Source: an optimization exercise on an open RTL-to-GDS flow (aim: a short achievable clock period and few clock cycles). Production flows keep margins and buffers that such runs may drop. RTL that was checked went through simulation tests only; none was proved equivalent to the original. Not every run is shown, and edits may drop behaviour that the tests do not exercise. Only the layout flow was run in runs 2 and 4; the RTL was not checked for function there. Power figures rest on the tool's default switching activity, not on a simulated workload.

File: design/flow/run.sh
#!/bin/bash
# synth_recipe.tcl (not shown) runs the flow's synth.tcl, then flattens the netlist and writes it again
# the make line also repeats each setting of config.mk as NAME=value (left out here)
make -C /OpenROAD-flow-scripts/flow DESIGN_CONFIG=/design/flow/config.mk WORK_HOME=/design/flow/orfs CLKGATE_MAP_FILE= SYNTH_SCRIPT=/design/flow/synth_recipe.tcl finish
File: design/flow/constraint.sdc
create_clock -name core_clock -period 11.0 [get_ports {clk}]
set_input_delay 2.2000 -clock core_clock [delete_from_list [all_inputs] [get_ports {clk}]]
set_output_delay 2.2000 -clock core_clock [all_outputs]
set_load 0.01 [all_outputs]
File: design/flow/design.v
module alu(
   input  signed [31:0] A, B,
   input         [4:0]  ALUOp,
   output reg signed [31:0] C,
   output Zero
);
   integer    i;
   always @( * )
    begin
      case ( ALUOp )
          5'b00000:  C = A;                           
          5'b00010:  C = A + B;                       
          5'b00110:  C = A - B;                       
          5'b00011:  C = A & B;                       
          5'b00001:   C = A | B;                       
          5'b01101:  C = ~(A | B);                    
          5'b01110:  C = A ^ B;                       
          5'b00111:  C = (A < B) ? 32'd1 : 32'd0;     
          5'b01001:  C = (A > B) ? 32'd1 : 32'd0;     
          5'b01100: C = ({1'b0, A} < {1'b0, B}) ? 32'd1 : 32'd0;  
          5'b01111:  C = {B[15:0],16'b0};             
          5'b00100:  C = B << A[4:0];
          5'b00101:  C = B >>> A[4:0];
          5'b01000:  C = B >> A[4:0];
          5'b10000:  C = A | {16'b0,B[15:0]};
          5'b10010: C = A & {16'b0,B[15:0]};
          5'b10001: C = A ^ {16'b0,B[15:0]};
          5'b10011: C = (A > 0) ? 32'd0 : 32'd1;
          5'b10100: C = (A >= 0) ? 32'd0 : 32'd1;
          5'b10101: C = (A <= 0) ? 32'd0 : 32'd1;
          5'b10110: C = (A < 0) ? 32'd0 : 32'd1;
          5'b10111:  C = (A != B) ? 32'd0 : 32'd1;
          default:   C = A;                           
      endcase
   end  
   assign Zero = (C == 32'b0);
endmodule
module mux2 #(parameter WIDTH = 32)
             (d0, d1,
              s, y);
    input  [WIDTH-1:0] d0, d1;
    input              s;
    output [WIDTH-1:0] y;
    assign y = ( s == 1'b1 ) ? d1:d0;
endmodule
module mux2_5 #(parameter WIDTH = 5)
             (d0, d1,
              s, y);
    input  [WIDTH-1:0] d0, d1;
    input              s;
    output [WIDTH-1:0] y;
    assign y = ( s == 1'b1 ) ? d1:d0;
endmodule
module mux2_1(d0, d1,
              s, y);
    input  d0, d1;
    input   s;
    output  y;
    assign y = ( s == 1'b1 ) ? d1:d0;
endmodule
module mux4 #(parameter WIDTH = 32)
             (d0, d1, d2, d3,
              s, y);
    input  [WIDTH-1:0] d0, d1, d2, d3;
    input  [1:0] s;
    output [WIDTH-1:0] y;
    reg [WIDTH-1:0] y_r;
    always @( * ) begin
        case ( s )
            2'b00: y_r = d0;
            2'b01: y_r = d1;
            2'b10: y_r = d2;
            2'b11: y_r = d3;
            default: ;
        endcase
    end  
    assign y = y_r;
endmodule
module mux4_5 #(parameter WIDTH = 5)
             (d0, d1, d2, d3,
              s, y);
    input  [WIDTH-1:0] d0, d1, d2, d3;
    input  [1:0] s;
    output [WIDTH-1:0] y;
    reg [WIDTH-1:0] y_r;
    always @( * ) begin
        case ( s )
            2'b00: y_r = d0;
            2'b01: y_r = d1;
            2'b10: y_r = d2;
            2'b11: y_r = d3;
            default: ;
        endcase
    end  
    assign y = y_r;
endmodule
module mux8 #(parameter WIDTH = 8)
             (d0, d1, d2, d3,
              d4, d5, d6, d7,
              s, y);
    input  [WIDTH-1:0] d0, d1, d2, d3;
    input  [WIDTH-1:0] d4, d5, d6, d7;
    input  [2:0]       s;
    output [WIDTH-1:0] y;
    reg [WIDTH-1:0] y_r;
    always @( * ) begin
        case ( s )
            3'd0: y_r = d0;
            3'd1: y_r = d1;
            3'd2: y_r = d2;
            3'd3: y_r = d3;
            3'd4: y_r = d4;
            3'd5: y_r = d5;
            3'd6: y_r = d6;
            3'd7: y_r = d7;
            default: ;
        endcase
    end  
    assign y = y_r;
endmodule
module mux16 #(parameter WIDTH = 8)
             (d0, d1, d2, d3,
              d4, d5, d6, d7,
              d8, d9, d10, d11,
              d12, d13, d14, d15,
              s, y);
    input [WIDTH-1:0] d0, d1, d2, d3;
    input [WIDTH-1:0] d4, d5, d6, d7;
    input [WIDTH-1:0] d8, d9, d10, d11;
    input [WIDTH-1:0] d12, d13, d14, d15;
    input [3:0] s;
    output [WIDTH-1:0] y;
    reg [WIDTH-1:0] y_r;
    always @( * ) begin
        case ( s )
            4'd0:  y_r = d0;
            4'd1:  y_r = d1;
            4'd2:  y_r = d2;
            4'd3:  y_r = d3;
            4'd4:  y_r = d4;
            4'd5:  y_r = d5;
            4'd6:  y_r = d6;
            4'd7:  y_r = d7;
            4'd8:  y_r = d8;
            4'd9:  y_r = d9;
            4'd10: y_r = d10;
            4'd11: y_r = d11;
            4'd12: y_r = d12;
            4'd13: y_r = d13;
            4'd14: y_r = d14;
            4'd15: y_r = d15;
            default: ;
        endcase
    end  
    assign y = y_r;
endmodule
module EXT16( Imm16,EXTOp,Imm32 );
   input  [15:0] Imm16;
   input         EXTOp;
   output [31:0] Imm32;
   assign Imm32 = (EXTOp) ? {{16{Imm16[15]}}, Imm16} : {16'd0, Imm16};  
endmodule
module EXT8( Imm8,EXTOp,Imm32 );
   input  [7:0]  Imm8;
   input         EXTOp;
   output [31:0] Imm32;
   assign Imm32 = (EXTOp) ? {{24{Imm8[7]}}, Imm8} : {24'd0, Imm8};  
endmodule
module PC( clk, rst, NPC, PC, PC_Write_Final );
  input              clk;
  input              rst;
  input             PC_Write_Final;
  input       [31:0] NPC;
  output reg  [31:0] PC;
  always @(posedge clk)
    begin
    if (rst) 
      PC <= 32'h0000_0000;
    else
      begin
        if(PC_Write_Final)
          PC <= NPC;
        else
          PC <= PC;
      end
    end
endmodule
  module RF(   input         clk, 
               input         rst,
               input         RFWr, 
               input  [4:0]  A1, A2, A3, 
               input  [31:0] WD, 
               output [31:0] RD1, RD2);
  reg [31:0] rf[0:31];
  integer i;
  always @(posedge clk)
    if (rst) begin     
      for (i=0; i<32; i=i+1)
        rf[i] <= 0;  
    end
    else 
      if (RFWr) begin 
        rf[A3] <= (A3 != 0) ? WD : 0;
      end
  assign RD1 = (A1 == 0) ? 0 : (RFWr && (A3 == A1)) ? WD : rf[A1];
  assign RD2 = (A2 == 0) ? 0 : (RFWr && (A3 == A2)) ? WD : rf[A2];
endmodule 
module DM(
    input MemR,
    input MemWr,
    input [1:0] MemWrBits,
    input [2:0] MemRBits,
    input [31:0] MemData,      
    output reg [3:0] WrMask,
    output reg [31:0] ReadData
);
    always@(*)
    begin
        WrMask = 4'b0000;
        if(MemWr == 1)
            begin
            case(MemWrBits)
                2'b00: WrMask = 4'b1111;  
                2'b01: WrMask = 4'b0011;  
                2'b10: WrMask = 4'b0001;  
                default: WrMask = 4'b0000;
            endcase
            end
    end
    always@(*)
    begin
    case(MemRBits)
        3'b000:
            begin
            ReadData = (MemR == 1)? MemData : 0;
            end
        3'b010:  
            begin
            ReadData = (MemR == 1)? {16'b0,MemData[15:0]} :0; 
            end
        3'b001:  
            begin
            ReadData = (MemR == 1)? {{16{MemData[15]}},MemData[15:0]} :0; 
            end
        3'b100:  
            begin
            ReadData = (MemR == 1)? {24'b0,MemData[7:0]} : 0;    
            end
        3'b011:  
            begin
            ReadData = (MemR == 1)? {{24{MemData[7]}},MemData[7:0]} : 0;    
            end
        default:
            begin
            ReadData = 0;
            end
    endcase
    end
endmodule
module Control(clk,rst,Op,Funct,Rs,Rt,PCSrc,NPCType,RegDst,MemRead,MemtoReg,ALUOp,MemWrite,ALUSrc_A,ALUSrc_B,RegWrite,MemWrBits,MemRBits,JumpSrc);
    input clk;
    input rst;
    input [5:0] Op;
    input [4:0] Rs; 
    input [4:0] Rt;  
    input [5:0] Funct;
    output reg  MemRead,MemWrite,RegWrite;
    output reg [1:0] NPCType;
    output reg [4:0] ALUOp;
    output reg [2:0] MemRBits;
    output reg [1:0] MemWrBits;
    output reg [1:0] MemtoReg;
    output reg [1:0] ALUSrc_A;
    output reg [1:0] ALUSrc_B;
    output reg [1:0] RegDst;
    output reg PCSrc;
    output reg JumpSrc;
    always@(*)
    begin
    if(rst)
    begin
        {MemRead,MemWrite,RegWrite} <= 3'b0;
        NPCType <= 2'b00;
        ALUOp <= 5'b00000;
        MemRBits <= 3'b0;
        MemWrBits <= 2'b0;
        MemtoReg <= 2'b0;
        ALUSrc_A <= 2'b0;
        ALUSrc_B <= 2'b0;
        RegDst <= 2'b0;
        PCSrc <= 1'b0;
        JumpSrc <= 1'b0;
    end
    else
    begin
        {MemRead,MemWrite,RegWrite} <= 3'b0;
        NPCType <= 2'b00;
        ALUOp <= 5'b00000;
        MemRBits <= 3'b0;
        MemWrBits <= 2'b0;
        MemtoReg <= 2'b0;
        ALUSrc_A <= 2'b0;
        ALUSrc_B <= 2'b0;
        RegDst <= 2'b0;
        PCSrc <= 1'b0;
        JumpSrc <= 1'b0;
        case(Op)
            6'b000000,
            6'b000000,6'b000000:
            begin
                case(Funct)
                    6'b100000:
                    begin
                        RegWrite <= 1'b1;
                        RegDst <= 2'b01;  
                        MemtoReg <= 2'b00;
                        NPCType <= 2'b00;  
                        ALUOp <= 5'b00010;
                        MemRead <= 1'b0;
                        MemWrite <= 1'b0;
                        PCSrc <= 1'b0;  
                        ALUSrc_A <= 2'b00;  
                        ALUSrc_B <= 2'b00;  
                    end
                    6'b100001:
                    begin
                        RegWrite <= 1'b1;
                        RegDst <= 2'b01;  
                        MemtoReg <= 2'b00;
                        NPCType <= 2'b00;  
                        ALUOp <= 5'b00010;
                        MemRead <= 1'b0;
                        MemWrite <= 1'b0;
                        PCSrc <= 1'b0;  
                        ALUSrc_A <= 2'b00;  
                        ALUSrc_B <= 2'b00;  
                    end
                    6'b100010:
                    begin
                        RegWrite <= 1'b1;
                        RegDst <= 2'b01;  
                        MemtoReg <= 2'b00;
                        NPCType <= 2'b00;  
                        ALUOp <= 5'b00110;
                        MemRead <= 1'b0;
                        MemWrite <= 1'b0;
                        PCSrc <= 1'b0;  
                        ALUSrc_A <= 2'b00;  
                        ALUSrc_B <= 2'b00;  
                    end
                    6'b100011:
                    begin
                        RegWrite <= 1'b1;
                        RegDst <= 2'b01;  
                        MemtoReg <= 2'b00;
                        NPCType <= 2'b00;  
                        ALUOp <= 5'b00110;
                        MemRead <= 1'b0;
                        MemWrite <= 1'b0;
                        PCSrc <= 1'b0;  
                        ALUSrc_A <= 2'b00;  
                        ALUSrc_B <= 2'b00;  
                    end
                    6'b000000:
                    begin
                        RegWrite <= 1'b1;
                        RegDst <= 2'b01;  
                        MemtoReg <= 2'b00;
                        NPCType <= 2'b00;  
                        ALUOp <= 5'b00100;
                        MemRead <= 1'b0;
                        MemWrite <= 1'b0;
                        PCSrc <= 1'b0;  
                        ALUSrc_A <= 2'b01;  
                        ALUSrc_B <= 2'b00;  
                    end
                    6'b000011:
                    begin
                        RegWrite <= 1'b1;
                        RegDst <= 2'b01;  
                        MemtoReg <= 2'b00;
                        NPCType <= 2'b00;  
                        ALUOp <= 5'b00101;
                        MemRead <= 1'b0;
                        MemWrite <= 1'b0;
                        PCSrc <= 1'b0;  
                        ALUSrc_A <= 2'b01;  
                        ALUSrc_B <= 2'b00;  
                    end
                    6'b000010:
                    begin
                        RegWrite <= 1'b1;
                        RegDst <= 2'b01;  
                        MemtoReg <= 2'b00;
                        NPCType <= 2'b00;  
                        ALUOp <= 5'b01000;
                        MemRead <= 1'b0;
                        MemWrite <= 1'b0;
                        PCSrc <= 1'b0;  
                        ALUSrc_A <= 2'b01;  
                        ALUSrc_B <= 2'b00;  
                    end
                    6'b000110:
                    begin
                        RegWrite <= 1'b1;
                        RegDst <= 2'b01;  
                        MemtoReg <= 2'b00;
                        NPCType <= 2'b00;  
                        ALUOp <= 5'b01000;
                        MemRead <= 1'b0;
                        MemWrite <= 1'b0;
                        PCSrc <= 1'b0;  
                        ALUSrc_A <= 2'b00;  
                        ALUSrc_B <= 2'b00;  
                    end
                    6'b000111:
                    begin
                        RegWrite <= 1'b1;
                        RegDst <= 2'b01;  
                        MemtoReg <= 2'b00;
                        NPCType <= 2'b00;  
                        ALUOp <= 5'b00101;
                        MemRead <= 1'b0;
                        MemWrite <= 1'b0;
                        PCSrc <= 1'b0;  
                        ALUSrc_A <= 2'b00;  
                        ALUSrc_B <= 2'b00;  
                    end
                    6'b000100:
                    begin
                        RegWrite <= 1'b1;
                        RegDst <= 2'b01;  
                        MemtoReg <= 2'b00;
                        NPCType <= 2'b00;  
                        ALUOp <= 5'b00100;
                        MemRead <= 1'b0;
                        MemWrite <= 1'b0;
                        PCSrc <= 1'b0;  
                        ALUSrc_A <= 2'b00;  
                        ALUSrc_B <= 2'b00;  
                    end
                    6'b100100:
                    begin
                        RegWrite <= 1'b1;
                        RegDst <= 2'b01;  
                        MemtoReg <= 2'b00;
                        NPCType <= 2'b00;  
                        ALUOp <= 5'b00011;
                        MemRead <= 1'b0;
                        MemWrite <= 1'b0;
                        PCSrc <= 1'b0;  
                        ALUSrc_A <= 2'b00;  
                        ALUSrc_B <= 2'b00;  
                    end
                    6'b100101:
                    begin
                        RegWrite <= 1'b1;
                        RegDst <= 2'b01;  
                        MemtoReg <= 2'b00;
                        NPCType <= 2'b00;  
                        ALUOp <= 5'b00001;
                        MemRead <= 1'b0;
                        MemWrite <= 1'b0;
                        PCSrc <= 1'b0;  
                        ALUSrc_A <= 2'b00;  
                        ALUSrc_B <= 2'b00;  
                    end
                    6'b100110:
                    begin
                        RegWrite <= 1'b1;
                        RegDst <= 2'b01;  
                        MemtoReg <= 2'b00;
                        NPCType <= 2'b00;  
                        ALUOp <= 5'b01110;
                        MemRead <= 1'b0;
                        MemWrite <= 1'b0;
                        PCSrc <= 1'b0;  
                        ALUSrc_A <= 2'b00;  
                        ALUSrc_B <= 2'b00;  
                    end
                    6'b100111:
                    begin
                        RegWrite <= 1'b1;
                        RegDst <= 2'b01;  
                        MemtoReg <= 2'b00;
                        NPCType <= 2'b00;  
                        ALUOp <= 5'b01101;
                        MemRead <= 1'b0;
                        MemWrite <= 1'b0;
                        PCSrc <= 1'b0;  
                        ALUSrc_A <= 2'b00;  
                        ALUSrc_B <= 2'b00;  
                    end
                    6'b101010:
                    begin
                        RegWrite <= 1'b1;
                        RegDst <= 2'b01;  
                        MemtoReg <= 2'b00;
                        NPCType <= 2'b00;  
                        ALUOp <= 5'b00111;
                        MemRead <= 1'b0;
                        MemWrite <= 1'b0;
                        PCSrc <= 1'b0;  
                        ALUSrc_A <= 2'b00;  
                        ALUSrc_B <= 2'b00;  
                    end
                    6'b101011:
                    begin
                        RegWrite <= 1'b1;
                        RegDst <= 2'b01;  
                        MemtoReg <= 2'b00;
                        NPCType <= 2'b00;  
                        ALUOp <= 5'b01100;
                        MemRead <= 1'b0;
                        MemWrite <= 1'b0;
                        PCSrc <= 1'b0;  
                        ALUSrc_A <= 2'b00;  
                        ALUSrc_B <= 2'b00;  
                    end
                    6'b001001:
                    begin
                        RegWrite <= 1'b1;  
                        RegDst <= 2'b01;  
                        MemtoReg <= 2'b10;  
                        NPCType <= 2'b10;  
                        ALUOp <= 5'b00111;
                        MemRead <= 1'b0;
                        MemWrite <= 1'b0;
                        PCSrc <= 1'b0;  
                        ALUSrc_A <= 2'b00;  
                        ALUSrc_B <= 2'b00;  
                        JumpSrc <= 1'b1;  
                    end
                    6'b001000:  
                    begin
                        RegWrite <= 1'b0; 
                        RegDst <= 2'b00;
                        MemtoReg <= 2'b10;  
                        NPCType <= 2'b10;  
                        ALUOp <= 5'b00111;
                        MemRead <= 1'b0;
                        MemWrite <= 1'b0;
                        PCSrc <= 1'b0;  
                        ALUSrc_A <= 2'b00;  
                        ALUSrc_B <= 2'b00;  
                        JumpSrc <= 1'b1;  
                    end
                endcase
            end  
        6'b001000:
        begin
            RegDst <= 2'b00;  
            RegWrite <= 1'b1;
            MemtoReg <= 2'b00;  
            MemWrite <= 1'b0;
            MemRead <= 1'b0;
            PCSrc <= 1'b0;
            ALUSrc_A <= 2'b00 ;  
            ALUSrc_B <= 2'b01 ;  
            NPCType <= 2'b00 ;  
            ALUOp <= 5'b00010;
        end
        6'b001001:
        begin
            RegDst <= 2'b00;  
            RegWrite <= 1'b1;
            MemtoReg <= 2'b00;  
            MemWrite <= 1'b0;
            MemRead <= 1'b0;
            PCSrc <= 1'b0;
            ALUSrc_A <= 2'b00 ;  
            ALUSrc_B <= 2'b01 ;  
            NPCType <= 2'b00 ;  
            ALUOp <= 5'b00010;
        end
        6'b001100:
        begin
            RegDst <= 2'b00;  
            RegWrite <= 1'b1;
            MemtoReg <= 2'b00;  
            MemWrite <= 1'b0;
            MemRead <= 1'b0;
            PCSrc <= 1'b0;
            ALUSrc_A <= 2'b00 ;  
            ALUSrc_B <= 2'b01 ;  
            NPCType <= 2'b00 ;  
            ALUOp <= 5'b10010;
        end
        6'b001101:
        begin
            RegDst <= 2'b00;  
            RegWrite <= 1'b1;
            MemtoReg <= 2'b00;  
            MemWrite <= 1'b0;
            MemRead <= 1'b0;
            PCSrc <= 1'b0;
            ALUSrc_A <= 2'b00 ;  
            ALUSrc_B <= 2'b01 ;  
            NPCType <= 2'b00 ;  
            ALUOp <= 5'b10000;
        end
        6'b001110:
        begin
            RegDst <= 2'b00 ; 
            RegWrite <= 1'b1;
            MemtoReg <= 2'b00;  
            MemWrite <= 1'b0;
            MemRead <= 1'b0;
            PCSrc <= 1'b0;
            ALUSrc_A <= 2'b00 ;  
            ALUSrc_B <= 2'b01 ;  
            NPCType <= 2'b00 ;  
            ALUOp <= 5'b10001;
        end
        6'b001111:
        begin
            RegDst <= 2'b00;  
            RegWrite <= 1'b1;
            MemtoReg <= 2'b00;  
            MemWrite <= 1'b0;
            MemRead <= 1'b0;
            PCSrc <= 1'b0;
            ALUSrc_A <= 2'b00 ;
            ALUSrc_B <= 2'b01 ;  
            NPCType <= 2'b00 ;  
            ALUOp <= 5'b01111;
        end
        6'b001010:
        begin
            RegDst <= 2'b00 ; 
            RegWrite <= 1'b1;
            MemtoReg <= 2'b00;  
            MemWrite <= 1'b0;
            MemRead <= 1'b0;
            PCSrc <= 1'b0;
            ALUSrc_A <= 2'b00 ;  
            ALUSrc_B <= 2'b01 ;  
            NPCType <= 2'b00 ;  
            ALUOp <= 5'b00111;
        end
        6'b001011:
        begin
            RegDst <= 2'b00;  
            RegWrite <= 1'b1;
            MemtoReg <= 2'b00;  
            MemWrite <= 1'b0;
            MemRead <= 1'b0;
            PCSrc <= 1'b0;
            ALUSrc_A <= 2'b00 ;  
            ALUSrc_B <= 2'b01 ;  
            NPCType <= 2'b00 ;  
            ALUOp <= 5'b01100;
        end
        6'b100011:
        begin
            RegDst <= 2'b00;  
            RegWrite <= 1'b1;
            MemtoReg <= 2'b01;  
            MemWrite <= 1'b0;
            MemRead <= 1'b1;
            MemRBits <= 3'b000;  
            PCSrc <= 1'b0;  
            ALUSrc_A <= 2'b00 ;  
            ALUSrc_B <= 2'b01 ;  
            NPCType <= 2'b00 ;  
            ALUOp <= 5'b00010;
        end
        6'b100000:
        begin
            RegDst <= 2'b00;  
            RegWrite <= 1'b1;
            MemtoReg <= 2'b01;  
            MemWrite <= 1'b0;
            MemRead <= 1'b1;
            MemRBits <= 3'b011;  
            PCSrc <= 1'b0;  
            ALUSrc_A <= 2'b00 ;  
            ALUSrc_B <= 2'b01 ;  
            NPCType <= 2'b00 ;  
            ALUOp <= 5'b00010;
        end
        6'b100100:
        begin
            RegDst <= 2'b00;  
            RegWrite <= 1'b1;
            MemtoReg <= 2'b01;  
            MemWrite <= 1'b0;
            MemRead <= 1'b1;
            MemRBits <= 3'b100;  
            PCSrc <= 1'b0;  
            ALUSrc_A <= 2'b00 ;  
            ALUSrc_B <= 2'b01 ;  
            NPCType <= 2'b00 ;  
            ALUOp <= 5'b00010;
        end
        6'b100001:
        begin
            RegDst <= 2'b00; 
            RegWrite <= 1'b1;
            MemtoReg <= 2'b01;  
            MemWrite <= 1'b0;
            MemRead <= 1'b1;
            MemRBits <= 3'b001;  
            PCSrc <= 1'b0;  
            ALUSrc_A <= 2'b00 ;  
            ALUSrc_B <= 2'b01 ;  
            NPCType <= 2'b00 ;  
            ALUOp <= 5'b00010;
        end
        6'b100101:
        begin
            RegDst <= 2'b00;  
            RegWrite <= 1'b1;
            MemtoReg <= 2'b01;  
            MemWrite <= 1'b0;
            MemRead <= 1'b1;
            MemRBits <= 3'b010;  
            PCSrc <= 1'b0;  
            ALUSrc_A <= 2'b00 ;  
            ALUSrc_B <= 2'b01 ;  
            NPCType <= 2'b00 ;  
            ALUOp <= 5'b00010;
        end
        6'b101011:
        begin
            RegWrite <= 1'b0;
            MemWrite <= 1'b1;
            MemRead <= 1'b0;
            MemWrBits <= 2'b00;  
            PCSrc <= 1'b0;  
            ALUSrc_A <= 2'b00 ;  
            ALUSrc_B <= 2'b01 ;  
            NPCType <= 2'b00 ;  
            ALUOp <= 5'b00010;
        end
        6'b101001:
        begin
            RegWrite <= 1'b0;
            MemWrite <= 1'b1;
            MemRead <= 1'b0;
            MemWrBits <= 2'b01;  
            PCSrc <= 1'b0;  
            ALUSrc_A <= 2'b00 ;  
            ALUSrc_B <= 2'b01 ;  
            NPCType <= 2'b00 ;  
            ALUOp <= 5'b00010;
        end
        6'b101000:
        begin
            RegWrite <= 1'b0;
            MemWrite <= 1'b1;
            MemRead <= 1'b0;
            MemWrBits <= 2'b10;  
            PCSrc <= 1'b0;  
            ALUSrc_A <= 2'b00 ;  
            ALUSrc_B <= 2'b01 ;  
            NPCType <= 2'b00 ;  
            ALUOp <= 5'b00010;
        end
        6'b000100:
        begin
            RegWrite <= 1'b0;
            MemWrite <= 1'b0;
            MemRead <= 1'b0;
            PCSrc <= 1'b1;  
            ALUSrc_A <= 2'b00 ;  
            ALUSrc_B <= 2'b00 ;  
            NPCType <= 2'b01 ;
            ALUOp <= 5'b00110 ;  
        end
        6'b000110:
        begin
            RegWrite <= 1'b0;
            MemWrite <= 1'b0;
            MemRead <= 1'b0;
            PCSrc <= 1'b1;  
            ALUSrc_A <= 2'b00 ;  
            ALUSrc_B <= 2'b00 ;  
            NPCType <= 2'b01 ;
            ALUOp <= 5'b10101 ;  
        end
        6'b000111:
        begin
            RegWrite <= 1'b0;
            MemWrite <= 1'b0;
            MemRead <= 1'b0;
            PCSrc <= 1'b1;  
            ALUSrc_A <= 2'b00 ;  
            ALUSrc_B <= 2'b00 ;  
            NPCType <= 2'b01 ;
            ALUOp <= 5'b10011 ;  
        end
        6'b000101:
        begin
            RegWrite <= 1'b0;
            MemWrite <= 1'b0;
            MemRead <= 1'b0;
            PCSrc <= 1'b1;  
            ALUSrc_A <= 2'b00 ;  
            ALUSrc_B <= 2'b00 ;  
            NPCType <= 2'b01 ;
            ALUOp <= 5'b10111;  
        end
        6'b000001:
        begin
            case(Rt)
                5'b00000:  
                begin
                    RegWrite <= 1'b0;
                    MemWrite <= 1'b0;
                    MemRead <= 1'b0;
                    PCSrc <= 1'b1;  
                    ALUSrc_A <= 2'b00 ;  
                    ALUSrc_B <= 2'b00 ;  
                    NPCType <= 2'b01 ;
                    ALUOp <= 5'b10110 ; 
                end
                5'b00001:  
                begin
                    RegWrite <= 1'b0;
                    MemWrite <= 1'b0;
                    MemRead <= 1'b0;
                    PCSrc <= 1'b1;  
                    ALUSrc_A <= 2'b00 ;  
                    ALUSrc_B <= 2'b00 ;  
                    NPCType <= 2'b01 ;
                    ALUOp <= 5'b10100 ; 
                end
            endcase
        end
        6'b000010:
        begin
            RegWrite <= 1'b0;
            MemWrite <= 1'b0;
            MemRead <= 1'b0;
            PCSrc <= 1'b0;  
            ALUSrc_A <= 2'b00 ;  
            ALUSrc_B <= 2'b00 ;  
            NPCType <= 2'b10 ;  
            ALUOp <= 5'b00000 ;
            JumpSrc <= 1'b0;  
        end
        6'b000011:
        begin
            RegWrite <= 1'b1;
            RegDst <= 2'b10 ;  
            MemtoReg <= 2'b10;  
            MemWrite <= 1'b0;
            MemRead <= 1'b0;
            PCSrc <= 1'b0;  
            ALUSrc_A <= 2'b00 ;  
            ALUSrc_B <= 2'b00 ;  
            NPCType <= 2'b10 ;  
            ALUOp <= 5'b00000 ;
            JumpSrc <= 1'b0 ;  
        end
        endcase
    end
    end
endmodule
module Adder_PCPlus4(PC_o,PCPlus4);
    input [31:0] PC_o;
	output reg [31:0] PCPlus4;
	always@(*)
		begin
		PCPlus4 = PC_o + 32'd4;
		end
endmodule
module Branch_Jump_Detect(
    input [1:0] NPCType,
    input Zero,
    output reg [1:0] NextType
);
always@(*)
begin
    NextType <= 2'b00;
    case(NPCType)
    2'b00:
    begin
        NextType <= 2'b00;
    end
    2'b01:
    begin
        if(Zero == 1)
        begin
            NextType <= 2'b01;
        end
        else
        begin
            NextType <= 2'b10;  
        end
    end
    2'b10:
    begin
        NextType <= 2'b11;  
    end
    endcase
end
endmodule
module BranchAdd(
    input [31:0] PCPlus4,
    input [31:0] SignEXTOffset,
    output reg [31:0] BranchPC
);
always@(*)
		begin
		BranchPC <= PCPlus4 + (SignEXTOffset << 2);
		end
endmodule
module EXMEMReg(
    input clk,
    input rst,
    input EXMEMStall,
    input EXMEMFlush,
    input [31:0] IDEXInstruction,
    output reg [31:0] EXMEMInstruction,
    input [31:0] IDEXPCPlus4,
    output reg [31:0] EXMEMPCPlus4,
    input [31:0] IDEXMemWriteData,
    output reg [31:0] EXMEMMemWriteData,
    input [31:0] ALUResult,
    output reg [31:0] EXMEMALUResult,
    input [4:0] IDEXRegRd,
    output reg [4:0] EXMEMRegRd,
    input IDEXRegWrite,
    output reg EXMEMRegWrite,
    input IDEXMemWrite,
    output reg EXMEMMemWrite,
    input [1:0] IDEXMemWrBits,
    output reg [1:0] EXMEMMemWrBits,
    input IDEXMemRead,
    output reg EXMEMMemRead,
    input [2:0] IDEXMemRBits,
    output reg [2:0] EXMEMMemRBits,
    input [1:0] IDEXMemtoReg,
    output reg [1:0] EXMEMMemtoReg
    );
always @(posedge clk)
    begin
        if(rst)
        begin
        EXMEMRegWrite <= 1'b0;
        EXMEMRegRd <= 5'b0;
        EXMEMPCPlus4 <= 32'b0;
        EXMEMMemWriteData <= 32'b0;
        EXMEMMemWrite<= 1'b0;
        EXMEMMemWrBits<= 2'b0;
        EXMEMMemtoReg<= 2'b0;
        EXMEMMemRead<= 1'b0;
        EXMEMMemRBits<= 3'b0;
        EXMEMInstruction<= 32'b0;
        EXMEMALUResult<= 32'b0;
        end
        else if(!EXMEMStall)
            begin
                if(EXMEMFlush)
                    begin
                        EXMEMRegWrite <= 1'b0;
                        EXMEMRegRd <= 5'b0;
                        EXMEMPCPlus4 <= 32'b0;
                        EXMEMMemWriteData <= 32'b0;
                        EXMEMMemWrite<= 1'b0;
                        EXMEMMemWrBits<= 2'b0;
                        EXMEMMemtoReg<= 2'b0;
                        EXMEMMemRead<= 1'b0;
                        EXMEMMemRBits<= 3'b0;
                        EXMEMInstruction<= 32'b0;
                        EXMEMALUResult<= 32'b0;
                    end
                else
                    begin
                        EXMEMRegWrite <= IDEXRegWrite;
                        EXMEMRegRd <= IDEXRegRd;
                        EXMEMPCPlus4 <= IDEXPCPlus4;
                        EXMEMMemWriteData <= IDEXMemWriteData;
                        EXMEMMemWrite<= IDEXMemWrite;
                        EXMEMMemWrBits<= IDEXMemWrBits;
                        EXMEMMemtoReg<= IDEXMemtoReg;
                        EXMEMMemRead<= IDEXMemRead;
                        EXMEMMemRBits<= IDEXMemRBits;
                        EXMEMInstruction<= IDEXInstruction;
                        EXMEMALUResult<= ALUResult;
                    end
            end
    end
endmodule
module ForwardUnit(
    input EXMEMRegWrite,
    input [4:0] EXMEMRegRd,
    input [4:0] IDEXRegRs,
    input [4:0] IDEXRegRt,
    input MEMWBRegWrite,
    input MEMWBMemRead,
    input EXMEMMemWrite,
    input [4:0] MEMWBRegRd,
    output reg [1:0] ForwardA,
    output reg [1:0] ForwardB,
    output reg ForwardC
);
always @(*)
    begin
        ForwardA <= 2'b00;
        ForwardB <= 2'b00;
        ForwardC <= 1'b0;
        if(EXMEMRegWrite && (EXMEMRegRd != 5'b0) && (EXMEMRegRd == IDEXRegRs))
            begin
            ForwardA <=  2'b10;
            end
        if(EXMEMRegWrite && (EXMEMRegRd != 5'b0) && (EXMEMRegRd == IDEXRegRt))
            begin
            ForwardB <=  2'b10;
            end
        if(MEMWBRegWrite && (MEMWBRegRd!= 5'b0) &&
        !(EXMEMRegWrite && (EXMEMRegRd != 5'b0) && (EXMEMRegRd == IDEXRegRs)) &&
        (MEMWBRegRd == IDEXRegRs))
            begin
            ForwardA <= 2'b01;
            end
        if(MEMWBRegWrite && (MEMWBRegRd!= 5'b0) &&
        !(EXMEMRegWrite && (EXMEMRegRd != 5'b0) && (EXMEMRegRd == IDEXRegRt)) &&
        (MEMWBRegRd == IDEXRegRt))
            begin
            ForwardB <= 2'b01;
            end 
        if(MEMWBMemRead &&  EXMEMMemWrite && (MEMWBRegRd == EXMEMRegRd) && (MEMWBRegRd != 5'b0))
            begin
            ForwardC <= 1'b1;
            end
    end
endmodule
module Hazard_Detect(
    input [1:0] Nexttype,
    input IDEXMEMRead,
    input [4:0] IDEXRt,  
    input [4:0] IFIDRs,
    input [4:0] IFIDRt,
    output reg IFIDStall,
    output reg IFIDFlush,
    output reg [1:0] PCSrc,
    output reg PCWrite,
    output reg IDEXFlush
);
always @(*)
    begin
        PCWrite <= 1'b1;
        PCSrc <= 2'b00;
        IFIDStall <= 1'b0;
        IFIDFlush <= 1'b0;
        IDEXFlush <= 1'b0;
        if(IDEXMEMRead && ((IDEXRt == IFIDRs) || (IDEXRt == IFIDRt)))  
            begin
                PCWrite <= 1'b0;  
                IFIDStall <= 1'b1;
                IDEXFlush <= 1'b1;
            end
        else
            begin
                case(Nexttype)
                    2'b00:
                    begin
                        PCWrite <= 1'b1;
                        PCSrc <= 2'b00;   
                        IFIDStall <= 1'b0;
                        IFIDFlush <= 1'b0;
                        IDEXFlush <= 1'b0;
                    end
                    2'b01:
                    begin
                        PCWrite <= 1'b1;
                        PCSrc <= 2'b00;
                        IFIDStall <= 1'b0;
                        IFIDFlush <= 1'b0;
                        IDEXFlush <= 1'b1;
                    end
                    2'b10:
                    begin
                        PCWrite <= 1'b1;
                        PCSrc <= 2'b10;
                        IFIDStall <= 1'b0;
                        IFIDFlush <= 1'b1;
                        IDEXFlush <= 1'b1;
                    end
                    2'b11:
                    begin
                        PCWrite <= 1'b1;
                        PCSrc <= 2'b01;   
                        IFIDStall <= 1'b0;
                        IFIDFlush <= 1'b1;
                        IDEXFlush <= 1'b1;
                    end
                endcase
            end
    end
endmodule
module IDEXReg(
    input clk,
    input rst,
    input IDEXStall,
    input IDEXFlush,
    input [31:0] RD1_i,
    output reg [31:0] IDEXRD1,
    input [31:0] RD2_i,
    output reg [31:0] IDEXRD2,
    input [31:0] PCPlus4_i,
    output reg [31:0] IDEXPCPlus4,
    input [31:0] SignEXT_i,
    output reg [31:0] IDEXSignEXT,
    input [31:0] Instruction,
    output reg [31:0] IDEXInstruction,
    input [4:0] WriteBackDst,
    output reg [4:0] IDEXRegRd,
    input RegWrite,
    output reg IDEXRegWrite,
    input [4:0] ALUOp,
    output reg [4:0] IDEXALUOp,
    input MemRead,
    output reg IDEXMemRead,
    input MemWrite,
    output reg IDEXMemWrite,
    input [1:0] NPCType,
    output reg [1:0] IDEXNPCType,
    input [2:0] MemRBits,
    output reg [2:0] IDEXMemRBits,
    input [1:0] MemWrBits,
    output reg [1:0] IDEXMemWrBits,
    input [1:0] MemtoReg,
    output reg [1:0] IDEXMemtoReg,
    input [1:0] ALUSrc_A,
    output reg [1:0] IDEXALUSrc_A,
    input [1:0] ALUSrc_B,
    output reg [1:0] IDEXALUSrc_B,
    input JumpSrc,
    output reg IDEXJumpSrc    
);
always @(posedge clk)
begin
    if(rst)
    begin
        IDEXALUSrc_A <= 2'b0;
        IDEXALUSrc_B <= 2'b0;
        IDEXSignEXT <= 32'b0;
        IDEXRegWrite <= 1'b0;
        IDEXRD2 <= 32'b0;
        IDEXRD1 <= 32'b0;
        IDEXPCPlus4 <= 32'b0;
        IDEXNPCType<= 2'b0;
        IDEXMemWrite <= 1'b0;
        IDEXMemWrBits <= 2'b0;
        IDEXMemtoReg <= 2'b0;
        IDEXMemRead <= 1'b0;
        IDEXMemRBits <= 3'b0;
        IDEXJumpSrc <= 1'b0;
        IDEXInstruction <= 32'b0;
        IDEXALUOp <= 5'b0;
        IDEXRegRd  <= 5'b0;
    end
    else if(!IDEXStall)
    begin
        if(IDEXFlush)
        begin
            IDEXALUSrc_A <= 2'b0;
            IDEXALUSrc_B <= 2'b0;
            IDEXSignEXT <= 32'b0;
            IDEXRegWrite <= 1'b0;
            IDEXRD2 <= 32'b0;
            IDEXRD1 <= 32'b0;
            IDEXPCPlus4 <= 32'b0;
            IDEXNPCType<= 2'b0;
            IDEXMemWrite <= 1'b0;
            IDEXMemWrBits <= 2'b0;
            IDEXMemtoReg <= 2'b0;
            IDEXMemRead <= 1'b0;
            IDEXMemRBits <= 3'b0;
            IDEXJumpSrc <= 1'b0;
            IDEXInstruction <= 32'b0;
            IDEXALUOp <= 5'b0;
            IDEXRegRd  <= 5'b0;
        end
        else
        begin
            IDEXALUSrc_A <= ALUSrc_A;
            IDEXALUSrc_B <= ALUSrc_B;
            IDEXSignEXT <= SignEXT_i;
            IDEXRegWrite <= RegWrite;
            IDEXRD2 <= RD2_i;
            IDEXRD1 <= RD1_i;
            IDEXPCPlus4 <= PCPlus4_i;
            IDEXNPCType<= NPCType;
            IDEXMemWrite <= MemWrite;
            IDEXMemWrBits <= MemWrBits;
            IDEXMemtoReg <= MemtoReg;
            IDEXMemRead <= MemRead;
            IDEXMemRBits <= MemRBits;
            IDEXJumpSrc <= JumpSrc;
            IDEXInstruction <= Instruction;
            IDEXALUOp <= ALUOp;
            IDEXRegRd  <= WriteBackDst;
        end
    end
end
endmodule
module IFIDReg(clk,rst,IFIDStall,IFIDFlush,PCPlus4_i,PCPlus4_o,Instruction_i,IFIDInstruction);
    input clk;
    input rst;
    input IFIDStall;
    input IFIDFlush;
    input [31:0] PCPlus4_i;
    input [31:0] Instruction_i;
    output reg [31:0] PCPlus4_o;
    output reg [31:0] IFIDInstruction;
    always @(posedge clk)
    begin
        if(rst)
        begin
            PCPlus4_o <= 32'b0;
            IFIDInstruction <= 32'b0;
        end
        else if(!IFIDStall)
        begin
            if(IFIDFlush)
                begin
                    PCPlus4_o <= 32'b0;
                    IFIDInstruction <= 32'b0;
                end
            else
                begin
                    PCPlus4_o <= PCPlus4_i;
                    IFIDInstruction <= Instruction_i;
                end
        end
    end
endmodule
module JumpAddress(
    input [31:0] IDEXPCPlus4,
    input [31:0] IDEXInstruction,
    input [31:0] GPR_RS,
    input IDEXJumpSrc,
    output reg [31:0] JumpPC
);
always @(*)
begin
    if(IDEXJumpSrc == 0)  
    begin
        JumpPC <= {IDEXPCPlus4[31:28],IDEXInstruction[25:0],2'b00};
    end
    else  
    begin
        JumpPC <= GPR_RS;
    end
end
endmodule
module MEMWBReg(
    input clk,
    input rst,
    input MEMWBStall,
    input MEMWBFlush,
    input [31:0] EXMEMInstruction,
    output reg [31:0] MEMWBInstruction,
    input [31:0] EXMEMPCPlus4,
    output reg [31:0] MEMWBPCPlus4,
    input [31:0] EXMEMALUResult,
    output reg [31:0] MEMWBALUResult,
    input [31:0] MemoryData,
    output reg [31:0] MEMWBMemoryData,
    input [4:0] EXMEMRegRd,
    output reg [4:0] MEMWBRegRd,
    input EXMEMRegWrite,
    output reg MEMWBRegWrite,
    input [1:0] EXMEMMemtoReg,
    output reg [1:0] MEMWBMemtoReg,
    input EXMEMMemRead,
    output reg MEMWBMemRead
);
always @(posedge clk)
    begin
        if(rst)
        begin
        MEMWBInstruction <= 32'b0;
        MEMWBPCPlus4  <= 32'b0;
        MEMWBALUResult  <= 32'b0;
        MEMWBMemoryData  <= 32'b0;
        MEMWBRegRd  <= 5'b0;
        MEMWBRegWrite  <= 1'b0;
        MEMWBMemtoReg  <= 2'b0;
        MEMWBMemRead <= 1'b0;
        end
        else if(!MEMWBStall)
        begin
            if(MEMWBFlush)
                begin
                    MEMWBInstruction <= 32'b0;
                    MEMWBPCPlus4  <= 32'b0;
                    MEMWBALUResult  <= 32'b0;
                    MEMWBMemoryData  <= 32'b0;
                    MEMWBRegRd  <= 5'b0;
                    MEMWBRegWrite  <= 1'b0;
                    MEMWBMemtoReg  <= 2'b0;
                    MEMWBMemRead <= 1'b0;
                end
            else
                begin
                    MEMWBInstruction <= EXMEMInstruction;
                    MEMWBPCPlus4 <= EXMEMPCPlus4;
                    MEMWBALUResult <= EXMEMALUResult;
                    MEMWBMemoryData <= MemoryData;
                    MEMWBRegRd <= EXMEMRegRd;
                    MEMWBRegWrite <= EXMEMRegWrite;
                    MEMWBMemtoReg <= EXMEMMemtoReg;
                    MEMWBMemRead <= EXMEMMemRead;
                end
        end
    end
endmodule
module MIPS(clk,rst,imem_addr,imem_rdata,dmem_addr,dmem_wdata,dmem_wmask,dmem_rdata,wb_en,wb_rd,wb_data);
    input clk;
    input rst;
    output [31:0] imem_addr;    
    input  [31:0] imem_rdata;   
    output [31:0] dmem_addr;    
    output [31:0] dmem_wdata;   
    output [3:0]  dmem_wmask;   
    input  [31:0] dmem_rdata;   
    output        wb_en;        
    output [4:0]  wb_rd;        
    output [31:0] wb_data;      
    wire [31:0] PCPlus4;
    wire [31:0] JumpPC;
    wire [31:0] IDEXPCPlus4;
    wire [1:0] PCSrc1;
    wire [31:0] NPC_First;
    mux4 MUX_NPC1(
        .d0(PCPlus4),
        .d1(JumpPC),
        .d2(IDEXPCPlus4),
        .d3(32'b0),
        .s(PCSrc1),
        .y(NPC_First)
        );
    wire [31:0] BranchPC;
    wire [31:0] NPC;
    wire [1:0] NextType;
    wire PCSrc2;
    wire PCSrc2Final;
    assign PCSrc2Final = PCSrc2 & (NextType == 2'b00);
    mux2 MUX_NPC2(
        .d0(NPC_First),
        .d1(BranchPC),
        .s(PCSrc2Final),
        .y(NPC)
        );
    wire [31:0] PC_o;
    wire PCWrite;
    PC my_PC(
        .clk(clk),
        .rst(rst),
        .NPC(NPC),
        .PC(PC_o),
        .PC_Write_Final(PCWrite)
        );
    wire [31:0] Instruction;
    assign imem_addr = PC_o;
    assign Instruction = imem_rdata;
   Adder_PCPlus4 PCAdder4(.PC_o(PC_o),.PCPlus4(PCPlus4));
   wire IFIDStall;
   wire IFIDFlush;
   wire [31:0] IFIDInstruction;
   wire [31:0] IFIDPCPlus4;
   IFIDReg IFIDReg(
       .clk(clk),
       .rst(rst),
       .IFIDStall(IFIDStall),
       .IFIDFlush(IFIDFlush),
       .PCPlus4_i(PCPlus4),
       .Instruction_i(Instruction),
       .PCPlus4_o(IFIDPCPlus4),
       .IFIDInstruction(IFIDInstruction)
       );
    wire [4:0] MEMWBRegRd;
    wire [31:0]WriteDataFinal;
    wire [31:0] ReadData1;
    wire [31:0] ReadData2;
    wire MEMWBRegWrite;
     RF my_RF(
         .clk(clk),
         .rst(rst),
         .RFWr(MEMWBRegWrite),
         .A1(IFIDInstruction[25:21]),
         .A2(IFIDInstruction[20:16]),
         .A3(MEMWBRegRd),
         .WD(WriteDataFinal),
         .RD1(ReadData1),
         .RD2(ReadData2)
         );
    wire [1:0] RegDst; 
    wire [4:0] RegDstIn;
    mux4_5 MUX_RegDst(
        .d0(IFIDInstruction[20:16]),
        .d1(IFIDInstruction[15:11]),
        .d2(5'b11111),
        .d3(5'b00000),
        .s(RegDst),
        .y(RegDstIn)
        );
    wire [31:0] SignEXTOffset;
    EXT16 EXTOffset(
        .Imm16(IFIDInstruction[15:0]),
        .EXTOp(1'b1),
        .Imm32(SignEXTOffset)
        );
    BranchAdd BranchAdd(.PCPlus4(IFIDPCPlus4),.SignEXTOffset(SignEXTOffset),.BranchPC(BranchPC));
    wire MemRead;
    wire [1:0] MemtoReg;
    wire [4:0] ALUOp;
    wire MemWrite;
    wire [1:0] Sig_ALUSrcA;
    wire [1:0] Sig_ALUSrcB;
    wire [1:0] MemWrBits;
    wire [2:0] MemRBits;
    wire [1:0] NPCType;
    wire JumpSrc;
    wire RegWrite;
    Control Control(
        .clk(clk),.rst(rst),
        .Op(IFIDInstruction[31:26]),
        .Funct(IFIDInstruction[5:0]),
        .Rs(IFIDInstruction[25:21]),
        .Rt(IFIDInstruction[20:16]),
        .PCSrc(PCSrc2),
        .NPCType(NPCType),
        .JumpSrc(JumpSrc),
        .RegDst(RegDst),
        .MemRead(MemRead),
        .MemtoReg(MemtoReg),
        .ALUOp(ALUOp),
        .MemWrite(MemWrite),
        .ALUSrc_A(Sig_ALUSrcA),
        .ALUSrc_B(Sig_ALUSrcB),
        .RegWrite(RegWrite),
        .MemWrBits(MemWrBits),
        .MemRBits(MemRBits)
        );
    wire [31:0] IDEXInstruction;
    wire IDEXMemRead ;
    wire IDEXFlush;
    Hazard_Detect Hazard_Detect(
        .Nexttype(NextType),
        .IDEXMEMRead(IDEXMemRead),
        .IDEXRt(IDEXInstruction[20:16]),
        .IFIDRs(IFIDInstruction[25:21]),
        .IFIDRt(IFIDInstruction[20:16]),
        .IFIDStall(IFIDStall),
        .IFIDFlush(IFIDFlush),
        .PCSrc(PCSrc1),
        .PCWrite(PCWrite),
        .IDEXFlush(IDEXFlush)
        );
    wire IDEXStall;
    assign IDEXStall = 1'b0;
    wire [31:0] IDEXRD1;
    wire [31:0] IDEXRD2;
    wire [1:0] IDEXALUSrc_A ;
    wire [1:0] IDEXALUSrc_B;
    wire [31:0] IDEXSignEXT;  
    wire [1:0] IDEXNPCType ;
    wire IDEXMemWrite ;
    wire [1:0] IDEXMemWrBits; 
    wire [1:0] IDEXMemtoReg ;
    wire [2:0] IDEXMemRBits; 
    wire IDEXJumpSrc ;
    wire [4:0] IDEXALUOp ;
    wire [4:0] IDEXRegRd ;
    wire IDEXRegWrite;
    IDEXReg IDEXReg(
        .clk(clk),
        .rst(rst),
        .IDEXStall(IDEXStall),
        .IDEXFlush(IDEXFlush),
        .RD1_i(ReadData1),
        .IDEXRD1(IDEXRD1),
        .RD2_i(ReadData2),
        .IDEXRD2(IDEXRD2),
        .PCPlus4_i(IFIDPCPlus4),
        .IDEXPCPlus4(IDEXPCPlus4),
        .SignEXT_i(SignEXTOffset),
        .IDEXSignEXT(IDEXSignEXT),
        .Instruction(IFIDInstruction),
        .IDEXInstruction(IDEXInstruction),
        .WriteBackDst(RegDstIn),
        .IDEXRegRd(IDEXRegRd),
        .RegWrite(RegWrite),
        .IDEXRegWrite(IDEXRegWrite),
        .ALUOp(ALUOp),
        .IDEXALUOp(IDEXALUOp),
        .MemRead(MemRead),
        .IDEXMemRead(IDEXMemRead),
        .MemWrite(MemWrite),
        .IDEXMemWrite(IDEXMemWrite),
        .NPCType(NPCType),
        .IDEXNPCType(IDEXNPCType),
        .MemRBits(MemRBits),
        .IDEXMemRBits(IDEXMemRBits),
        .MemWrBits(MemWrBits),
        .IDEXMemWrBits(IDEXMemWrBits),
        .MemtoReg(MemtoReg),
        .IDEXMemtoReg(IDEXMemtoReg),
        .ALUSrc_A(Sig_ALUSrcA),
        .IDEXALUSrc_A(IDEXALUSrc_A),
        .ALUSrc_B(Sig_ALUSrcB),
        .IDEXALUSrc_B(IDEXALUSrc_B),
        .JumpSrc(JumpSrc),
        .IDEXJumpSrc(IDEXJumpSrc)
        );
    wire [1:0] ForwardA;
    wire  [31:0] ALUSrcA_First;
    wire [31:0] EXMEMALUResult;
    wire [31:0] EXMEMFwdData;
    wire [1:0] EXMEMMemtoReg;
    wire [31:0] EXMEMPCPlus4;
    assign EXMEMFwdData = (EXMEMMemtoReg == 2'b10) ? EXMEMPCPlus4 : EXMEMALUResult;
    mux4 MUX_ForwardA(
        .d0(IDEXRD1),
        .d1(WriteDataFinal),
        .d2(EXMEMFwdData),
        .d3(32'b0),
        .s(ForwardA),
        .y(ALUSrcA_First)
        );
    wire [31:0] ALUSrcAData;
    mux4 MUX_ALUSrcA(
        .d0(ALUSrcA_First),
        .d1({27'b0,IDEXInstruction[10:6]}),
        .d2(32'b0),
        .d3(32'b0),
        .s(IDEXALUSrc_A),
        .y(ALUSrcAData)
        );
   JumpAddress JumpAddress(
       .IDEXPCPlus4(IDEXPCPlus4),
       .IDEXInstruction(IDEXInstruction),
       .GPR_RS(ALUSrcA_First),
       .IDEXJumpSrc(IDEXJumpSrc),
       .JumpPC(JumpPC)
       );
    wire [1:0] ForwardB;
    wire [31:0] ALUSrcB_First;
    mux4 MUX_ForwardB(
        .d0(IDEXRD2),
        .d1(WriteDataFinal),
        .d2(EXMEMFwdData),
        .d3(32'b0),
        .s(ForwardB),
        .y(ALUSrcB_First)
        );
    wire [31:0] ALUSrcBData;
    mux4 MUX_ALUSrcB(
        .d0(ALUSrcB_First),
        .d1(IDEXSignEXT),
        .d2(32'b0),
        .d3(32'b0),
        .s(IDEXALUSrc_B),
        .y(ALUSrcBData)
        );
    wire Zero;
    wire [31:0] ALUResult;
    alu ALU(
        .A(ALUSrcAData),
        .B(ALUSrcBData),
        .ALUOp(IDEXALUOp),
        .C(ALUResult),
        .Zero(Zero)
        );
    Branch_Jump_Detect Branch_Jump_Detect(
        .NPCType(IDEXNPCType),
        .Zero(Zero),
        .NextType(NextType)
        );
    wire EXMEMRegWrite;
    wire [4:0] EXMEMRegRd;
    wire ForwardC;
    wire MEMWBMemRead;
    wire EXMEMMemWrite;
    ForwardUnit ForwardUnit(
        .EXMEMRegWrite(EXMEMRegWrite),
        .EXMEMRegRd(EXMEMRegRd),
        .IDEXRegRs(IDEXInstruction[25:21]),
        .IDEXRegRt(IDEXInstruction[20:16]),
        .MEMWBRegWrite(MEMWBRegWrite),
        .MEMWBRegRd(MEMWBRegRd),
        .ForwardA(ForwardA),
        .ForwardB(ForwardB),
        .ForwardC(ForwardC),
        .MEMWBMemRead(MEMWBMemRead),
        .EXMEMMemWrite(EXMEMMemWrite)
        );
    wire EXMEMStall;
    assign EXMEMStall = 1'b0;
    wire EXMEMFlush;
    assign EXMEMFlush = 1'b0;
    wire [31:0] EXMEMInstruction;
    wire [31:0] EXMEMMemWriteData;
    wire [1:0] EXMEMMemWrBits;
    wire EXMEMMemRead;
    wire [2:0] EXMEMMemRBits;
    EXMEMReg EXMEMReg(
     .clk(clk),
     .rst(rst),
     .EXMEMStall(EXMEMStall),
     .EXMEMFlush(EXMEMFlush),
     .IDEXInstruction(IDEXInstruction),
     .EXMEMInstruction(EXMEMInstruction),
     .IDEXPCPlus4(IDEXPCPlus4),
     .EXMEMPCPlus4(EXMEMPCPlus4),
     .IDEXMemWriteData(ALUSrcB_First),  
     .EXMEMMemWriteData(EXMEMMemWriteData),
     .ALUResult(ALUResult),
     .EXMEMALUResult(EXMEMALUResult),
     .IDEXRegRd(IDEXRegRd),
     .EXMEMRegRd(EXMEMRegRd),
     .IDEXRegWrite(IDEXRegWrite),
     .EXMEMRegWrite(EXMEMRegWrite),
     .IDEXMemWrite(IDEXMemWrite),
     .EXMEMMemWrite(EXMEMMemWrite),
     .IDEXMemWrBits(IDEXMemWrBits),
     .EXMEMMemWrBits(EXMEMMemWrBits),
     .IDEXMemRead(IDEXMemRead),
     .EXMEMMemRead(EXMEMMemRead),
     .IDEXMemRBits(IDEXMemRBits),
     .EXMEMMemRBits(EXMEMMemRBits),
     .IDEXMemtoReg(IDEXMemtoReg),
     .EXMEMMemtoReg(EXMEMMemtoReg)
    );
    wire [31:0] EXMEMMemWriteDataFinal;
    mux2 MUX_ForwardC(
        .d0(EXMEMMemWriteData),
        .d1(WriteDataFinal),
        .s(ForwardC),
        .y(EXMEMMemWriteDataFinal)
        );
    wire [31:0] EXMEMMemReadData;
    DM DM(
        .MemR(EXMEMMemRead),
        .MemWr(EXMEMMemWrite),
        .MemWrBits(EXMEMMemWrBits),
        .MemRBits(EXMEMMemRBits),
        .MemData(dmem_rdata),
        .WrMask(dmem_wmask),
        .ReadData(EXMEMMemReadData)
        );
    assign dmem_addr = EXMEMALUResult;
    assign dmem_wdata = EXMEMMemWriteDataFinal;
    wire MEMWBStall;
    assign MEMWBStall = 1'b0;
    wire MEMWBFlush;
    assign MEMWBFlush = 1'b0;
    wire [31:0] MEMWBInstruction;
    wire [31:0] MEMWBPCPlus4;
    wire [31:0] MEMWBALUResult;
    wire [31:0] MEMWBMemoryData;
    wire [1:0] MEMWBMemtoReg;
    MEMWBReg MEMWBReg(
        .clk(clk),
        .rst(rst),
        .MEMWBStall(MEMWBStall),
        .MEMWBFlush(MEMWBFlush),
        .EXMEMInstruction(EXMEMInstruction),
        .MEMWBInstruction(MEMWBInstruction),
        .EXMEMPCPlus4(EXMEMPCPlus4),
        .MEMWBPCPlus4(MEMWBPCPlus4),
        .EXMEMALUResult(EXMEMALUResult),
        .MEMWBALUResult(MEMWBALUResult),
        .MemoryData(EXMEMMemReadData),
        .MEMWBMemoryData(MEMWBMemoryData),
        .EXMEMRegRd(EXMEMRegRd),
        .MEMWBRegRd(MEMWBRegRd),
        .EXMEMRegWrite(EXMEMRegWrite),
        .MEMWBRegWrite(MEMWBRegWrite),
        .EXMEMMemtoReg(EXMEMMemtoReg),
        .MEMWBMemtoReg(MEMWBMemtoReg),
        .EXMEMMemRead(EXMEMMemRead),
        .MEMWBMemRead(MEMWBMemRead)
        );
    mux4 MUX_MemtoReg(
        .d0(MEMWBALUResult),
        .d1(MEMWBMemoryData),
        .d2(MEMWBPCPlus4),
        .d3(32'b0),
        .s(MEMWBMemtoReg),
        .y(WriteDataFinal)
        );
    assign wb_en = MEMWBRegWrite;
    assign wb_rd = MEMWBRegRd;
    assign wb_data = WriteDataFinal;
endmodule
File: design/flow/config.mk
export PLATFORM = sky130hd
export DESIGN_NAME = MIPS
export DESIGN_NICKNAME = MIPS
export VERILOG_FILES = /design/flow/design.v
export SDC_FILE = /design/flow/constraint.sdc
export NUM_CORES = 4
export LEC_CHECK = 0
export CAP_MARGIN = 20
export CORE_MARGIN = 2
export CORE_UTILIZATION = 40
export PLACE_DENSITY = 0.6
export SLEW_MARGIN = 20
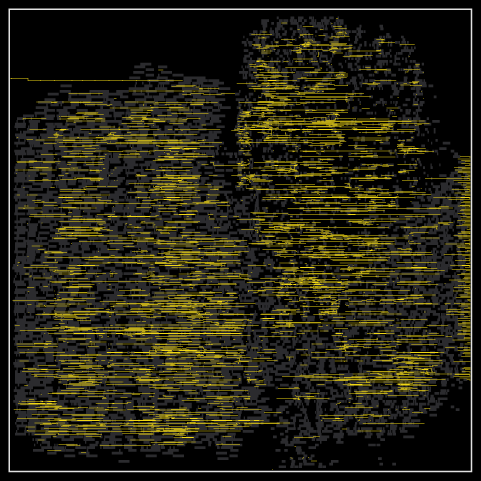
(run_1/m3.png)
(1 px per µm) Cells faint in the background.
The layer holds 11% of the routed length. 1250 nets have wire on it.
via count of the routed design: 68100
Routed WL: 365000 µm
M3 GR Usage: 0.0694

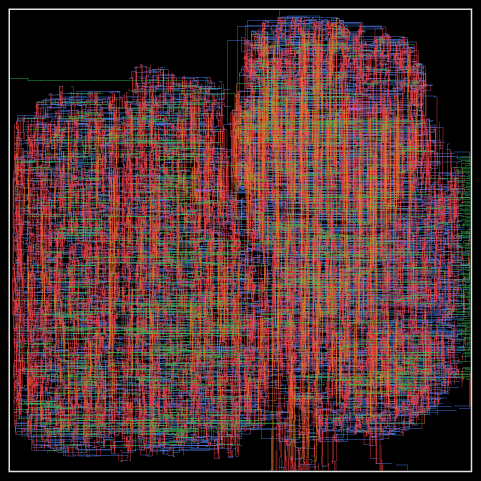
(run_1/layers.png)
(1 px per µm)
M3: drawn in green, wire length 39.5 mm. M4: drawn in orange, wire length 21.9 mm. M2: drawn in red, wire length 165 mm. M5: drawn in purple, wire length 27.6 µm. M1: drawn in blue, wire length 138 mm.
DR WL/cell: 35.2 µm
GRT Total Usage: 0.338

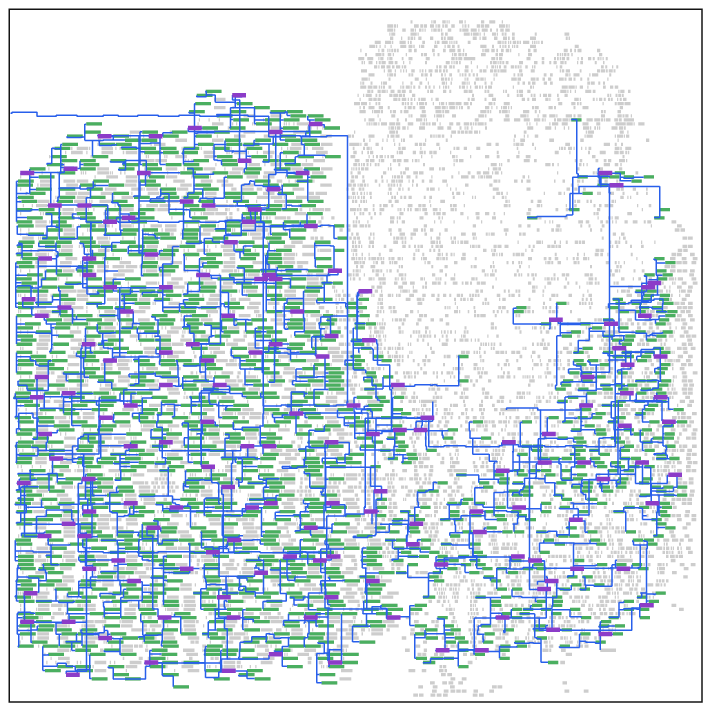
(run_1/clock_wires.png)
(1.5 px per µm)
clock wires: drawn in blue, length 19200 µm. clock-net drivers: drawn in purple, count 159. flip-flops: drawn in green, count 1483.
There are 160 routed clock nets.
P_clk: 5520 µW
Clk pwr share: 0.353

==> summary.txt, run 1 <==
Final layout
  – Leading cell type in the layout, fill and taps excluded: nor2_1
  – Sequential share of cell area: 0.423
  – Layout fillers: between 15000 and 20000
  – Diodes inserted: 5

Critical path
  – Most frequent CP cell: buf_4
  – Worst reg2reg path startpoint: MEMWBReg.MEMWBMemtoReg[0]
  – CP startpoint kind: register
  – Critical path fanouts, max: between 50 and 60
  – Worst path required time: around 12 ns
  – Crit-path leading delay family: compound AO/OA/AOI/OAI gates
  – CP max-delay cell: o2bb2ai_1
  – CP Buf/Inv Count: 6

Worst hold path
  – Hold path startpoint: EXMEMReg.EXMEMPCPlus4[20]

Synth
  – Synth unique cells: between 90 and 100
  – Synth async-reset ratio: 0
  – Post-synthesis cell area: approximately 0.083 mm²
  – Post-synth top area share: 0.368
  – Syn avg cell area: roughly 11 µm²
  – Multiplexer share of the synthesized area: 0.197
  – Main combinational cell family by area after synthesis: multiplexers
  – Post-synth top area cell: edfxtp_1

CTS
  – Clk root buf: clkbuf_16
  – Reg clk slew, reported paths: around 0.06 ns
  – Post CTS Setup Buffer Count: 0
  – CTS H-tree depth: 4
  – CTS tree: built
  – Clock Latency Late Sink: 0.83 ns
  – Cts hold-fix bufs: 0

Run status
  – Status: finished clean

Power and ir drop
  – Seq power: between 6000 and 7000 µW
  – Leading power group: registers
  – Power per cell area: 165 mW/mm²
  – P_comb: 3650 µW

Global routing
  – Met1 GRT Util: 0.447

STA
  – Fin Setup TNS: 0 ns
  – Clk_skew: approximately 0.041 ns
  – Least-Margin Pin Slew: approximately 1.3 ns
  – Worst slew margin: 0.160
  – F_max: between 100 and 150 MHz

Place
  – Placed Instance Area: ~0.089 mm²
  – GP Congestion: 1.04
  – PortBufs: ~200
  – Estimated wirelength of the detail-placed design: about 250000 µm

Die
  – Boundary pin count: between 200 and 250

Detailed routing
  – First-iteration detailed-routing DRC count: between 10000 and 15000
Testbench counts for the RTL of run 1, summed over its fixed seeds: cycles 37,386.
[run 1: how the worst max path moves through the flow]
stage	from	to	slack (ns)	depth (start not counted)
CTS	MEMWBReg.MEMWBMemtoReg[0]	IFIDReg.PCPlus4_o[31]	1.28	28
detailed placement	MEMWBReg.MEMWBMemtoReg[0]	IFIDReg.PCPlus4_o[9]	1.30	28
floorplan	MEMWBReg.MEMWBMemtoReg[0]	my_PC.PC[16]	2.92	29
finish	MEMWBReg.MEMWBMemtoReg[0]	IFIDReg.PCPlus4_o[12]	1.01	28
global route	MEMWBReg.MEMWBMemtoReg[0]	IFIDReg.PCPlus4_o[12]	0.60	28
global placement	MEMWBReg.MEMWBMemtoReg[0]	IFIDReg.PCPlus4_o[25]	1.34	28
[run 1: worst register-to-register path, delay by kind of cell, from the launching register on]
family	cells	cell delay (ns)
muxes	1	0.18
buffers and inverters	6	1.72
adders and majority gates	1	0.41
and+or+nand+nor	8	2.42
DFF	1	0.36
AOI/OAI and AO/OA	12	4.86
[run 1: per-layer routing]
metal	vias up	part of all wire
li1	28000	-
met1	34500	0.38
met2	4740	0.45
met3	907	0.11
met4	4	0.060
met5	-	0.000074
==> run_1/routed.png <==
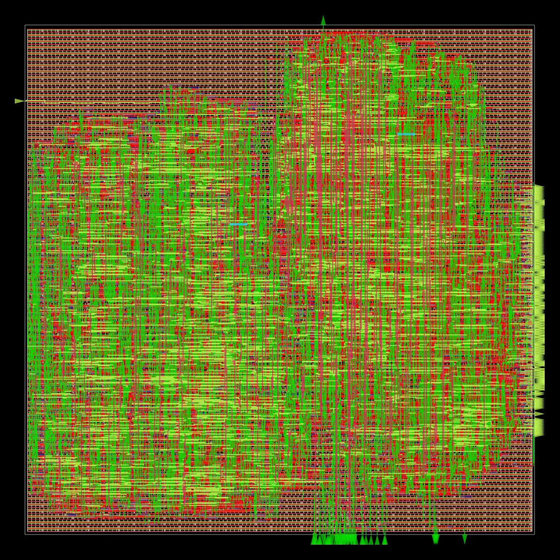

==> run 2: a larger rewrite; changed files in full <==
==> design/flow/design.v <==
module MIPS(clk,rst,imem_addr,imem_rdata,dmem_addr,dmem_wdata,dmem_wmask,dmem_rdata,wb_en,wb_rd,wb_data);
    input clk;
    input rst;
    output [31:0] imem_addr;
    input  [31:0] imem_rdata;
    output [31:0] dmem_addr;
    output [31:0] dmem_wdata;
    output [3:0]  dmem_wmask;
    input  [31:0] dmem_rdata;
    output        wb_en;
    output [4:0]  wb_rd;
    output [31:0] wb_data;
    reg [31:0] pc;
    reg        fd_v;
    reg [31:0] fd_ir;
    reg [31:0] fd_pc4;
    reg        de_v;           
    reg        de_we;          
    reg [4:0]  de_rd;
    reg        de_ld;          
    reg [2:0]  de_ldt;         
    reg        de_st;          
    reg [3:0]  de_smask;
    reg [31:0] de_a, de_b, de_s;
    reg        de_fam, de_faw, de_fbm, de_fbw, de_fsm, de_fsw;
    reg        de_shv;         
    reg [4:0]  de_sh;          
    reg        de_add, de_sub, de_and, de_or, de_xor, de_nor, de_slt, de_sltu, de_sll, de_srl, de_sra;
    reg        de_br;
    reg [2:0]  de_brt;         
    reg        de_pred;        
    reg [31:0] de_alt;         
    reg        em_we;
    reg [4:0]  em_rd;
    reg        em_ld;
    reg [2:0]  em_ldt;
    reg [3:0]  em_mask;
    reg [31:0] em_res;
    reg [31:0] em_sdata;
    reg        mw_we;
    reg [4:0]  mw_rd;
    reg [31:0] mw_res;
    reg [31:0] rf [1:31];
    wire [5:0]  op = fd_ir[31:26];
    wire [4:0]  rs = fd_ir[25:21];
    wire [4:0]  rt = fd_ir[20:16];
    wire [4:0]  rd = fd_ir[15:11];
    wire [4:0]  sa = fd_ir[10:6];
    wire [5:0]  fn = fd_ir[5:0];
    wire [15:0] imm = fd_ir[15:0];
    wire [31:0] simm = {{16{imm[15]}}, imm};
    wire [31:0] zimm = {16'b0, imm};
    wire rtype  = (op == 6'b000000);
    wire i_sll  = rtype & (fn == 6'b000000);
    wire i_srl  = rtype & (fn == 6'b000010);
    wire i_sra  = rtype & (fn == 6'b000011);
    wire i_sllv = rtype & (fn == 6'b000100);
    wire i_srlv = rtype & (fn == 6'b000110);
    wire i_srav = rtype & (fn == 6'b000111);
    wire i_jr   = rtype & (fn == 6'b001000);
    wire i_jalr = rtype & (fn == 6'b001001);
    wire i_addr = rtype & ((fn == 6'b100000) | (fn == 6'b100001));
    wire i_subr = rtype & ((fn == 6'b100010) | (fn == 6'b100011));
    wire i_andr = rtype & (fn == 6'b100100);
    wire i_orr  = rtype & (fn == 6'b100101);
    wire i_xorr = rtype & (fn == 6'b100110);
    wire i_norr = rtype & (fn == 6'b100111);
    wire i_sltr = rtype & (fn == 6'b101010);
    wire i_sltur= rtype & (fn == 6'b101011);
    wire i_regimm = (op == 6'b000001);
    wire i_bltz = i_regimm & ~rt[0];
    wire i_bgez = i_regimm &  rt[0];
    wire i_j    = (op == 6'b000010);
    wire i_jal  = (op == 6'b000011);
    wire i_beq  = (op == 6'b000100);
    wire i_bne  = (op == 6'b000101);
    wire i_blez = (op == 6'b000110);
    wire i_bgtz = (op == 6'b000111);
    wire i_addi = (op == 6'b001000) | (op == 6'b001001);
    wire i_slti = (op == 6'b001010);
    wire i_sltiu= (op == 6'b001011);
    wire i_andi = (op == 6'b001100);
    wire i_ori  = (op == 6'b001101);
    wire i_xori = (op == 6'b001110);
    wire i_lui  = (op == 6'b001111);
    wire i_lb   = (op == 6'b100000);
    wire i_lh   = (op == 6'b100001);
    wire i_lw   = (op == 6'b100011);
    wire i_lbu  = (op == 6'b100100);
    wire i_lhu  = (op == 6'b100101);
    wire i_sb   = (op == 6'b101000);
    wire i_sh   = (op == 6'b101001);
    wire i_sw   = (op == 6'b101011);
    wire i_load  = i_lb | i_lh | i_lw | i_lbu | i_lhu;
    wire i_store = i_sb | i_sh | i_sw;
    wire i_shimm = i_sll | i_srl | i_sra;
    wire i_shvar = i_sllv | i_srlv | i_srav;
    wire i_alur  = i_addr | i_subr | i_andr | i_orr | i_xorr | i_norr | i_sltr | i_sltur | i_shimm | i_shvar;
    wire i_alui  = i_addi | i_slti | i_sltiu | i_andi | i_ori | i_xori;
    wire i_branch = i_beq | i_bne | i_blez | i_bgtz | i_bltz | i_bgez;
    wire use_rs = i_alur & ~i_shimm | i_alui | i_load | i_store | i_branch | i_jr | i_jalr;
    wire use_rt = i_alur | i_beq | i_bne | i_store;
    wire use_rtB = i_alur | i_beq | i_bne;        
    wire d_we   = i_alur | i_alui | i_lui | i_load | i_jal | i_jalr;
    wire [4:0] d_rd = i_jal ? 5'd31 : (rtype ? rd : rt);
    wire [31:0] rf_rs = (rs == 5'd0) ? 32'd0 : (mw_we && mw_rd == rs) ? mw_res : rf[rs];
    wire [31:0] rf_rt = (rt == 5'd0) ? 32'd0 : (mw_we && mw_rd == rt) ? mw_res : rf[rt];
    wire e_hit_rs = de_v & de_we & (de_rd != 5'd0) & (de_rd == rs);
    wire e_hit_rt = de_v & de_we & (de_rd != 5'd0) & (de_rd == rt);
    wire m_hit_rs = em_we & (em_rd != 5'd0) & (em_rd == rs);
    wire m_hit_rt = em_we & (em_rd != 5'd0) & (em_rd == rt);
    wire ld_use   = de_ld & ((e_hit_rs & use_rs) | (e_hit_rt & use_rt));
    wire jr_wait  = (i_jr | i_jalr) & (e_hit_rs | (m_hit_rs & em_ld));
    wire d_stall  = fd_v & (ld_use | jr_wait);
    wire [31:0] jr_tgt = m_hit_rs ? em_res : rf_rs;
    wire [31:0] br_tgt = fd_pc4 + {simm[29:0], 2'b00};
    wire [31:0] j_tgt  = {fd_pc4[31:28], fd_ir[25:0], 2'b00};
    wire        br_pred = imm[15];         
    wire d_redir_raw = i_j | i_jal | i_jr | i_jalr | (i_branch & br_pred);
    wire [31:0] d_tgt = (i_jr | i_jalr) ? jr_tgt : (i_j | i_jal) ? j_tgt : br_tgt;
    wire [31:0] fa = de_fam ? em_res : de_faw ? mw_res : de_a;
    wire [31:0] fb = de_fbm ? em_res : de_fbw ? mw_res : de_b;
    wire [31:0] fs = de_fsm ? em_res : de_fsw ? mw_res : de_s;
    wire [4:0]  shamt = de_shv ? fa[4:0] : de_sh;
    wire [31:0] sum   = fa + fb;
    wire [31:0] diff  = fa - fb;
    wire        lt_s  = ($signed(fa) < $signed(fb));
    wire        lt_u  = (fa < fb);
    wire [31:0] shl   = fb << shamt;
    wire [31:0] shr   = fb >> shamt;
    wire [31:0] sar   = $signed(fb) >>> shamt;
    wire [31:0] alu =
          ({32{de_add}}  & sum)
        | ({32{de_sub}}  & diff)
        | ({32{de_and}}  & (fa & fb))
        | ({32{de_or}}   & (fa | fb))
        | ({32{de_xor}}  & (fa ^ fb))
        | ({32{de_nor}}  & ~(fa | fb))
        | ({32{de_slt}}  & {31'b0, lt_s})
        | ({32{de_sltu}} & {31'b0, lt_u})
        | ({32{de_sll}}  & shl)
        | ({32{de_srl}}  & shr)
        | ({32{de_sra}}  & sar);
    wire eq   = (fa == fb);
    wire az   = (fa == 32'd0);
    wire aneg = fa[31];
    reg  taken;
    always @(*) begin
        case (de_brt)
            3'd0: taken = eq;
            3'd1: taken = ~eq;
            3'd2: taken = aneg | az;
            3'd3: taken = ~aneg & ~az;
            3'd4: taken = aneg;
            default: taken = ~aneg;
        endcase
    end
    wire e_redir = de_v & de_br & (taken != de_pred);
    reg [31:0] ldata;
    always @(*) begin
        case (em_ldt)
            3'd1: ldata = {{16{dmem_rdata[15]}}, dmem_rdata[15:0]};
            3'd2: ldata = {16'b0, dmem_rdata[15:0]};
            3'd3: ldata = {{24{dmem_rdata[7]}}, dmem_rdata[7:0]};
            3'd4: ldata = {24'b0, dmem_rdata[7:0]};
            default: ldata = dmem_rdata;
        endcase
    end
    wire d_go = fd_v & ~d_stall & ~e_redir;    
    always @(posedge clk) begin
        if (rst) begin
            pc   <= 32'd0;
            fd_v <= 1'b0;
        end else if (e_redir) begin
            pc   <= de_alt;
            fd_v <= 1'b0;
        end else if (fd_v & d_stall) begin
        end else if (fd_v & d_redir_raw) begin
            pc   <= d_tgt;
            fd_v <= 1'b0;
        end else begin
            pc   <= pc + 32'd4;
            fd_v <= 1'b1;
        end
    end
    always @(posedge clk) begin
        if (!(fd_v & d_stall)) begin
            fd_ir  <= imem_rdata;
            fd_pc4 <= pc + 32'd4;
        end
    end
    always @(posedge clk) begin
        if (rst) begin
            de_v  <= 1'b0;
            de_we <= 1'b0;
            de_ld <= 1'b0;
            de_st <= 1'b0;
            de_br <= 1'b0;
        end else begin
            de_v  <= d_go;
            de_we <= d_go & d_we;
            de_ld <= d_go & i_load;
            de_st <= d_go & i_store;
            de_br <= d_go & i_branch;
        end
    end
    always @(posedge clk) begin
        de_rd <= d_rd;
        de_ldt <= i_lh ? 3'd1 : i_lhu ? 3'd2 : i_lb ? 3'd3 : i_lbu ? 3'd4 : 3'd0;
        de_smask <= i_sw ? 4'b1111 : i_sh ? 4'b0011 : 4'b0001;
        de_a <= (i_jal | i_jalr | i_lui) ? 32'd0 : rf_rs;
        de_b <= (i_jal | i_jalr) ? fd_pc4 : i_lui ? {imm, 16'b0} :
                (i_andi | i_ori | i_xori) ? zimm : use_rtB ? rf_rt : simm;
        de_s <= rf_rt;
        de_fam <= e_hit_rs & use_rs & ~(i_jal | i_jalr | i_lui);
        de_faw <= m_hit_rs & use_rs & ~(i_jal | i_jalr | i_lui);
        de_fbm <= e_hit_rt & use_rtB;
        de_fbw <= m_hit_rt & use_rtB;
        de_fsm <= e_hit_rt;
        de_fsw <= m_hit_rt;
        de_shv <= i_shvar;
        de_sh  <= sa;
        de_add <= i_addr | i_addi | i_load | i_store;
        de_sub <= i_subr;
        de_and <= i_andr | i_andi;
        de_or  <= i_orr | i_ori | i_lui | i_jal | i_jalr;
        de_xor <= i_xorr | i_xori;
        de_nor <= i_norr;
        de_slt <= i_sltr | i_slti;
        de_sltu<= i_sltur | i_sltiu;
        de_sll <= i_sll | i_sllv;
        de_srl <= i_srl | i_srlv;
        de_sra <= i_sra | i_srav;
        de_brt <= i_beq ? 3'd0 : i_bne ? 3'd1 : i_blez ? 3'd2 : i_bgtz ? 3'd3 : i_bltz ? 3'd4 : 3'd5;
        de_pred <= br_pred;
        de_alt  <= br_pred ? fd_pc4 : br_tgt;
    end
    always @(posedge clk) begin
        if (rst) begin
            em_we   <= 1'b0;
            em_ld   <= 1'b0;
            em_mask <= 4'b0;
        end else begin
            em_we   <= de_we;
            em_ld   <= de_ld;
            em_mask <= de_st ? de_smask : 4'b0;
        end
    end
    always @(posedge clk) begin
        em_rd    <= de_rd;
        em_ldt   <= de_ldt;
        em_res   <= alu;
        em_sdata <= fs;
    end
    always @(posedge clk) begin
        if (rst) mw_we <= 1'b0;
        else     mw_we <= em_we;
    end
    always @(posedge clk) begin
        mw_rd  <= em_rd;
        mw_res <= em_ld ? ldata : em_res;
    end
    integer i;
    always @(posedge clk) begin
        if (rst) begin
            for (i = 1; i < 32; i = i + 1) rf[i] <= 32'd0;
        end else if (mw_we && mw_rd != 5'd0) begin
            rf[mw_rd] <= mw_res;
        end
    end
    assign imem_addr  = pc;
    assign dmem_addr  = em_res;
    assign dmem_wdata = em_sdata;
    assign dmem_wmask = em_mask;
    assign wb_en      = mw_we;
    assign wb_rd      = mw_rd;
    assign wb_data    = mw_res;
endmodule
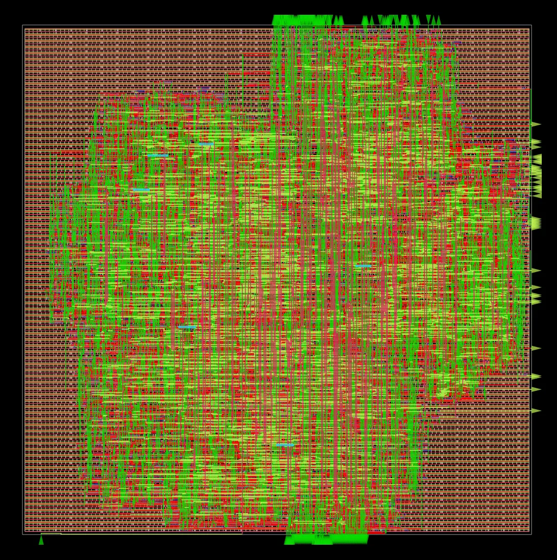
(run_2/routed.png)
DR WL/cell: 35.5 µm
met1 wire length: 122000 µm

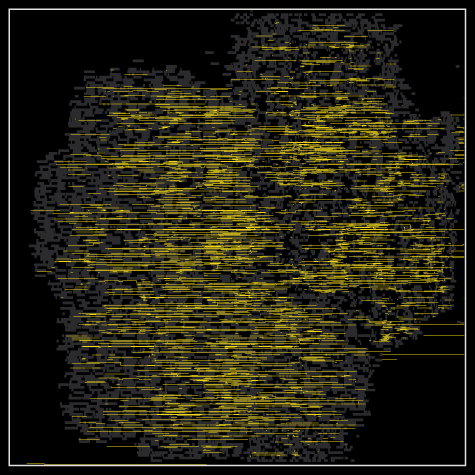
(run_2/m3.png)
(1 px per µm) Cells faint in the background.
M3 GR Usage: 0.0818
Routed WL: 330000 µm

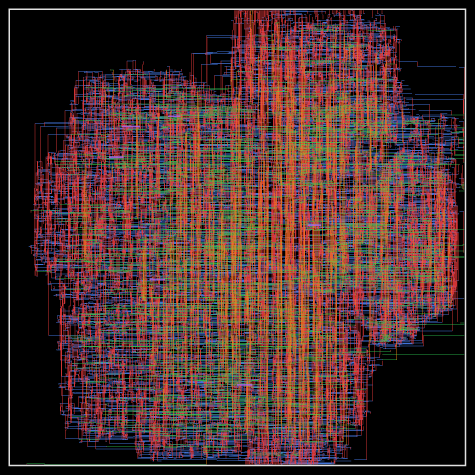
(run_2/layers.png)
(1 px per µm)
via count of the routed design: 59600
GRT Total Usage: 0.315

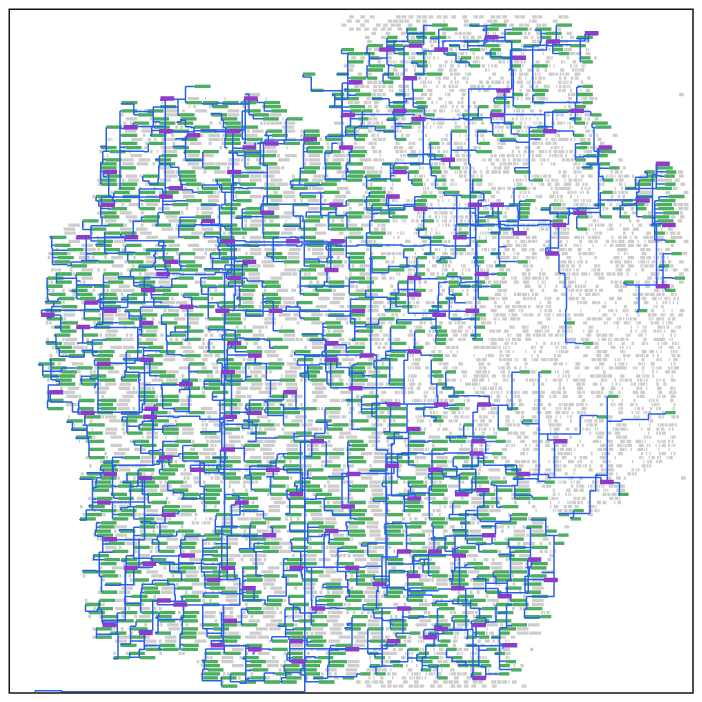
(run_2/clock_wires.png)
(1.5 px per µm)
P_clk: 5460 µW
Clk pwr share: 0.368

==> run 2 against run 1 <==
Still clean. First-iteration DRC count down 11%. Worst hold slack worse by 0.040 ns. Clock-buffer cell count up 15. Final cell count down 10%. Combinational power down 19%. Die area down 2.6%. Sequential power about the same. Clock skew down 0.0041 ns. Critical path type unchanged. Critical endpoint is now de_ld. Largest cell class unchanged. Largest power group unchanged.
==> summary.txt, run 2 <==
STA
  – Worst slew margin: 0.167 (was 0.160)
  – F_max: 168 MHz (was 100 MHz)
  – Fin Setup TNS: 0 ns (unchanged)

Critical path
  – CP max-delay cell: dfxtp_1 (was o2bb2ai_1)
  – CP Buf/Inv Count: 3 (was 6)
  – Crit-path leading delay family: simple AND/OR/NAND/NOR gates (was compound AO/OA/AOI/OAI gates)
  – Worst setup path start: mw_res[27] (was MEMWBReg.MEMWBMemtoReg[0])
  – CP startpoint kind: register (unchanged)
  – Worst reg2reg path startpoint: mw_res[27] (was MEMWBReg.MEMWBMemtoReg[0])
  – Worst path required time: 11.72 ns (about the same)
  – Most frequent CP cell: buf_4 (unchanged)

Power and ir drop
  – Power per cell area: 163 mW/mm² (was 165 mW/mm²)
  – Leading power group: registers (unchanged)

Detailed routing
  – DR top layer: met5 (unchanged)
  – DR WL met3: 39600 µm (was 39500 µm)

Synth
  – Post-synthesis cell area: 0.0813 mm² (was 0.0835 mm²)
  – Post-synth top area cell: edfxtp_1 (unchanged)
  – Multiplexer share of the synthesized area: 0.229 (was 0.197)
  – Post-synth top area share: 0.402 (was 0.368)
  – Synth unique cells: 98 (was 93)

CTS
  – Clk root buf: clkbuf_16 (unchanged)
  – Cts hold-fix bufs: 0 (unchanged)
  – CTS tree: built (unchanged)
  – Clock Latency Late Sink: 0.86 ns (was 0.83 ns)
  – Post CTS Setup Buffer Count: 0 (unchanged)
  – CTS H-tree depth: 4 (unchanged)

Final layout
  – Leading cell type in the layout, fill and taps excluded: edfxtp_1 (was nor2_1)

Place
  – PortBufs: 203 (unchanged)
  – GP Congestion: 1.01 (was 1.04)

Worst hold path
  – Hold path startpoint: em_rd[3] (was EXMEMReg.EXMEMPCPlus4[20])

Run status
  – Status: finished clean (unchanged)

Die
  – Boundary pin count: 204 (unchanged)
-- run 2: changes by cell type after synthesis, moves of 92 or more --
cell	before	now
nor2_1	1405	381
nor3_1	169	77
a21oi_1	321	195
and2_1	26	1023
mux2i_1	96	333
dfxtp_1	459	328
a211oi_1	176	74
clkbuf_1	566	465
nor2b_1	202	34
-- run 2: worst reg2reg max path, cell delays in order (launching register included) --
cell and delay [ns]:
dfxtp_1 0.63, buf_4 0.48, mux2i_1 0.20, o21ai_1 0.60, inv_1 0.17, ha_1 0.47
nor4_1 0.37, nand3_1 0.30, nor4_4 0.42, nor2_1 0.10, o21a_1 0.21, a211oi_4 0.29
mux2i_4 0.27, buf_4 0.54, nand4b_1 0.37, a2111oi_1 0.40
-- run 2: area by class of cell --
type / instances / area, µm²
Clock inverter: 81 / 867
Tap cell: 2672 / 3340
Clock buffer: 216 / 4400
Timing Repair Buffer: 362 / 3290
Antenna cell: 12 / 30.0
Fill cell: 18000 / 111000
Sequential cell: 1416 / 39300
Inverter: 127 / 479
Multi-Input combinational cell: 4408 / 39600
-- run 2: routing by layer --
layer  track usage  vias to the layer above
met1         0.416                    30300
met2         0.456                     4055
met3        0.0818                      776
met4         0.210                       12
li1              -                    24400
met5             0                        -
==> run 2 -> run 3 <==
--- a/design/flow/design.v
+++ b/design/flow/design.v
@@ -14,6 +14,7 @@
     reg        fd_v;
     reg [31:0] fd_ir;
     reg [31:0] fd_pc4;
+    reg        fd_pred;        
     reg        de_v;           
     reg        de_we;          
     reg [4:0]  de_rd;
@@ -41,6 +42,15 @@
     reg [4:0]  mw_rd;
     reg [31:0] mw_res;
     reg [31:0] rf [1:31];
+    wire [31:0] pc4    = pc + 32'd4;
+    wire [5:0]  f_op   = imem_rdata[31:26];
+    wire        f_jmp  = (f_op == 6'b000010) | (f_op == 6'b000011);
+    wire        f_br   = (f_op == 6'b000001) | (f_op[5:2] == 4'b0001);
+    wire        f_pred = f_br & imem_rdata[15];
+    wire [31:0] f_btgt = pc4 + {{14{imem_rdata[15]}}, imem_rdata[15:0], 2'b00};
+    wire [31:0] f_jtgt = {pc4[31:28], imem_rdata[25:0], 2'b00};
+    wire        f_redir = f_jmp | f_pred;
+    wire [31:0] f_tgt  = f_jmp ? f_jtgt : f_btgt;
     wire [5:0]  op = fd_ir[31:26];
     wire [4:0]  rs = fd_ir[25:21];
     wire [4:0]  rt = fd_ir[20:16];
@@ -112,23 +122,31 @@
     wire ld_use   = de_ld & ((e_hit_rs & use_rs) | (e_hit_rt & use_rt));
     wire jr_wait  = (i_jr | i_jalr) & (e_hit_rs | (m_hit_rs & em_ld));
     wire d_stall  = fd_v & (ld_use | jr_wait);
-    wire [31:0] jr_tgt = m_hit_rs ? em_res : rf_rs;
+    wire [31:0] d_rsv = m_hit_rs ? em_res : rf_rs;
+    wire [31:0] d_rtv = m_hit_rt ? em_res : rf_rt;
+    wire        rs_late = e_hit_rs | (m_hit_rs & em_ld);
+    wire        rt_late = e_hit_rt | (m_hit_rt & em_ld);
+    wire        br_dep = rs_late | ((i_beq | i_bne) & rt_late);
+    wire        d_eq   = (d_rsv == d_rtv);
+    wire        d_az   = (d_rsv == 32'd0);
+    wire        d_neg  = d_rsv[31];
+    wire        d_taken = i_beq ? d_eq : i_bne ? ~d_eq : i_blez ? (d_neg | d_az) :
+                          i_bgtz ? ~(d_neg | d_az) : i_bltz ? d_neg : ~d_neg;
+    wire        d_bres = i_branch & ~br_dep;
     wire [31:0] br_tgt = fd_pc4 + {simm[29:0], 2'b00};
-    wire [31:0] j_tgt  = {fd_pc4[31:28], fd_ir[25:0], 2'b00};
-    wire        br_pred = imm[15];         
-    wire d_redir_raw = i_j | i_jal | i_jr | i_jalr | (i_branch & br_pred);
-    wire [31:0] d_tgt = (i_jr | i_jalr) ? jr_tgt : (i_j | i_jal) ? j_tgt : br_tgt;
+    wire d_redir_raw = (i_jr | i_jalr) | (d_bres & (d_taken != fd_pred));
+    wire [31:0] d_tgt = (i_jr | i_jalr) ? d_rsv : d_taken ? br_tgt : fd_pc4;
     wire [31:0] fa = de_fam ? em_res : de_faw ? mw_res : de_a;
     wire [31:0] fb = de_fbm ? em_res : de_fbw ? mw_res : de_b;
     wire [31:0] fs = de_fsm ? em_res : de_fsw ? mw_res : de_s;
     wire [4:0]  shamt = de_shv ? fa[4:0] : de_sh;
     wire [31:0] sum   = fa + fb;
     wire [31:0] diff  = fa - fb;
-    wire        lt_s  = ($signed(fa) < $signed(fb));
+    wire        lt_s  = ({~fa[31], fa[30:0]} < {~fb[31], fb[30:0]});
     wire        lt_u  = (fa < fb);
     wire [31:0] shl   = fb << shamt;
     wire [31:0] shr   = fb >> shamt;
-    wire [31:0] sar   = $signed(fb) >>> shamt;
+    wire [31:0] sar   = shr | ({32{fb[31]}} & ~(32'hffffffff >> shamt));
     wire [31:0] alu =
           ({32{de_add}}  & sum)
         | ({32{de_sub}}  & diff)
@@ -178,6 +196,9 @@
         end else if (fd_v & d_redir_raw) begin
             pc   <= d_tgt;
             fd_v <= 1'b0;
+        end else if (f_redir) begin
+            pc   <= f_tgt;
+            fd_v <= 1'b1;
         end else begin
             pc   <= pc + 32'd4;
             fd_v <= 1'b1;
@@ -185,8 +206,9 @@
     end
     always @(posedge clk) begin
         if (!(fd_v & d_stall)) begin
-            fd_ir  <= imem_rdata;
-            fd_pc4 <= pc + 32'd4;
+            fd_ir   <= imem_rdata;
+            fd_pc4  <= pc4;
+            fd_pred <= f_pred;
         end
     end
     always @(posedge clk) begin
@@ -201,7 +223,7 @@
             de_we <= d_go & d_we;
             de_ld <= d_go & i_load;
             de_st <= d_go & i_store;
-            de_br <= d_go & i_branch;
+            de_br <= d_go & i_branch & br_dep;
         end
     end
     always @(posedge clk) begin
@@ -232,8 +254,8 @@
         de_srl <= i_srl | i_srlv;
         de_sra <= i_sra | i_srav;
         de_brt <= i_beq ? 3'd0 : i_bne ? 3'd1 : i_blez ? 3'd2 : i_bgtz ? 3'd3 : i_bltz ? 3'd4 : 3'd5;
-        de_pred <= br_pred;
-        de_alt  <= br_pred ? fd_pc4 : br_tgt;
+        de_pred <= fd_pred;
+        de_alt  <= fd_pred ? fd_pc4 : br_tgt;
     end
     always @(posedge clk) begin
         if (rst) begin
==> design/flow/flow/run.sh (new file) <==
#!/bin/bash
set -euo pipefail
bash standard.sh SETUP_SLACK_MARGIN=7.5 TNS_END_PERCENT=100 finish > run_standard.log 2>&1
==> design/flow/standard.sh (new file) <==
#!/bin/bash
# synth_recipe.tcl (not shown) runs the flow's synth.tcl, then flattens the netlist and writes it again
# the make line also repeats each setting of config.mk as NAME=value (left out here)
make -C /OpenROAD-flow-scripts/flow DESIGN_CONFIG=/design/flow/config.mk WORK_HOME=/design/flow/orfs CLKGATE_MAP_FILE= SYNTH_SCRIPT=/design/flow/synth_recipe.tcl "${@:-finish}"
--- a/design/flow/config.mk
+++ b/design/flow/config.mk
@@ -5,6 +5,7 @@
 export SDC_FILE = /design/flow/constraint.sdc
 export NUM_CORES = 4
 export LEC_CHECK = 0
+export ABC_CLOCK_PERIOD_IN_PS = 3500
 export CAP_MARGIN = 20
 export CORE_MARGIN = 2
 export CORE_UTILIZATION = 40
removed: design/flow/run.sh
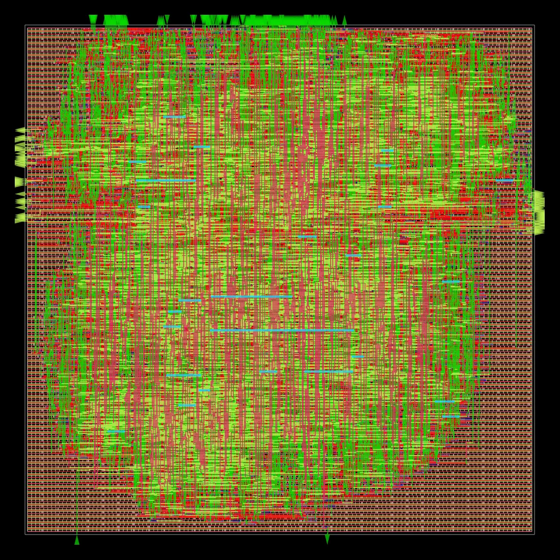
(run_3/routed.png)
via count of the routed design: 78200
met1 wire length: 156000 µm

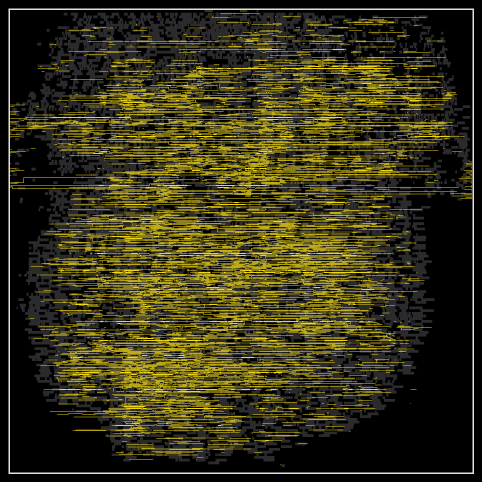
(run_3/m3.png)
(1 px per µm) Cells faint in the background.
1913 nets have wire on it. The layer carries 73.3 mm of wire. The layer holds 16% of the routed length.
M3 GR Usage: 0.174
Routed WL: 451000 µm

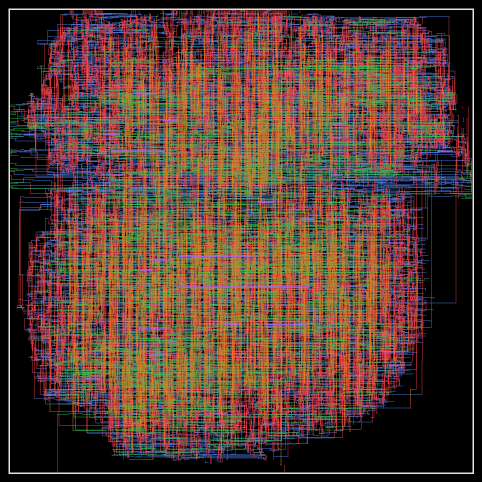
(run_3/layers.png)
(1 px per µm)
M3: drawn in green, wire length 73.3 mm. M5: drawn in purple, wire length 597 µm. M4: drawn in orange, wire length 43.1 mm. M2: drawn in red, wire length 178 mm. M1: drawn in blue, wire length 156 mm.
GRT Total Usage: 0.405
DR WL/cell: 39.9 µm

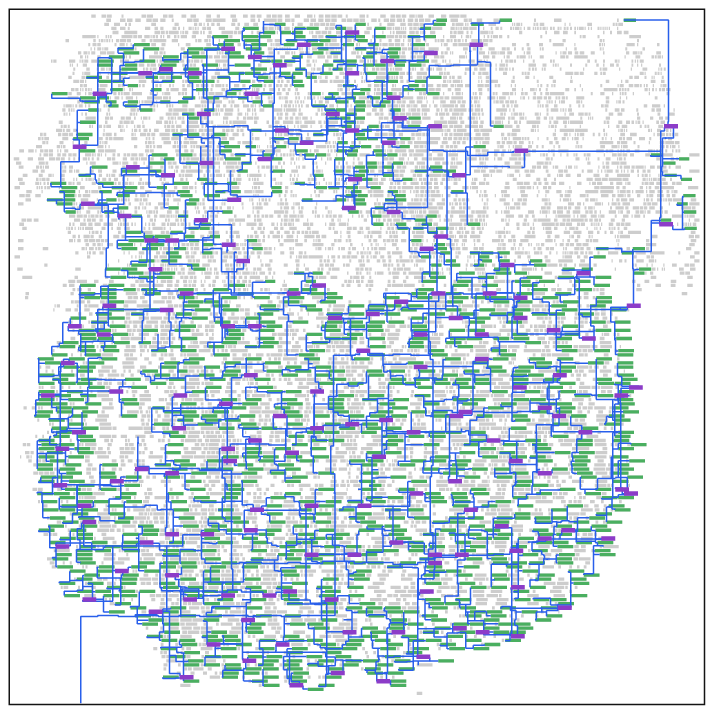
(run_3/clock_wires.png)
(1.5 px per µm)
clock-net drivers: drawn in purple, count 161. flip-flops: drawn in green, count 1417. clock wires: drawn in blue, length 19600 µm.
Position of the flops: spread over the die. There are 162 routed clock nets.
P_clk: 5510 µW
Clock Latency Late Sink: 0.90 ns
Clk pwr share: 0.327
clk_skew: 0.0725 ns

==> run 3 against run 2 <==
Still clean on timing, DRC and antenna. Cell area grew 19%. Clock-buffer cell count is 13 lower. Global-route usage rose by 9.0 points. First-iteration DRC count is 50% higher. Sequential cell count increased by 1. Via count grew 31%. Synthesized cell count increased by 18%. Setup slack better by 0.64 ns. Highest routed layer unchanged.
==> summary.txt, run 3 <==
Global routing
  – Most Crowded Layer GR: met2 (unchanged)
  – Met2 GRT Util: 0.555 (was 0.456)
  – Pin count of the biggest net entering global routing: 68 (was 93)

Critical path
  – CP Buf/Inv Count: 7 (was 3)
  – Most frequent CP cell: buf_12 (was buf_4)
  – CP startpoint kind: register (unchanged)
  – Crit-path leading delay family: simple AND/OR/NAND/NOR gates (unchanged)
  – Crit path depth: 22 (was 15)
  – Worst path required time: 11.79 ns (was 11.72 ns)
  – Critical path fanouts, max: 12 (was 46)
  – CP endpoint kind: register (unchanged)

Final layout
  – Leading cell type in the layout, fill and taps excluded: edfxtp_1 (unchanged)
  – Layout cell share with drive strength beyond 1: 0.299 (was 0.191)
  – Fin cells: 11300 (was 9294)

STA
  – Worst slew margin: 0.123 (was 0.167)
  – Least-Margin Pin Slew: 1.31 ns (was 1.25 ns)
  – Setup violators final: 0 (unchanged)
  – F_max: 188 MHz (was 168 MHz)

Power and ir drop
  – Combinational share of power: 0.290 (was 0.199)
  – Leading power group: registers (unchanged)
  – Power per cell area: 156 mW/mm² (was 163 mW/mm²)

Synth
  – Post-synth EDFFs: 1089 (was 1088)
  – Simple-gate portion of the synthesized area: 0.162 (was 0.142)
  – Post-synth top area cell: edfxtp_1 (unchanged)
  – Top FF cell, synth: edfxtp_1 (unchanged)
  – Top cells by area, synth: edfxtp_1 (39%), mux4_2 (8.7%), dfxtp_1 (7.8%) (was edfxtp_1 (40%), mux4_2 (18%), dfxtp_1 (8.1%))
  – Multiplexer share of the synthesized area: 0.164 (was 0.229)
  – Synth unique cells: 101 (was 98)
  – Synth async-reset ratio: 0 (unchanged)
  – Post-synthesis cell area: 0.0841 mm² (was 0.0813 mm²)
  – Syn avg cell area: 10.9 µm² (was 12.4 µm²)
  – Post-synth top area share: 0.389 (was 0.402)

Place
  – Estimated wirelength of the detail-placed design: 263000 µm (was 231000 µm)
  – PortBufs: 203 (unchanged)
  – GP Congestion: 1.04 (was 1.01)

Run status
  – Status: finished clean (unchanged)

Die
  – Boundary pin count: 204 (unchanged)

CTS
  – CTS H-tree depth: 4 (unchanged)
  – Reg clk slew, reported paths: 0.07 ns (was 0.06 ns)

Detailed routing
  – First-iteration detailed-routing DRC count: 14600 (was 9767)
Testbench counts for the RTL of run 3, summed over its fixed seeds: cycles 32,609.
run 3: layout make-up:
type,count,area [µm²]
fillers,17900,101000
multi-input cells,5525,46000
flip-flops and latches,1417,39700
repair buffers,1097,13100
clock buffers,203,4300
well taps,2805,3510
clock inverters,96,1000
inverters,147,588
diodes,32,80.1
repair inverters,1,8.76
run 3: repair_timing:
action,4_1_cts,5_1_grt
setup endpoints to repair,1937,774
pin swaps,212,101
setup buffers,520,107
gates resized for setup,1656,330
hold buffers,0,0
cloned,124,12
run 3: metal layers:
layer / up-vias / share of wire
met5: - / 0.0013
met4: 52 / 0.095
met3: 2044 / 0.16
met2: 7505 / 0.39
met1: 38300 / 0.35
li1: 30300 / -
run 3: through the flow:
stage,total power [µW],cell area [µm²],setup WS [ns]
2_1_floorplan,8110,86000,5.77
3_3_place_gp,9610,89400,3.91
3_5_place_dp,9620,89400,3.92
4_1_cts,16400,106000,5.96
5_1_grt,17000,108000,5.72
6_report,16900,108000,5.69
run 3: worst paths after layout:
kind	start	end	slack, ns
setup / recovery	register	pc[27]	5.69
hold / removal	de_ldt[2]	em_ldt[2]	0.33
setup reg to reg	register	pc[27]	5.69
hold reg to reg	de_ldt[2]	em_ldt[2]	0.33
==> run 4: a larger rewrite; changed files in full <==
==> design/flow/design.v <==
module MIPS(clk,rst,imem_addr,imem_rdata,dmem_addr,dmem_wdata,dmem_wmask,dmem_rdata,wb_en,wb_rd,wb_data);
    input clk;
    input rst;
    output [31:0] imem_addr;
    input  [31:0] imem_rdata;
    output [31:0] dmem_addr;
    output [31:0] dmem_wdata;
    output [3:0]  dmem_wmask;
    input  [31:0] dmem_rdata;
    output        wb_en;
    output [4:0]  wb_rd;
    output [31:0] wb_data;
    reg [31:0] pc;
    reg [31:0] ra_pred;        
    reg        fd_v;
    reg [31:0] fd_ir;
    reg [31:0] fd_pc4;
    reg        fd_pred;        
    reg        fd_pjr;         
    reg [31:0] fd_rsv, fd_rtv;      
    reg        fd_ers, fd_ert;      
    reg        fd_mrs, fd_mrt;      
    reg        fd_wrs, fd_wrt;      
    reg        de_v;           
    reg        e_kill;         
    reg        de_we;
    reg [4:0]  de_rd;
    reg        de_ld;
    reg [2:0]  de_ldt;         
    reg        de_st;
    reg        de_mem;         
    reg [3:0]  de_smask;
    reg [31:0] de_a, de_b, de_s;
    reg        de_fa, de_fb, de_fs;    
    reg        de_shv;
    reg [4:0]  de_sh;
    reg        de_add, de_sub, de_and, de_or, de_xor, de_nor, de_slt, de_sltu, de_sll, de_srl, de_sra;
    reg        de_br;
    reg [2:0]  de_brt;         
    reg        de_pred;
    reg [31:0] de_alt;
    reg        em_we;
    reg [4:0]  em_rd;
    reg        em_ld;
    reg [2:0]  em_ldt;
    reg [3:0]  em_mask;
    reg [31:0] em_res;
    reg [31:0] em_addr;        
    reg [31:0] em_sdata;
    reg        mw_we;
    reg [4:0]  mw_rd;
    reg [31:0] mw_res;
    reg [31:0] wb_q;           
    reg [31:0] rf [1:31];
    wire [31:0] pc4    = pc + 32'd4;
    wire [5:0]  f_op   = imem_rdata[31:26];
    wire [4:0]  f_rs   = imem_rdata[25:21];
    wire [4:0]  f_rt   = imem_rdata[20:16];
    wire        f_jmp  = (f_op == 6'b000010) | (f_op == 6'b000011);
    wire        f_br   = (f_op == 6'b000001) | (f_op[5:2] == 4'b0001);
    wire        f_pred = f_br & imem_rdata[15];
    wire [31:0] f_btgt = pc4 + {{14{imem_rdata[15]}}, imem_rdata[15:0], 2'b00};
    wire [31:0] f_jtgt = {pc4[31:28], imem_rdata[25:0], 2'b00};
    wire        f_ret  = (f_op == 6'b000000) & (imem_rdata[5:0] == 6'b001000) & (f_rs == 5'd31);
    wire        f_redir = f_jmp | f_pred | f_ret;
    wire [31:0] f_tgt  = f_ret ? ra_pred : f_jmp ? f_jtgt : f_btgt;
    wire [31:0] f_rsv = (f_rs == 5'd0) ? 32'd0 : (mw_we && mw_rd == f_rs) ? mw_res : rf[f_rs];
    wire [31:0] f_rtv = (f_rt == 5'd0) ? 32'd0 : (mw_we && mw_rd == f_rt) ? mw_res : rf[f_rt];
    wire [5:0]  op = fd_ir[31:26];
    wire [4:0]  rs = fd_ir[25:21];
    wire [4:0]  rt = fd_ir[20:16];
    wire [4:0]  rd = fd_ir[15:11];
    wire [4:0]  sa = fd_ir[10:6];
    wire [5:0]  fn = fd_ir[5:0];
    wire [15:0] imm = fd_ir[15:0];
    wire [31:0] simm = {{16{imm[15]}}, imm};
    wire [31:0] zimm = {16'b0, imm};
    wire rtype  = (op == 6'b000000);
    wire i_sll  = rtype & (fn == 6'b000000);
    wire i_srl  = rtype & (fn == 6'b000010);
    wire i_sra  = rtype & (fn == 6'b000011);
    wire i_sllv = rtype & (fn == 6'b000100);
    wire i_srlv = rtype & (fn == 6'b000110);
    wire i_srav = rtype & (fn == 6'b000111);
    wire i_jr   = rtype & (fn == 6'b001000);
    wire i_jalr = rtype & (fn == 6'b001001);
    wire i_addr = rtype & ((fn == 6'b100000) | (fn == 6'b100001));
    wire i_subr = rtype & ((fn == 6'b100010) | (fn == 6'b100011));
    wire i_andr = rtype & (fn == 6'b100100);
    wire i_orr  = rtype & (fn == 6'b100101);
    wire i_xorr = rtype & (fn == 6'b100110);
    wire i_norr = rtype & (fn == 6'b100111);
    wire i_sltr = rtype & (fn == 6'b101010);
    wire i_sltur= rtype & (fn == 6'b101011);
    wire i_regimm = (op == 6'b000001);
    wire i_bltz = i_regimm & ~rt[0];
    wire i_bgez = i_regimm &  rt[0];
    wire i_j    = (op == 6'b000010);
    wire i_jal  = (op == 6'b000011);
    wire i_beq  = (op == 6'b000100);
    wire i_bne  = (op == 6'b000101);
    wire i_blez = (op == 6'b000110);
    wire i_bgtz = (op == 6'b000111);
    wire i_addi = (op == 6'b001000) | (op == 6'b001001);
    wire i_slti = (op == 6'b001010);
    wire i_sltiu= (op == 6'b001011);
    wire i_andi = (op == 6'b001100);
    wire i_ori  = (op == 6'b001101);
    wire i_xori = (op == 6'b001110);
    wire i_lui  = (op == 6'b001111);
    wire i_lb   = (op == 6'b100000);
    wire i_lh   = (op == 6'b100001);
    wire i_lw   = (op == 6'b100011);
    wire i_lbu  = (op == 6'b100100);
    wire i_lhu  = (op == 6'b100101);
    wire i_sb   = (op == 6'b101000);
    wire i_sh   = (op == 6'b101001);
    wire i_sw   = (op == 6'b101011);
    wire i_load  = i_lb | i_lh | i_lw | i_lbu | i_lhu;
    wire i_store = i_sb | i_sh | i_sw;
    wire i_shimm = i_sll | i_srl | i_sra;
    wire i_shvar = i_sllv | i_srlv | i_srav;
    wire i_alur  = i_addr | i_subr | i_andr | i_orr | i_xorr | i_norr | i_sltr | i_sltur | i_shimm | i_shvar;
    wire i_alui  = i_addi | i_slti | i_sltiu | i_andi | i_ori | i_xori;
    wire i_branch = i_beq | i_bne | i_blez | i_bgtz | i_bltz | i_bgez;
    wire use_rs = i_alur & ~i_shimm | i_alui | i_load | i_store | i_branch | i_jr | i_jalr;
    wire use_rt = i_alur | i_beq | i_bne | i_store;
    wire use_rtB = i_alur | i_beq | i_bne;        
    wire d_we   = i_alur | i_alui | i_lui | i_load | i_jal | i_jalr;
    wire [4:0] d_rd = i_jal ? 5'd31 : (rtype ? rd : rt);
    reg [31:0] ldata;
    always @(*) begin
        case (em_ldt)
            3'd1: ldata = {{16{dmem_rdata[15]}}, dmem_rdata[15:0]};
            3'd2: ldata = {16'b0, dmem_rdata[15:0]};
            3'd3: ldata = {{24{dmem_rdata[7]}}, dmem_rdata[7:0]};
            3'd4: ldata = {24'b0, dmem_rdata[7:0]};
            default: ldata = dmem_rdata;
        endcase
    end
    wire [31:0] m_val = em_ld ? ldata : em_res;
    wire [31:0] d_rsv = fd_mrs ? em_res : fd_wrs ? mw_res : fd_rsv;
    wire [31:0] d_rtv = fd_mrt ? em_res : fd_wrt ? mw_res : fd_rtv;
    wire [31:0] d_rso = fd_mrs ? m_val : fd_wrs ? mw_res : fd_rsv;
    wire [31:0] d_rto = fd_mrt ? m_val : fd_wrt ? mw_res : fd_rtv;
    wire rs_late = fd_ers | (fd_mrs & em_ld);
    wire rt_late = fd_ert | (fd_mrt & em_ld);
    wire ld_use  = de_ld & ((fd_ers & use_rs) | (fd_ert & use_rt));
    wire jr_wait = (i_jr | i_jalr) & rs_late;
    wire d_stall = fd_v & (ld_use | jr_wait);
    wire        br_dep = rs_late | ((i_beq | i_bne) & rt_late);
    wire        d_eq   = (d_rsv == d_rtv);
    wire        d_az   = (d_rsv == 32'd0);
    wire        d_neg  = d_rsv[31];
    wire        d_taken = i_beq ? d_eq : i_bne ? ~d_eq : i_blez ? (d_neg | d_az) :
                          i_bgtz ? ~(d_neg | d_az) : i_bltz ? d_neg : ~d_neg;
    wire        d_bres = i_branch & ~br_dep;
    wire [31:0] br_tgt = fd_pc4 + {simm[29:0], 2'b00};
    wire [31:0] br_alt = fd_pred ? fd_pc4 : br_tgt;
    wire d_jrmis = (d_rsv != pc);
    wire d_redir_j  = i_jalr | (i_jr & (~fd_pjr | d_jrmis));
    wire d_redir_b  = d_bres & (d_taken != fd_pred);
    wire d_redir_raw = d_redir_j | d_redir_b;
    wire [31:0] d_tgt = (i_jr | i_jalr) ? d_rsv : br_alt;
    wire e_v = de_v & ~e_kill;
    wire [31:0] fa = de_fa ? em_res : de_a;
    wire [31:0] fb = de_fb ? em_res : de_b;
    wire [31:0] fs = de_fs ? em_res : de_s;
    wire [4:0]  shamt = de_shv ? fa[4:0] : de_sh;
    wire [31:0] sum   = fa + fb;
    wire [31:0] diff  = fa - fb;
    wire        lt_s  = ({~fa[31], fa[30:0]} < {~fb[31], fb[30:0]});
    wire        lt_u  = (fa < fb);
    wire [31:0] shl   = fb << shamt;
    wire [31:0] shr   = fb >> shamt;
    wire [31:0] sar   = shr | ({32{fb[31]}} & ~(32'hffffffff >> shamt));
    wire [31:0] alu =
          ({32{de_add}}  & sum)
        | ({32{de_sub}}  & diff)
        | ({32{de_and}}  & (fa & fb))
        | ({32{de_or}}   & (fa | fb))
        | ({32{de_xor}}  & (fa ^ fb))
        | ({32{de_nor}}  & ~(fa | fb))
        | ({32{de_slt}}  & {31'b0, lt_s})
        | ({32{de_sltu}} & {31'b0, lt_u})
        | ({32{de_sll}}  & shl)
        | ({32{de_srl}}  & shr)
        | ({32{de_sra}}  & sar);
    wire eq   = (fa == fb);
    wire az   = (fa == 32'd0);
    wire aneg = fa[31];
    reg  taken;
    always @(*) begin
        case (de_brt)
            3'd0: taken = eq;
            3'd1: taken = ~eq;
            3'd2: taken = aneg | az;
            3'd3: taken = ~aneg & ~az;
            3'd4: taken = aneg;
            default: taken = ~aneg;
        endcase
    end
    wire e_redir = e_v & de_br & (taken != de_pred);
    wire hold = fd_v & d_stall;                     
    wire d_go = fd_v & ~d_stall;                    
    wire [4:0] nx_rs = hold ? rs : f_rs;            
    wire [4:0] nx_rt = hold ? rt : f_rt;
    wire e_wr = e_v & de_we & (de_rd != 5'd0);      
    wire m_wr = em_we & (em_rd != 5'd0);
    wire d_wr = fd_v & d_we & (d_rd != 5'd0);
    always @(posedge clk) begin
        if (rst) begin
            pc   <= 32'd0;
            fd_v <= 1'b0;
        end else if (e_redir) begin
            pc   <= de_alt;
            fd_v <= 1'b0;
        end else if (hold) begin
        end else if (fd_v & d_redir_raw) begin
            pc   <= d_tgt;
            fd_v <= 1'b0;
        end else if (f_redir) begin
            pc   <= f_tgt;
            fd_v <= 1'b1;
        end else begin
            pc   <= pc4;
            fd_v <= 1'b1;
        end
    end
    always @(posedge clk) begin
        if (!hold) begin
            fd_ir   <= imem_rdata;
            fd_pc4  <= pc4;
            fd_pred <= f_pred;
            fd_pjr  <= f_ret;
            fd_rsv  <= f_rsv;
            fd_rtv  <= f_rtv;
        end else begin
            fd_rsv  <= d_rso;
            fd_rtv  <= d_rto;
        end
        fd_ers <= ~hold & d_wr & (d_rd == f_rs);
        fd_ert <= ~hold & d_wr & (d_rd == f_rt);
        fd_mrs <= e_wr & (de_rd == nx_rs);
        fd_mrt <= e_wr & (de_rd == nx_rt);
        fd_wrs <= m_wr & (em_rd == nx_rs);
        fd_wrt <= m_wr & (em_rd == nx_rt);
    end
    always @(posedge clk) begin
        if (rst)                         ra_pred <= 32'd0;
        else if (d_go & ~e_redir & (i_jal | i_jalr)) ra_pred <= fd_pc4;
    end
    always @(posedge clk) begin
        if (rst) begin
            de_v   <= 1'b0;
            e_kill <= 1'b0;
            de_we  <= 1'b0;
            de_ld  <= 1'b0;
            de_st  <= 1'b0;
            de_br  <= 1'b0;
        end else begin
            de_v   <= d_go;
            e_kill <= e_redir;
            de_we  <= d_go & d_we;
            de_ld  <= d_go & i_load;
            de_st  <= d_go & i_store;
            de_br  <= d_go & i_branch & br_dep;
        end
    end
    always @(posedge clk) begin
        de_rd <= d_rd;
        de_mem <= i_load | i_store;
        de_ldt <= i_lh ? 3'd1 : i_lhu ? 3'd2 : i_lb ? 3'd3 : i_lbu ? 3'd4 : 3'd0;
        de_smask <= i_sw ? 4'b1111 : i_sh ? 4'b0011 : 4'b0001;
        de_a <= (i_jal | i_jalr | i_lui) ? 32'd0 : d_rso;
        de_b <= (i_jal | i_jalr) ? fd_pc4 : i_lui ? {imm, 16'b0} :
                (i_andi | i_ori | i_xori) ? zimm : use_rtB ? d_rto : simm;
        de_s <= d_rto;
        de_fa <= fd_ers & use_rs & ~(i_jal | i_jalr | i_lui);
        de_fb <= fd_ert & use_rtB;
        de_fs <= fd_ert;
        de_shv <= i_shvar;
        de_sh  <= sa;
        de_add <= i_addr | i_addi | i_load | i_store;
        de_sub <= i_subr;
        de_and <= i_andr | i_andi;
        de_or  <= i_orr | i_ori | i_lui | i_jal | i_jalr;
        de_xor <= i_xorr | i_xori;
        de_nor <= i_norr;
        de_slt <= i_sltr | i_slti;
        de_sltu<= i_sltur | i_sltiu;
        de_sll <= i_sll | i_sllv;
        de_srl <= i_srl | i_srlv;
        de_sra <= i_sra | i_srav;
        de_brt <= i_beq ? 3'd0 : i_bne ? 3'd1 : i_blez ? 3'd2 : i_bgtz ? 3'd3 : i_bltz ? 3'd4 : 3'd5;
        de_pred <= fd_pred;
        de_alt  <= br_alt;
    end
    always @(posedge clk) begin
        if (rst) begin
            em_we   <= 1'b0;
            em_ld   <= 1'b0;
            em_mask <= 4'b0;
        end else begin
            em_we   <= de_we & ~e_kill;
            em_ld   <= de_ld & ~e_kill;
            em_mask <= (de_st & ~e_kill) ? de_smask : 4'b0;
        end
    end
    always @(posedge clk) begin
        em_rd    <= de_rd;
        em_ldt   <= de_ldt;
        em_res   <= alu;
        em_sdata <= fs;
        if (de_mem) em_addr <= sum;
    end
    always @(posedge clk) begin
        if (rst) mw_we <= 1'b0;
        else     mw_we <= em_we;
    end
    always @(posedge clk) begin
        mw_rd  <= em_rd;
        mw_res <= m_val;
        if (em_we) wb_q <= m_val;
    end
    integer i;
    always @(posedge clk) begin
        if (rst) begin
            for (i = 1; i < 32; i = i + 1) rf[i] <= 32'd0;
        end else if (mw_we && mw_rd != 5'd0) begin
            rf[mw_rd] <= mw_res;
        end
    end
    assign imem_addr  = pc;
    assign dmem_addr  = em_addr;
    assign dmem_wdata = em_sdata;
    assign dmem_wmask = em_mask;
    assign wb_en      = mw_we;
    assign wb_rd      = mw_rd;
    assign wb_data    = wb_q;
endmodule
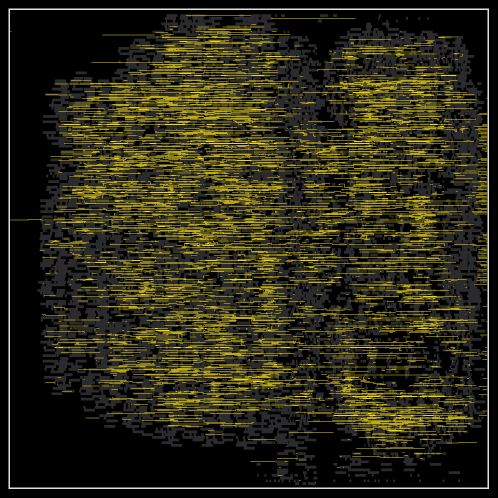
(run_4/m3.png)
(1 px per µm) Cells faint in the background.
1602 nets have wire on it. The longest straight run is 182 µm. The layer holds 12% of the routed length. The wires run mostly horizontal.
Routed WL: 438000 µm
M3 GR Usage: 0.0979

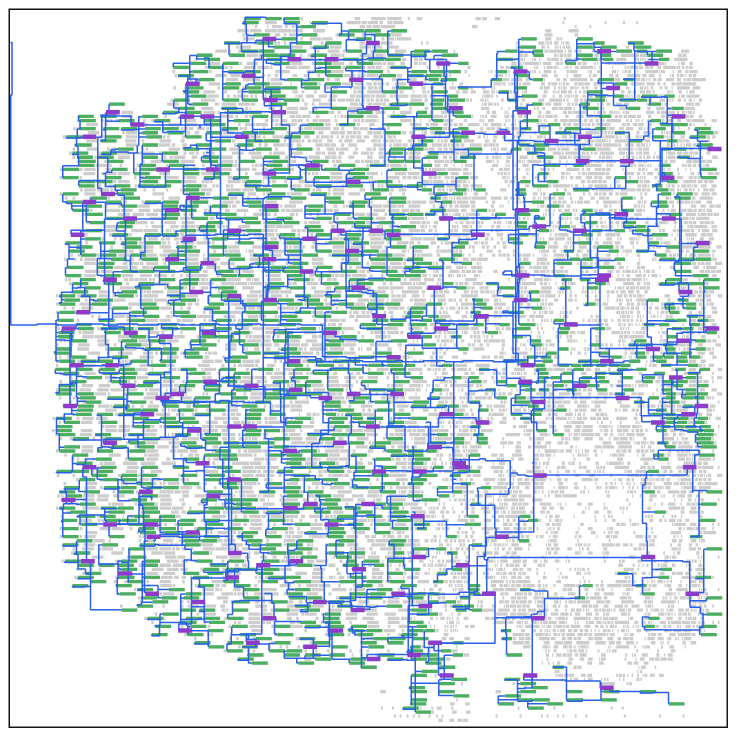
(run_4/clock_wires.png)
(1.5 px per µm)
clk_skew: 0.0503 ns
P_clk: 6020 µW
Clk pwr share: 0.349

==> run 4 against run 3 <==
First-iteration DRC count fell by 17%. Final cell count up 1.2%. Synthesized cell count is 0.12% lower. Sequential cell count up 156. Sequential share of layout area is 0.60 points higher. Total power rose by 2.2%. Combinational power is 16% lower. Still clean on timing, DRC and antenna. Critical path type unchanged. Global-route usage down 3.9 points. Setup slack better by 1.0 ns. Register-to-register slack improved by 1.0 ns. Die area is 6.7% higher.
==> summary.txt, run 4 <==
Run status
  – Status: finished clean (unchanged)

STA
  – F_max: 233 MHz (was 188 MHz)
  – Least-Margin Pin Slew: 1.19 ns (was 1.31 ns)
  – Setup violators final: 0 (unchanged)
  – Worst slew margin: 0.201 (was 0.123)

Synth
  – Top FF cell, synth: edfxtp_1 (unchanged)
  – Post-synthesis cell area: 0.0897 mm² (was 0.0841 mm²)
  – Syn avg cell area: 11.7 µm² (was 10.9 µm²)
  – Top cells by area, synth: edfxtp_1 (39%), mux4_2 (13%), dfxtp_1 (9.3%) (was edfxtp_1 (39%), mux4_2 (8.7%), dfxtp_1 (7.8%))
  – Post-synth top area cell: edfxtp_1 (unchanged)
  – Synth async-reset ratio: 0 (unchanged)
  – Synth unique cells: 91 (was 101)
  – Post-synth top area share: 0.386 (was 0.389)
  – Post-synth EDFFs: 1154 (was 1089)

Final layout
  – Diodes inserted: 19 (was 32)
  – Layout cell share with drive strength beyond 1: 0.334 (was 0.299)
  – ClkCell Share: 0.0493 (was 0.0489)
  – Nonclk inv count: 187 (was 148)
  – Non-clk bufs: 1077 (was 1097)
  – Sequential share of cell area: 0.372 (was 0.366)
  – Leading cell type in the layout, fill and taps excluded: edfxtp_1 (unchanged)
  – Multi-In Gates: 5300 (was 5525)
  – Signal buf overhead: 0.114 (was 0.121)
  – Multi-input combinational cell area: 0.0495 mm² (was 0.0460 mm²)
  – Layout fillers: 18800 (was 17900)
  – Seq cells: 1573 (was 1417)

Place
  – Estimated wirelength of the detail-placed design: 246000 µm (was 263000 µm)
  – PortBufs: 203 (unchanged)

Power and ir drop
  – Total Power: 17200 µW (was 16900 µW)
  – Seq power: 7120 µW (was 6450 µW)
  – Leading power group: registers (unchanged)
  – P_comb: 4090 µW (was 4890 µW)

CTS
  – Cts hold-fix bufs: 0 (unchanged)
  – Reg clk slew, reported paths: 0.06 ns (was 0.07 ns)
  – Clk root buf: clkbuf_16 (unchanged)
  – CTS H-tree depth: 4 (unchanged)
  – Clock Latency Late Sink: 0.89 ns (was 0.90 ns)

Critical path
  – Worst path required time: 11.61 ns (was 11.79 ns)
  – CP max-delay cell: dfxtp_4 (was a22oi_2)
  – Crit-path leading delay family: compound AO/OA/AOI/OAI gates (was simple AND/OR/NAND/NOR gates)
  – Critical path fanouts, max: 5 (was 12)
  – CP Buf/Inv Count: 4 (was 7)

Global routing
  – Met2 GRT Util: 0.559 (was 0.555)
  – Met1 GRT Util: 0.435 (was 0.504)

Detailed routing
  – First-iteration detailed-routing DRC count: 12100 (was 14600)
  – DR top layer: met5 (unchanged)

Die
  – N_taps: 2975 (was 2805)
  – Boundary pin count: 204 (unchanged)
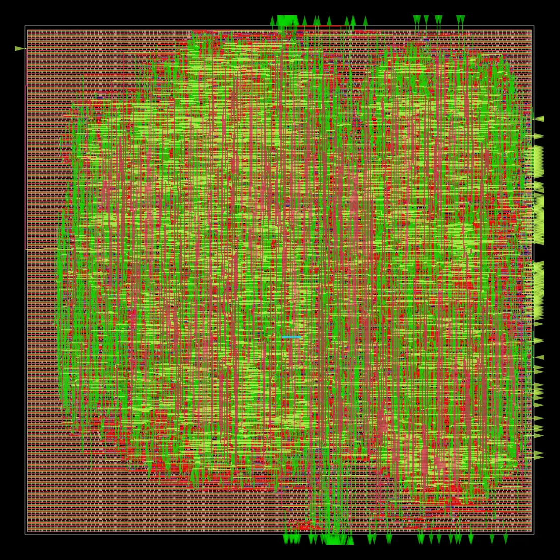
(run_4/routed.png)
GRT Total Usage: 0.366
via count of the routed design: 76700
met1 wire length: 148000 µm
DR WL met3: 53500 µm
wire length on met2: 193000 µm

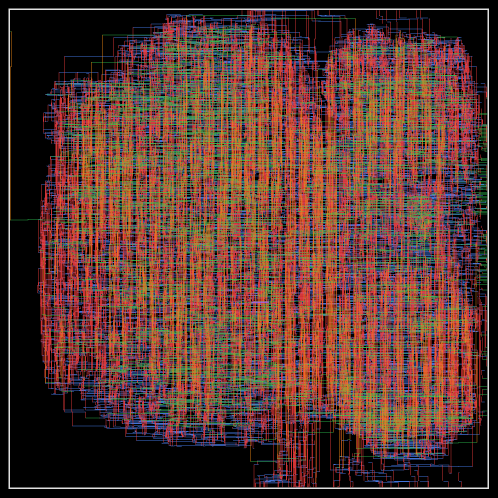
(run_4/layers.png)
(1 px per µm)
DR WL/cell: 38.2 µm

[run 4: stage by stage]
step	worst slack, ns	hold slack [ns]	std cells	area (µm²)
after global placement	4.85	0.315	10400	95900
after floorplan	6.36	0.310	7724	91900
after CTS	6.77	0.336	11200	112000
final	6.71	0.330	11500	116000
after detailed placement	4.84	0.319	10500	95900
after global routing	6.64	0.345	11400	116000
[run 4: cells by family (layout without fill, tap and decap cells)]
logic type,count (synthesis),after routing,share of synthesized area
simple gates,2341,2344,0.139
flops,1573,1573,0.480
compound gates,1516,1518,0.111
mux,1024,1024,0.190
buf+inv,856,1597,0.0366
xor+xnor,222,222,0.0217
fa+ha+maj,160,160,0.0226
other cells,1,51,0.0000418
[run 4: what timing repair did]
item / CTS / global route
resized for setup: 1692 / 496
pin swaps: 207 / 239
gates cloned: 108 / 23
setup buffers: 348 / 183
endpoints found under the setup margin: 1728 / 463
[run 4: worst paths after layout]
check | start | to | slack (ns) | depth (start not counted)
setup reg to reg | de_fa | em_addr[30] | 6.71 | 18
setup / recovery | de_fa | em_addr[30] | 6.71 | 18
hold reg to reg | de_ldt[0] | em_ldt[0] | 0.33 | 0
hold / removal | de_ldt[0] | em_ldt[0] | 0.33 | 0
==> run 4 -> run 5 <==
--- a/design/flow/design.v
+++ b/design/flow/design.v
@@ -38,13 +38,14 @@
     reg        de_br;
     reg [2:0]  de_brt;         
     reg        de_pred;
+    reg        de_eqab, de_az;      
     reg [31:0] de_alt;
     reg        em_we;
     reg [4:0]  em_rd;
     reg        em_ld;
     reg [2:0]  em_ldt;
     reg [3:0]  em_mask;
-    reg [31:0] em_res;
+    reg [31:0] em_sum, em_dif, em_oth;    
     reg [31:0] em_addr;        
     reg [31:0] em_sdata;
     reg        mw_we;
@@ -59,7 +60,9 @@
     wire        f_jmp  = (f_op == 6'b000010) | (f_op == 6'b000011);
     wire        f_br   = (f_op == 6'b000001) | (f_op[5:2] == 4'b0001);
     wire        f_pred = f_br & imem_rdata[15];
-    wire [31:0] f_btgt = pc4 + {{14{imem_rdata[15]}}, imem_rdata[15:0], 2'b00};
+    wire [16:0] f_blo  = {1'b0, pc4[17:2]} + {1'b0, imem_rdata[15:0]};
+    wire [13:0] pc4_hm = pc4[31:18] - 14'd1;
+    wire [31:0] f_btgt = {f_blo[16] ? pc4[31:18] : pc4_hm, f_blo[15:0], pc4[1:0]};
     wire [31:0] f_jtgt = {pc4[31:28], imem_rdata[25:0], 2'b00};
     wire        f_ret  = (f_op == 6'b000000) & (imem_rdata[5:0] == 6'b001000) & (f_rs == 5'd31);
     wire        f_redir = f_jmp | f_pred | f_ret;
@@ -138,6 +141,7 @@
             default: ldata = dmem_rdata;
         endcase
     end
+    wire [31:0] em_res = em_sum | em_dif | em_oth;
     wire [31:0] m_val = em_ld ? ldata : em_res;
     wire [31:0] d_rsv = fd_mrs ? em_res : fd_wrs ? mw_res : fd_rsv;
     wire [31:0] d_rtv = fd_mrt ? em_res : fd_wrt ? mw_res : fd_rtv;
@@ -167,17 +171,16 @@
     wire [31:0] fb = de_fb ? em_res : de_b;
     wire [31:0] fs = de_fs ? em_res : de_s;
     wire [4:0]  shamt = de_shv ? fa[4:0] : de_sh;
-    wire [31:0] sum   = fa + fb;
-    wire [31:0] diff  = fa - fb;
+    wire [31:0] sum, diff;
+    ks_add32 add_u (.a(fa), .b(fb),  .ci(1'b0), .s(sum));
+    ks_add32 sub_u (.a(fa), .b(~fb), .ci(1'b1), .s(diff));
     wire        lt_s  = ({~fa[31], fa[30:0]} < {~fb[31], fb[30:0]});
     wire        lt_u  = (fa < fb);
     wire [31:0] shl   = fb << shamt;
     wire [31:0] shr   = fb >> shamt;
     wire [31:0] sar   = shr | ({32{fb[31]}} & ~(32'hffffffff >> shamt));
-    wire [31:0] alu =
-          ({32{de_add}}  & sum)
-        | ({32{de_sub}}  & diff)
-        | ({32{de_and}}  & (fa & fb))
+    wire [31:0] alu_oth =
+          ({32{de_and}}  & (fa & fb))
         | ({32{de_or}}   & (fa | fb))
         | ({32{de_xor}}  & (fa ^ fb))
         | ({32{de_nor}}  & ~(fa | fb))
@@ -186,8 +189,8 @@
         | ({32{de_sll}}  & shl)
         | ({32{de_srl}}  & shr)
         | ({32{de_sra}}  & sar);
-    wire eq   = (fa == fb);
-    wire az   = (fa == 32'd0);
+    wire eq   = de_fa ? (de_fb ? 1'b1 : (em_res == de_b)) : (de_fb ? (de_a == em_res) : de_eqab);
+    wire az   = de_fa ? (em_res == 32'd0) : de_az;
     wire aneg = fa[31];
     reg  taken;
     always @(*) begin
@@ -248,7 +251,7 @@
     end
     always @(posedge clk) begin
         if (rst)                         ra_pred <= 32'd0;
-        else if (d_go & ~e_redir & (i_jal | i_jalr)) ra_pred <= fd_pc4;
+        else if (d_go & (i_jal | i_jalr)) ra_pred <= fd_pc4;
     end
     always @(posedge clk) begin
         if (rst) begin
@@ -294,6 +297,8 @@
         de_sra <= i_sra | i_srav;
         de_brt <= i_beq ? 3'd0 : i_bne ? 3'd1 : i_blez ? 3'd2 : i_bgtz ? 3'd3 : i_bltz ? 3'd4 : 3'd5;
         de_pred <= fd_pred;
+        de_eqab <= (d_rso == d_rto);
+        de_az   <= (d_rso == 32'd0);
         de_alt  <= br_alt;
     end
     always @(posedge clk) begin
@@ -310,7 +315,9 @@
     always @(posedge clk) begin
         em_rd    <= de_rd;
         em_ldt   <= de_ldt;
-        em_res   <= alu;
+        em_sum   <= de_add ? sum : 32'd0;
+        em_dif   <= de_sub ? diff : 32'd0;
+        em_oth   <= alu_oth;
         em_sdata <= fs;
         if (de_mem) em_addr <= sum;
     end
@@ -339,3 +346,30 @@
     assign wb_rd      = mw_rd;
     assign wb_data    = wb_q;
 endmodule
+module ks_add32(
+    input  [31:0] a,
+    input  [31:0] b,
+    input         ci,
+    output [31:0] s
+);
+    reg [31:0] g [0:5];
+    reg [31:0] p [0:5];
+    integer k, j;
+    always @(*) begin
+        g[0] = a & b;
+        p[0] = a ^ b;
+        g[0][0] = (a[0] & b[0]) | ((a[0] ^ b[0]) & ci);
+        for (k = 1; k <= 5; k = k + 1) begin
+            for (j = 0; j < 32; j = j + 1) begin
+                if (j >= (1 << (k - 1))) begin
+                    g[k][j] = g[k-1][j] | (p[k-1][j] & g[k-1][j - (1 << (k - 1))]);
+                    p[k][j] = p[k-1][j] & p[k-1][j - (1 << (k - 1))];
+                end else begin
+                    g[k][j] = g[k-1][j];
+                    p[k][j] = p[k-1][j];
+                end
+            end
+        end
+    end
+    assign s = (a ^ b) ^ {g[5][30:0], ci};
+endmodule
==> design/flow/flow/run.sh (replaced) <==
#!/bin/bash
# Standard ORFS layout (standard.sh, unchanged synthesis), with
#  - the port buffers (one per input and output, as in the standard flow)
#    made buf_4 instead of the smallest buffer.
# The SDC (clock period, I/O delays, loads) is the design's, untouched.
set -euo pipefail
bash standard.sh SETUP_SLACK_MARGIN=7.5 TNS_END_PERCENT=100 \
  "BUFFER_PORTS_ARGS=-buffer_cell sky130_fd_sc_hd__buf_4" finish > run_standard.log 2>&1
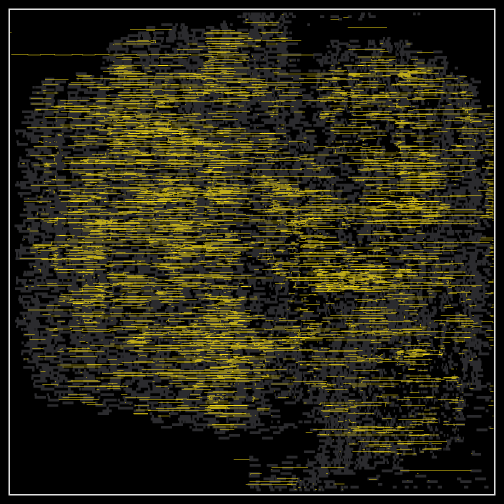
(run_5/m3.png)
(1 px per µm) Cells faint in the background.
The layer carries 48.5 mm of wire. The layer holds 11% of the routed length. 1468 nets have wire on it. The wires run mostly horizontal.
M3 GR Usage: 0.0822
via count of the routed design: 76000
Routed WL: 432000 µm

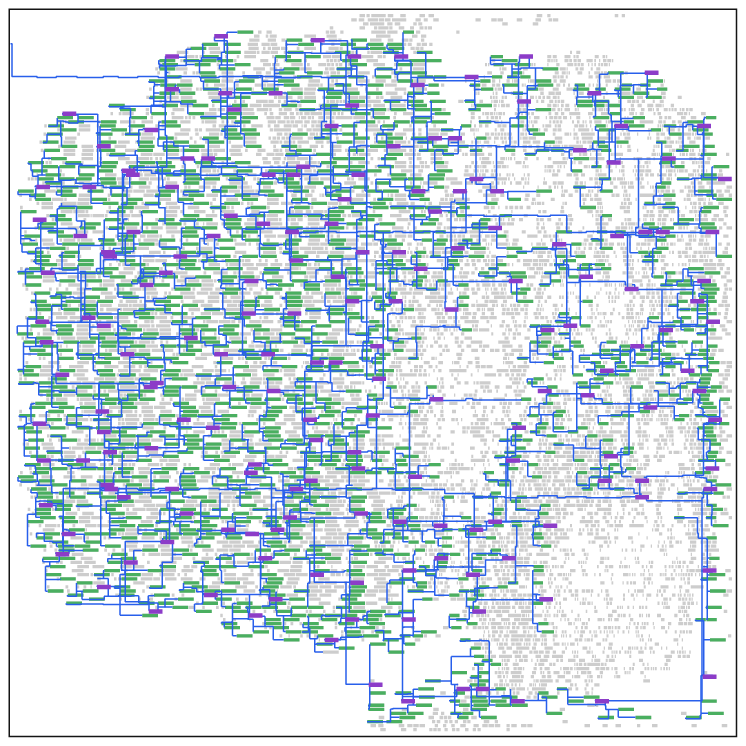
(run_5/clock_wires.png)
(1.5 px per µm)
clock-net drivers: drawn in purple, count 185. flip-flops: drawn in green, count 1639. clock wires: drawn in blue, length 23.0 mm.
Position of the flops: spread over the die. There are 186 routed clock nets.
Clk pwr share: 0.360
clk_skew: 0.0812 ns
P_clk: 6420 µW

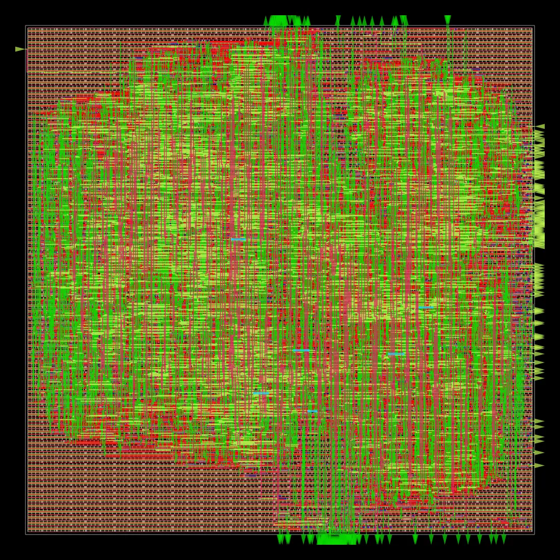
(run_5/routed.png)
GRT Total Usage: 0.356
DR WL met3: 48500 µm
DR top layer: met5

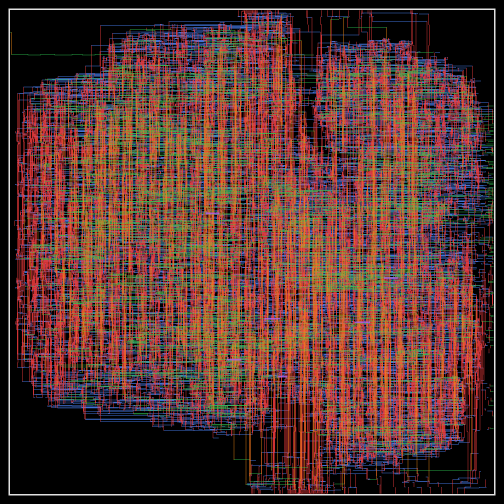
(run_5/layers.png)
(1 px per µm)
DR WL/cell: 37.3 µm

==> run 5 against run 4 <==
Still clean on timing, DRC and antenna. Critical path type is now in2reg. Clock power grew 6.6%. Critical path depth shrank 3. Largest power group unchanged. Non-clock buffer count shrank 70. Setup slack lost 0.065 ns.
==> summary.txt, run 5 <==
STA
  – Least-Margin Pin Slew: 1.03 ns (was 1.19 ns)
  – Setup ws final: 6.64 ns (was 6.71 ns)
  – Worst slew margin: 0.293 (was 0.201)
  – Fin Setup TNS: 0 ns (unchanged)
  – F_max: 230 MHz (was 233 MHz)

CTS
  – Reg clk slew, reported paths: 0.06 ns (about the same)
  – CTS tree: built (unchanged)
  – Clk root buf: clkbuf_16 (unchanged)
  – CTS H-tree depth: 4 (unchanged)

Critical path
  – Crit path depth: 15 (was 18)
  – Crit-path leading delay family: compound AO/OA/AOI/OAI gates (unchanged)
  – CP endpoint kind: register (unchanged)
  – Reg2reg setup slack: 6.68 ns (was 6.71 ns)
  – R2r endpoint: pc[11] (was em_addr[30])
  – CP max-delay cell: or3_4 (was dfxtp_4)
  – Worst setup path start: imem_rdata[0] (was de_fa)
  – Worst reg2reg path depth: 17 (was 18)
  – Worst path required time: 11.73 ns (was 11.61 ns)
  – Crit path to: pc[29] (was em_addr[30])

Place
  – PortBufs: 203 (unchanged)
  – Placed cells: 10700 (was 10500)
  – DP Worst Slack: 4.58 ns (was 4.84 ns)
  – GP Congestion: 1.01 (was 0.984)
  – Placed Instance Area: 0.0978 mm² (was 0.0959 mm²)

Synth
  – Synth unique cells: 94 (was 91)
  – Simple-gate portion of the synthesized area: 0.148 (was 0.139)
  – Top FF cell, synth: edfxtp_1 (unchanged)
  – Post-synthesis cell area: 0.0921 mm² (was 0.0897 mm²)
  – Xor-xnor portion of the synthesized cell area: 0.0291 (was 0.0217)
  – Post-synth top area cell: edfxtp_1 (unchanged)
  – Adder-Cell Fraction of Synth Area: 0.0204 (was 0.0226)
  – Post-synth top area share: 0.376 (was 0.386)
  – Synth Area in Compound Gates: 0.0920 (was 0.111)
  – Syn avg cell area: 11.8 µm² (was 11.7 µm²)
  – Multiplexer share of the synthesized area: 0.193 (was 0.190)

Run status
  – Status: finished clean (unchanged)

Power and ir drop
  – Total Power: 17800 µW (was 17200 µW)
  – Leading power group: registers (unchanged)
  – Power per cell area: 153 mW/mm² (was 148 mW/mm²)

Worst hold path
  – Hold path startpoint: de_ldt[1] (was de_ldt[0])

Final layout
  – Layout fillers: 19700 (was 18800)
  – Register Area: 0.0446 mm² (was 0.0433 mm²)
  – Leading cell type in the layout, fill and taps excluded: edfxtp_1 (unchanged)
  – Layout cell share with drive strength beyond 1: 0.320 (was 0.334)
Testbench counts for the RTL of run 5, summed over its fixed seeds: cycles 32,305.
-- run 5: logic make-up after synthesis --
family	after synthesis
AO/OA/AOI/OAI	1342
other	1
buffers and inverters	853
AND/OR/NAND/NOR	2556
XOR/XNOR	306
flip-flops	1639
multiplexers	981
adder cells (fa/ha/maj)	148
-- run 5: metal layers --
| metal | part of all wire | global-route usage |
|---|---|---|
| met5 | 0.00016 | 0 |
| met1 | 0.35 | 0.436 |
| met4 | 0.094 | 0.271 |
| met2 | 0.44 | 0.547 |
| met3 | 0.11 | 0.0822 |
-- run 5: repair_timing --
action | 4_1_cts | 5_1_grt
pin swaps | 159 | 166
hold buffers | 0 | 0
gates resized for setup | 1013 | 395
gates cloned | 80 | 17
endpoints found under the setup margin | 1747 | 902
buffers inserted | 293 | 173
-- run 5: cell type report --
| cell class | instances | area share |
|---|---|---|
| inverters | 181 | 0.00623 |
| multi-input cells | 5365 | 0.422 |
| well taps | 3026 | 0.0325 |
| repair buffers | 1007 | 0.103 |
| flip-flops and latches | 1639 | 0.382 |
| diodes | 25 | 0.000536 |
| clock buffers | 246 | 0.0443 |
| clock inverters | 102 | 0.00874 |
==> run 5 -> run 6 <==
--- a/design/flow/design.v
+++ b/design/flow/design.v
@@ -17,6 +17,7 @@
     reg [31:0] fd_pc4;
     reg        fd_pred;        
     reg        fd_pjr;         
+    reg        fd_bfix;        
     reg [31:0] fd_rsv, fd_rtv;      
     reg        fd_ers, fd_ert;      
     reg        fd_mrs, fd_mrt;      
@@ -60,9 +61,11 @@
     wire        f_jmp  = (f_op == 6'b000010) | (f_op == 6'b000011);
     wire        f_br   = (f_op == 6'b000001) | (f_op[5:2] == 4'b0001);
     wire        f_pred = f_br & imem_rdata[15];
-    wire [16:0] f_blo  = {1'b0, pc4[17:2]} + {1'b0, imem_rdata[15:0]};
-    wire [13:0] pc4_hm = pc4[31:18] - 14'd1;
-    wire [31:0] f_btgt = {f_blo[16] ? pc4[31:18] : pc4_hm, f_blo[15:0], pc4[1:0]};
+    localparam FBW = 16;
+    wire [FBW:0] f_blo = {1'b0, pc4[FBW+1:2]} + {1'b0, imem_rdata[FBW-1:0]};
+    wire [31:0] f_btgt = {pc4[31:FBW+2], f_blo[FBW-1:0], pc4[1:0]};
+    wire [16:0] f_ihi  = {1'b1, imem_rdata[15:0]} >> FBW;      
+    wire        f_bfix = f_pred & ~(f_blo[FBW] & (&f_ihi[16-FBW:0]));
     wire [31:0] f_jtgt = {pc4[31:28], imem_rdata[25:0], 2'b00};
     wire        f_ret  = (f_op == 6'b000000) & (imem_rdata[5:0] == 6'b001000) & (f_rs == 5'd31);
     wire        f_redir = f_jmp | f_pred | f_ret;
@@ -158,14 +161,14 @@
     wire        d_neg  = d_rsv[31];
     wire        d_taken = i_beq ? d_eq : i_bne ? ~d_eq : i_blez ? (d_neg | d_az) :
                           i_bgtz ? ~(d_neg | d_az) : i_bltz ? d_neg : ~d_neg;
-    wire        d_bres = i_branch & ~br_dep;
+    wire        d_bres = i_branch & ~br_dep & ~fd_bfix;
     wire [31:0] br_tgt = fd_pc4 + {simm[29:0], 2'b00};
     wire [31:0] br_alt = fd_pred ? fd_pc4 : br_tgt;
     wire d_jrmis = (d_rsv != pc);
     wire d_redir_j  = i_jalr | (i_jr & (~fd_pjr | d_jrmis));
     wire d_redir_b  = d_bres & (d_taken != fd_pred);
-    wire d_redir_raw = d_redir_j | d_redir_b;
-    wire [31:0] d_tgt = (i_jr | i_jalr) ? d_rsv : br_alt;
+    wire d_redir_raw = d_redir_j | d_redir_b | fd_bfix;
+    wire [31:0] d_tgt = (i_jr | i_jalr) ? d_rsv : fd_bfix ? br_tgt : br_alt;
     wire e_v = de_v & ~e_kill;
     wire [31:0] fa = de_fa ? em_res : de_a;
     wire [31:0] fb = de_fb ? em_res : de_b;
@@ -236,6 +239,7 @@
             fd_pc4  <= pc4;
             fd_pred <= f_pred;
             fd_pjr  <= f_ret;
+            fd_bfix <= f_bfix;
             fd_rsv  <= f_rsv;
             fd_rtv  <= f_rtv;
         end else begin
@@ -267,7 +271,7 @@
             de_we  <= d_go & d_we;
             de_ld  <= d_go & i_load;
             de_st  <= d_go & i_store;
-            de_br  <= d_go & i_branch & br_dep;
+            de_br  <= d_go & i_branch & (br_dep | fd_bfix);
         end
     end
     always @(posedge clk) begin
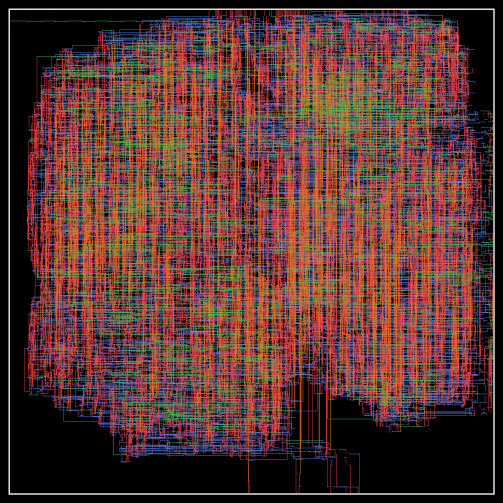
(run_6/layers.png)
(1 px per µm)
M2: drawn in red, wire length 190 mm. M4: drawn in orange, wire length 39.5 mm. M5: drawn in purple, wire length 78.2 µm. M1: drawn in blue, wire length 154 mm. M3: drawn in green, wire length 49.3 mm.
DR WL/cell: 37.3 µm
Routed WL: 433000 µm

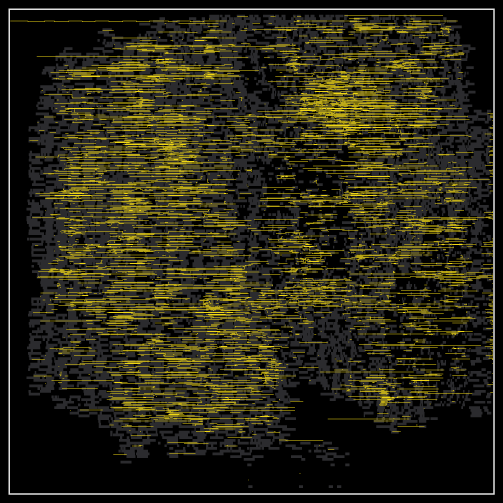
(run_6/m3.png)
(1 px per µm) Cells faint in the background.
M3 GR Usage: 0.0855
via count of the routed design: 76000

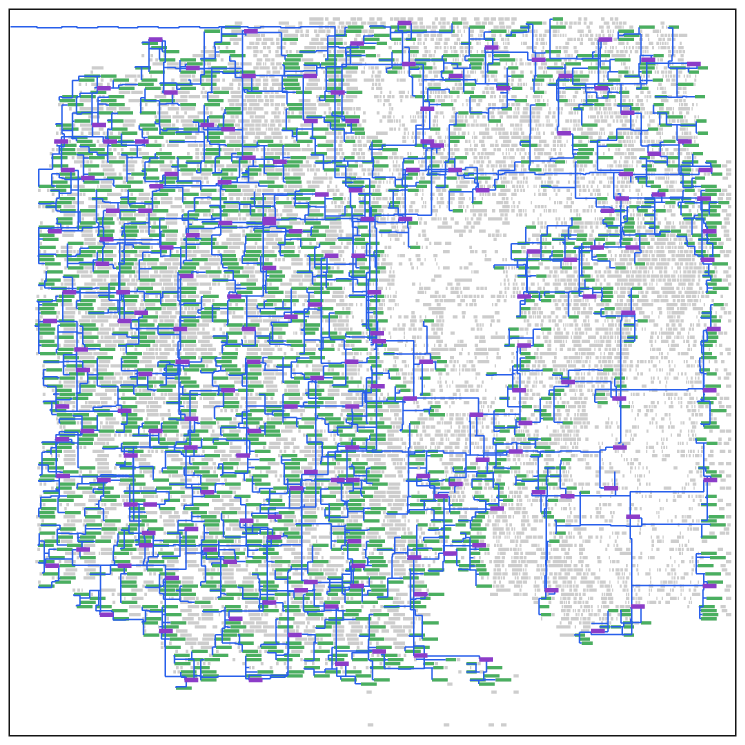
(run_6/clock_wires.png)
(1.5 px per µm)
flip-flops: drawn in green, count 1640. clock-net drivers: drawn in purple, count 182. clock wires: drawn in blue, length 22.3 mm.
Position of the flops: spread over the die.
P_clk: 6220 µW
Clock Latency Late Sink: 0.88 ns

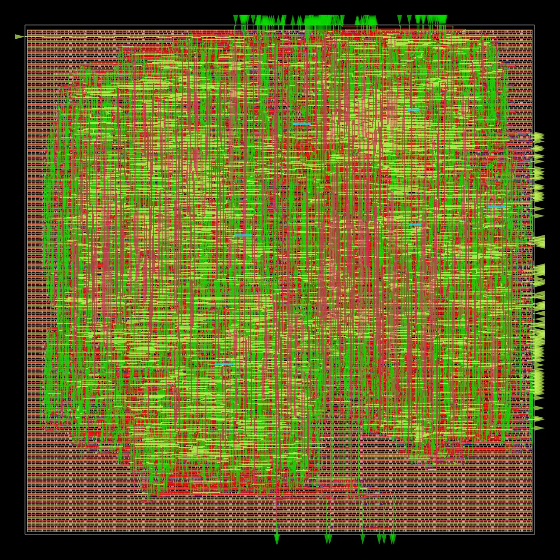
(run_6/routed.png)
GRT Total Usage: 0.358
met1 wire length: 154000 µm

==> run 6 against run 5 <==
Core utilization is 0.25 points higher. Clock-buffer cell count is 18 lower. Die area is 0.22% lower. Synthesized cell count is 0.84% higher. Critical path type is now reg2reg. Worst hold slack worse by 0.014 ns.
==> summary.txt, run 6 <==
Run status
  – Status: finished clean (unchanged)

Global routing
  – Pin count of the biggest net entering global routing: 80 (was 69)

Final layout
  – Layout fillers: 19300 (was 19700)
  – Clock buf count: 228 (was 246)
  – Multi-input combinational cell area: 0.0489 mm² (was 0.0492 mm²)
  – Non-clk bufs: 956 (was 1007)
  – Fin cells: 11600 (about the same)
  – Multi-In Gates: 5453 (was 5365)
  – Seq cells: 1640 (was 1639)
  – Nonclk inv count: 174 (was 181)
  – Multi-input gate share of total cell area: 0.421 (was 0.422)
  – ClkCell Share: 0.0512 (was 0.0531)
  – Leading cell type in the layout, fill and taps excluded: edfxtp_1 (unchanged)
  – Signal buf overhead: 0.106 (was 0.103)
  – Design area: 0.116 mm² (was 0.117 mm²)
  – Diodes inserted: 17 (was 25)

Synth
  – Syn avg cell area: 11.6 µm² (was 11.8 µm²)
  – Adder-Cell Fraction of Synth Area: 0.0203 (was 0.0204)
  – Post-synth EDFFs: 1155 (was 1154)
  – Post-synth top area share: 0.377 (was 0.376)
  – Post-synth top area cell: edfxtp_1 (unchanged)
  – Synth async-reset ratio: 0 (unchanged)
  – Multiplexer share of the synthesized area: 0.191 (was 0.193)
  – Simple-gate portion of the synthesized area: 0.149 (was 0.148)
  – Xor-xnor portion of the synthesized cell area: 0.0284 (was 0.0291)

Critical path
  – Critical path fanouts, max: 54 (was 4)
  – CP max-delay cell: or4b_4 (was or3_4)
  – CP Buf/Inv Count: 4 (was 2)
  – R2r endpoint: pc[8] (was pc[11])
  – Worst reg2reg path depth: 14 (was 17)
  – Crit path to: pc[8] (was pc[29])
  – Most frequent CP cell: a211oi_4
  – Worst path required time: 11.76 ns (was 11.73 ns)
  – CP endpoint kind: register (unchanged)
  – Crit path depth: 14 (was 15)
  – Reg2reg setup slack: 6.57 ns (was 6.68 ns)

STA
  – Setup violators final: 0 (unchanged)
  – Hold slack: 0.329 ns (was 0.344 ns)
  – F_max: 226 MHz (was 230 MHz)
  – Fin Setup TNS: 0 ns (unchanged)

Place
  – Placed cells: 10600 (was 10700)
  – Estimated wirelength of the detail-placed design: 256000 µm (was 262000 µm)
  – Placed Instance Area: 0.0972 mm² (was 0.0978 mm²)
  – GP Congestion: 1.03 (was 1.01)
  – DP Worst Slack: 4.77 ns (was 4.58 ns)

Power and ir drop
  – Power per cell area: 152 mW/mm² (was 153 mW/mm²)
  – Total Power: 17600 µW (was 17800 µW)

Worst hold path
  – Hold path startpoint: de_ldt[2] (was de_ldt[1])
  – Hold EP: em_ldt[2] (was em_ldt[1])

CTS
  – CTS tree: built (unchanged)
  – CTS H-tree depth: 4 (unchanged)

Die
  – N_taps: 3009 (was 3026)
Testbench counts for the RTL of run 6, summed over its fixed seeds: cycles 32,305.
[run 6: cell count changes in the layout (fill, tap and decap cells not counted), sizes merged, moves of 17 or more]
cell / previous run / this run
nand2: 379 / 456
a21oi: 441 / 503
or2: 7 / 68
buf: 970 / 921
a211oi: 60 / 90
xor2: 112 / 86
clkbuf: 268 / 244
mux2i: 295 / 273
xnor2: 194 / 212
a21o: 66 / 49
[run 6: power breakdown]
part / leakage, µW / total [µW] / switching [µW] / internal (µW)
Sequential: 0.0160 / 7250 / 296 / 6950
Clock: 0.00288 / 6220 / 2730 / 3490
Combinational: 0.0246 / 4180 / 2520 / 1660
[run 6: metal layers]
layer / wire, µm / GRT usage / up-vias
met1: 154000 / 0.442 / 38000
li1: - / - / 30300
met5: 78 / 0 / -
met2: 190000 / 0.549 / 6017
met3: 49300 / 0.0855 / 1626
met4: 39500 / 0.257 / 12
[run 6: timing repair]
item,in CTS,in global routing
resized for setup,1125,269
gates cloned,108,13
hold buffers,0,0
pin swaps,156,136
setup endpoints to repair,2248,1250
setup buffers,368,105
==> run 7: a larger rewrite; changed files in full <==
==> design/flow/design.v <==
module MIPS(clk,rst,imem_addr,imem_rdata,dmem_addr,dmem_wdata,dmem_wmask,dmem_rdata,wb_en,wb_rd,wb_data);
    input clk;
    input rst;
    output [31:0] imem_addr;
    input  [31:0] imem_rdata;
    output [31:0] dmem_addr;
    output [31:0] dmem_wdata;
    output [3:0]  dmem_wmask;
    input  [31:0] dmem_rdata;
    output        wb_en;
    output [4:0]  wb_rd;
    output [31:0] wb_data;
    reg [31:0] pc;
    reg [31:0] ra_pred;        
    reg        fd_v;
    reg [31:0] fd_ir;
    reg [31:0] fd_pc4;
    reg        fd_pred;        
    reg        fd_pjr;         
    reg [31:0] fd_rsv, fd_rtv;      
    reg        fd_ers, fd_ert;      
    reg        fd_wrs, fd_wrt;      
    reg        de_v;           
    reg        e_kill;         
    reg        de_we;
    reg [4:0]  de_rd;
    reg        de_ld;
    reg [2:0]  de_ldt;         
    reg [3:0]  de_mask;        
    reg [31:0] de_addr;        
    reg [31:0] de_a, de_b, de_s;
    reg        de_fa, de_fb;   
    reg        de_shv;
    reg [4:0]  de_sh;
    reg        de_add, de_sub, de_and, de_or, de_xor, de_nor, de_slt, de_sltu, de_sll, de_srl, de_sra;
    reg        de_br;
    reg [2:0]  de_brt;         
    reg        de_pred;
    reg        de_eqab, de_az;      
    reg [31:0] de_alt;
    reg        ew_we;
    reg [4:0]  ew_rd;
    reg [31:0] ew_sum, ew_dif, ew_oth, ew_ld;    
    reg [31:0] wq_a, wq_b;     
    reg [31:0] rf [1:31];
    wire [31:0] ew_res = ew_sum | ew_dif | ew_oth | ew_ld;
    wire [31:0] wq     = wq_a | wq_b;
    wire [31:0] pc4    = pc + 32'd4;
    wire [5:0]  f_op   = imem_rdata[31:26];
    wire [4:0]  f_rs   = imem_rdata[25:21];
    wire [4:0]  f_rt   = imem_rdata[20:16];
    wire        f_jmp  = (f_op == 6'b000010) | (f_op == 6'b000011);
    wire        f_br   = (f_op == 6'b000001) | (f_op[5:2] == 4'b0001);
    wire        f_pred = f_br & imem_rdata[15];
    wire [16:0] f_blo  = {1'b0, pc4[17:2]} + {1'b0, imem_rdata[15:0]};
    wire [13:0] pc4_hm = pc4[31:18] - 14'd1;
    wire [31:0] f_btgt = {f_blo[16] ? pc4[31:18] : pc4_hm, f_blo[15:0], pc4[1:0]};
    wire [31:0] f_jtgt = {pc4[31:28], imem_rdata[25:0], 2'b00};
    wire        f_ret  = (f_op == 6'b000000) & (imem_rdata[5:0] == 6'b001000) & (f_rs == 5'd31);
    wire        f_redir = f_jmp | f_pred | f_ret;
    wire [31:0] f_tgt  = f_ret ? ra_pred : f_jmp ? f_jtgt : f_btgt;
    wire [31:0] f_rsv = (f_rs == 5'd0) ? 32'd0 : (ew_we && ew_rd == f_rs) ? wq : rf[f_rs];
    wire [31:0] f_rtv = (f_rt == 5'd0) ? 32'd0 : (ew_we && ew_rd == f_rt) ? wq : rf[f_rt];
    wire [5:0]  op = fd_ir[31:26];
    wire [4:0]  rs = fd_ir[25:21];
    wire [4:0]  rt = fd_ir[20:16];
    wire [4:0]  rd = fd_ir[15:11];
    wire [4:0]  sa = fd_ir[10:6];
    wire [5:0]  fn = fd_ir[5:0];
    wire [15:0] imm = fd_ir[15:0];
    wire [31:0] simm = {{16{imm[15]}}, imm};
    wire [31:0] zimm = {16'b0, imm};
    wire rtype  = (op == 6'b000000);
    wire i_sll  = rtype & (fn == 6'b000000);
    wire i_srl  = rtype & (fn == 6'b000010);
    wire i_sra  = rtype & (fn == 6'b000011);
    wire i_sllv = rtype & (fn == 6'b000100);
    wire i_srlv = rtype & (fn == 6'b000110);
    wire i_srav = rtype & (fn == 6'b000111);
    wire i_jr   = rtype & (fn == 6'b001000);
    wire i_jalr = rtype & (fn == 6'b001001);
    wire i_addr = rtype & ((fn == 6'b100000) | (fn == 6'b100001));
    wire i_subr = rtype & ((fn == 6'b100010) | (fn == 6'b100011));
    wire i_andr = rtype & (fn == 6'b100100);
    wire i_orr  = rtype & (fn == 6'b100101);
    wire i_xorr = rtype & (fn == 6'b100110);
    wire i_norr = rtype & (fn == 6'b100111);
    wire i_sltr = rtype & (fn == 6'b101010);
    wire i_sltur= rtype & (fn == 6'b101011);
    wire i_regimm = (op == 6'b000001);
    wire i_bltz = i_regimm & ~rt[0];
    wire i_bgez = i_regimm &  rt[0];
    wire i_j    = (op == 6'b000010);
    wire i_jal  = (op == 6'b000011);
    wire i_beq  = (op == 6'b000100);
    wire i_bne  = (op == 6'b000101);
    wire i_blez = (op == 6'b000110);
    wire i_bgtz = (op == 6'b000111);
    wire i_addi = (op == 6'b001000) | (op == 6'b001001);
    wire i_slti = (op == 6'b001010);
    wire i_sltiu= (op == 6'b001011);
    wire i_andi = (op == 6'b001100);
    wire i_ori  = (op == 6'b001101);
    wire i_xori = (op == 6'b001110);
    wire i_lui  = (op == 6'b001111);
    wire i_lb   = (op == 6'b100000);
    wire i_lh   = (op == 6'b100001);
    wire i_lw   = (op == 6'b100011);
    wire i_lbu  = (op == 6'b100100);
    wire i_lhu  = (op == 6'b100101);
    wire i_sb   = (op == 6'b101000);
    wire i_sh   = (op == 6'b101001);
    wire i_sw   = (op == 6'b101011);
    wire i_load  = i_lb | i_lh | i_lw | i_lbu | i_lhu;
    wire i_store = i_sb | i_sh | i_sw;
    wire i_shimm = i_sll | i_srl | i_sra;
    wire i_shvar = i_sllv | i_srlv | i_srav;
    wire i_alur  = i_addr | i_subr | i_andr | i_orr | i_xorr | i_norr | i_sltr | i_sltur | i_shimm | i_shvar;
    wire i_alui  = i_addi | i_slti | i_sltiu | i_andi | i_ori | i_xori;
    wire i_branch = i_beq | i_bne | i_blez | i_bgtz | i_bltz | i_bgez;
    wire use_rs = i_alur & ~i_shimm | i_alui | i_load | i_store | i_branch | i_jr | i_jalr;
    wire use_rt = i_alur | i_beq | i_bne | i_store;
    wire use_rtB = i_alur | i_beq | i_bne;        
    wire d_we   = i_alur | i_alui | i_lui | i_load | i_jal | i_jalr;
    wire [4:0] d_rd = i_jal ? 5'd31 : (rtype ? rd : rt);
    wire [31:0] d_rsv = fd_wrs ? ew_res : fd_rsv;
    wire [31:0] d_rtv = fd_wrt ? ew_res : fd_rtv;
    wire agi     = (i_load | i_store) & fd_ers;       
    wire jr_wait = (i_jr | i_jalr) & fd_ers;
    wire st_wait = i_store & fd_ert;                  
    wire d_stall = fd_v & (agi | jr_wait | st_wait);
    wire [31:0] addr_r = fd_rsv + simm;
    wire [31:0] addr_w = ew_res + simm;
    wire [31:0] d_addr = fd_wrs ? addr_w : addr_r;
    wire        br_dep = fd_ers | ((i_beq | i_bne) & fd_ert);
    wire s_w = fd_wrs, s_r = ~fd_wrs;
    wire t_w = fd_wrt, t_r = ~fd_wrt;
    wire eq_wr = (ew_res == fd_rtv);
    wire eq_rw = (fd_rsv == ew_res);
    wire eq_rr = (fd_rsv == fd_rtv);
    wire        d_eq   = (s_w & t_w) | (s_w & t_r & eq_wr) | (s_r & t_w & eq_rw) | (s_r & t_r & eq_rr);
    wire        d_az   = (s_w & (ew_res == 32'd0)) | (s_r & (fd_rsv == 32'd0));
    wire        d_neg  = (s_w & ew_res[31]) | (s_r & fd_rsv[31]);
    wire        d_taken = i_beq ? d_eq : i_bne ? ~d_eq : i_blez ? (d_neg | d_az) :
                          i_bgtz ? ~(d_neg | d_az) : i_bltz ? d_neg : ~d_neg;
    wire        d_bres = i_branch & ~br_dep;
    wire [31:0] br_tgt = fd_pc4 + {simm[29:0], 2'b00};
    wire [31:0] br_alt = fd_pred ? fd_pc4 : br_tgt;
    wire d_jrmis = (s_w & (ew_res != pc)) | (s_r & (fd_rsv != pc));
    wire d_redir_j  = i_jalr | (i_jr & (~fd_pjr | d_jrmis));
    wire d_redir_b  = d_bres & (d_taken != fd_pred);
    wire d_redir_raw = d_redir_j | d_redir_b;
    wire [31:0] d_tgt = (i_jr | i_jalr) ? d_rsv : br_alt;
    wire e_v = de_v & ~e_kill;
    wire [31:0] fa = de_fa ? ew_res : de_a;
    wire [31:0] fb = de_fb ? ew_res : de_b;
    wire [4:0]  shamt = de_shv ? fa[4:0] : de_sh;
    wire [31:0] sum, diff;
    ks_add32 add_u (.a(fa), .b(fb),  .ci(1'b0), .s(sum));
    ks_add32 sub_u (.a(fa), .b(~fb), .ci(1'b1), .s(diff));
    wire        lt_s  = ({~fa[31], fa[30:0]} < {~fb[31], fb[30:0]});
    wire        lt_u  = (fa < fb);
    wire [31:0] shl   = fb << shamt;
    wire [31:0] shr   = fb >> shamt;
    wire [31:0] sar   = shr | ({32{fb[31]}} & ~(32'hffffffff >> shamt));
    wire [31:0] alu_oth =
          ({32{de_and}}  & (fa & fb))
        | ({32{de_or}}   & (fa | fb))
        | ({32{de_xor}}  & (fa ^ fb))
        | ({32{de_nor}}  & ~(fa | fb))
        | ({32{de_slt}}  & {31'b0, lt_s})
        | ({32{de_sltu}} & {31'b0, lt_u})
        | ({32{de_sll}}  & shl)
        | ({32{de_srl}}  & shr)
        | ({32{de_sra}}  & sar);
    wire eq   = de_fa ? (de_fb ? 1'b1 : (ew_res == de_b)) : (de_fb ? (de_a == ew_res) : de_eqab);
    wire az   = de_fa ? (ew_res == 32'd0) : de_az;
    wire aneg = fa[31];
    reg  taken;
    always @(*) begin
        case (de_brt)
            3'd0: taken = eq;
            3'd1: taken = ~eq;
            3'd2: taken = aneg | az;
            3'd3: taken = ~aneg & ~az;
            3'd4: taken = aneg;
            default: taken = ~aneg;
        endcase
    end
    wire e_redir = e_v & de_br & (taken != de_pred);
    reg [31:0] ldata;
    always @(*) begin
        case (de_ldt)
            3'd1: ldata = {{16{dmem_rdata[15]}}, dmem_rdata[15:0]};
            3'd2: ldata = {16'b0, dmem_rdata[15:0]};
            3'd3: ldata = {{24{dmem_rdata[7]}}, dmem_rdata[7:0]};
            3'd4: ldata = {24'b0, dmem_rdata[7:0]};
            default: ldata = dmem_rdata;
        endcase
    end
    wire hold = fd_v & d_stall;                     
    wire d_go = fd_v & ~d_stall;                    
    wire [4:0] nx_rs = hold ? rs : f_rs;            
    wire [4:0] nx_rt = hold ? rt : f_rt;
    wire e_wr = e_v & de_we & (de_rd != 5'd0);      
    wire d_wr = fd_v & d_we & (d_rd != 5'd0);
    wire sel_e = e_redir;
    wire sel_h = ~e_redir & hold;
    wire sel_d = ~e_redir & ~hold & fd_v & d_redir_raw;
    wire sel_f = ~e_redir & ~hold & ~(fd_v & d_redir_raw) & f_redir;
    wire sel_n = ~e_redir & ~hold & ~(fd_v & d_redir_raw) & ~f_redir;
    wire [31:0] pc_nx = ({32{sel_e}} & de_alt) | ({32{sel_h}} & pc) | ({32{sel_d}} & d_tgt) |
                        ({32{sel_f}} & f_tgt)  | ({32{sel_n}} & pc4);
    always @(posedge clk) begin
        if (rst) begin
            pc   <= 32'd0;
            fd_v <= 1'b0;
        end else begin
            pc   <= pc_nx;
            fd_v <= sel_h ? fd_v : (sel_f | sel_n);
        end
    end
    always @(posedge clk) begin
        if (!hold) begin
            fd_ir   <= imem_rdata;
            fd_pc4  <= pc4;
            fd_pred <= f_pred;
            fd_pjr  <= f_ret;
            fd_rsv  <= f_rsv;
            fd_rtv  <= f_rtv;
        end else begin
            fd_rsv  <= d_rsv;
            fd_rtv  <= d_rtv;
        end
        fd_ers <= ~hold & d_wr & (d_rd == f_rs);
        fd_ert <= ~hold & d_wr & (d_rd == f_rt);
        fd_wrs <= e_wr & (de_rd == nx_rs);
        fd_wrt <= e_wr & (de_rd == nx_rt);
    end
    always @(posedge clk) begin
        if (rst)                          ra_pred <= 32'd0;
        else if (d_go & (i_jal | i_jalr)) ra_pred <= fd_pc4;
    end
    always @(posedge clk) begin
        if (rst) begin
            de_v    <= 1'b0;
            e_kill  <= 1'b0;
            de_we   <= 1'b0;
            de_ld   <= 1'b0;
            de_br   <= 1'b0;
            de_mask <= 4'b0;
        end else begin
            de_v    <= d_go;
            e_kill  <= e_redir;
            de_we   <= d_go & d_we;
            de_ld   <= d_go & i_load;
            de_br   <= d_go & i_branch & br_dep;
            de_mask <= (d_go & i_store) ? (i_sw ? 4'b1111 : i_sh ? 4'b0011 : 4'b0001) : 4'b0;
        end
    end
    always @(posedge clk) begin
        de_rd   <= d_rd;
        de_ldt  <= i_lh ? 3'd1 : i_lhu ? 3'd2 : i_lb ? 3'd3 : i_lbu ? 3'd4 : 3'd0;
        de_addr <= d_addr;
        de_a <= (i_jal | i_jalr | i_lui) ? 32'd0 : d_rsv;
        de_b <= (i_jal | i_jalr) ? fd_pc4 : i_lui ? {imm, 16'b0} :
                (i_andi | i_ori | i_xori) ? zimm : use_rtB ? d_rtv : simm;
        de_s <= d_rtv;
        de_fa <= fd_ers & use_rs & ~(i_jal | i_jalr | i_lui);
        de_fb <= fd_ert & use_rtB;
        de_shv <= i_shvar;
        de_sh  <= sa;
        de_add <= i_addr | i_addi;
        de_sub <= i_subr;
        de_and <= i_andr | i_andi;
        de_or  <= i_orr | i_ori | i_lui | i_jal | i_jalr;
        de_xor <= i_xorr | i_xori;
        de_nor <= i_norr;
        de_slt <= i_sltr | i_slti;
        de_sltu<= i_sltur | i_sltiu;
        de_sll <= i_sll | i_sllv;
        de_srl <= i_srl | i_srlv;
        de_sra <= i_sra | i_srav;
        de_brt <= i_beq ? 3'd0 : i_bne ? 3'd1 : i_blez ? 3'd2 : i_bgtz ? 3'd3 : i_bltz ? 3'd4 : 3'd5;
        de_pred <= fd_pred;
        de_eqab <= (d_rsv == d_rtv);
        de_az   <= (d_rsv == 32'd0);
        de_alt  <= br_alt;
    end
    always @(posedge clk) begin
        if (rst) ew_we <= 1'b0;
        else     ew_we <= de_we & ~e_kill;
    end
    always @(posedge clk) begin
        ew_rd  <= de_rd;
        ew_sum <= de_add ? sum : 32'd0;
        ew_dif <= de_sub ? diff : 32'd0;
        ew_oth <= alu_oth;
        ew_ld  <= de_ld ? ldata : 32'd0;
        if (de_we) begin
            wq_a <= (sum & {32{de_add}}) | (diff & {32{de_sub}});
            wq_b <= de_ld ? ldata : alu_oth;
        end
    end
    integer i;
    always @(posedge clk) begin
        if (rst) begin
            for (i = 1; i < 32; i = i + 1) rf[i] <= 32'd0;
        end else if (ew_we && ew_rd != 5'd0) begin
            rf[ew_rd] <= wq;
        end
    end
    assign imem_addr  = pc;
    assign dmem_addr  = de_addr;
    assign dmem_wdata = de_s;
    assign dmem_wmask = de_mask & {4{~e_kill}};
    assign wb_en      = ew_we;
    assign wb_rd      = ew_rd;
    assign wb_data    = wq;
endmodule
module ks_add32(
    input  [31:0] a,
    input  [31:0] b,
    input         ci,
    output [31:0] s
);
    reg [31:0] g [0:5];
    reg [31:0] p [0:5];
    integer k, j;
    always @(*) begin
        g[0] = a & b;
        p[0] = a ^ b;
        g[0][0] = (a[0] & b[0]) | ((a[0] ^ b[0]) & ci);
        for (k = 1; k <= 5; k = k + 1) begin
            for (j = 0; j < 32; j = j + 1) begin
                if (j >= (1 << (k - 1))) begin
                    g[k][j] = g[k-1][j] | (p[k-1][j] & g[k-1][j - (1 << (k - 1))]);
                    p[k][j] = p[k-1][j] & p[k-1][j - (1 << (k - 1))];
                end else begin
                    g[k][j] = g[k-1][j];
                    p[k][j] = p[k-1][j];
                end
            end
        end
    end
    assign s = (a ^ b) ^ {g[5][30:0], ci};
endmodule
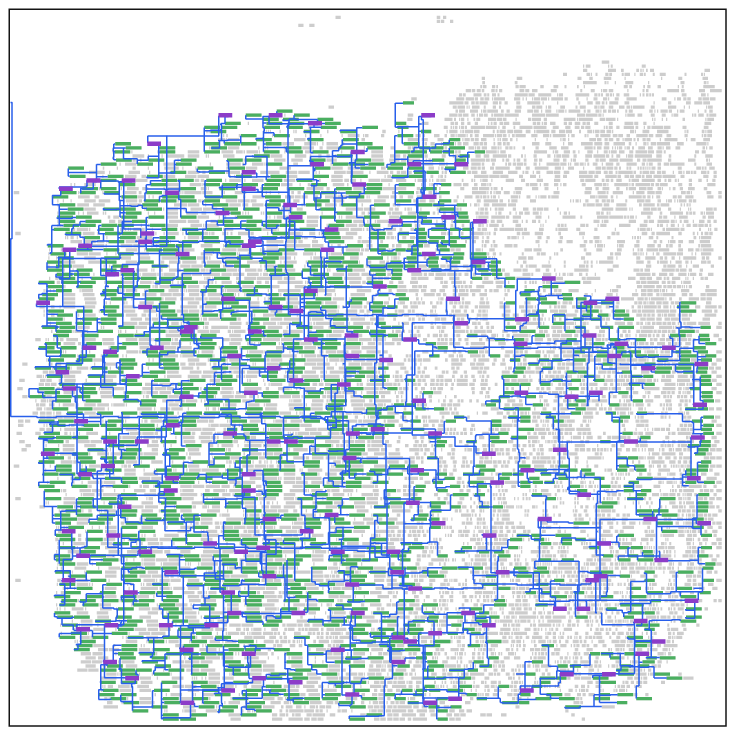
(run_7/clock_wires.png)
(1.5 px per µm)
P_clk: 6120 µW
Clk pwr share: 0.346
Clock Latency Late Sink: 0.90 ns
clk_skew: 0.0794 ns

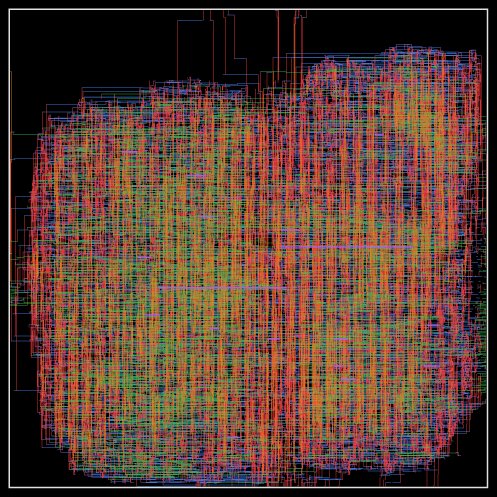
(run_7/layers.png)
(1 px per µm)
M5: drawn in purple, wire length 443 µm. M4: drawn in orange, wire length 48.6 mm. M3: drawn in green, wire length 74.9 mm. M2: drawn in red, wire length 196 mm. M1: drawn in blue, wire length 155 mm.
GRT Total Usage: 0.394
Routed WL: 475000 µm
DR WL/cell: 39.6 µm
via count of the routed design: 81800

==> run 7 against run 6 <==
Clock power shrank 2%. Sequential power shrank 2%. Sequential share of layout area shrank 2.2 points. Largest cell class unchanged. Global-route usage grew 3.7 points. Core utilization grew 4.0 points. Routed wire length grew 9.7%. Sequential cell count shrank 18. Setup slack lost 0.038 ns. Total power grew 0.21%. Worst hold slack gained 0.10 ns. Combinational power grew 6.5%. First-iteration DRC count grew 19%.
==> summary.txt, run 7 <==
Run status
  – Status: finished clean (unchanged)

Power and ir drop
  – Internal Pwr Total: 12200 µW (was 12100 µW)
  – Combinational share of power: 0.252 (was 0.237)
  – Total Power: 17700 µW (was 17600 µW)

Final layout
  – Multi-input combinational cell area: 0.0497 mm² (was 0.0489 mm²)
  – Layout cell share with drive strength beyond 1: 0.394 (was 0.315)
  – Layout fillers: 18000 (was 19300)
  – Design area: 0.122 mm² (was 0.116 mm²)

Synth
  – Simple-gate portion of the synthesized area: 0.131 (was 0.149)
  – Main combinational cell family by area after synthesis: multiplexers (unchanged)
  – Syn avg cell area: 11.4 µm² (was 11.6 µm²)
  – Post-synth top area share: 0.388 (was 0.377)
  – Post-synth top area cell: edfxtp_1 (unchanged)
  – Synth Area in Compound Gates: 0.0980 (was 0.0924)
  – Multiplexer share of the synthesized area: 0.185 (was 0.191)
  – Post-synth EDFFs: 1154 (was 1155)
  – Top cells by area, synth: edfxtp_1 (39%), mux4_2 (16%), dfxtp_1 (10%) (was edfxtp_1 (38%), mux4_2 (15%), dfxtp_1 (11%))
  – Top FF cell, synth: edfxtp_1 (unchanged)

Worst hold path
  – Worst Hold Depth: 0 (unchanged)
  – Hold EP: ew_rd[4] (was em_ldt[2])
  – Hold path startpoint: de_rd[4] (was de_ldt[2])

Detailed routing
  – First-iteration detailed-routing DRC count: 14100 (was 11900)

CTS
  – Cts hold-fix bufs: 0 (unchanged)
  – Reg clk slew, reported paths: 0.06 ns (about the same)
  – CTS tree: built (unchanged)
  – Post CTS Setup Buffer Count: 579 (was 368)

Place
  – PortBufs: 203 (unchanged)
  – GP Congestion: 1.02 (was 1.03)
  – Estimated wirelength of the detail-placed design: 264000 µm (was 256000 µm)
  – Placed Instance Area: 0.0954 mm² (was 0.0972 mm²)

Critical path
  – Reg2reg setup slack: 6.62 ns (was 6.57 ns)
  – R2r endpoint: pc[30] (was pc[8])
  – Critical path fanouts, max: 5 (was 54)
  – CP startpoint kind: primary input (was register)
  – Worst reg2reg path startpoint: pc[6] (was fd_mrt)

STA
  – Setup violators final: 0 (unchanged)
  – Setup ws final: 6.53 ns (was 6.57 ns)
  – Fin Setup TNS: 0 ns (unchanged)
  – F_max: 224 MHz (was 226 MHz)

Die
  – Boundary pin count: 204 (unchanged)

Global routing
  – Pin count of the biggest net entering global routing: 64 (was 80)
Testbench counts for the RTL of run 7, summed over its fixed seeds: cycles 32,005.
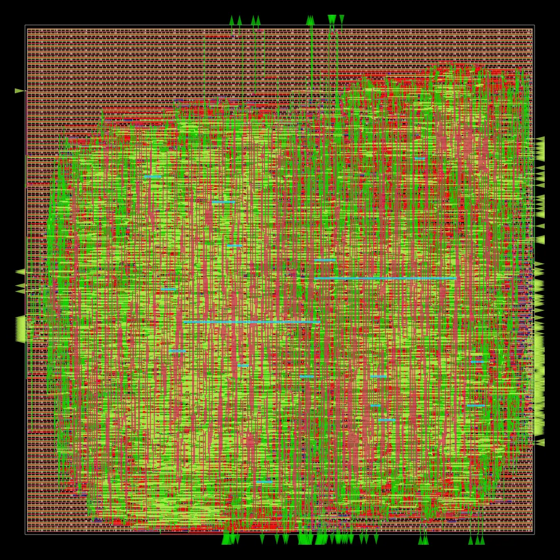
(run_7/routed.png)
DR WL met3: 74900 µm
wire length on met2: 196000 µm
met1 wire length: 155000 µm

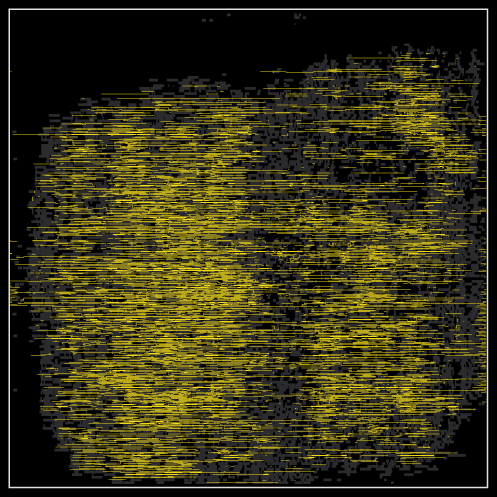
(run_7/m3.png)
(1 px per µm) Cells faint in the background.
M3 GR Usage: 0.155

==> run 7: power groups by stage <==
stage               clock network [µW]  registers (µW)  logic, µW
finish                            6120            7120       4450
global route                      6310            7130       4530
CTS                               6060            7090       3830
global placement                     0            7220       2940
floorplan                            0            7130       1840
detailed placement                   0            7240       2940
==> run 7: critical path, cell delays in order <==
cell and delay, ns:
buf_12 0.11, ha_4 0.16, inv_2 0.05, fa_2 0.22, nor2b_4 0.05, o31a_1 0.34, o2111ai_4 0.26, a31oi_4 0.15
a211oi_4 0.27, buf_6 0.17, and3_4 0.24, nand3_4 0.12, buf_6 0.18, nor4_4 0.15, xnor2_1 0.14, o21ai_1 0.07
a22oi_1 0.18, a21oi_1 0.10
==> run 7: metal layers <==
metal	global-route usage	part of all wire	vias to the layer above
met1	0.470	0.33	40200
met5	0	0.00093	-
li1	-	-	31200
met4	0.302	0.10	34
met2	0.571	0.41	7955
met3	0.155	0.16	2304
==> run 7: area by class of cell <==
type,instances,share of cell area
timing repair buffer,1407,0.145
sequential,1622,0.362
multi-input combinational,5403,0.406
timing repair inverter,1,0.0000715
inverter,218,0.00818
clock inverter,89,0.00798
tap,2975,0.0304
clock buffer,232,0.0394
antenna,31,0.000633
==> run 7 -> run 8 <==
--- a/design/flow/design.v
+++ b/design/flow/design.v
@@ -17,6 +17,7 @@
     reg [31:0] fd_pc4;
     reg        fd_pred;        
     reg        fd_pjr;         
+    reg        fd_bfix;        
     reg [31:0] fd_rsv, fd_rtv;      
     reg        fd_ers, fd_ert;      
     reg        fd_wrs, fd_wrt;      
@@ -42,6 +43,7 @@
     reg [4:0]  ew_rd;
     reg [31:0] ew_sum, ew_dif, ew_oth, ew_ld;    
     reg [31:0] wq_a, wq_b;     
+    reg [31:0] wo_a, wo_b;     
     reg [31:0] rf [1:31];
     wire [31:0] ew_res = ew_sum | ew_dif | ew_oth | ew_ld;
     wire [31:0] wq     = wq_a | wq_b;
@@ -52,9 +54,11 @@
     wire        f_jmp  = (f_op == 6'b000010) | (f_op == 6'b000011);
     wire        f_br   = (f_op == 6'b000001) | (f_op[5:2] == 4'b0001);
     wire        f_pred = f_br & imem_rdata[15];
-    wire [16:0] f_blo  = {1'b0, pc4[17:2]} + {1'b0, imem_rdata[15:0]};
-    wire [13:0] pc4_hm = pc4[31:18] - 14'd1;
-    wire [31:0] f_btgt = {f_blo[16] ? pc4[31:18] : pc4_hm, f_blo[15:0], pc4[1:0]};
+    localparam FBW = 16;
+    wire [FBW:0] f_blo = {1'b0, pc4[FBW+1:2]} + {1'b0, imem_rdata[FBW-1:0]};
+    wire [31:0] f_btgt = {pc4[31:FBW+2], f_blo[FBW-1:0], pc4[1:0]};
+    wire [16:0] f_ihi  = {1'b1, imem_rdata[15:0]} >> FBW;      
+    wire        f_bfix = f_pred & ~(f_blo[FBW] & (&f_ihi[16-FBW:0]));
     wire [31:0] f_jtgt = {pc4[31:28], imem_rdata[25:0], 2'b00};
     wire        f_ret  = (f_op == 6'b000000) & (imem_rdata[5:0] == 6'b001000) & (f_rs == 5'd31);
     wire        f_redir = f_jmp | f_pred | f_ret;
@@ -123,41 +127,44 @@
     wire use_rtB = i_alur | i_beq | i_bne;        
     wire d_we   = i_alur | i_alui | i_lui | i_load | i_jal | i_jalr;
     wire [4:0] d_rd = i_jal ? 5'd31 : (rtype ? rd : rt);
-    wire [31:0] d_rsv = fd_wrs ? ew_res : fd_rsv;
-    wire [31:0] d_rtv = fd_wrt ? ew_res : fd_rtv;
+    wire [31:0] d_rsv = fd_wrs ? wq : fd_rsv;
+    wire [31:0] d_rtv = fd_wrt ? wq : fd_rtv;
     wire agi     = (i_load | i_store) & fd_ers;       
     wire jr_wait = (i_jr | i_jalr) & fd_ers;
     wire st_wait = i_store & fd_ert;                  
     wire d_stall = fd_v & (agi | jr_wait | st_wait);
-    wire [31:0] addr_r = fd_rsv + simm;
-    wire [31:0] addr_w = ew_res + simm;
+    wire [31:0] addr_r, addr_w;
+    wire        addr_rco, addr_wco;
+    ks_add #(32) agr_u (.a(fd_rsv), .b(simm), .ci(1'b0), .s(addr_r), .co(addr_rco));
+    ks_add #(32) agw_u (.a(wq),     .b(simm), .ci(1'b0), .s(addr_w), .co(addr_wco));
     wire [31:0] d_addr = fd_wrs ? addr_w : addr_r;
-    wire        br_dep = fd_ers | ((i_beq | i_bne) & fd_ert);
+    wire        br_dep = (fd_ers | ((i_beq | i_bne) & fd_ert)) & ~((i_beq | i_bne) & (rs == rt));
     wire s_w = fd_wrs, s_r = ~fd_wrs;
     wire t_w = fd_wrt, t_r = ~fd_wrt;
-    wire eq_wr = (ew_res == fd_rtv);
-    wire eq_rw = (fd_rsv == ew_res);
+    wire eq_wr = (wq == fd_rtv);
+    wire eq_rw = (fd_rsv == wq);
     wire eq_rr = (fd_rsv == fd_rtv);
     wire        d_eq   = (s_w & t_w) | (s_w & t_r & eq_wr) | (s_r & t_w & eq_rw) | (s_r & t_r & eq_rr);
-    wire        d_az   = (s_w & (ew_res == 32'd0)) | (s_r & (fd_rsv == 32'd0));
-    wire        d_neg  = (s_w & ew_res[31]) | (s_r & fd_rsv[31]);
+    wire        d_az   = (s_w & (wq == 32'd0)) | (s_r & (fd_rsv == 32'd0));
+    wire        d_neg  = (s_w & wq[31]) | (s_r & fd_rsv[31]);
     wire        d_taken = i_beq ? d_eq : i_bne ? ~d_eq : i_blez ? (d_neg | d_az) :
                           i_bgtz ? ~(d_neg | d_az) : i_bltz ? d_neg : ~d_neg;
-    wire        d_bres = i_branch & ~br_dep;
+    wire        d_bres = i_branch & ~br_dep & ~fd_bfix;
     wire [31:0] br_tgt = fd_pc4 + {simm[29:0], 2'b00};
     wire [31:0] br_alt = fd_pred ? fd_pc4 : br_tgt;
-    wire d_jrmis = (s_w & (ew_res != pc)) | (s_r & (fd_rsv != pc));
+    wire d_jrmis = (s_w & (wq != pc)) | (s_r & (fd_rsv != pc));
     wire d_redir_j  = i_jalr | (i_jr & (~fd_pjr | d_jrmis));
     wire d_redir_b  = d_bres & (d_taken != fd_pred);
-    wire d_redir_raw = d_redir_j | d_redir_b;
-    wire [31:0] d_tgt = (i_jr | i_jalr) ? d_rsv : br_alt;
+    wire d_redir_raw = d_redir_j | d_redir_b | fd_bfix;
+    wire [31:0] d_tgt = (i_jr | i_jalr) ? d_rsv : fd_bfix ? br_tgt : br_alt;
     wire e_v = de_v & ~e_kill;
     wire [31:0] fa = de_fa ? ew_res : de_a;
     wire [31:0] fb = de_fb ? ew_res : de_b;
     wire [4:0]  shamt = de_shv ? fa[4:0] : de_sh;
     wire [31:0] sum, diff;
-    ks_add32 add_u (.a(fa), .b(fb),  .ci(1'b0), .s(sum));
-    ks_add32 sub_u (.a(fa), .b(~fb), .ci(1'b1), .s(diff));
+    wire        sum_co, dif_co;
+    ks_add #(32) add_u (.a(fa), .b(fb),  .ci(1'b0), .s(sum),  .co(sum_co));
+    ks_add #(32) sub_u (.a(fa), .b(~fb), .ci(1'b1), .s(diff), .co(dif_co));
     wire        lt_s  = ({~fa[31], fa[30:0]} < {~fb[31], fb[30:0]});
     wire        lt_u  = (fa < fb);
     wire [31:0] shl   = fb << shamt;
@@ -226,6 +233,7 @@
             fd_pc4  <= pc4;
             fd_pred <= f_pred;
             fd_pjr  <= f_ret;
+            fd_bfix <= f_bfix;
             fd_rsv  <= f_rsv;
             fd_rtv  <= f_rtv;
         end else begin
@@ -254,7 +262,7 @@
             e_kill  <= e_redir;
             de_we   <= d_go & d_we;
             de_ld   <= d_go & i_load;
-            de_br   <= d_go & i_branch & br_dep;
+            de_br   <= d_go & i_branch & (br_dep | fd_bfix);
             de_mask <= (d_go & i_store) ? (i_sw ? 4'b1111 : i_sh ? 4'b0011 : 4'b0001) : 4'b0;
         end
     end
@@ -297,9 +305,11 @@
         ew_dif <= de_sub ? diff : 32'd0;
         ew_oth <= alu_oth;
         ew_ld  <= de_ld ? ldata : 32'd0;
+        wq_a <= (sum & {32{de_add}}) | (diff & {32{de_sub}});
+        wq_b <= de_ld ? ldata : alu_oth;
         if (de_we) begin
-            wq_a <= (sum & {32{de_add}}) | (diff & {32{de_sub}});
-            wq_b <= de_ld ? ldata : alu_oth;
+            wo_a <= (sum & {32{de_add}}) | (diff & {32{de_sub}});
+            wo_b <= de_ld ? ldata : alu_oth;
         end
     end
     integer i;
@@ -316,23 +326,25 @@
     assign dmem_wmask = de_mask & {4{~e_kill}};
     assign wb_en      = ew_we;
     assign wb_rd      = ew_rd;
-    assign wb_data    = wq;
+    assign wb_data    = wo_a | wo_b;
 endmodule
-module ks_add32(
-    input  [31:0] a,
-    input  [31:0] b,
-    input         ci,
-    output [31:0] s
+module ks_add #(parameter W = 32) (
+    input  [W-1:0] a,
+    input  [W-1:0] b,
+    input          ci,
+    output [W-1:0] s,
+    output         co
 );
-    reg [31:0] g [0:5];
-    reg [31:0] p [0:5];
+    localparam L = (W > 16) ? 5 : (W > 8) ? 4 : (W > 4) ? 3 : (W > 2) ? 2 : 1;
+    reg [W-1:0] g [0:L];
+    reg [W-1:0] p [0:L];
     integer k, j;
     always @(*) begin
         g[0] = a & b;
-        p[0] = a ^ b;
-        g[0][0] = (a[0] & b[0]) | ((a[0] ^ b[0]) & ci);
-        for (k = 1; k <= 5; k = k + 1) begin
-            for (j = 0; j < 32; j = j + 1) begin
+        p[0] = a | b;
+        g[0][0] = (a[0] & b[0]) | ((a[0] | b[0]) & ci);
+        for (k = 1; k <= L; k = k + 1) begin
+            for (j = 0; j < W; j = j + 1) begin
                 if (j >= (1 << (k - 1))) begin
                     g[k][j] = g[k-1][j] | (p[k-1][j] & g[k-1][j - (1 << (k - 1))]);
                     p[k][j] = p[k-1][j] & p[k-1][j - (1 << (k - 1))];
@@ -343,5 +355,7 @@
             end
         end
     end
-    assign s = (a ^ b) ^ {g[5][30:0], ci};
+    wire [W-1:0] c = {g[L][W-2:0], ci};
+    assign s  = (a ^ c) ^ b;
+    assign co = g[L][W-1];
 endmodule
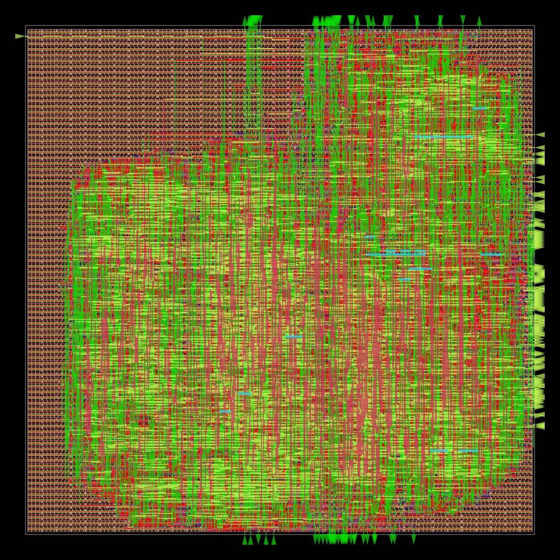
(run_8/routed.png)
GRT Total Usage: 0.360
wire length on met2: 191000 µm
Routed WL: 444000 µm

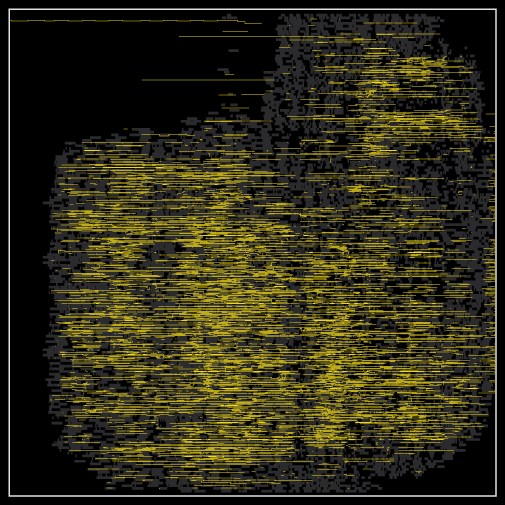
(run_8/m3.png)
(1 px per µm) Cells faint in the background.
The layer carries 60.9 mm of wire. The wires run mostly horizontal.
M3 GR Usage: 0.109
via count of the routed design: 80000

==> run 8 against run 7 <==
Still clean. Sequential share of layout area up 1.5 points. Routed wire length is 6.6% lower. Clock power increased by 2%. Sequential cell count increased by 65. Core utilization shrank 2.6 points. Synthesized area increased by 3.6%. Sequential power up 4.5%. Die area rose by 3.6%. Cell area shrank 1.4%. Global-route usage fell by 3.5 points. Combinational power is 3% lower. Critical path type is now reg2reg. Critical endpoint is now wo_a[30].
==> summary.txt, run 8 <==
Synth
  – Register area share after synthesis: 0.489 (was 0.492)
  – Main combinational cell family by area after synthesis: multiplexers (unchanged)
  – Synth Area in Compound Gates: 0.0945 (was 0.0980)
  – Synth unique cells: 105 (was 85)
  – Post-synthesis cell area: 0.0926 mm² (was 0.0894 mm²)
  – Adder-Cell Fraction of Synth Area: 0.0262 (was 0.0256)
  – Synth async-reset ratio: 0 (unchanged)
  – Multiplexer share of the synthesized area: 0.181 (was 0.185)
  – Post-synth EDFFs: 1155 (was 1154)
  – Post-synth top area cell: edfxtp_1 (unchanged)
  – Xor-xnor portion of the synthesized cell area: 0.0416 (was 0.0315)
  – Simple-gate portion of the synthesized area: 0.128 (was 0.131)
  – Top cells by area, synth: edfxtp_1 (37%), mux4_2 (15%), dfxtp_1 (11%) (was edfxtp_1 (39%), mux4_2 (16%), dfxtp_1 (10%))
  – Top FF cell, synth: edfxtp_1 (unchanged)
  – Syn avg cell area: 11.3 µm² (was 11.4 µm²)
  – Post-synth top area share: 0.374 (was 0.388)

Place
  – PortBufs: 203 (unchanged)
  – Placed Instance Area: 0.0981 mm² (was 0.0954 mm²)
  – Placed cells: 11000 (was 10600)
  – Estimated wirelength of the detail-placed design: 254000 µm (was 264000 µm)
  – DP Worst Slack: 4.92 ns (was 4.61 ns)

Critical path
  – CP Buf/Inv Count: 5 (was 4)
  – Critical path fanouts, max: 8 (was 5)
  – CP startpoint kind: register (was primary input)
  – CP endpoint kind: register (unchanged)
  – Critical Path, Cell by Cell: buf_6 -> buf_16 -> a21oi_4 -> buf_4 -> buf_12 -> ha_4 -> inv_2 -> fa_2 -> o21bai_4 -> a21oi_2 -> o21ba_4 -> o31ai_4 -> a2111o_1 -> nand4_1 -> nand2_2 -> a221o_1 -> nand2_2 -> a21oi_2 -> mux2i_1 -> a211o_1 (was buf_12 -> ha_4 -> inv_2 -> fa_2 -> nor2b_4 -> o31a_1 -> o2111ai_4 -> a31oi_4 -> a211oi_4 -> buf_6 -> and3_4 -> nand3_4 -> buf_6 -> nor4_4 -> xnor2_1 -> o21ai_1 -> a22oi_1 -> a21oi_1)
  – Crit-path leading delay family: compound AO/OA/AOI/OAI gates (unchanged)
  – Crit path largest cell delay: 0.37 ns (was 0.34 ns)
  – CP max-delay cell: dfxtp_4 (was o31a_1)

STA
  – Setup ws final: 6.74 ns (was 6.53 ns)
  – Setup violators final: 0 (unchanged)
  – F_max: 235 MHz (was 224 MHz)
  – Worst slew margin: 0.0664 (was 0.233)
  – Hold slack: 0.406 ns (was 0.429 ns)
  – Fin Setup TNS: 0 ns (unchanged)

CTS
  – CTS H-tree depth: 4 (unchanged)
  – CTS tree: built (unchanged)
  – Clk root buf: clkbuf_16 (unchanged)

Final layout
  – Design area: 0.121 mm² (was 0.122 mm²)
  – Leading cell type in the layout, fill and taps excluded: nor2_1 (unchanged)

Die
  – Boundary pin count: 204 (unchanged)
  – Starting Density: 0.403 (was 0.402)

Global routing
  – Most Crowded Layer GR: met2 (unchanged)
  – Met1 GRT Util: 0.433 (was 0.470)
  – Pin count of the biggest net entering global routing: 67 (was 64)
  – Met2 GRT Util: 0.543 (was 0.571)

Detailed routing
  – First-iteration detailed-routing DRC count: 13000 (was 14100)
  – DR WL met3: 60900 µm (was 74900 µm)
  – Met1 wire length: 148000 µm (was 155000 µm)
  – DR top layer: met5 (unchanged)

Power and ir drop
  – Clk pwr share: 0.348 (was 0.346)
  – Switch Pwr: 5640 µW (was 5530 µW)
  – Sequential power share: 0.413 (was 0.402)
  – Total Power: 18000 µW (was 17700 µW)
  – Combinational share of power: 0.240 (was 0.252)
  – Power per cell area: 149 mW/mm² (was 144 mW/mm²)
  – Sw frac: 0.313 (about the same)

Run status
  – Status: finished clean (unchanged)
Testbench counts for the RTL of run 8, summed over its fixed seeds: cycles 31,989.
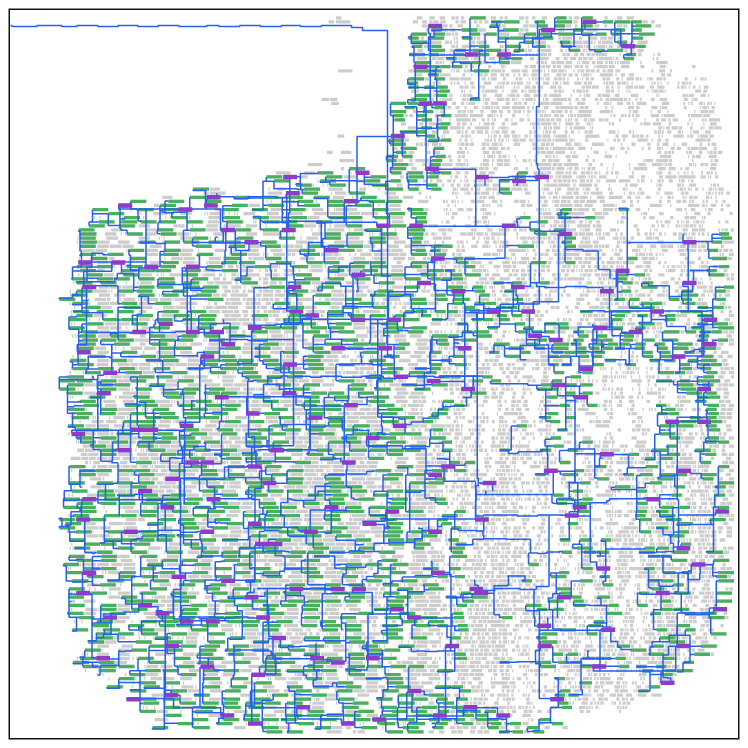
(run_8/clock_wires.png)
(1.5 px per µm)
clock wires: drawn in blue, length 22.3 mm. clock-net drivers: drawn in purple, count 179. flip-flops: drawn in green, count 1687.
There are 180 routed clock nets. Position of the flops: spread over the die.
clk_skew: 0.111 ns
Clock Latency Late Sink: 0.91 ns

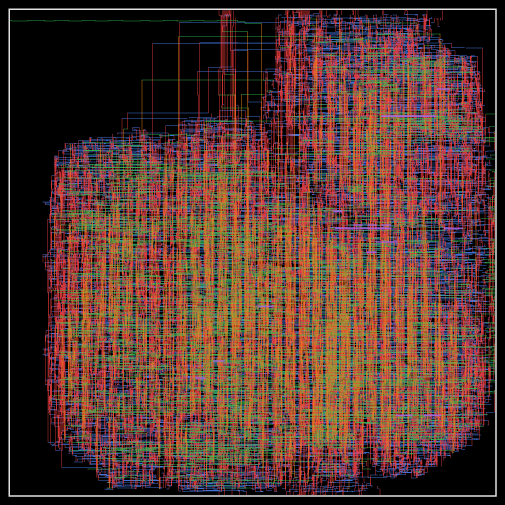
(run_8/layers.png)
(1 px per µm)
M2: drawn in red, wire length 191 mm. M1: drawn in blue, wire length 148 mm. M5: drawn in purple, wire length 258 µm. M4: drawn in orange, wire length 43.6 mm. M3: drawn in green, wire length 60.9 mm.
DR WL/cell: 36.7 µm

-- run 8: area by class of cell --
class / count / area, µm²
clock inverter: 97 / 1040
fill: 19100 / 109000
timing repair inverter: 2 / 36.3
antenna: 14 / 35.0
sequential: 1687 / 45600
clock buffer: 238 / 4990
multi-input combinational: 5654 / 49600
tap: 3026 / 3790
timing repair buffer: 1148 / 14800
inverter: 231 / 991
-- run 8: what timing repair did --
action	4_1_cts	5_1_grt
endpoints found under the setup margin	1573	1094
buffers inserted	430	191
hold buffers	0	0
pin swaps	249	235
gates resized for setup	1288	474
cloned	130	22
-- run 8: power by group through the flow --
stage          clock network, µW  logic (µW)  registers [µW]
6_report                    6270        4320            7440
5_1_grt                     6510        4420            7450
4_1_cts                     6250        3850            7410
3_5_place_dp                   0        3090            7540
3_3_place_gp                   0        3080            7530
2_1_floorplan                  0        2000            7380
-- run 8: final timing paths --
check	from	slack [ns]	depth (start not counted)	end
worst min register to register	de_rd[1]	0.41	0	ew_rd[1]
worst min-delay path	de_rd[1]	0.41	0	ew_rd[1]
worst max register to register	de_fb	6.74	20	wo_a[30]
worst max-delay path	de_fb	6.74	20	wo_a[30]
==> run 8 -> run 9 <==
--- a/design/flow/design.v
+++ b/design/flow/design.v
@@ -43,7 +43,7 @@
     reg [4:0]  ew_rd;
     reg [31:0] ew_sum, ew_dif, ew_oth, ew_ld;    
     reg [31:0] wq_a, wq_b;     
-    reg [31:0] wo_a, wo_b;     
+    reg [31:0] wo_s, wo_d, wo_o;   
     reg [31:0] rf [1:31];
     wire [31:0] ew_res = ew_sum | ew_dif | ew_oth | ew_ld;
     wire [31:0] wq     = wq_a | wq_b;
@@ -308,8 +308,9 @@
         wq_a <= (sum & {32{de_add}}) | (diff & {32{de_sub}});
         wq_b <= de_ld ? ldata : alu_oth;
         if (de_we) begin
-            wo_a <= (sum & {32{de_add}}) | (diff & {32{de_sub}});
-            wo_b <= de_ld ? ldata : alu_oth;
+            wo_s <= sum & {32{de_add}};
+            wo_d <= diff & {32{de_sub}};
+            wo_o <= de_ld ? ldata : alu_oth;
         end
     end
     integer i;
@@ -326,7 +327,7 @@
     assign dmem_wmask = de_mask & {4{~e_kill}};
     assign wb_en      = ew_we;
     assign wb_rd      = ew_rd;
-    assign wb_data    = wo_a | wo_b;
+    assign wb_data    = wo_s | wo_d | wo_o;
 endmodule
 module ks_add #(parameter W = 32) (
     input  [W-1:0] a,
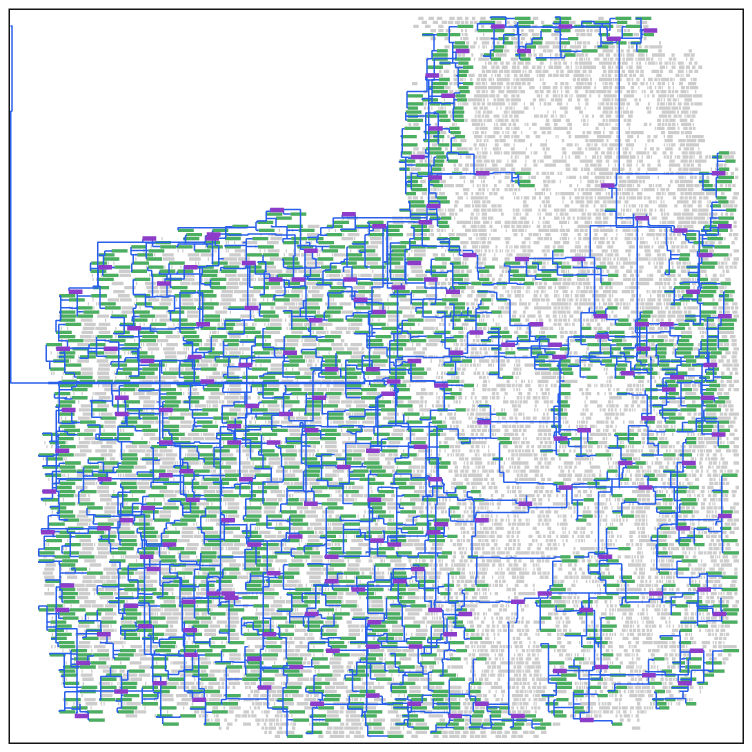
(run_9/clock_wires.png)
(1.5 px per µm)
P_clk: 6670 µW
Clock Latency Late Sink: 0.92 ns
Clk pwr share: 0.357

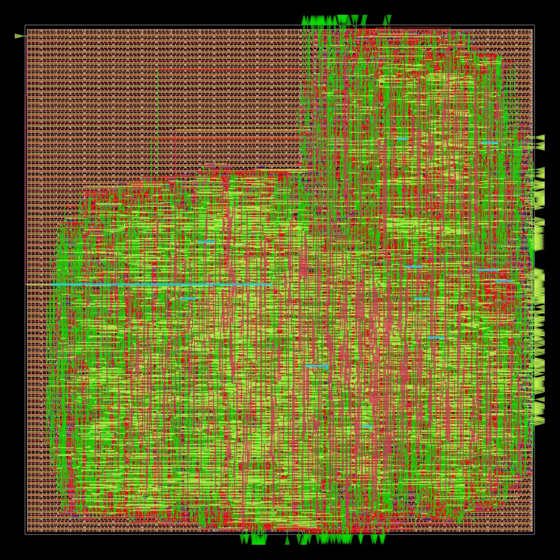
(run_9/routed.png)
GRT Total Usage: 0.354
DR WL/cell: 35.4 µm

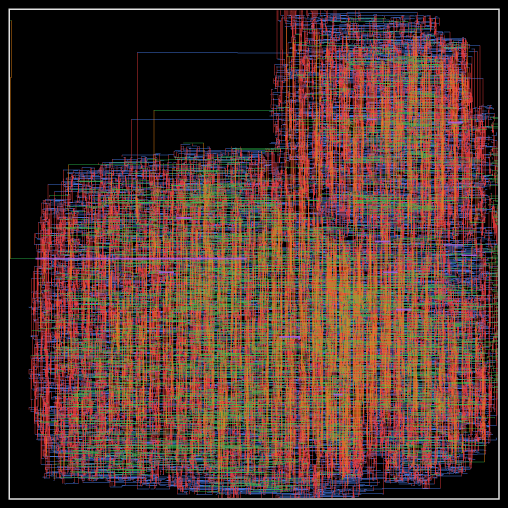
(run_9/layers.png)
(1 px per µm)
via count of the routed design: 81400
Routed WL: 439000 µm

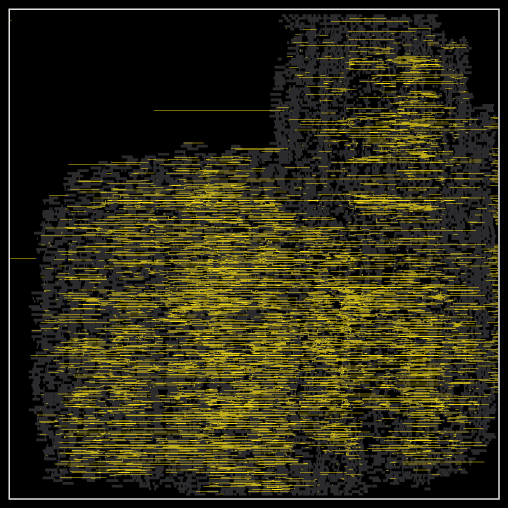
(run_9/m3.png)
(1 px per µm) Cells faint in the background.
M3 GR Usage: 0.111

==> run 9 against run 8 <==
Still clean on timing, DRC and antenna. First-iteration DRC count grew 1.7%. Synthesized cell count increased by 2.5%. Die area increased by 1.3%. Clock-buffer cell count fell by 2. Sequential power up 2%. Clock power grew 6.4%. Critical path depth decreased by 6. Routed wire length fell by 0.96%. Setup slack worse by 0.12 ns. Critical endpoint is now wo_s[30].
==> summary.txt, run 9 <==
Run status
  – Status: finished clean (unchanged)

CTS
  – CTS H-tree depth: 4 (unchanged)
  – CTS tree: built (unchanged)
  – Post CTS Setup Buffer Count: 421 (was 430)
  – Cts hold-fix bufs: 0 (unchanged)

Detailed routing
  – Wire length on met2: 190000 µm (was 191000 µm)
  – First-iteration detailed-routing DRC count: 13300 (was 13000)
  – DR WL met3: 59800 µm (was 60900 µm)

Synth
  – Post-synthesis cell area: 0.0938 mm² (was 0.0926 mm²)
  – Synth unique cells: 103 (was 105)
  – Post-synth top area cell: edfxtp_1 (unchanged)
  – Top cells by area, synth: edfxtp_1 (38%), mux4_2 (15%), dfxtp_1 (11%) (was edfxtp_1 (37%), mux4_2 (15%), dfxtp_1 (11%))
  – Post-synth top area share: 0.380 (was 0.374)
  – Synth Area in Compound Gates: 0.0988 (was 0.0945)
  – Adder-Cell Fraction of Synth Area: 0.0254 (was 0.0262)
  – Xor-xnor portion of the synthesized cell area: 0.0398 (was 0.0416)
  – Syn avg cell area: 11.2 µm² (was 11.3 µm²)
  – Main combinational cell family by area after synthesis: multiplexers (unchanged)

Final layout
  – Multi-input combinational cell area: 0.0508 mm² (was 0.0496 mm²)
  – Clock buf count: 236 (was 238)
  – Multi-input gate share of total cell area: 0.413 (was 0.410)
  – Diodes inserted: 28 (was 14)
  – Top class by area: multi-input gates (unchanged)
  – Register Area: 0.0466 mm² (was 0.0456 mm²)
  – Layout fillers: 19600 (was 19100)
  – ClkCell Share: 0.0525 (was 0.0499)
  – Sequential share of cell area: 0.379 (was 0.377)
  – Seq cells: 1719 (was 1687)
  – Design area: 0.123 mm² (was 0.121 mm²)

Critical path
  – Critical Path, Cell by Cell: bufbuf_16 -> a21oi_2 -> inv_1 -> ha_1 -> a21oi_1 -> nor2_1 -> or4_1 -> o311a_1 -> o21bai_1 -> a21o_1 -> a311oi_4 -> a21oi_2 -> mux2i_1 -> buf_4 (was buf_6 -> buf_16 -> a21oi_4 -> buf_4 -> buf_12 -> ha_4 -> inv_2 -> fa_2 -> o21bai_4 -> a21oi_2 -> o21ba_4 -> o31ai_4 -> a2111o_1 -> nand4_1 -> nand2_2 -> a221o_1 -> nand2_2 -> a21oi_2 -> mux2i_1 -> a211o_1)
  – CP endpoint kind: register (unchanged)
  – CP max-delay cell: a21oi_2 (was dfxtp_4)
  – Crit-path leading delay family: compound AO/OA/AOI/OAI gates (unchanged)
  – Critical path fanouts, max: 33 (was 8)

Power and ir drop
  – Leading power group: registers (unchanged)
  – Switch Pwr: 5780 µW (was 5640 µW)
  – Total Power: 18700 µW (was 18000 µW)
  – Seq power: 7580 µW (was 7440 µW)
  – Combinational share of power: 0.237 (was 0.240)
  – Internal Pwr Total: 12900 µW (was 12400 µW)
  – Sw frac: 0.310 (was 0.313)

STA
  – Hold slack: 0.432 ns (was 0.406 ns)
  – Setup ws final: 6.62 ns (was 6.74 ns)
  – F_max: 228 MHz (was 235 MHz)

Place
  – Placed cells: 11300 (was 11000)
  – Estimated wirelength of the detail-placed design: 256000 µm (was 254000 µm)

Die
  – Starting Density: 0.403 (about the same)
  – Boundary pin count: 204 (unchanged)

Global routing
  – Most Crowded Layer GR: met2 (unchanged)
Testbench counts for the RTL of run 9, summed over its fixed seeds: cycles 31,989.
==> run 9: cell types whose count changed after synthesis, moves of 30 or more <==
| cell | delta |
|---|---|
| and2_1 | +40 |
| nor4_2 | -32 |
| nor2_1 | +83 |
| nand2b_1 | -30 |
| or2_2 | -30 |
| clkbuf_1 | +41 |
| edfxtp_1 | +32 |
| a21oi_1 | +44 |
| nor4_1 | +46 |
| xnor2_1 | -48 |
| xor2_1 | +33 |
| mux2i_1 | -32 |
==> run 9: worst paths after layout <==
path             start         to  slack, ns  depth (start not counted)
max              de_fb   wo_s[30]       6.62                         14
min          fd_pc4[1]  de_alt[1]       0.43                          0
max reg2reg      de_fb   wo_s[30]       6.62                         14
min reg2reg  fd_pc4[1]  de_alt[1]       0.43                          0
==> run 9: worst register-to-register path, cell delays in order (launching register included) <==
cell and delay, ns:
dfxtp_4 0.39, bufbuf_16 0.34, a21oi_2 0.51, inv_1 0.25, ha_1 0.31, a21oi_1 0.18
nor2_1 0.11, or4_1 0.48, o311a_1 0.40, o21bai_1 0.18, a21o_1 0.26, a311oi_4 0.16
a21oi_2 0.25, mux2i_1 0.28, buf_4 0.15
==> run 9 -> run 10 <==
--- a/design/flow/design.v
+++ b/design/flow/design.v
@@ -42,11 +42,11 @@
     reg        ew_we;
     reg [4:0]  ew_rd;
     reg [31:0] ew_sum, ew_dif, ew_oth, ew_ld;    
-    reg [31:0] wq_a, wq_b;     
+    reg [31:0] wq_o;           
     reg [31:0] wo_s, wo_d, wo_o;   
     reg [31:0] rf [1:31];
     wire [31:0] ew_res = ew_sum | ew_dif | ew_oth | ew_ld;
-    wire [31:0] wq     = wq_a | wq_b;
+    wire [31:0] wq     = ew_sum | ew_dif | wq_o;
     wire [31:0] pc4    = pc + 32'd4;
     wire [5:0]  f_op   = imem_rdata[31:26];
     wire [4:0]  f_rs   = imem_rdata[25:21];
@@ -305,8 +305,7 @@
         ew_dif <= de_sub ? diff : 32'd0;
         ew_oth <= alu_oth;
         ew_ld  <= de_ld ? ldata : 32'd0;
-        wq_a <= (sum & {32{de_add}}) | (diff & {32{de_sub}});
-        wq_b <= de_ld ? ldata : alu_oth;
+        wq_o <= de_ld ? ldata : alu_oth;
         if (de_we) begin
             wo_s <= sum & {32{de_add}};
             wo_d <= diff & {32{de_sub}};
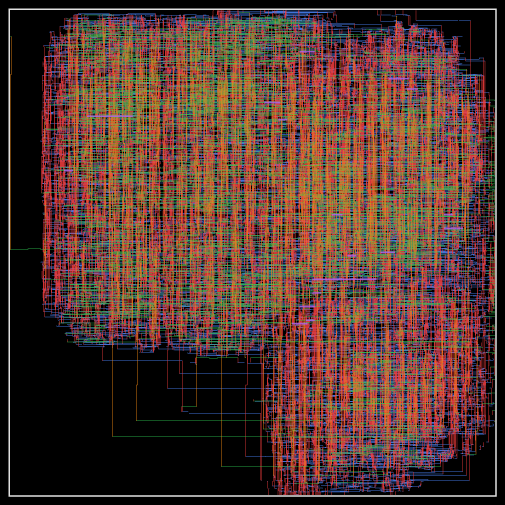
(run_10/layers.png)
(1 px per µm)
M5: drawn in purple, wire length 273 µm. M2: drawn in red, wire length 187 mm. M3: drawn in green, wire length 62.4 mm. M4: drawn in orange, wire length 42.2 mm. M1: drawn in blue, wire length 146 mm.
Routed WL: 438000 µm
DR WL/cell: 36.1 µm
GRT Total Usage: 0.356
via count of the routed design: 80300

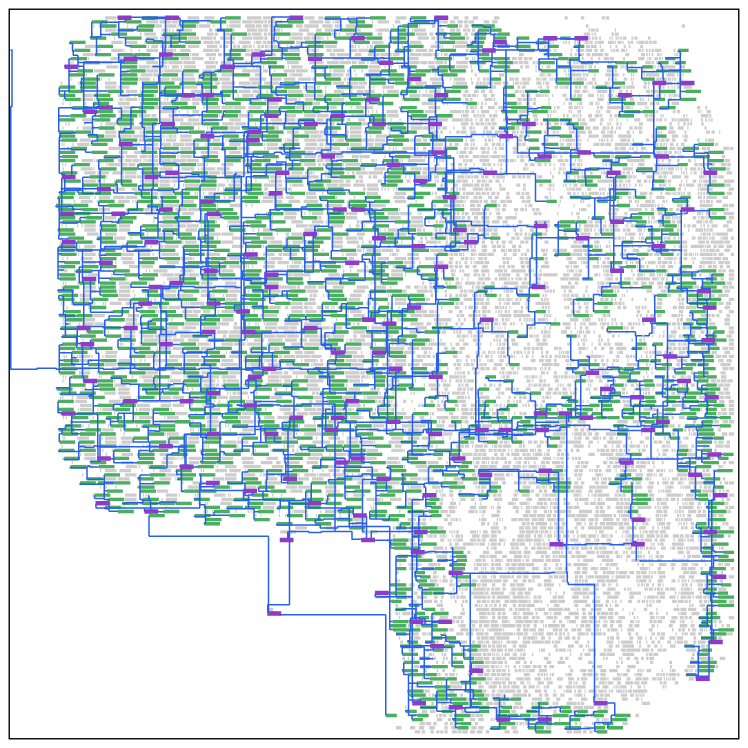
(run_10/clock_wires.png)
(1.5 px per µm)
clock wires: drawn in blue, length 23.0 mm. flip-flops: drawn in green, count 1687. clock-net drivers: drawn in purple, count 183.
There are 184 routed clock nets.
Clk pwr share: 0.349
clk_skew: 0.119 ns
P_clk: 6330 µW

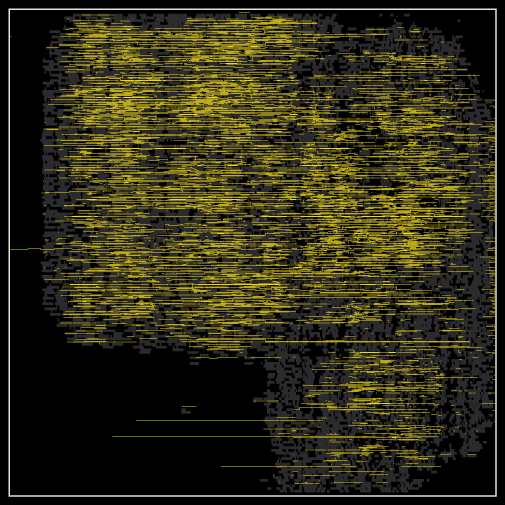
(run_10/m3.png)
(1 px per µm) Cells faint in the background.
The layer carries 62.4 mm of wire. The longest straight run is 262 µm.
M3 GR Usage: 0.124

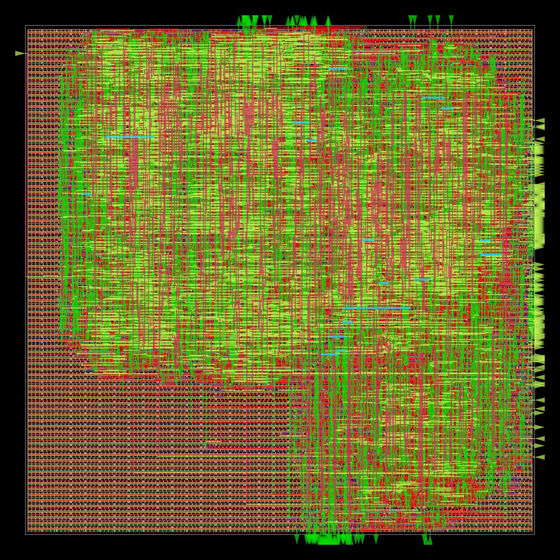
(run_10/routed.png)
wire length on met2: 187000 µm
DR WL met3: 62400 µm

==> run 10 against run 9 <==
Maximum frequency shrank 1.4%. Sequential cell count shrank 32. Via count shrank 1.4%. Combinational power is essentially flat. Non-clock buffer count shrank 42. Clock-buffer cell count shrank 10. Register-to-register slack lost 0.06 ns. Die area shrank 1.2%. Global-route usage grew 0.15 points. First-iteration DRC count shrank 4.3%. Critical path depth grew 3. Critical endpoint is now wo_s[28]. Largest cell class unchanged.
==> summary.txt, run 10 <==
Synth
  – Top cells by area, synth: edfxtp_1 (38%), mux4_2 (15%), dfxtp_1 (11%) (unchanged)
  – Adder-Cell Fraction of Synth Area: 0.0259 (was 0.0254)
  – Simple-gate portion of the synthesized area: 0.135 (was 0.129)
  – Synth Area in Compound Gates: 0.0905 (was 0.0988)
  – Multiplexer share of the synthesized area: 0.179 (was 0.176)
  – Post-synth EDFFs: 1187 (unchanged)
  – Xor-xnor portion of the synthesized cell area: 0.0401 (was 0.0398)

Die
  – Boundary pin count: 204 (unchanged)

STA
  – Worst slew margin: 0.112 (was 0.174)
  – Setup ws final: 6.56 ns (was 6.62 ns)
  – Setup violators final: 0 (unchanged)
  – F_max: 225 MHz (was 228 MHz)
  – Least-Margin Pin Slew: 1.33 ns (was 1.23 ns)

Place
  – GP Congestion: 1.03 (was 1.04)
  – DP Worst Slack: 4.96 ns (about the same)

Power and ir drop
  – Sw frac: 0.316 (was 0.310)
  – Seq power: 7390 µW (was 7580 µW)
  – Switch Pwr: 5750 µW (was 5780 µW)
  – Sequential power share: 0.407 (was 0.406)

Final layout
  – Nonclk inv count: 214 (was 231)
  – Signal buf overhead: 0.117 (was 0.116)
  – Top class by area: multi-input gates (unchanged)
  – Leading cell type in the layout, fill and taps excluded: nor2_1 (unchanged)
  – Multi-In Gates: 5730 (was 5800)
  – Diodes inserted: 22 (was 28)
  – Seq cells: 1687 (was 1719)
  – Multi-input gate share of total cell area: 0.416 (was 0.413)
  – Layout fillers: 19000 (was 19600)
  – Layout cell share with drive strength beyond 1: 0.357 (was 0.359)
  – Non-clk bufs: 1108 (was 1150)

Critical path
  – Critical Path, Cell by Cell: buf_12 -> nor2_1 -> a21oi_2 -> inv_2 -> fa_2 -> o21bai_4 -> a21oi_4 -> or2_4 -> a221o_1 -> a21o_4 -> o41a_1 -> o2111ai_2 -> a311oi_2 -> or2_4 -> o21ai_2 -> xnor2_1 -> and2_1 (was bufbuf_16 -> a21oi_2 -> inv_1 -> ha_1 -> a21oi_1 -> nor2_1 -> or4_1 -> o311a_1 -> o21bai_1 -> a21o_1 -> a311oi_4 -> a21oi_2 -> mux2i_1 -> buf_4)
  – Crit path largest cell delay: 0.44 ns (was 0.50 ns)
  – Worst path required time: 11.57 ns (was 11.72 ns)
  – CP max-delay cell: o41a_1 (was a21oi_2)
  – CP endpoint kind: register (unchanged)

Detailed routing
  – First-iteration detailed-routing DRC count: 12700 (was 13300)

Worst hold path
  – Worst Hold Depth: 0 (unchanged)

CTS
  – CTS H-tree depth: 4 (unchanged)
  – Reg clk slew, reported paths: 0.07 ns (was 0.06 ns)

Global routing
  – Pin count of the biggest net entering global routing: 85 (was 70)

Run status
  – Status: finished clean (unchanged)
Testbench counts for the RTL of run 10, summed over its fixed seeds: cycles 31,989.
-- run 10: final timing paths --
| path | endpoint | from |
|---|---|---|
| worst max-delay path | wo_s[28] | de_fa |
| worst min-delay path | ew_rd[4] | de_rd[4] |
| worst max register to register | wo_s[28] | de_fa |
| worst min register to register | ew_rd[4] | de_rd[4] |
-- run 10: repair_timing --
action / 4_1_cts / 5_1_grt
cloned: 139 / 20
resized for setup: 1382 / 639
hold buffers: 0 / 0
setup buffers: 389 / 195
endpoints found under the setup margin: 1634 / 538
pin swaps: 247 / 303
-- run 10: critical path: cells and delay by family, from the launching register on --
family / cells / cell delay, ns
xor gates and xnor gates: 1 / 0.08
DFF: 1 / 0.42
AOI/OAI and AO/OA: 9 / 2.17
and+or+nand+nor: 4 / 0.79
adders and majority gates: 1 / 0.43
buffers and inverters: 2 / 0.24
-- run 10: logic make-up after synthesis --
group           count (synthesis)
fa+ha+maj                     192
buf+inv                       888
mux                           870
flops                        1687
other cells                     1
simple gates                 2811
xor+xnor                      424
compound gates               1366
-- run 10: metal layers --
metal,up-vias,wire length (µm),global-route usage
met4,34,42200,0.273
met2,6905,187000,0.529
met3,1872,62400,0.124
li1,31800,-,-
met1,39700,146000,0.421
met5,-,273,0.00265

==> port drivers added, routing unchanged <==
The flow's constraints put no driver on any port. The routed layouts listed below were extracted and timed again, unchanged, in two steps. Step 1 assumes that a clkbuf_16 drives the clock port and a buf_2 every other input. Step 2 also shifts input and output timing later by t, the mid clock arrival at the registers, as if the neighbouring blocks saw the same clock. Three values: ideal, step 1, step 2; two values: the first two.
run	shift t [ns]	setup slack, ns	pins driven straight from the clock port
run 1	0.904	1.007 / 1.007 / 1.007	1
run 2	0.926	5.046 / 5.046 / 5.046	1
run 3	0.960	5.691 / 5.691 / 5.049	1
run 4	0.956	6.710 / 6.710 / 5.882	1
run 5	0.960	6.644 / 6.679 / 5.740	1
run 6	0.942	6.572 / 6.572 / 5.791	1
run 7	0.959	6.535 / 6.583 / 5.624	1
run 8	0.953	6.744 / 6.744 / 5.931	1
run 9	0.956	6.622 / 6.622 / 5.929	1
run 10	0.962	6.561 / 6.561 / 5.775	1
After both steps setup and hold are still met in every run listed. For run 7, which loses most, drivers alone change the setup slack by +0.048 ns; drivers and shift together by -0.911 ns.
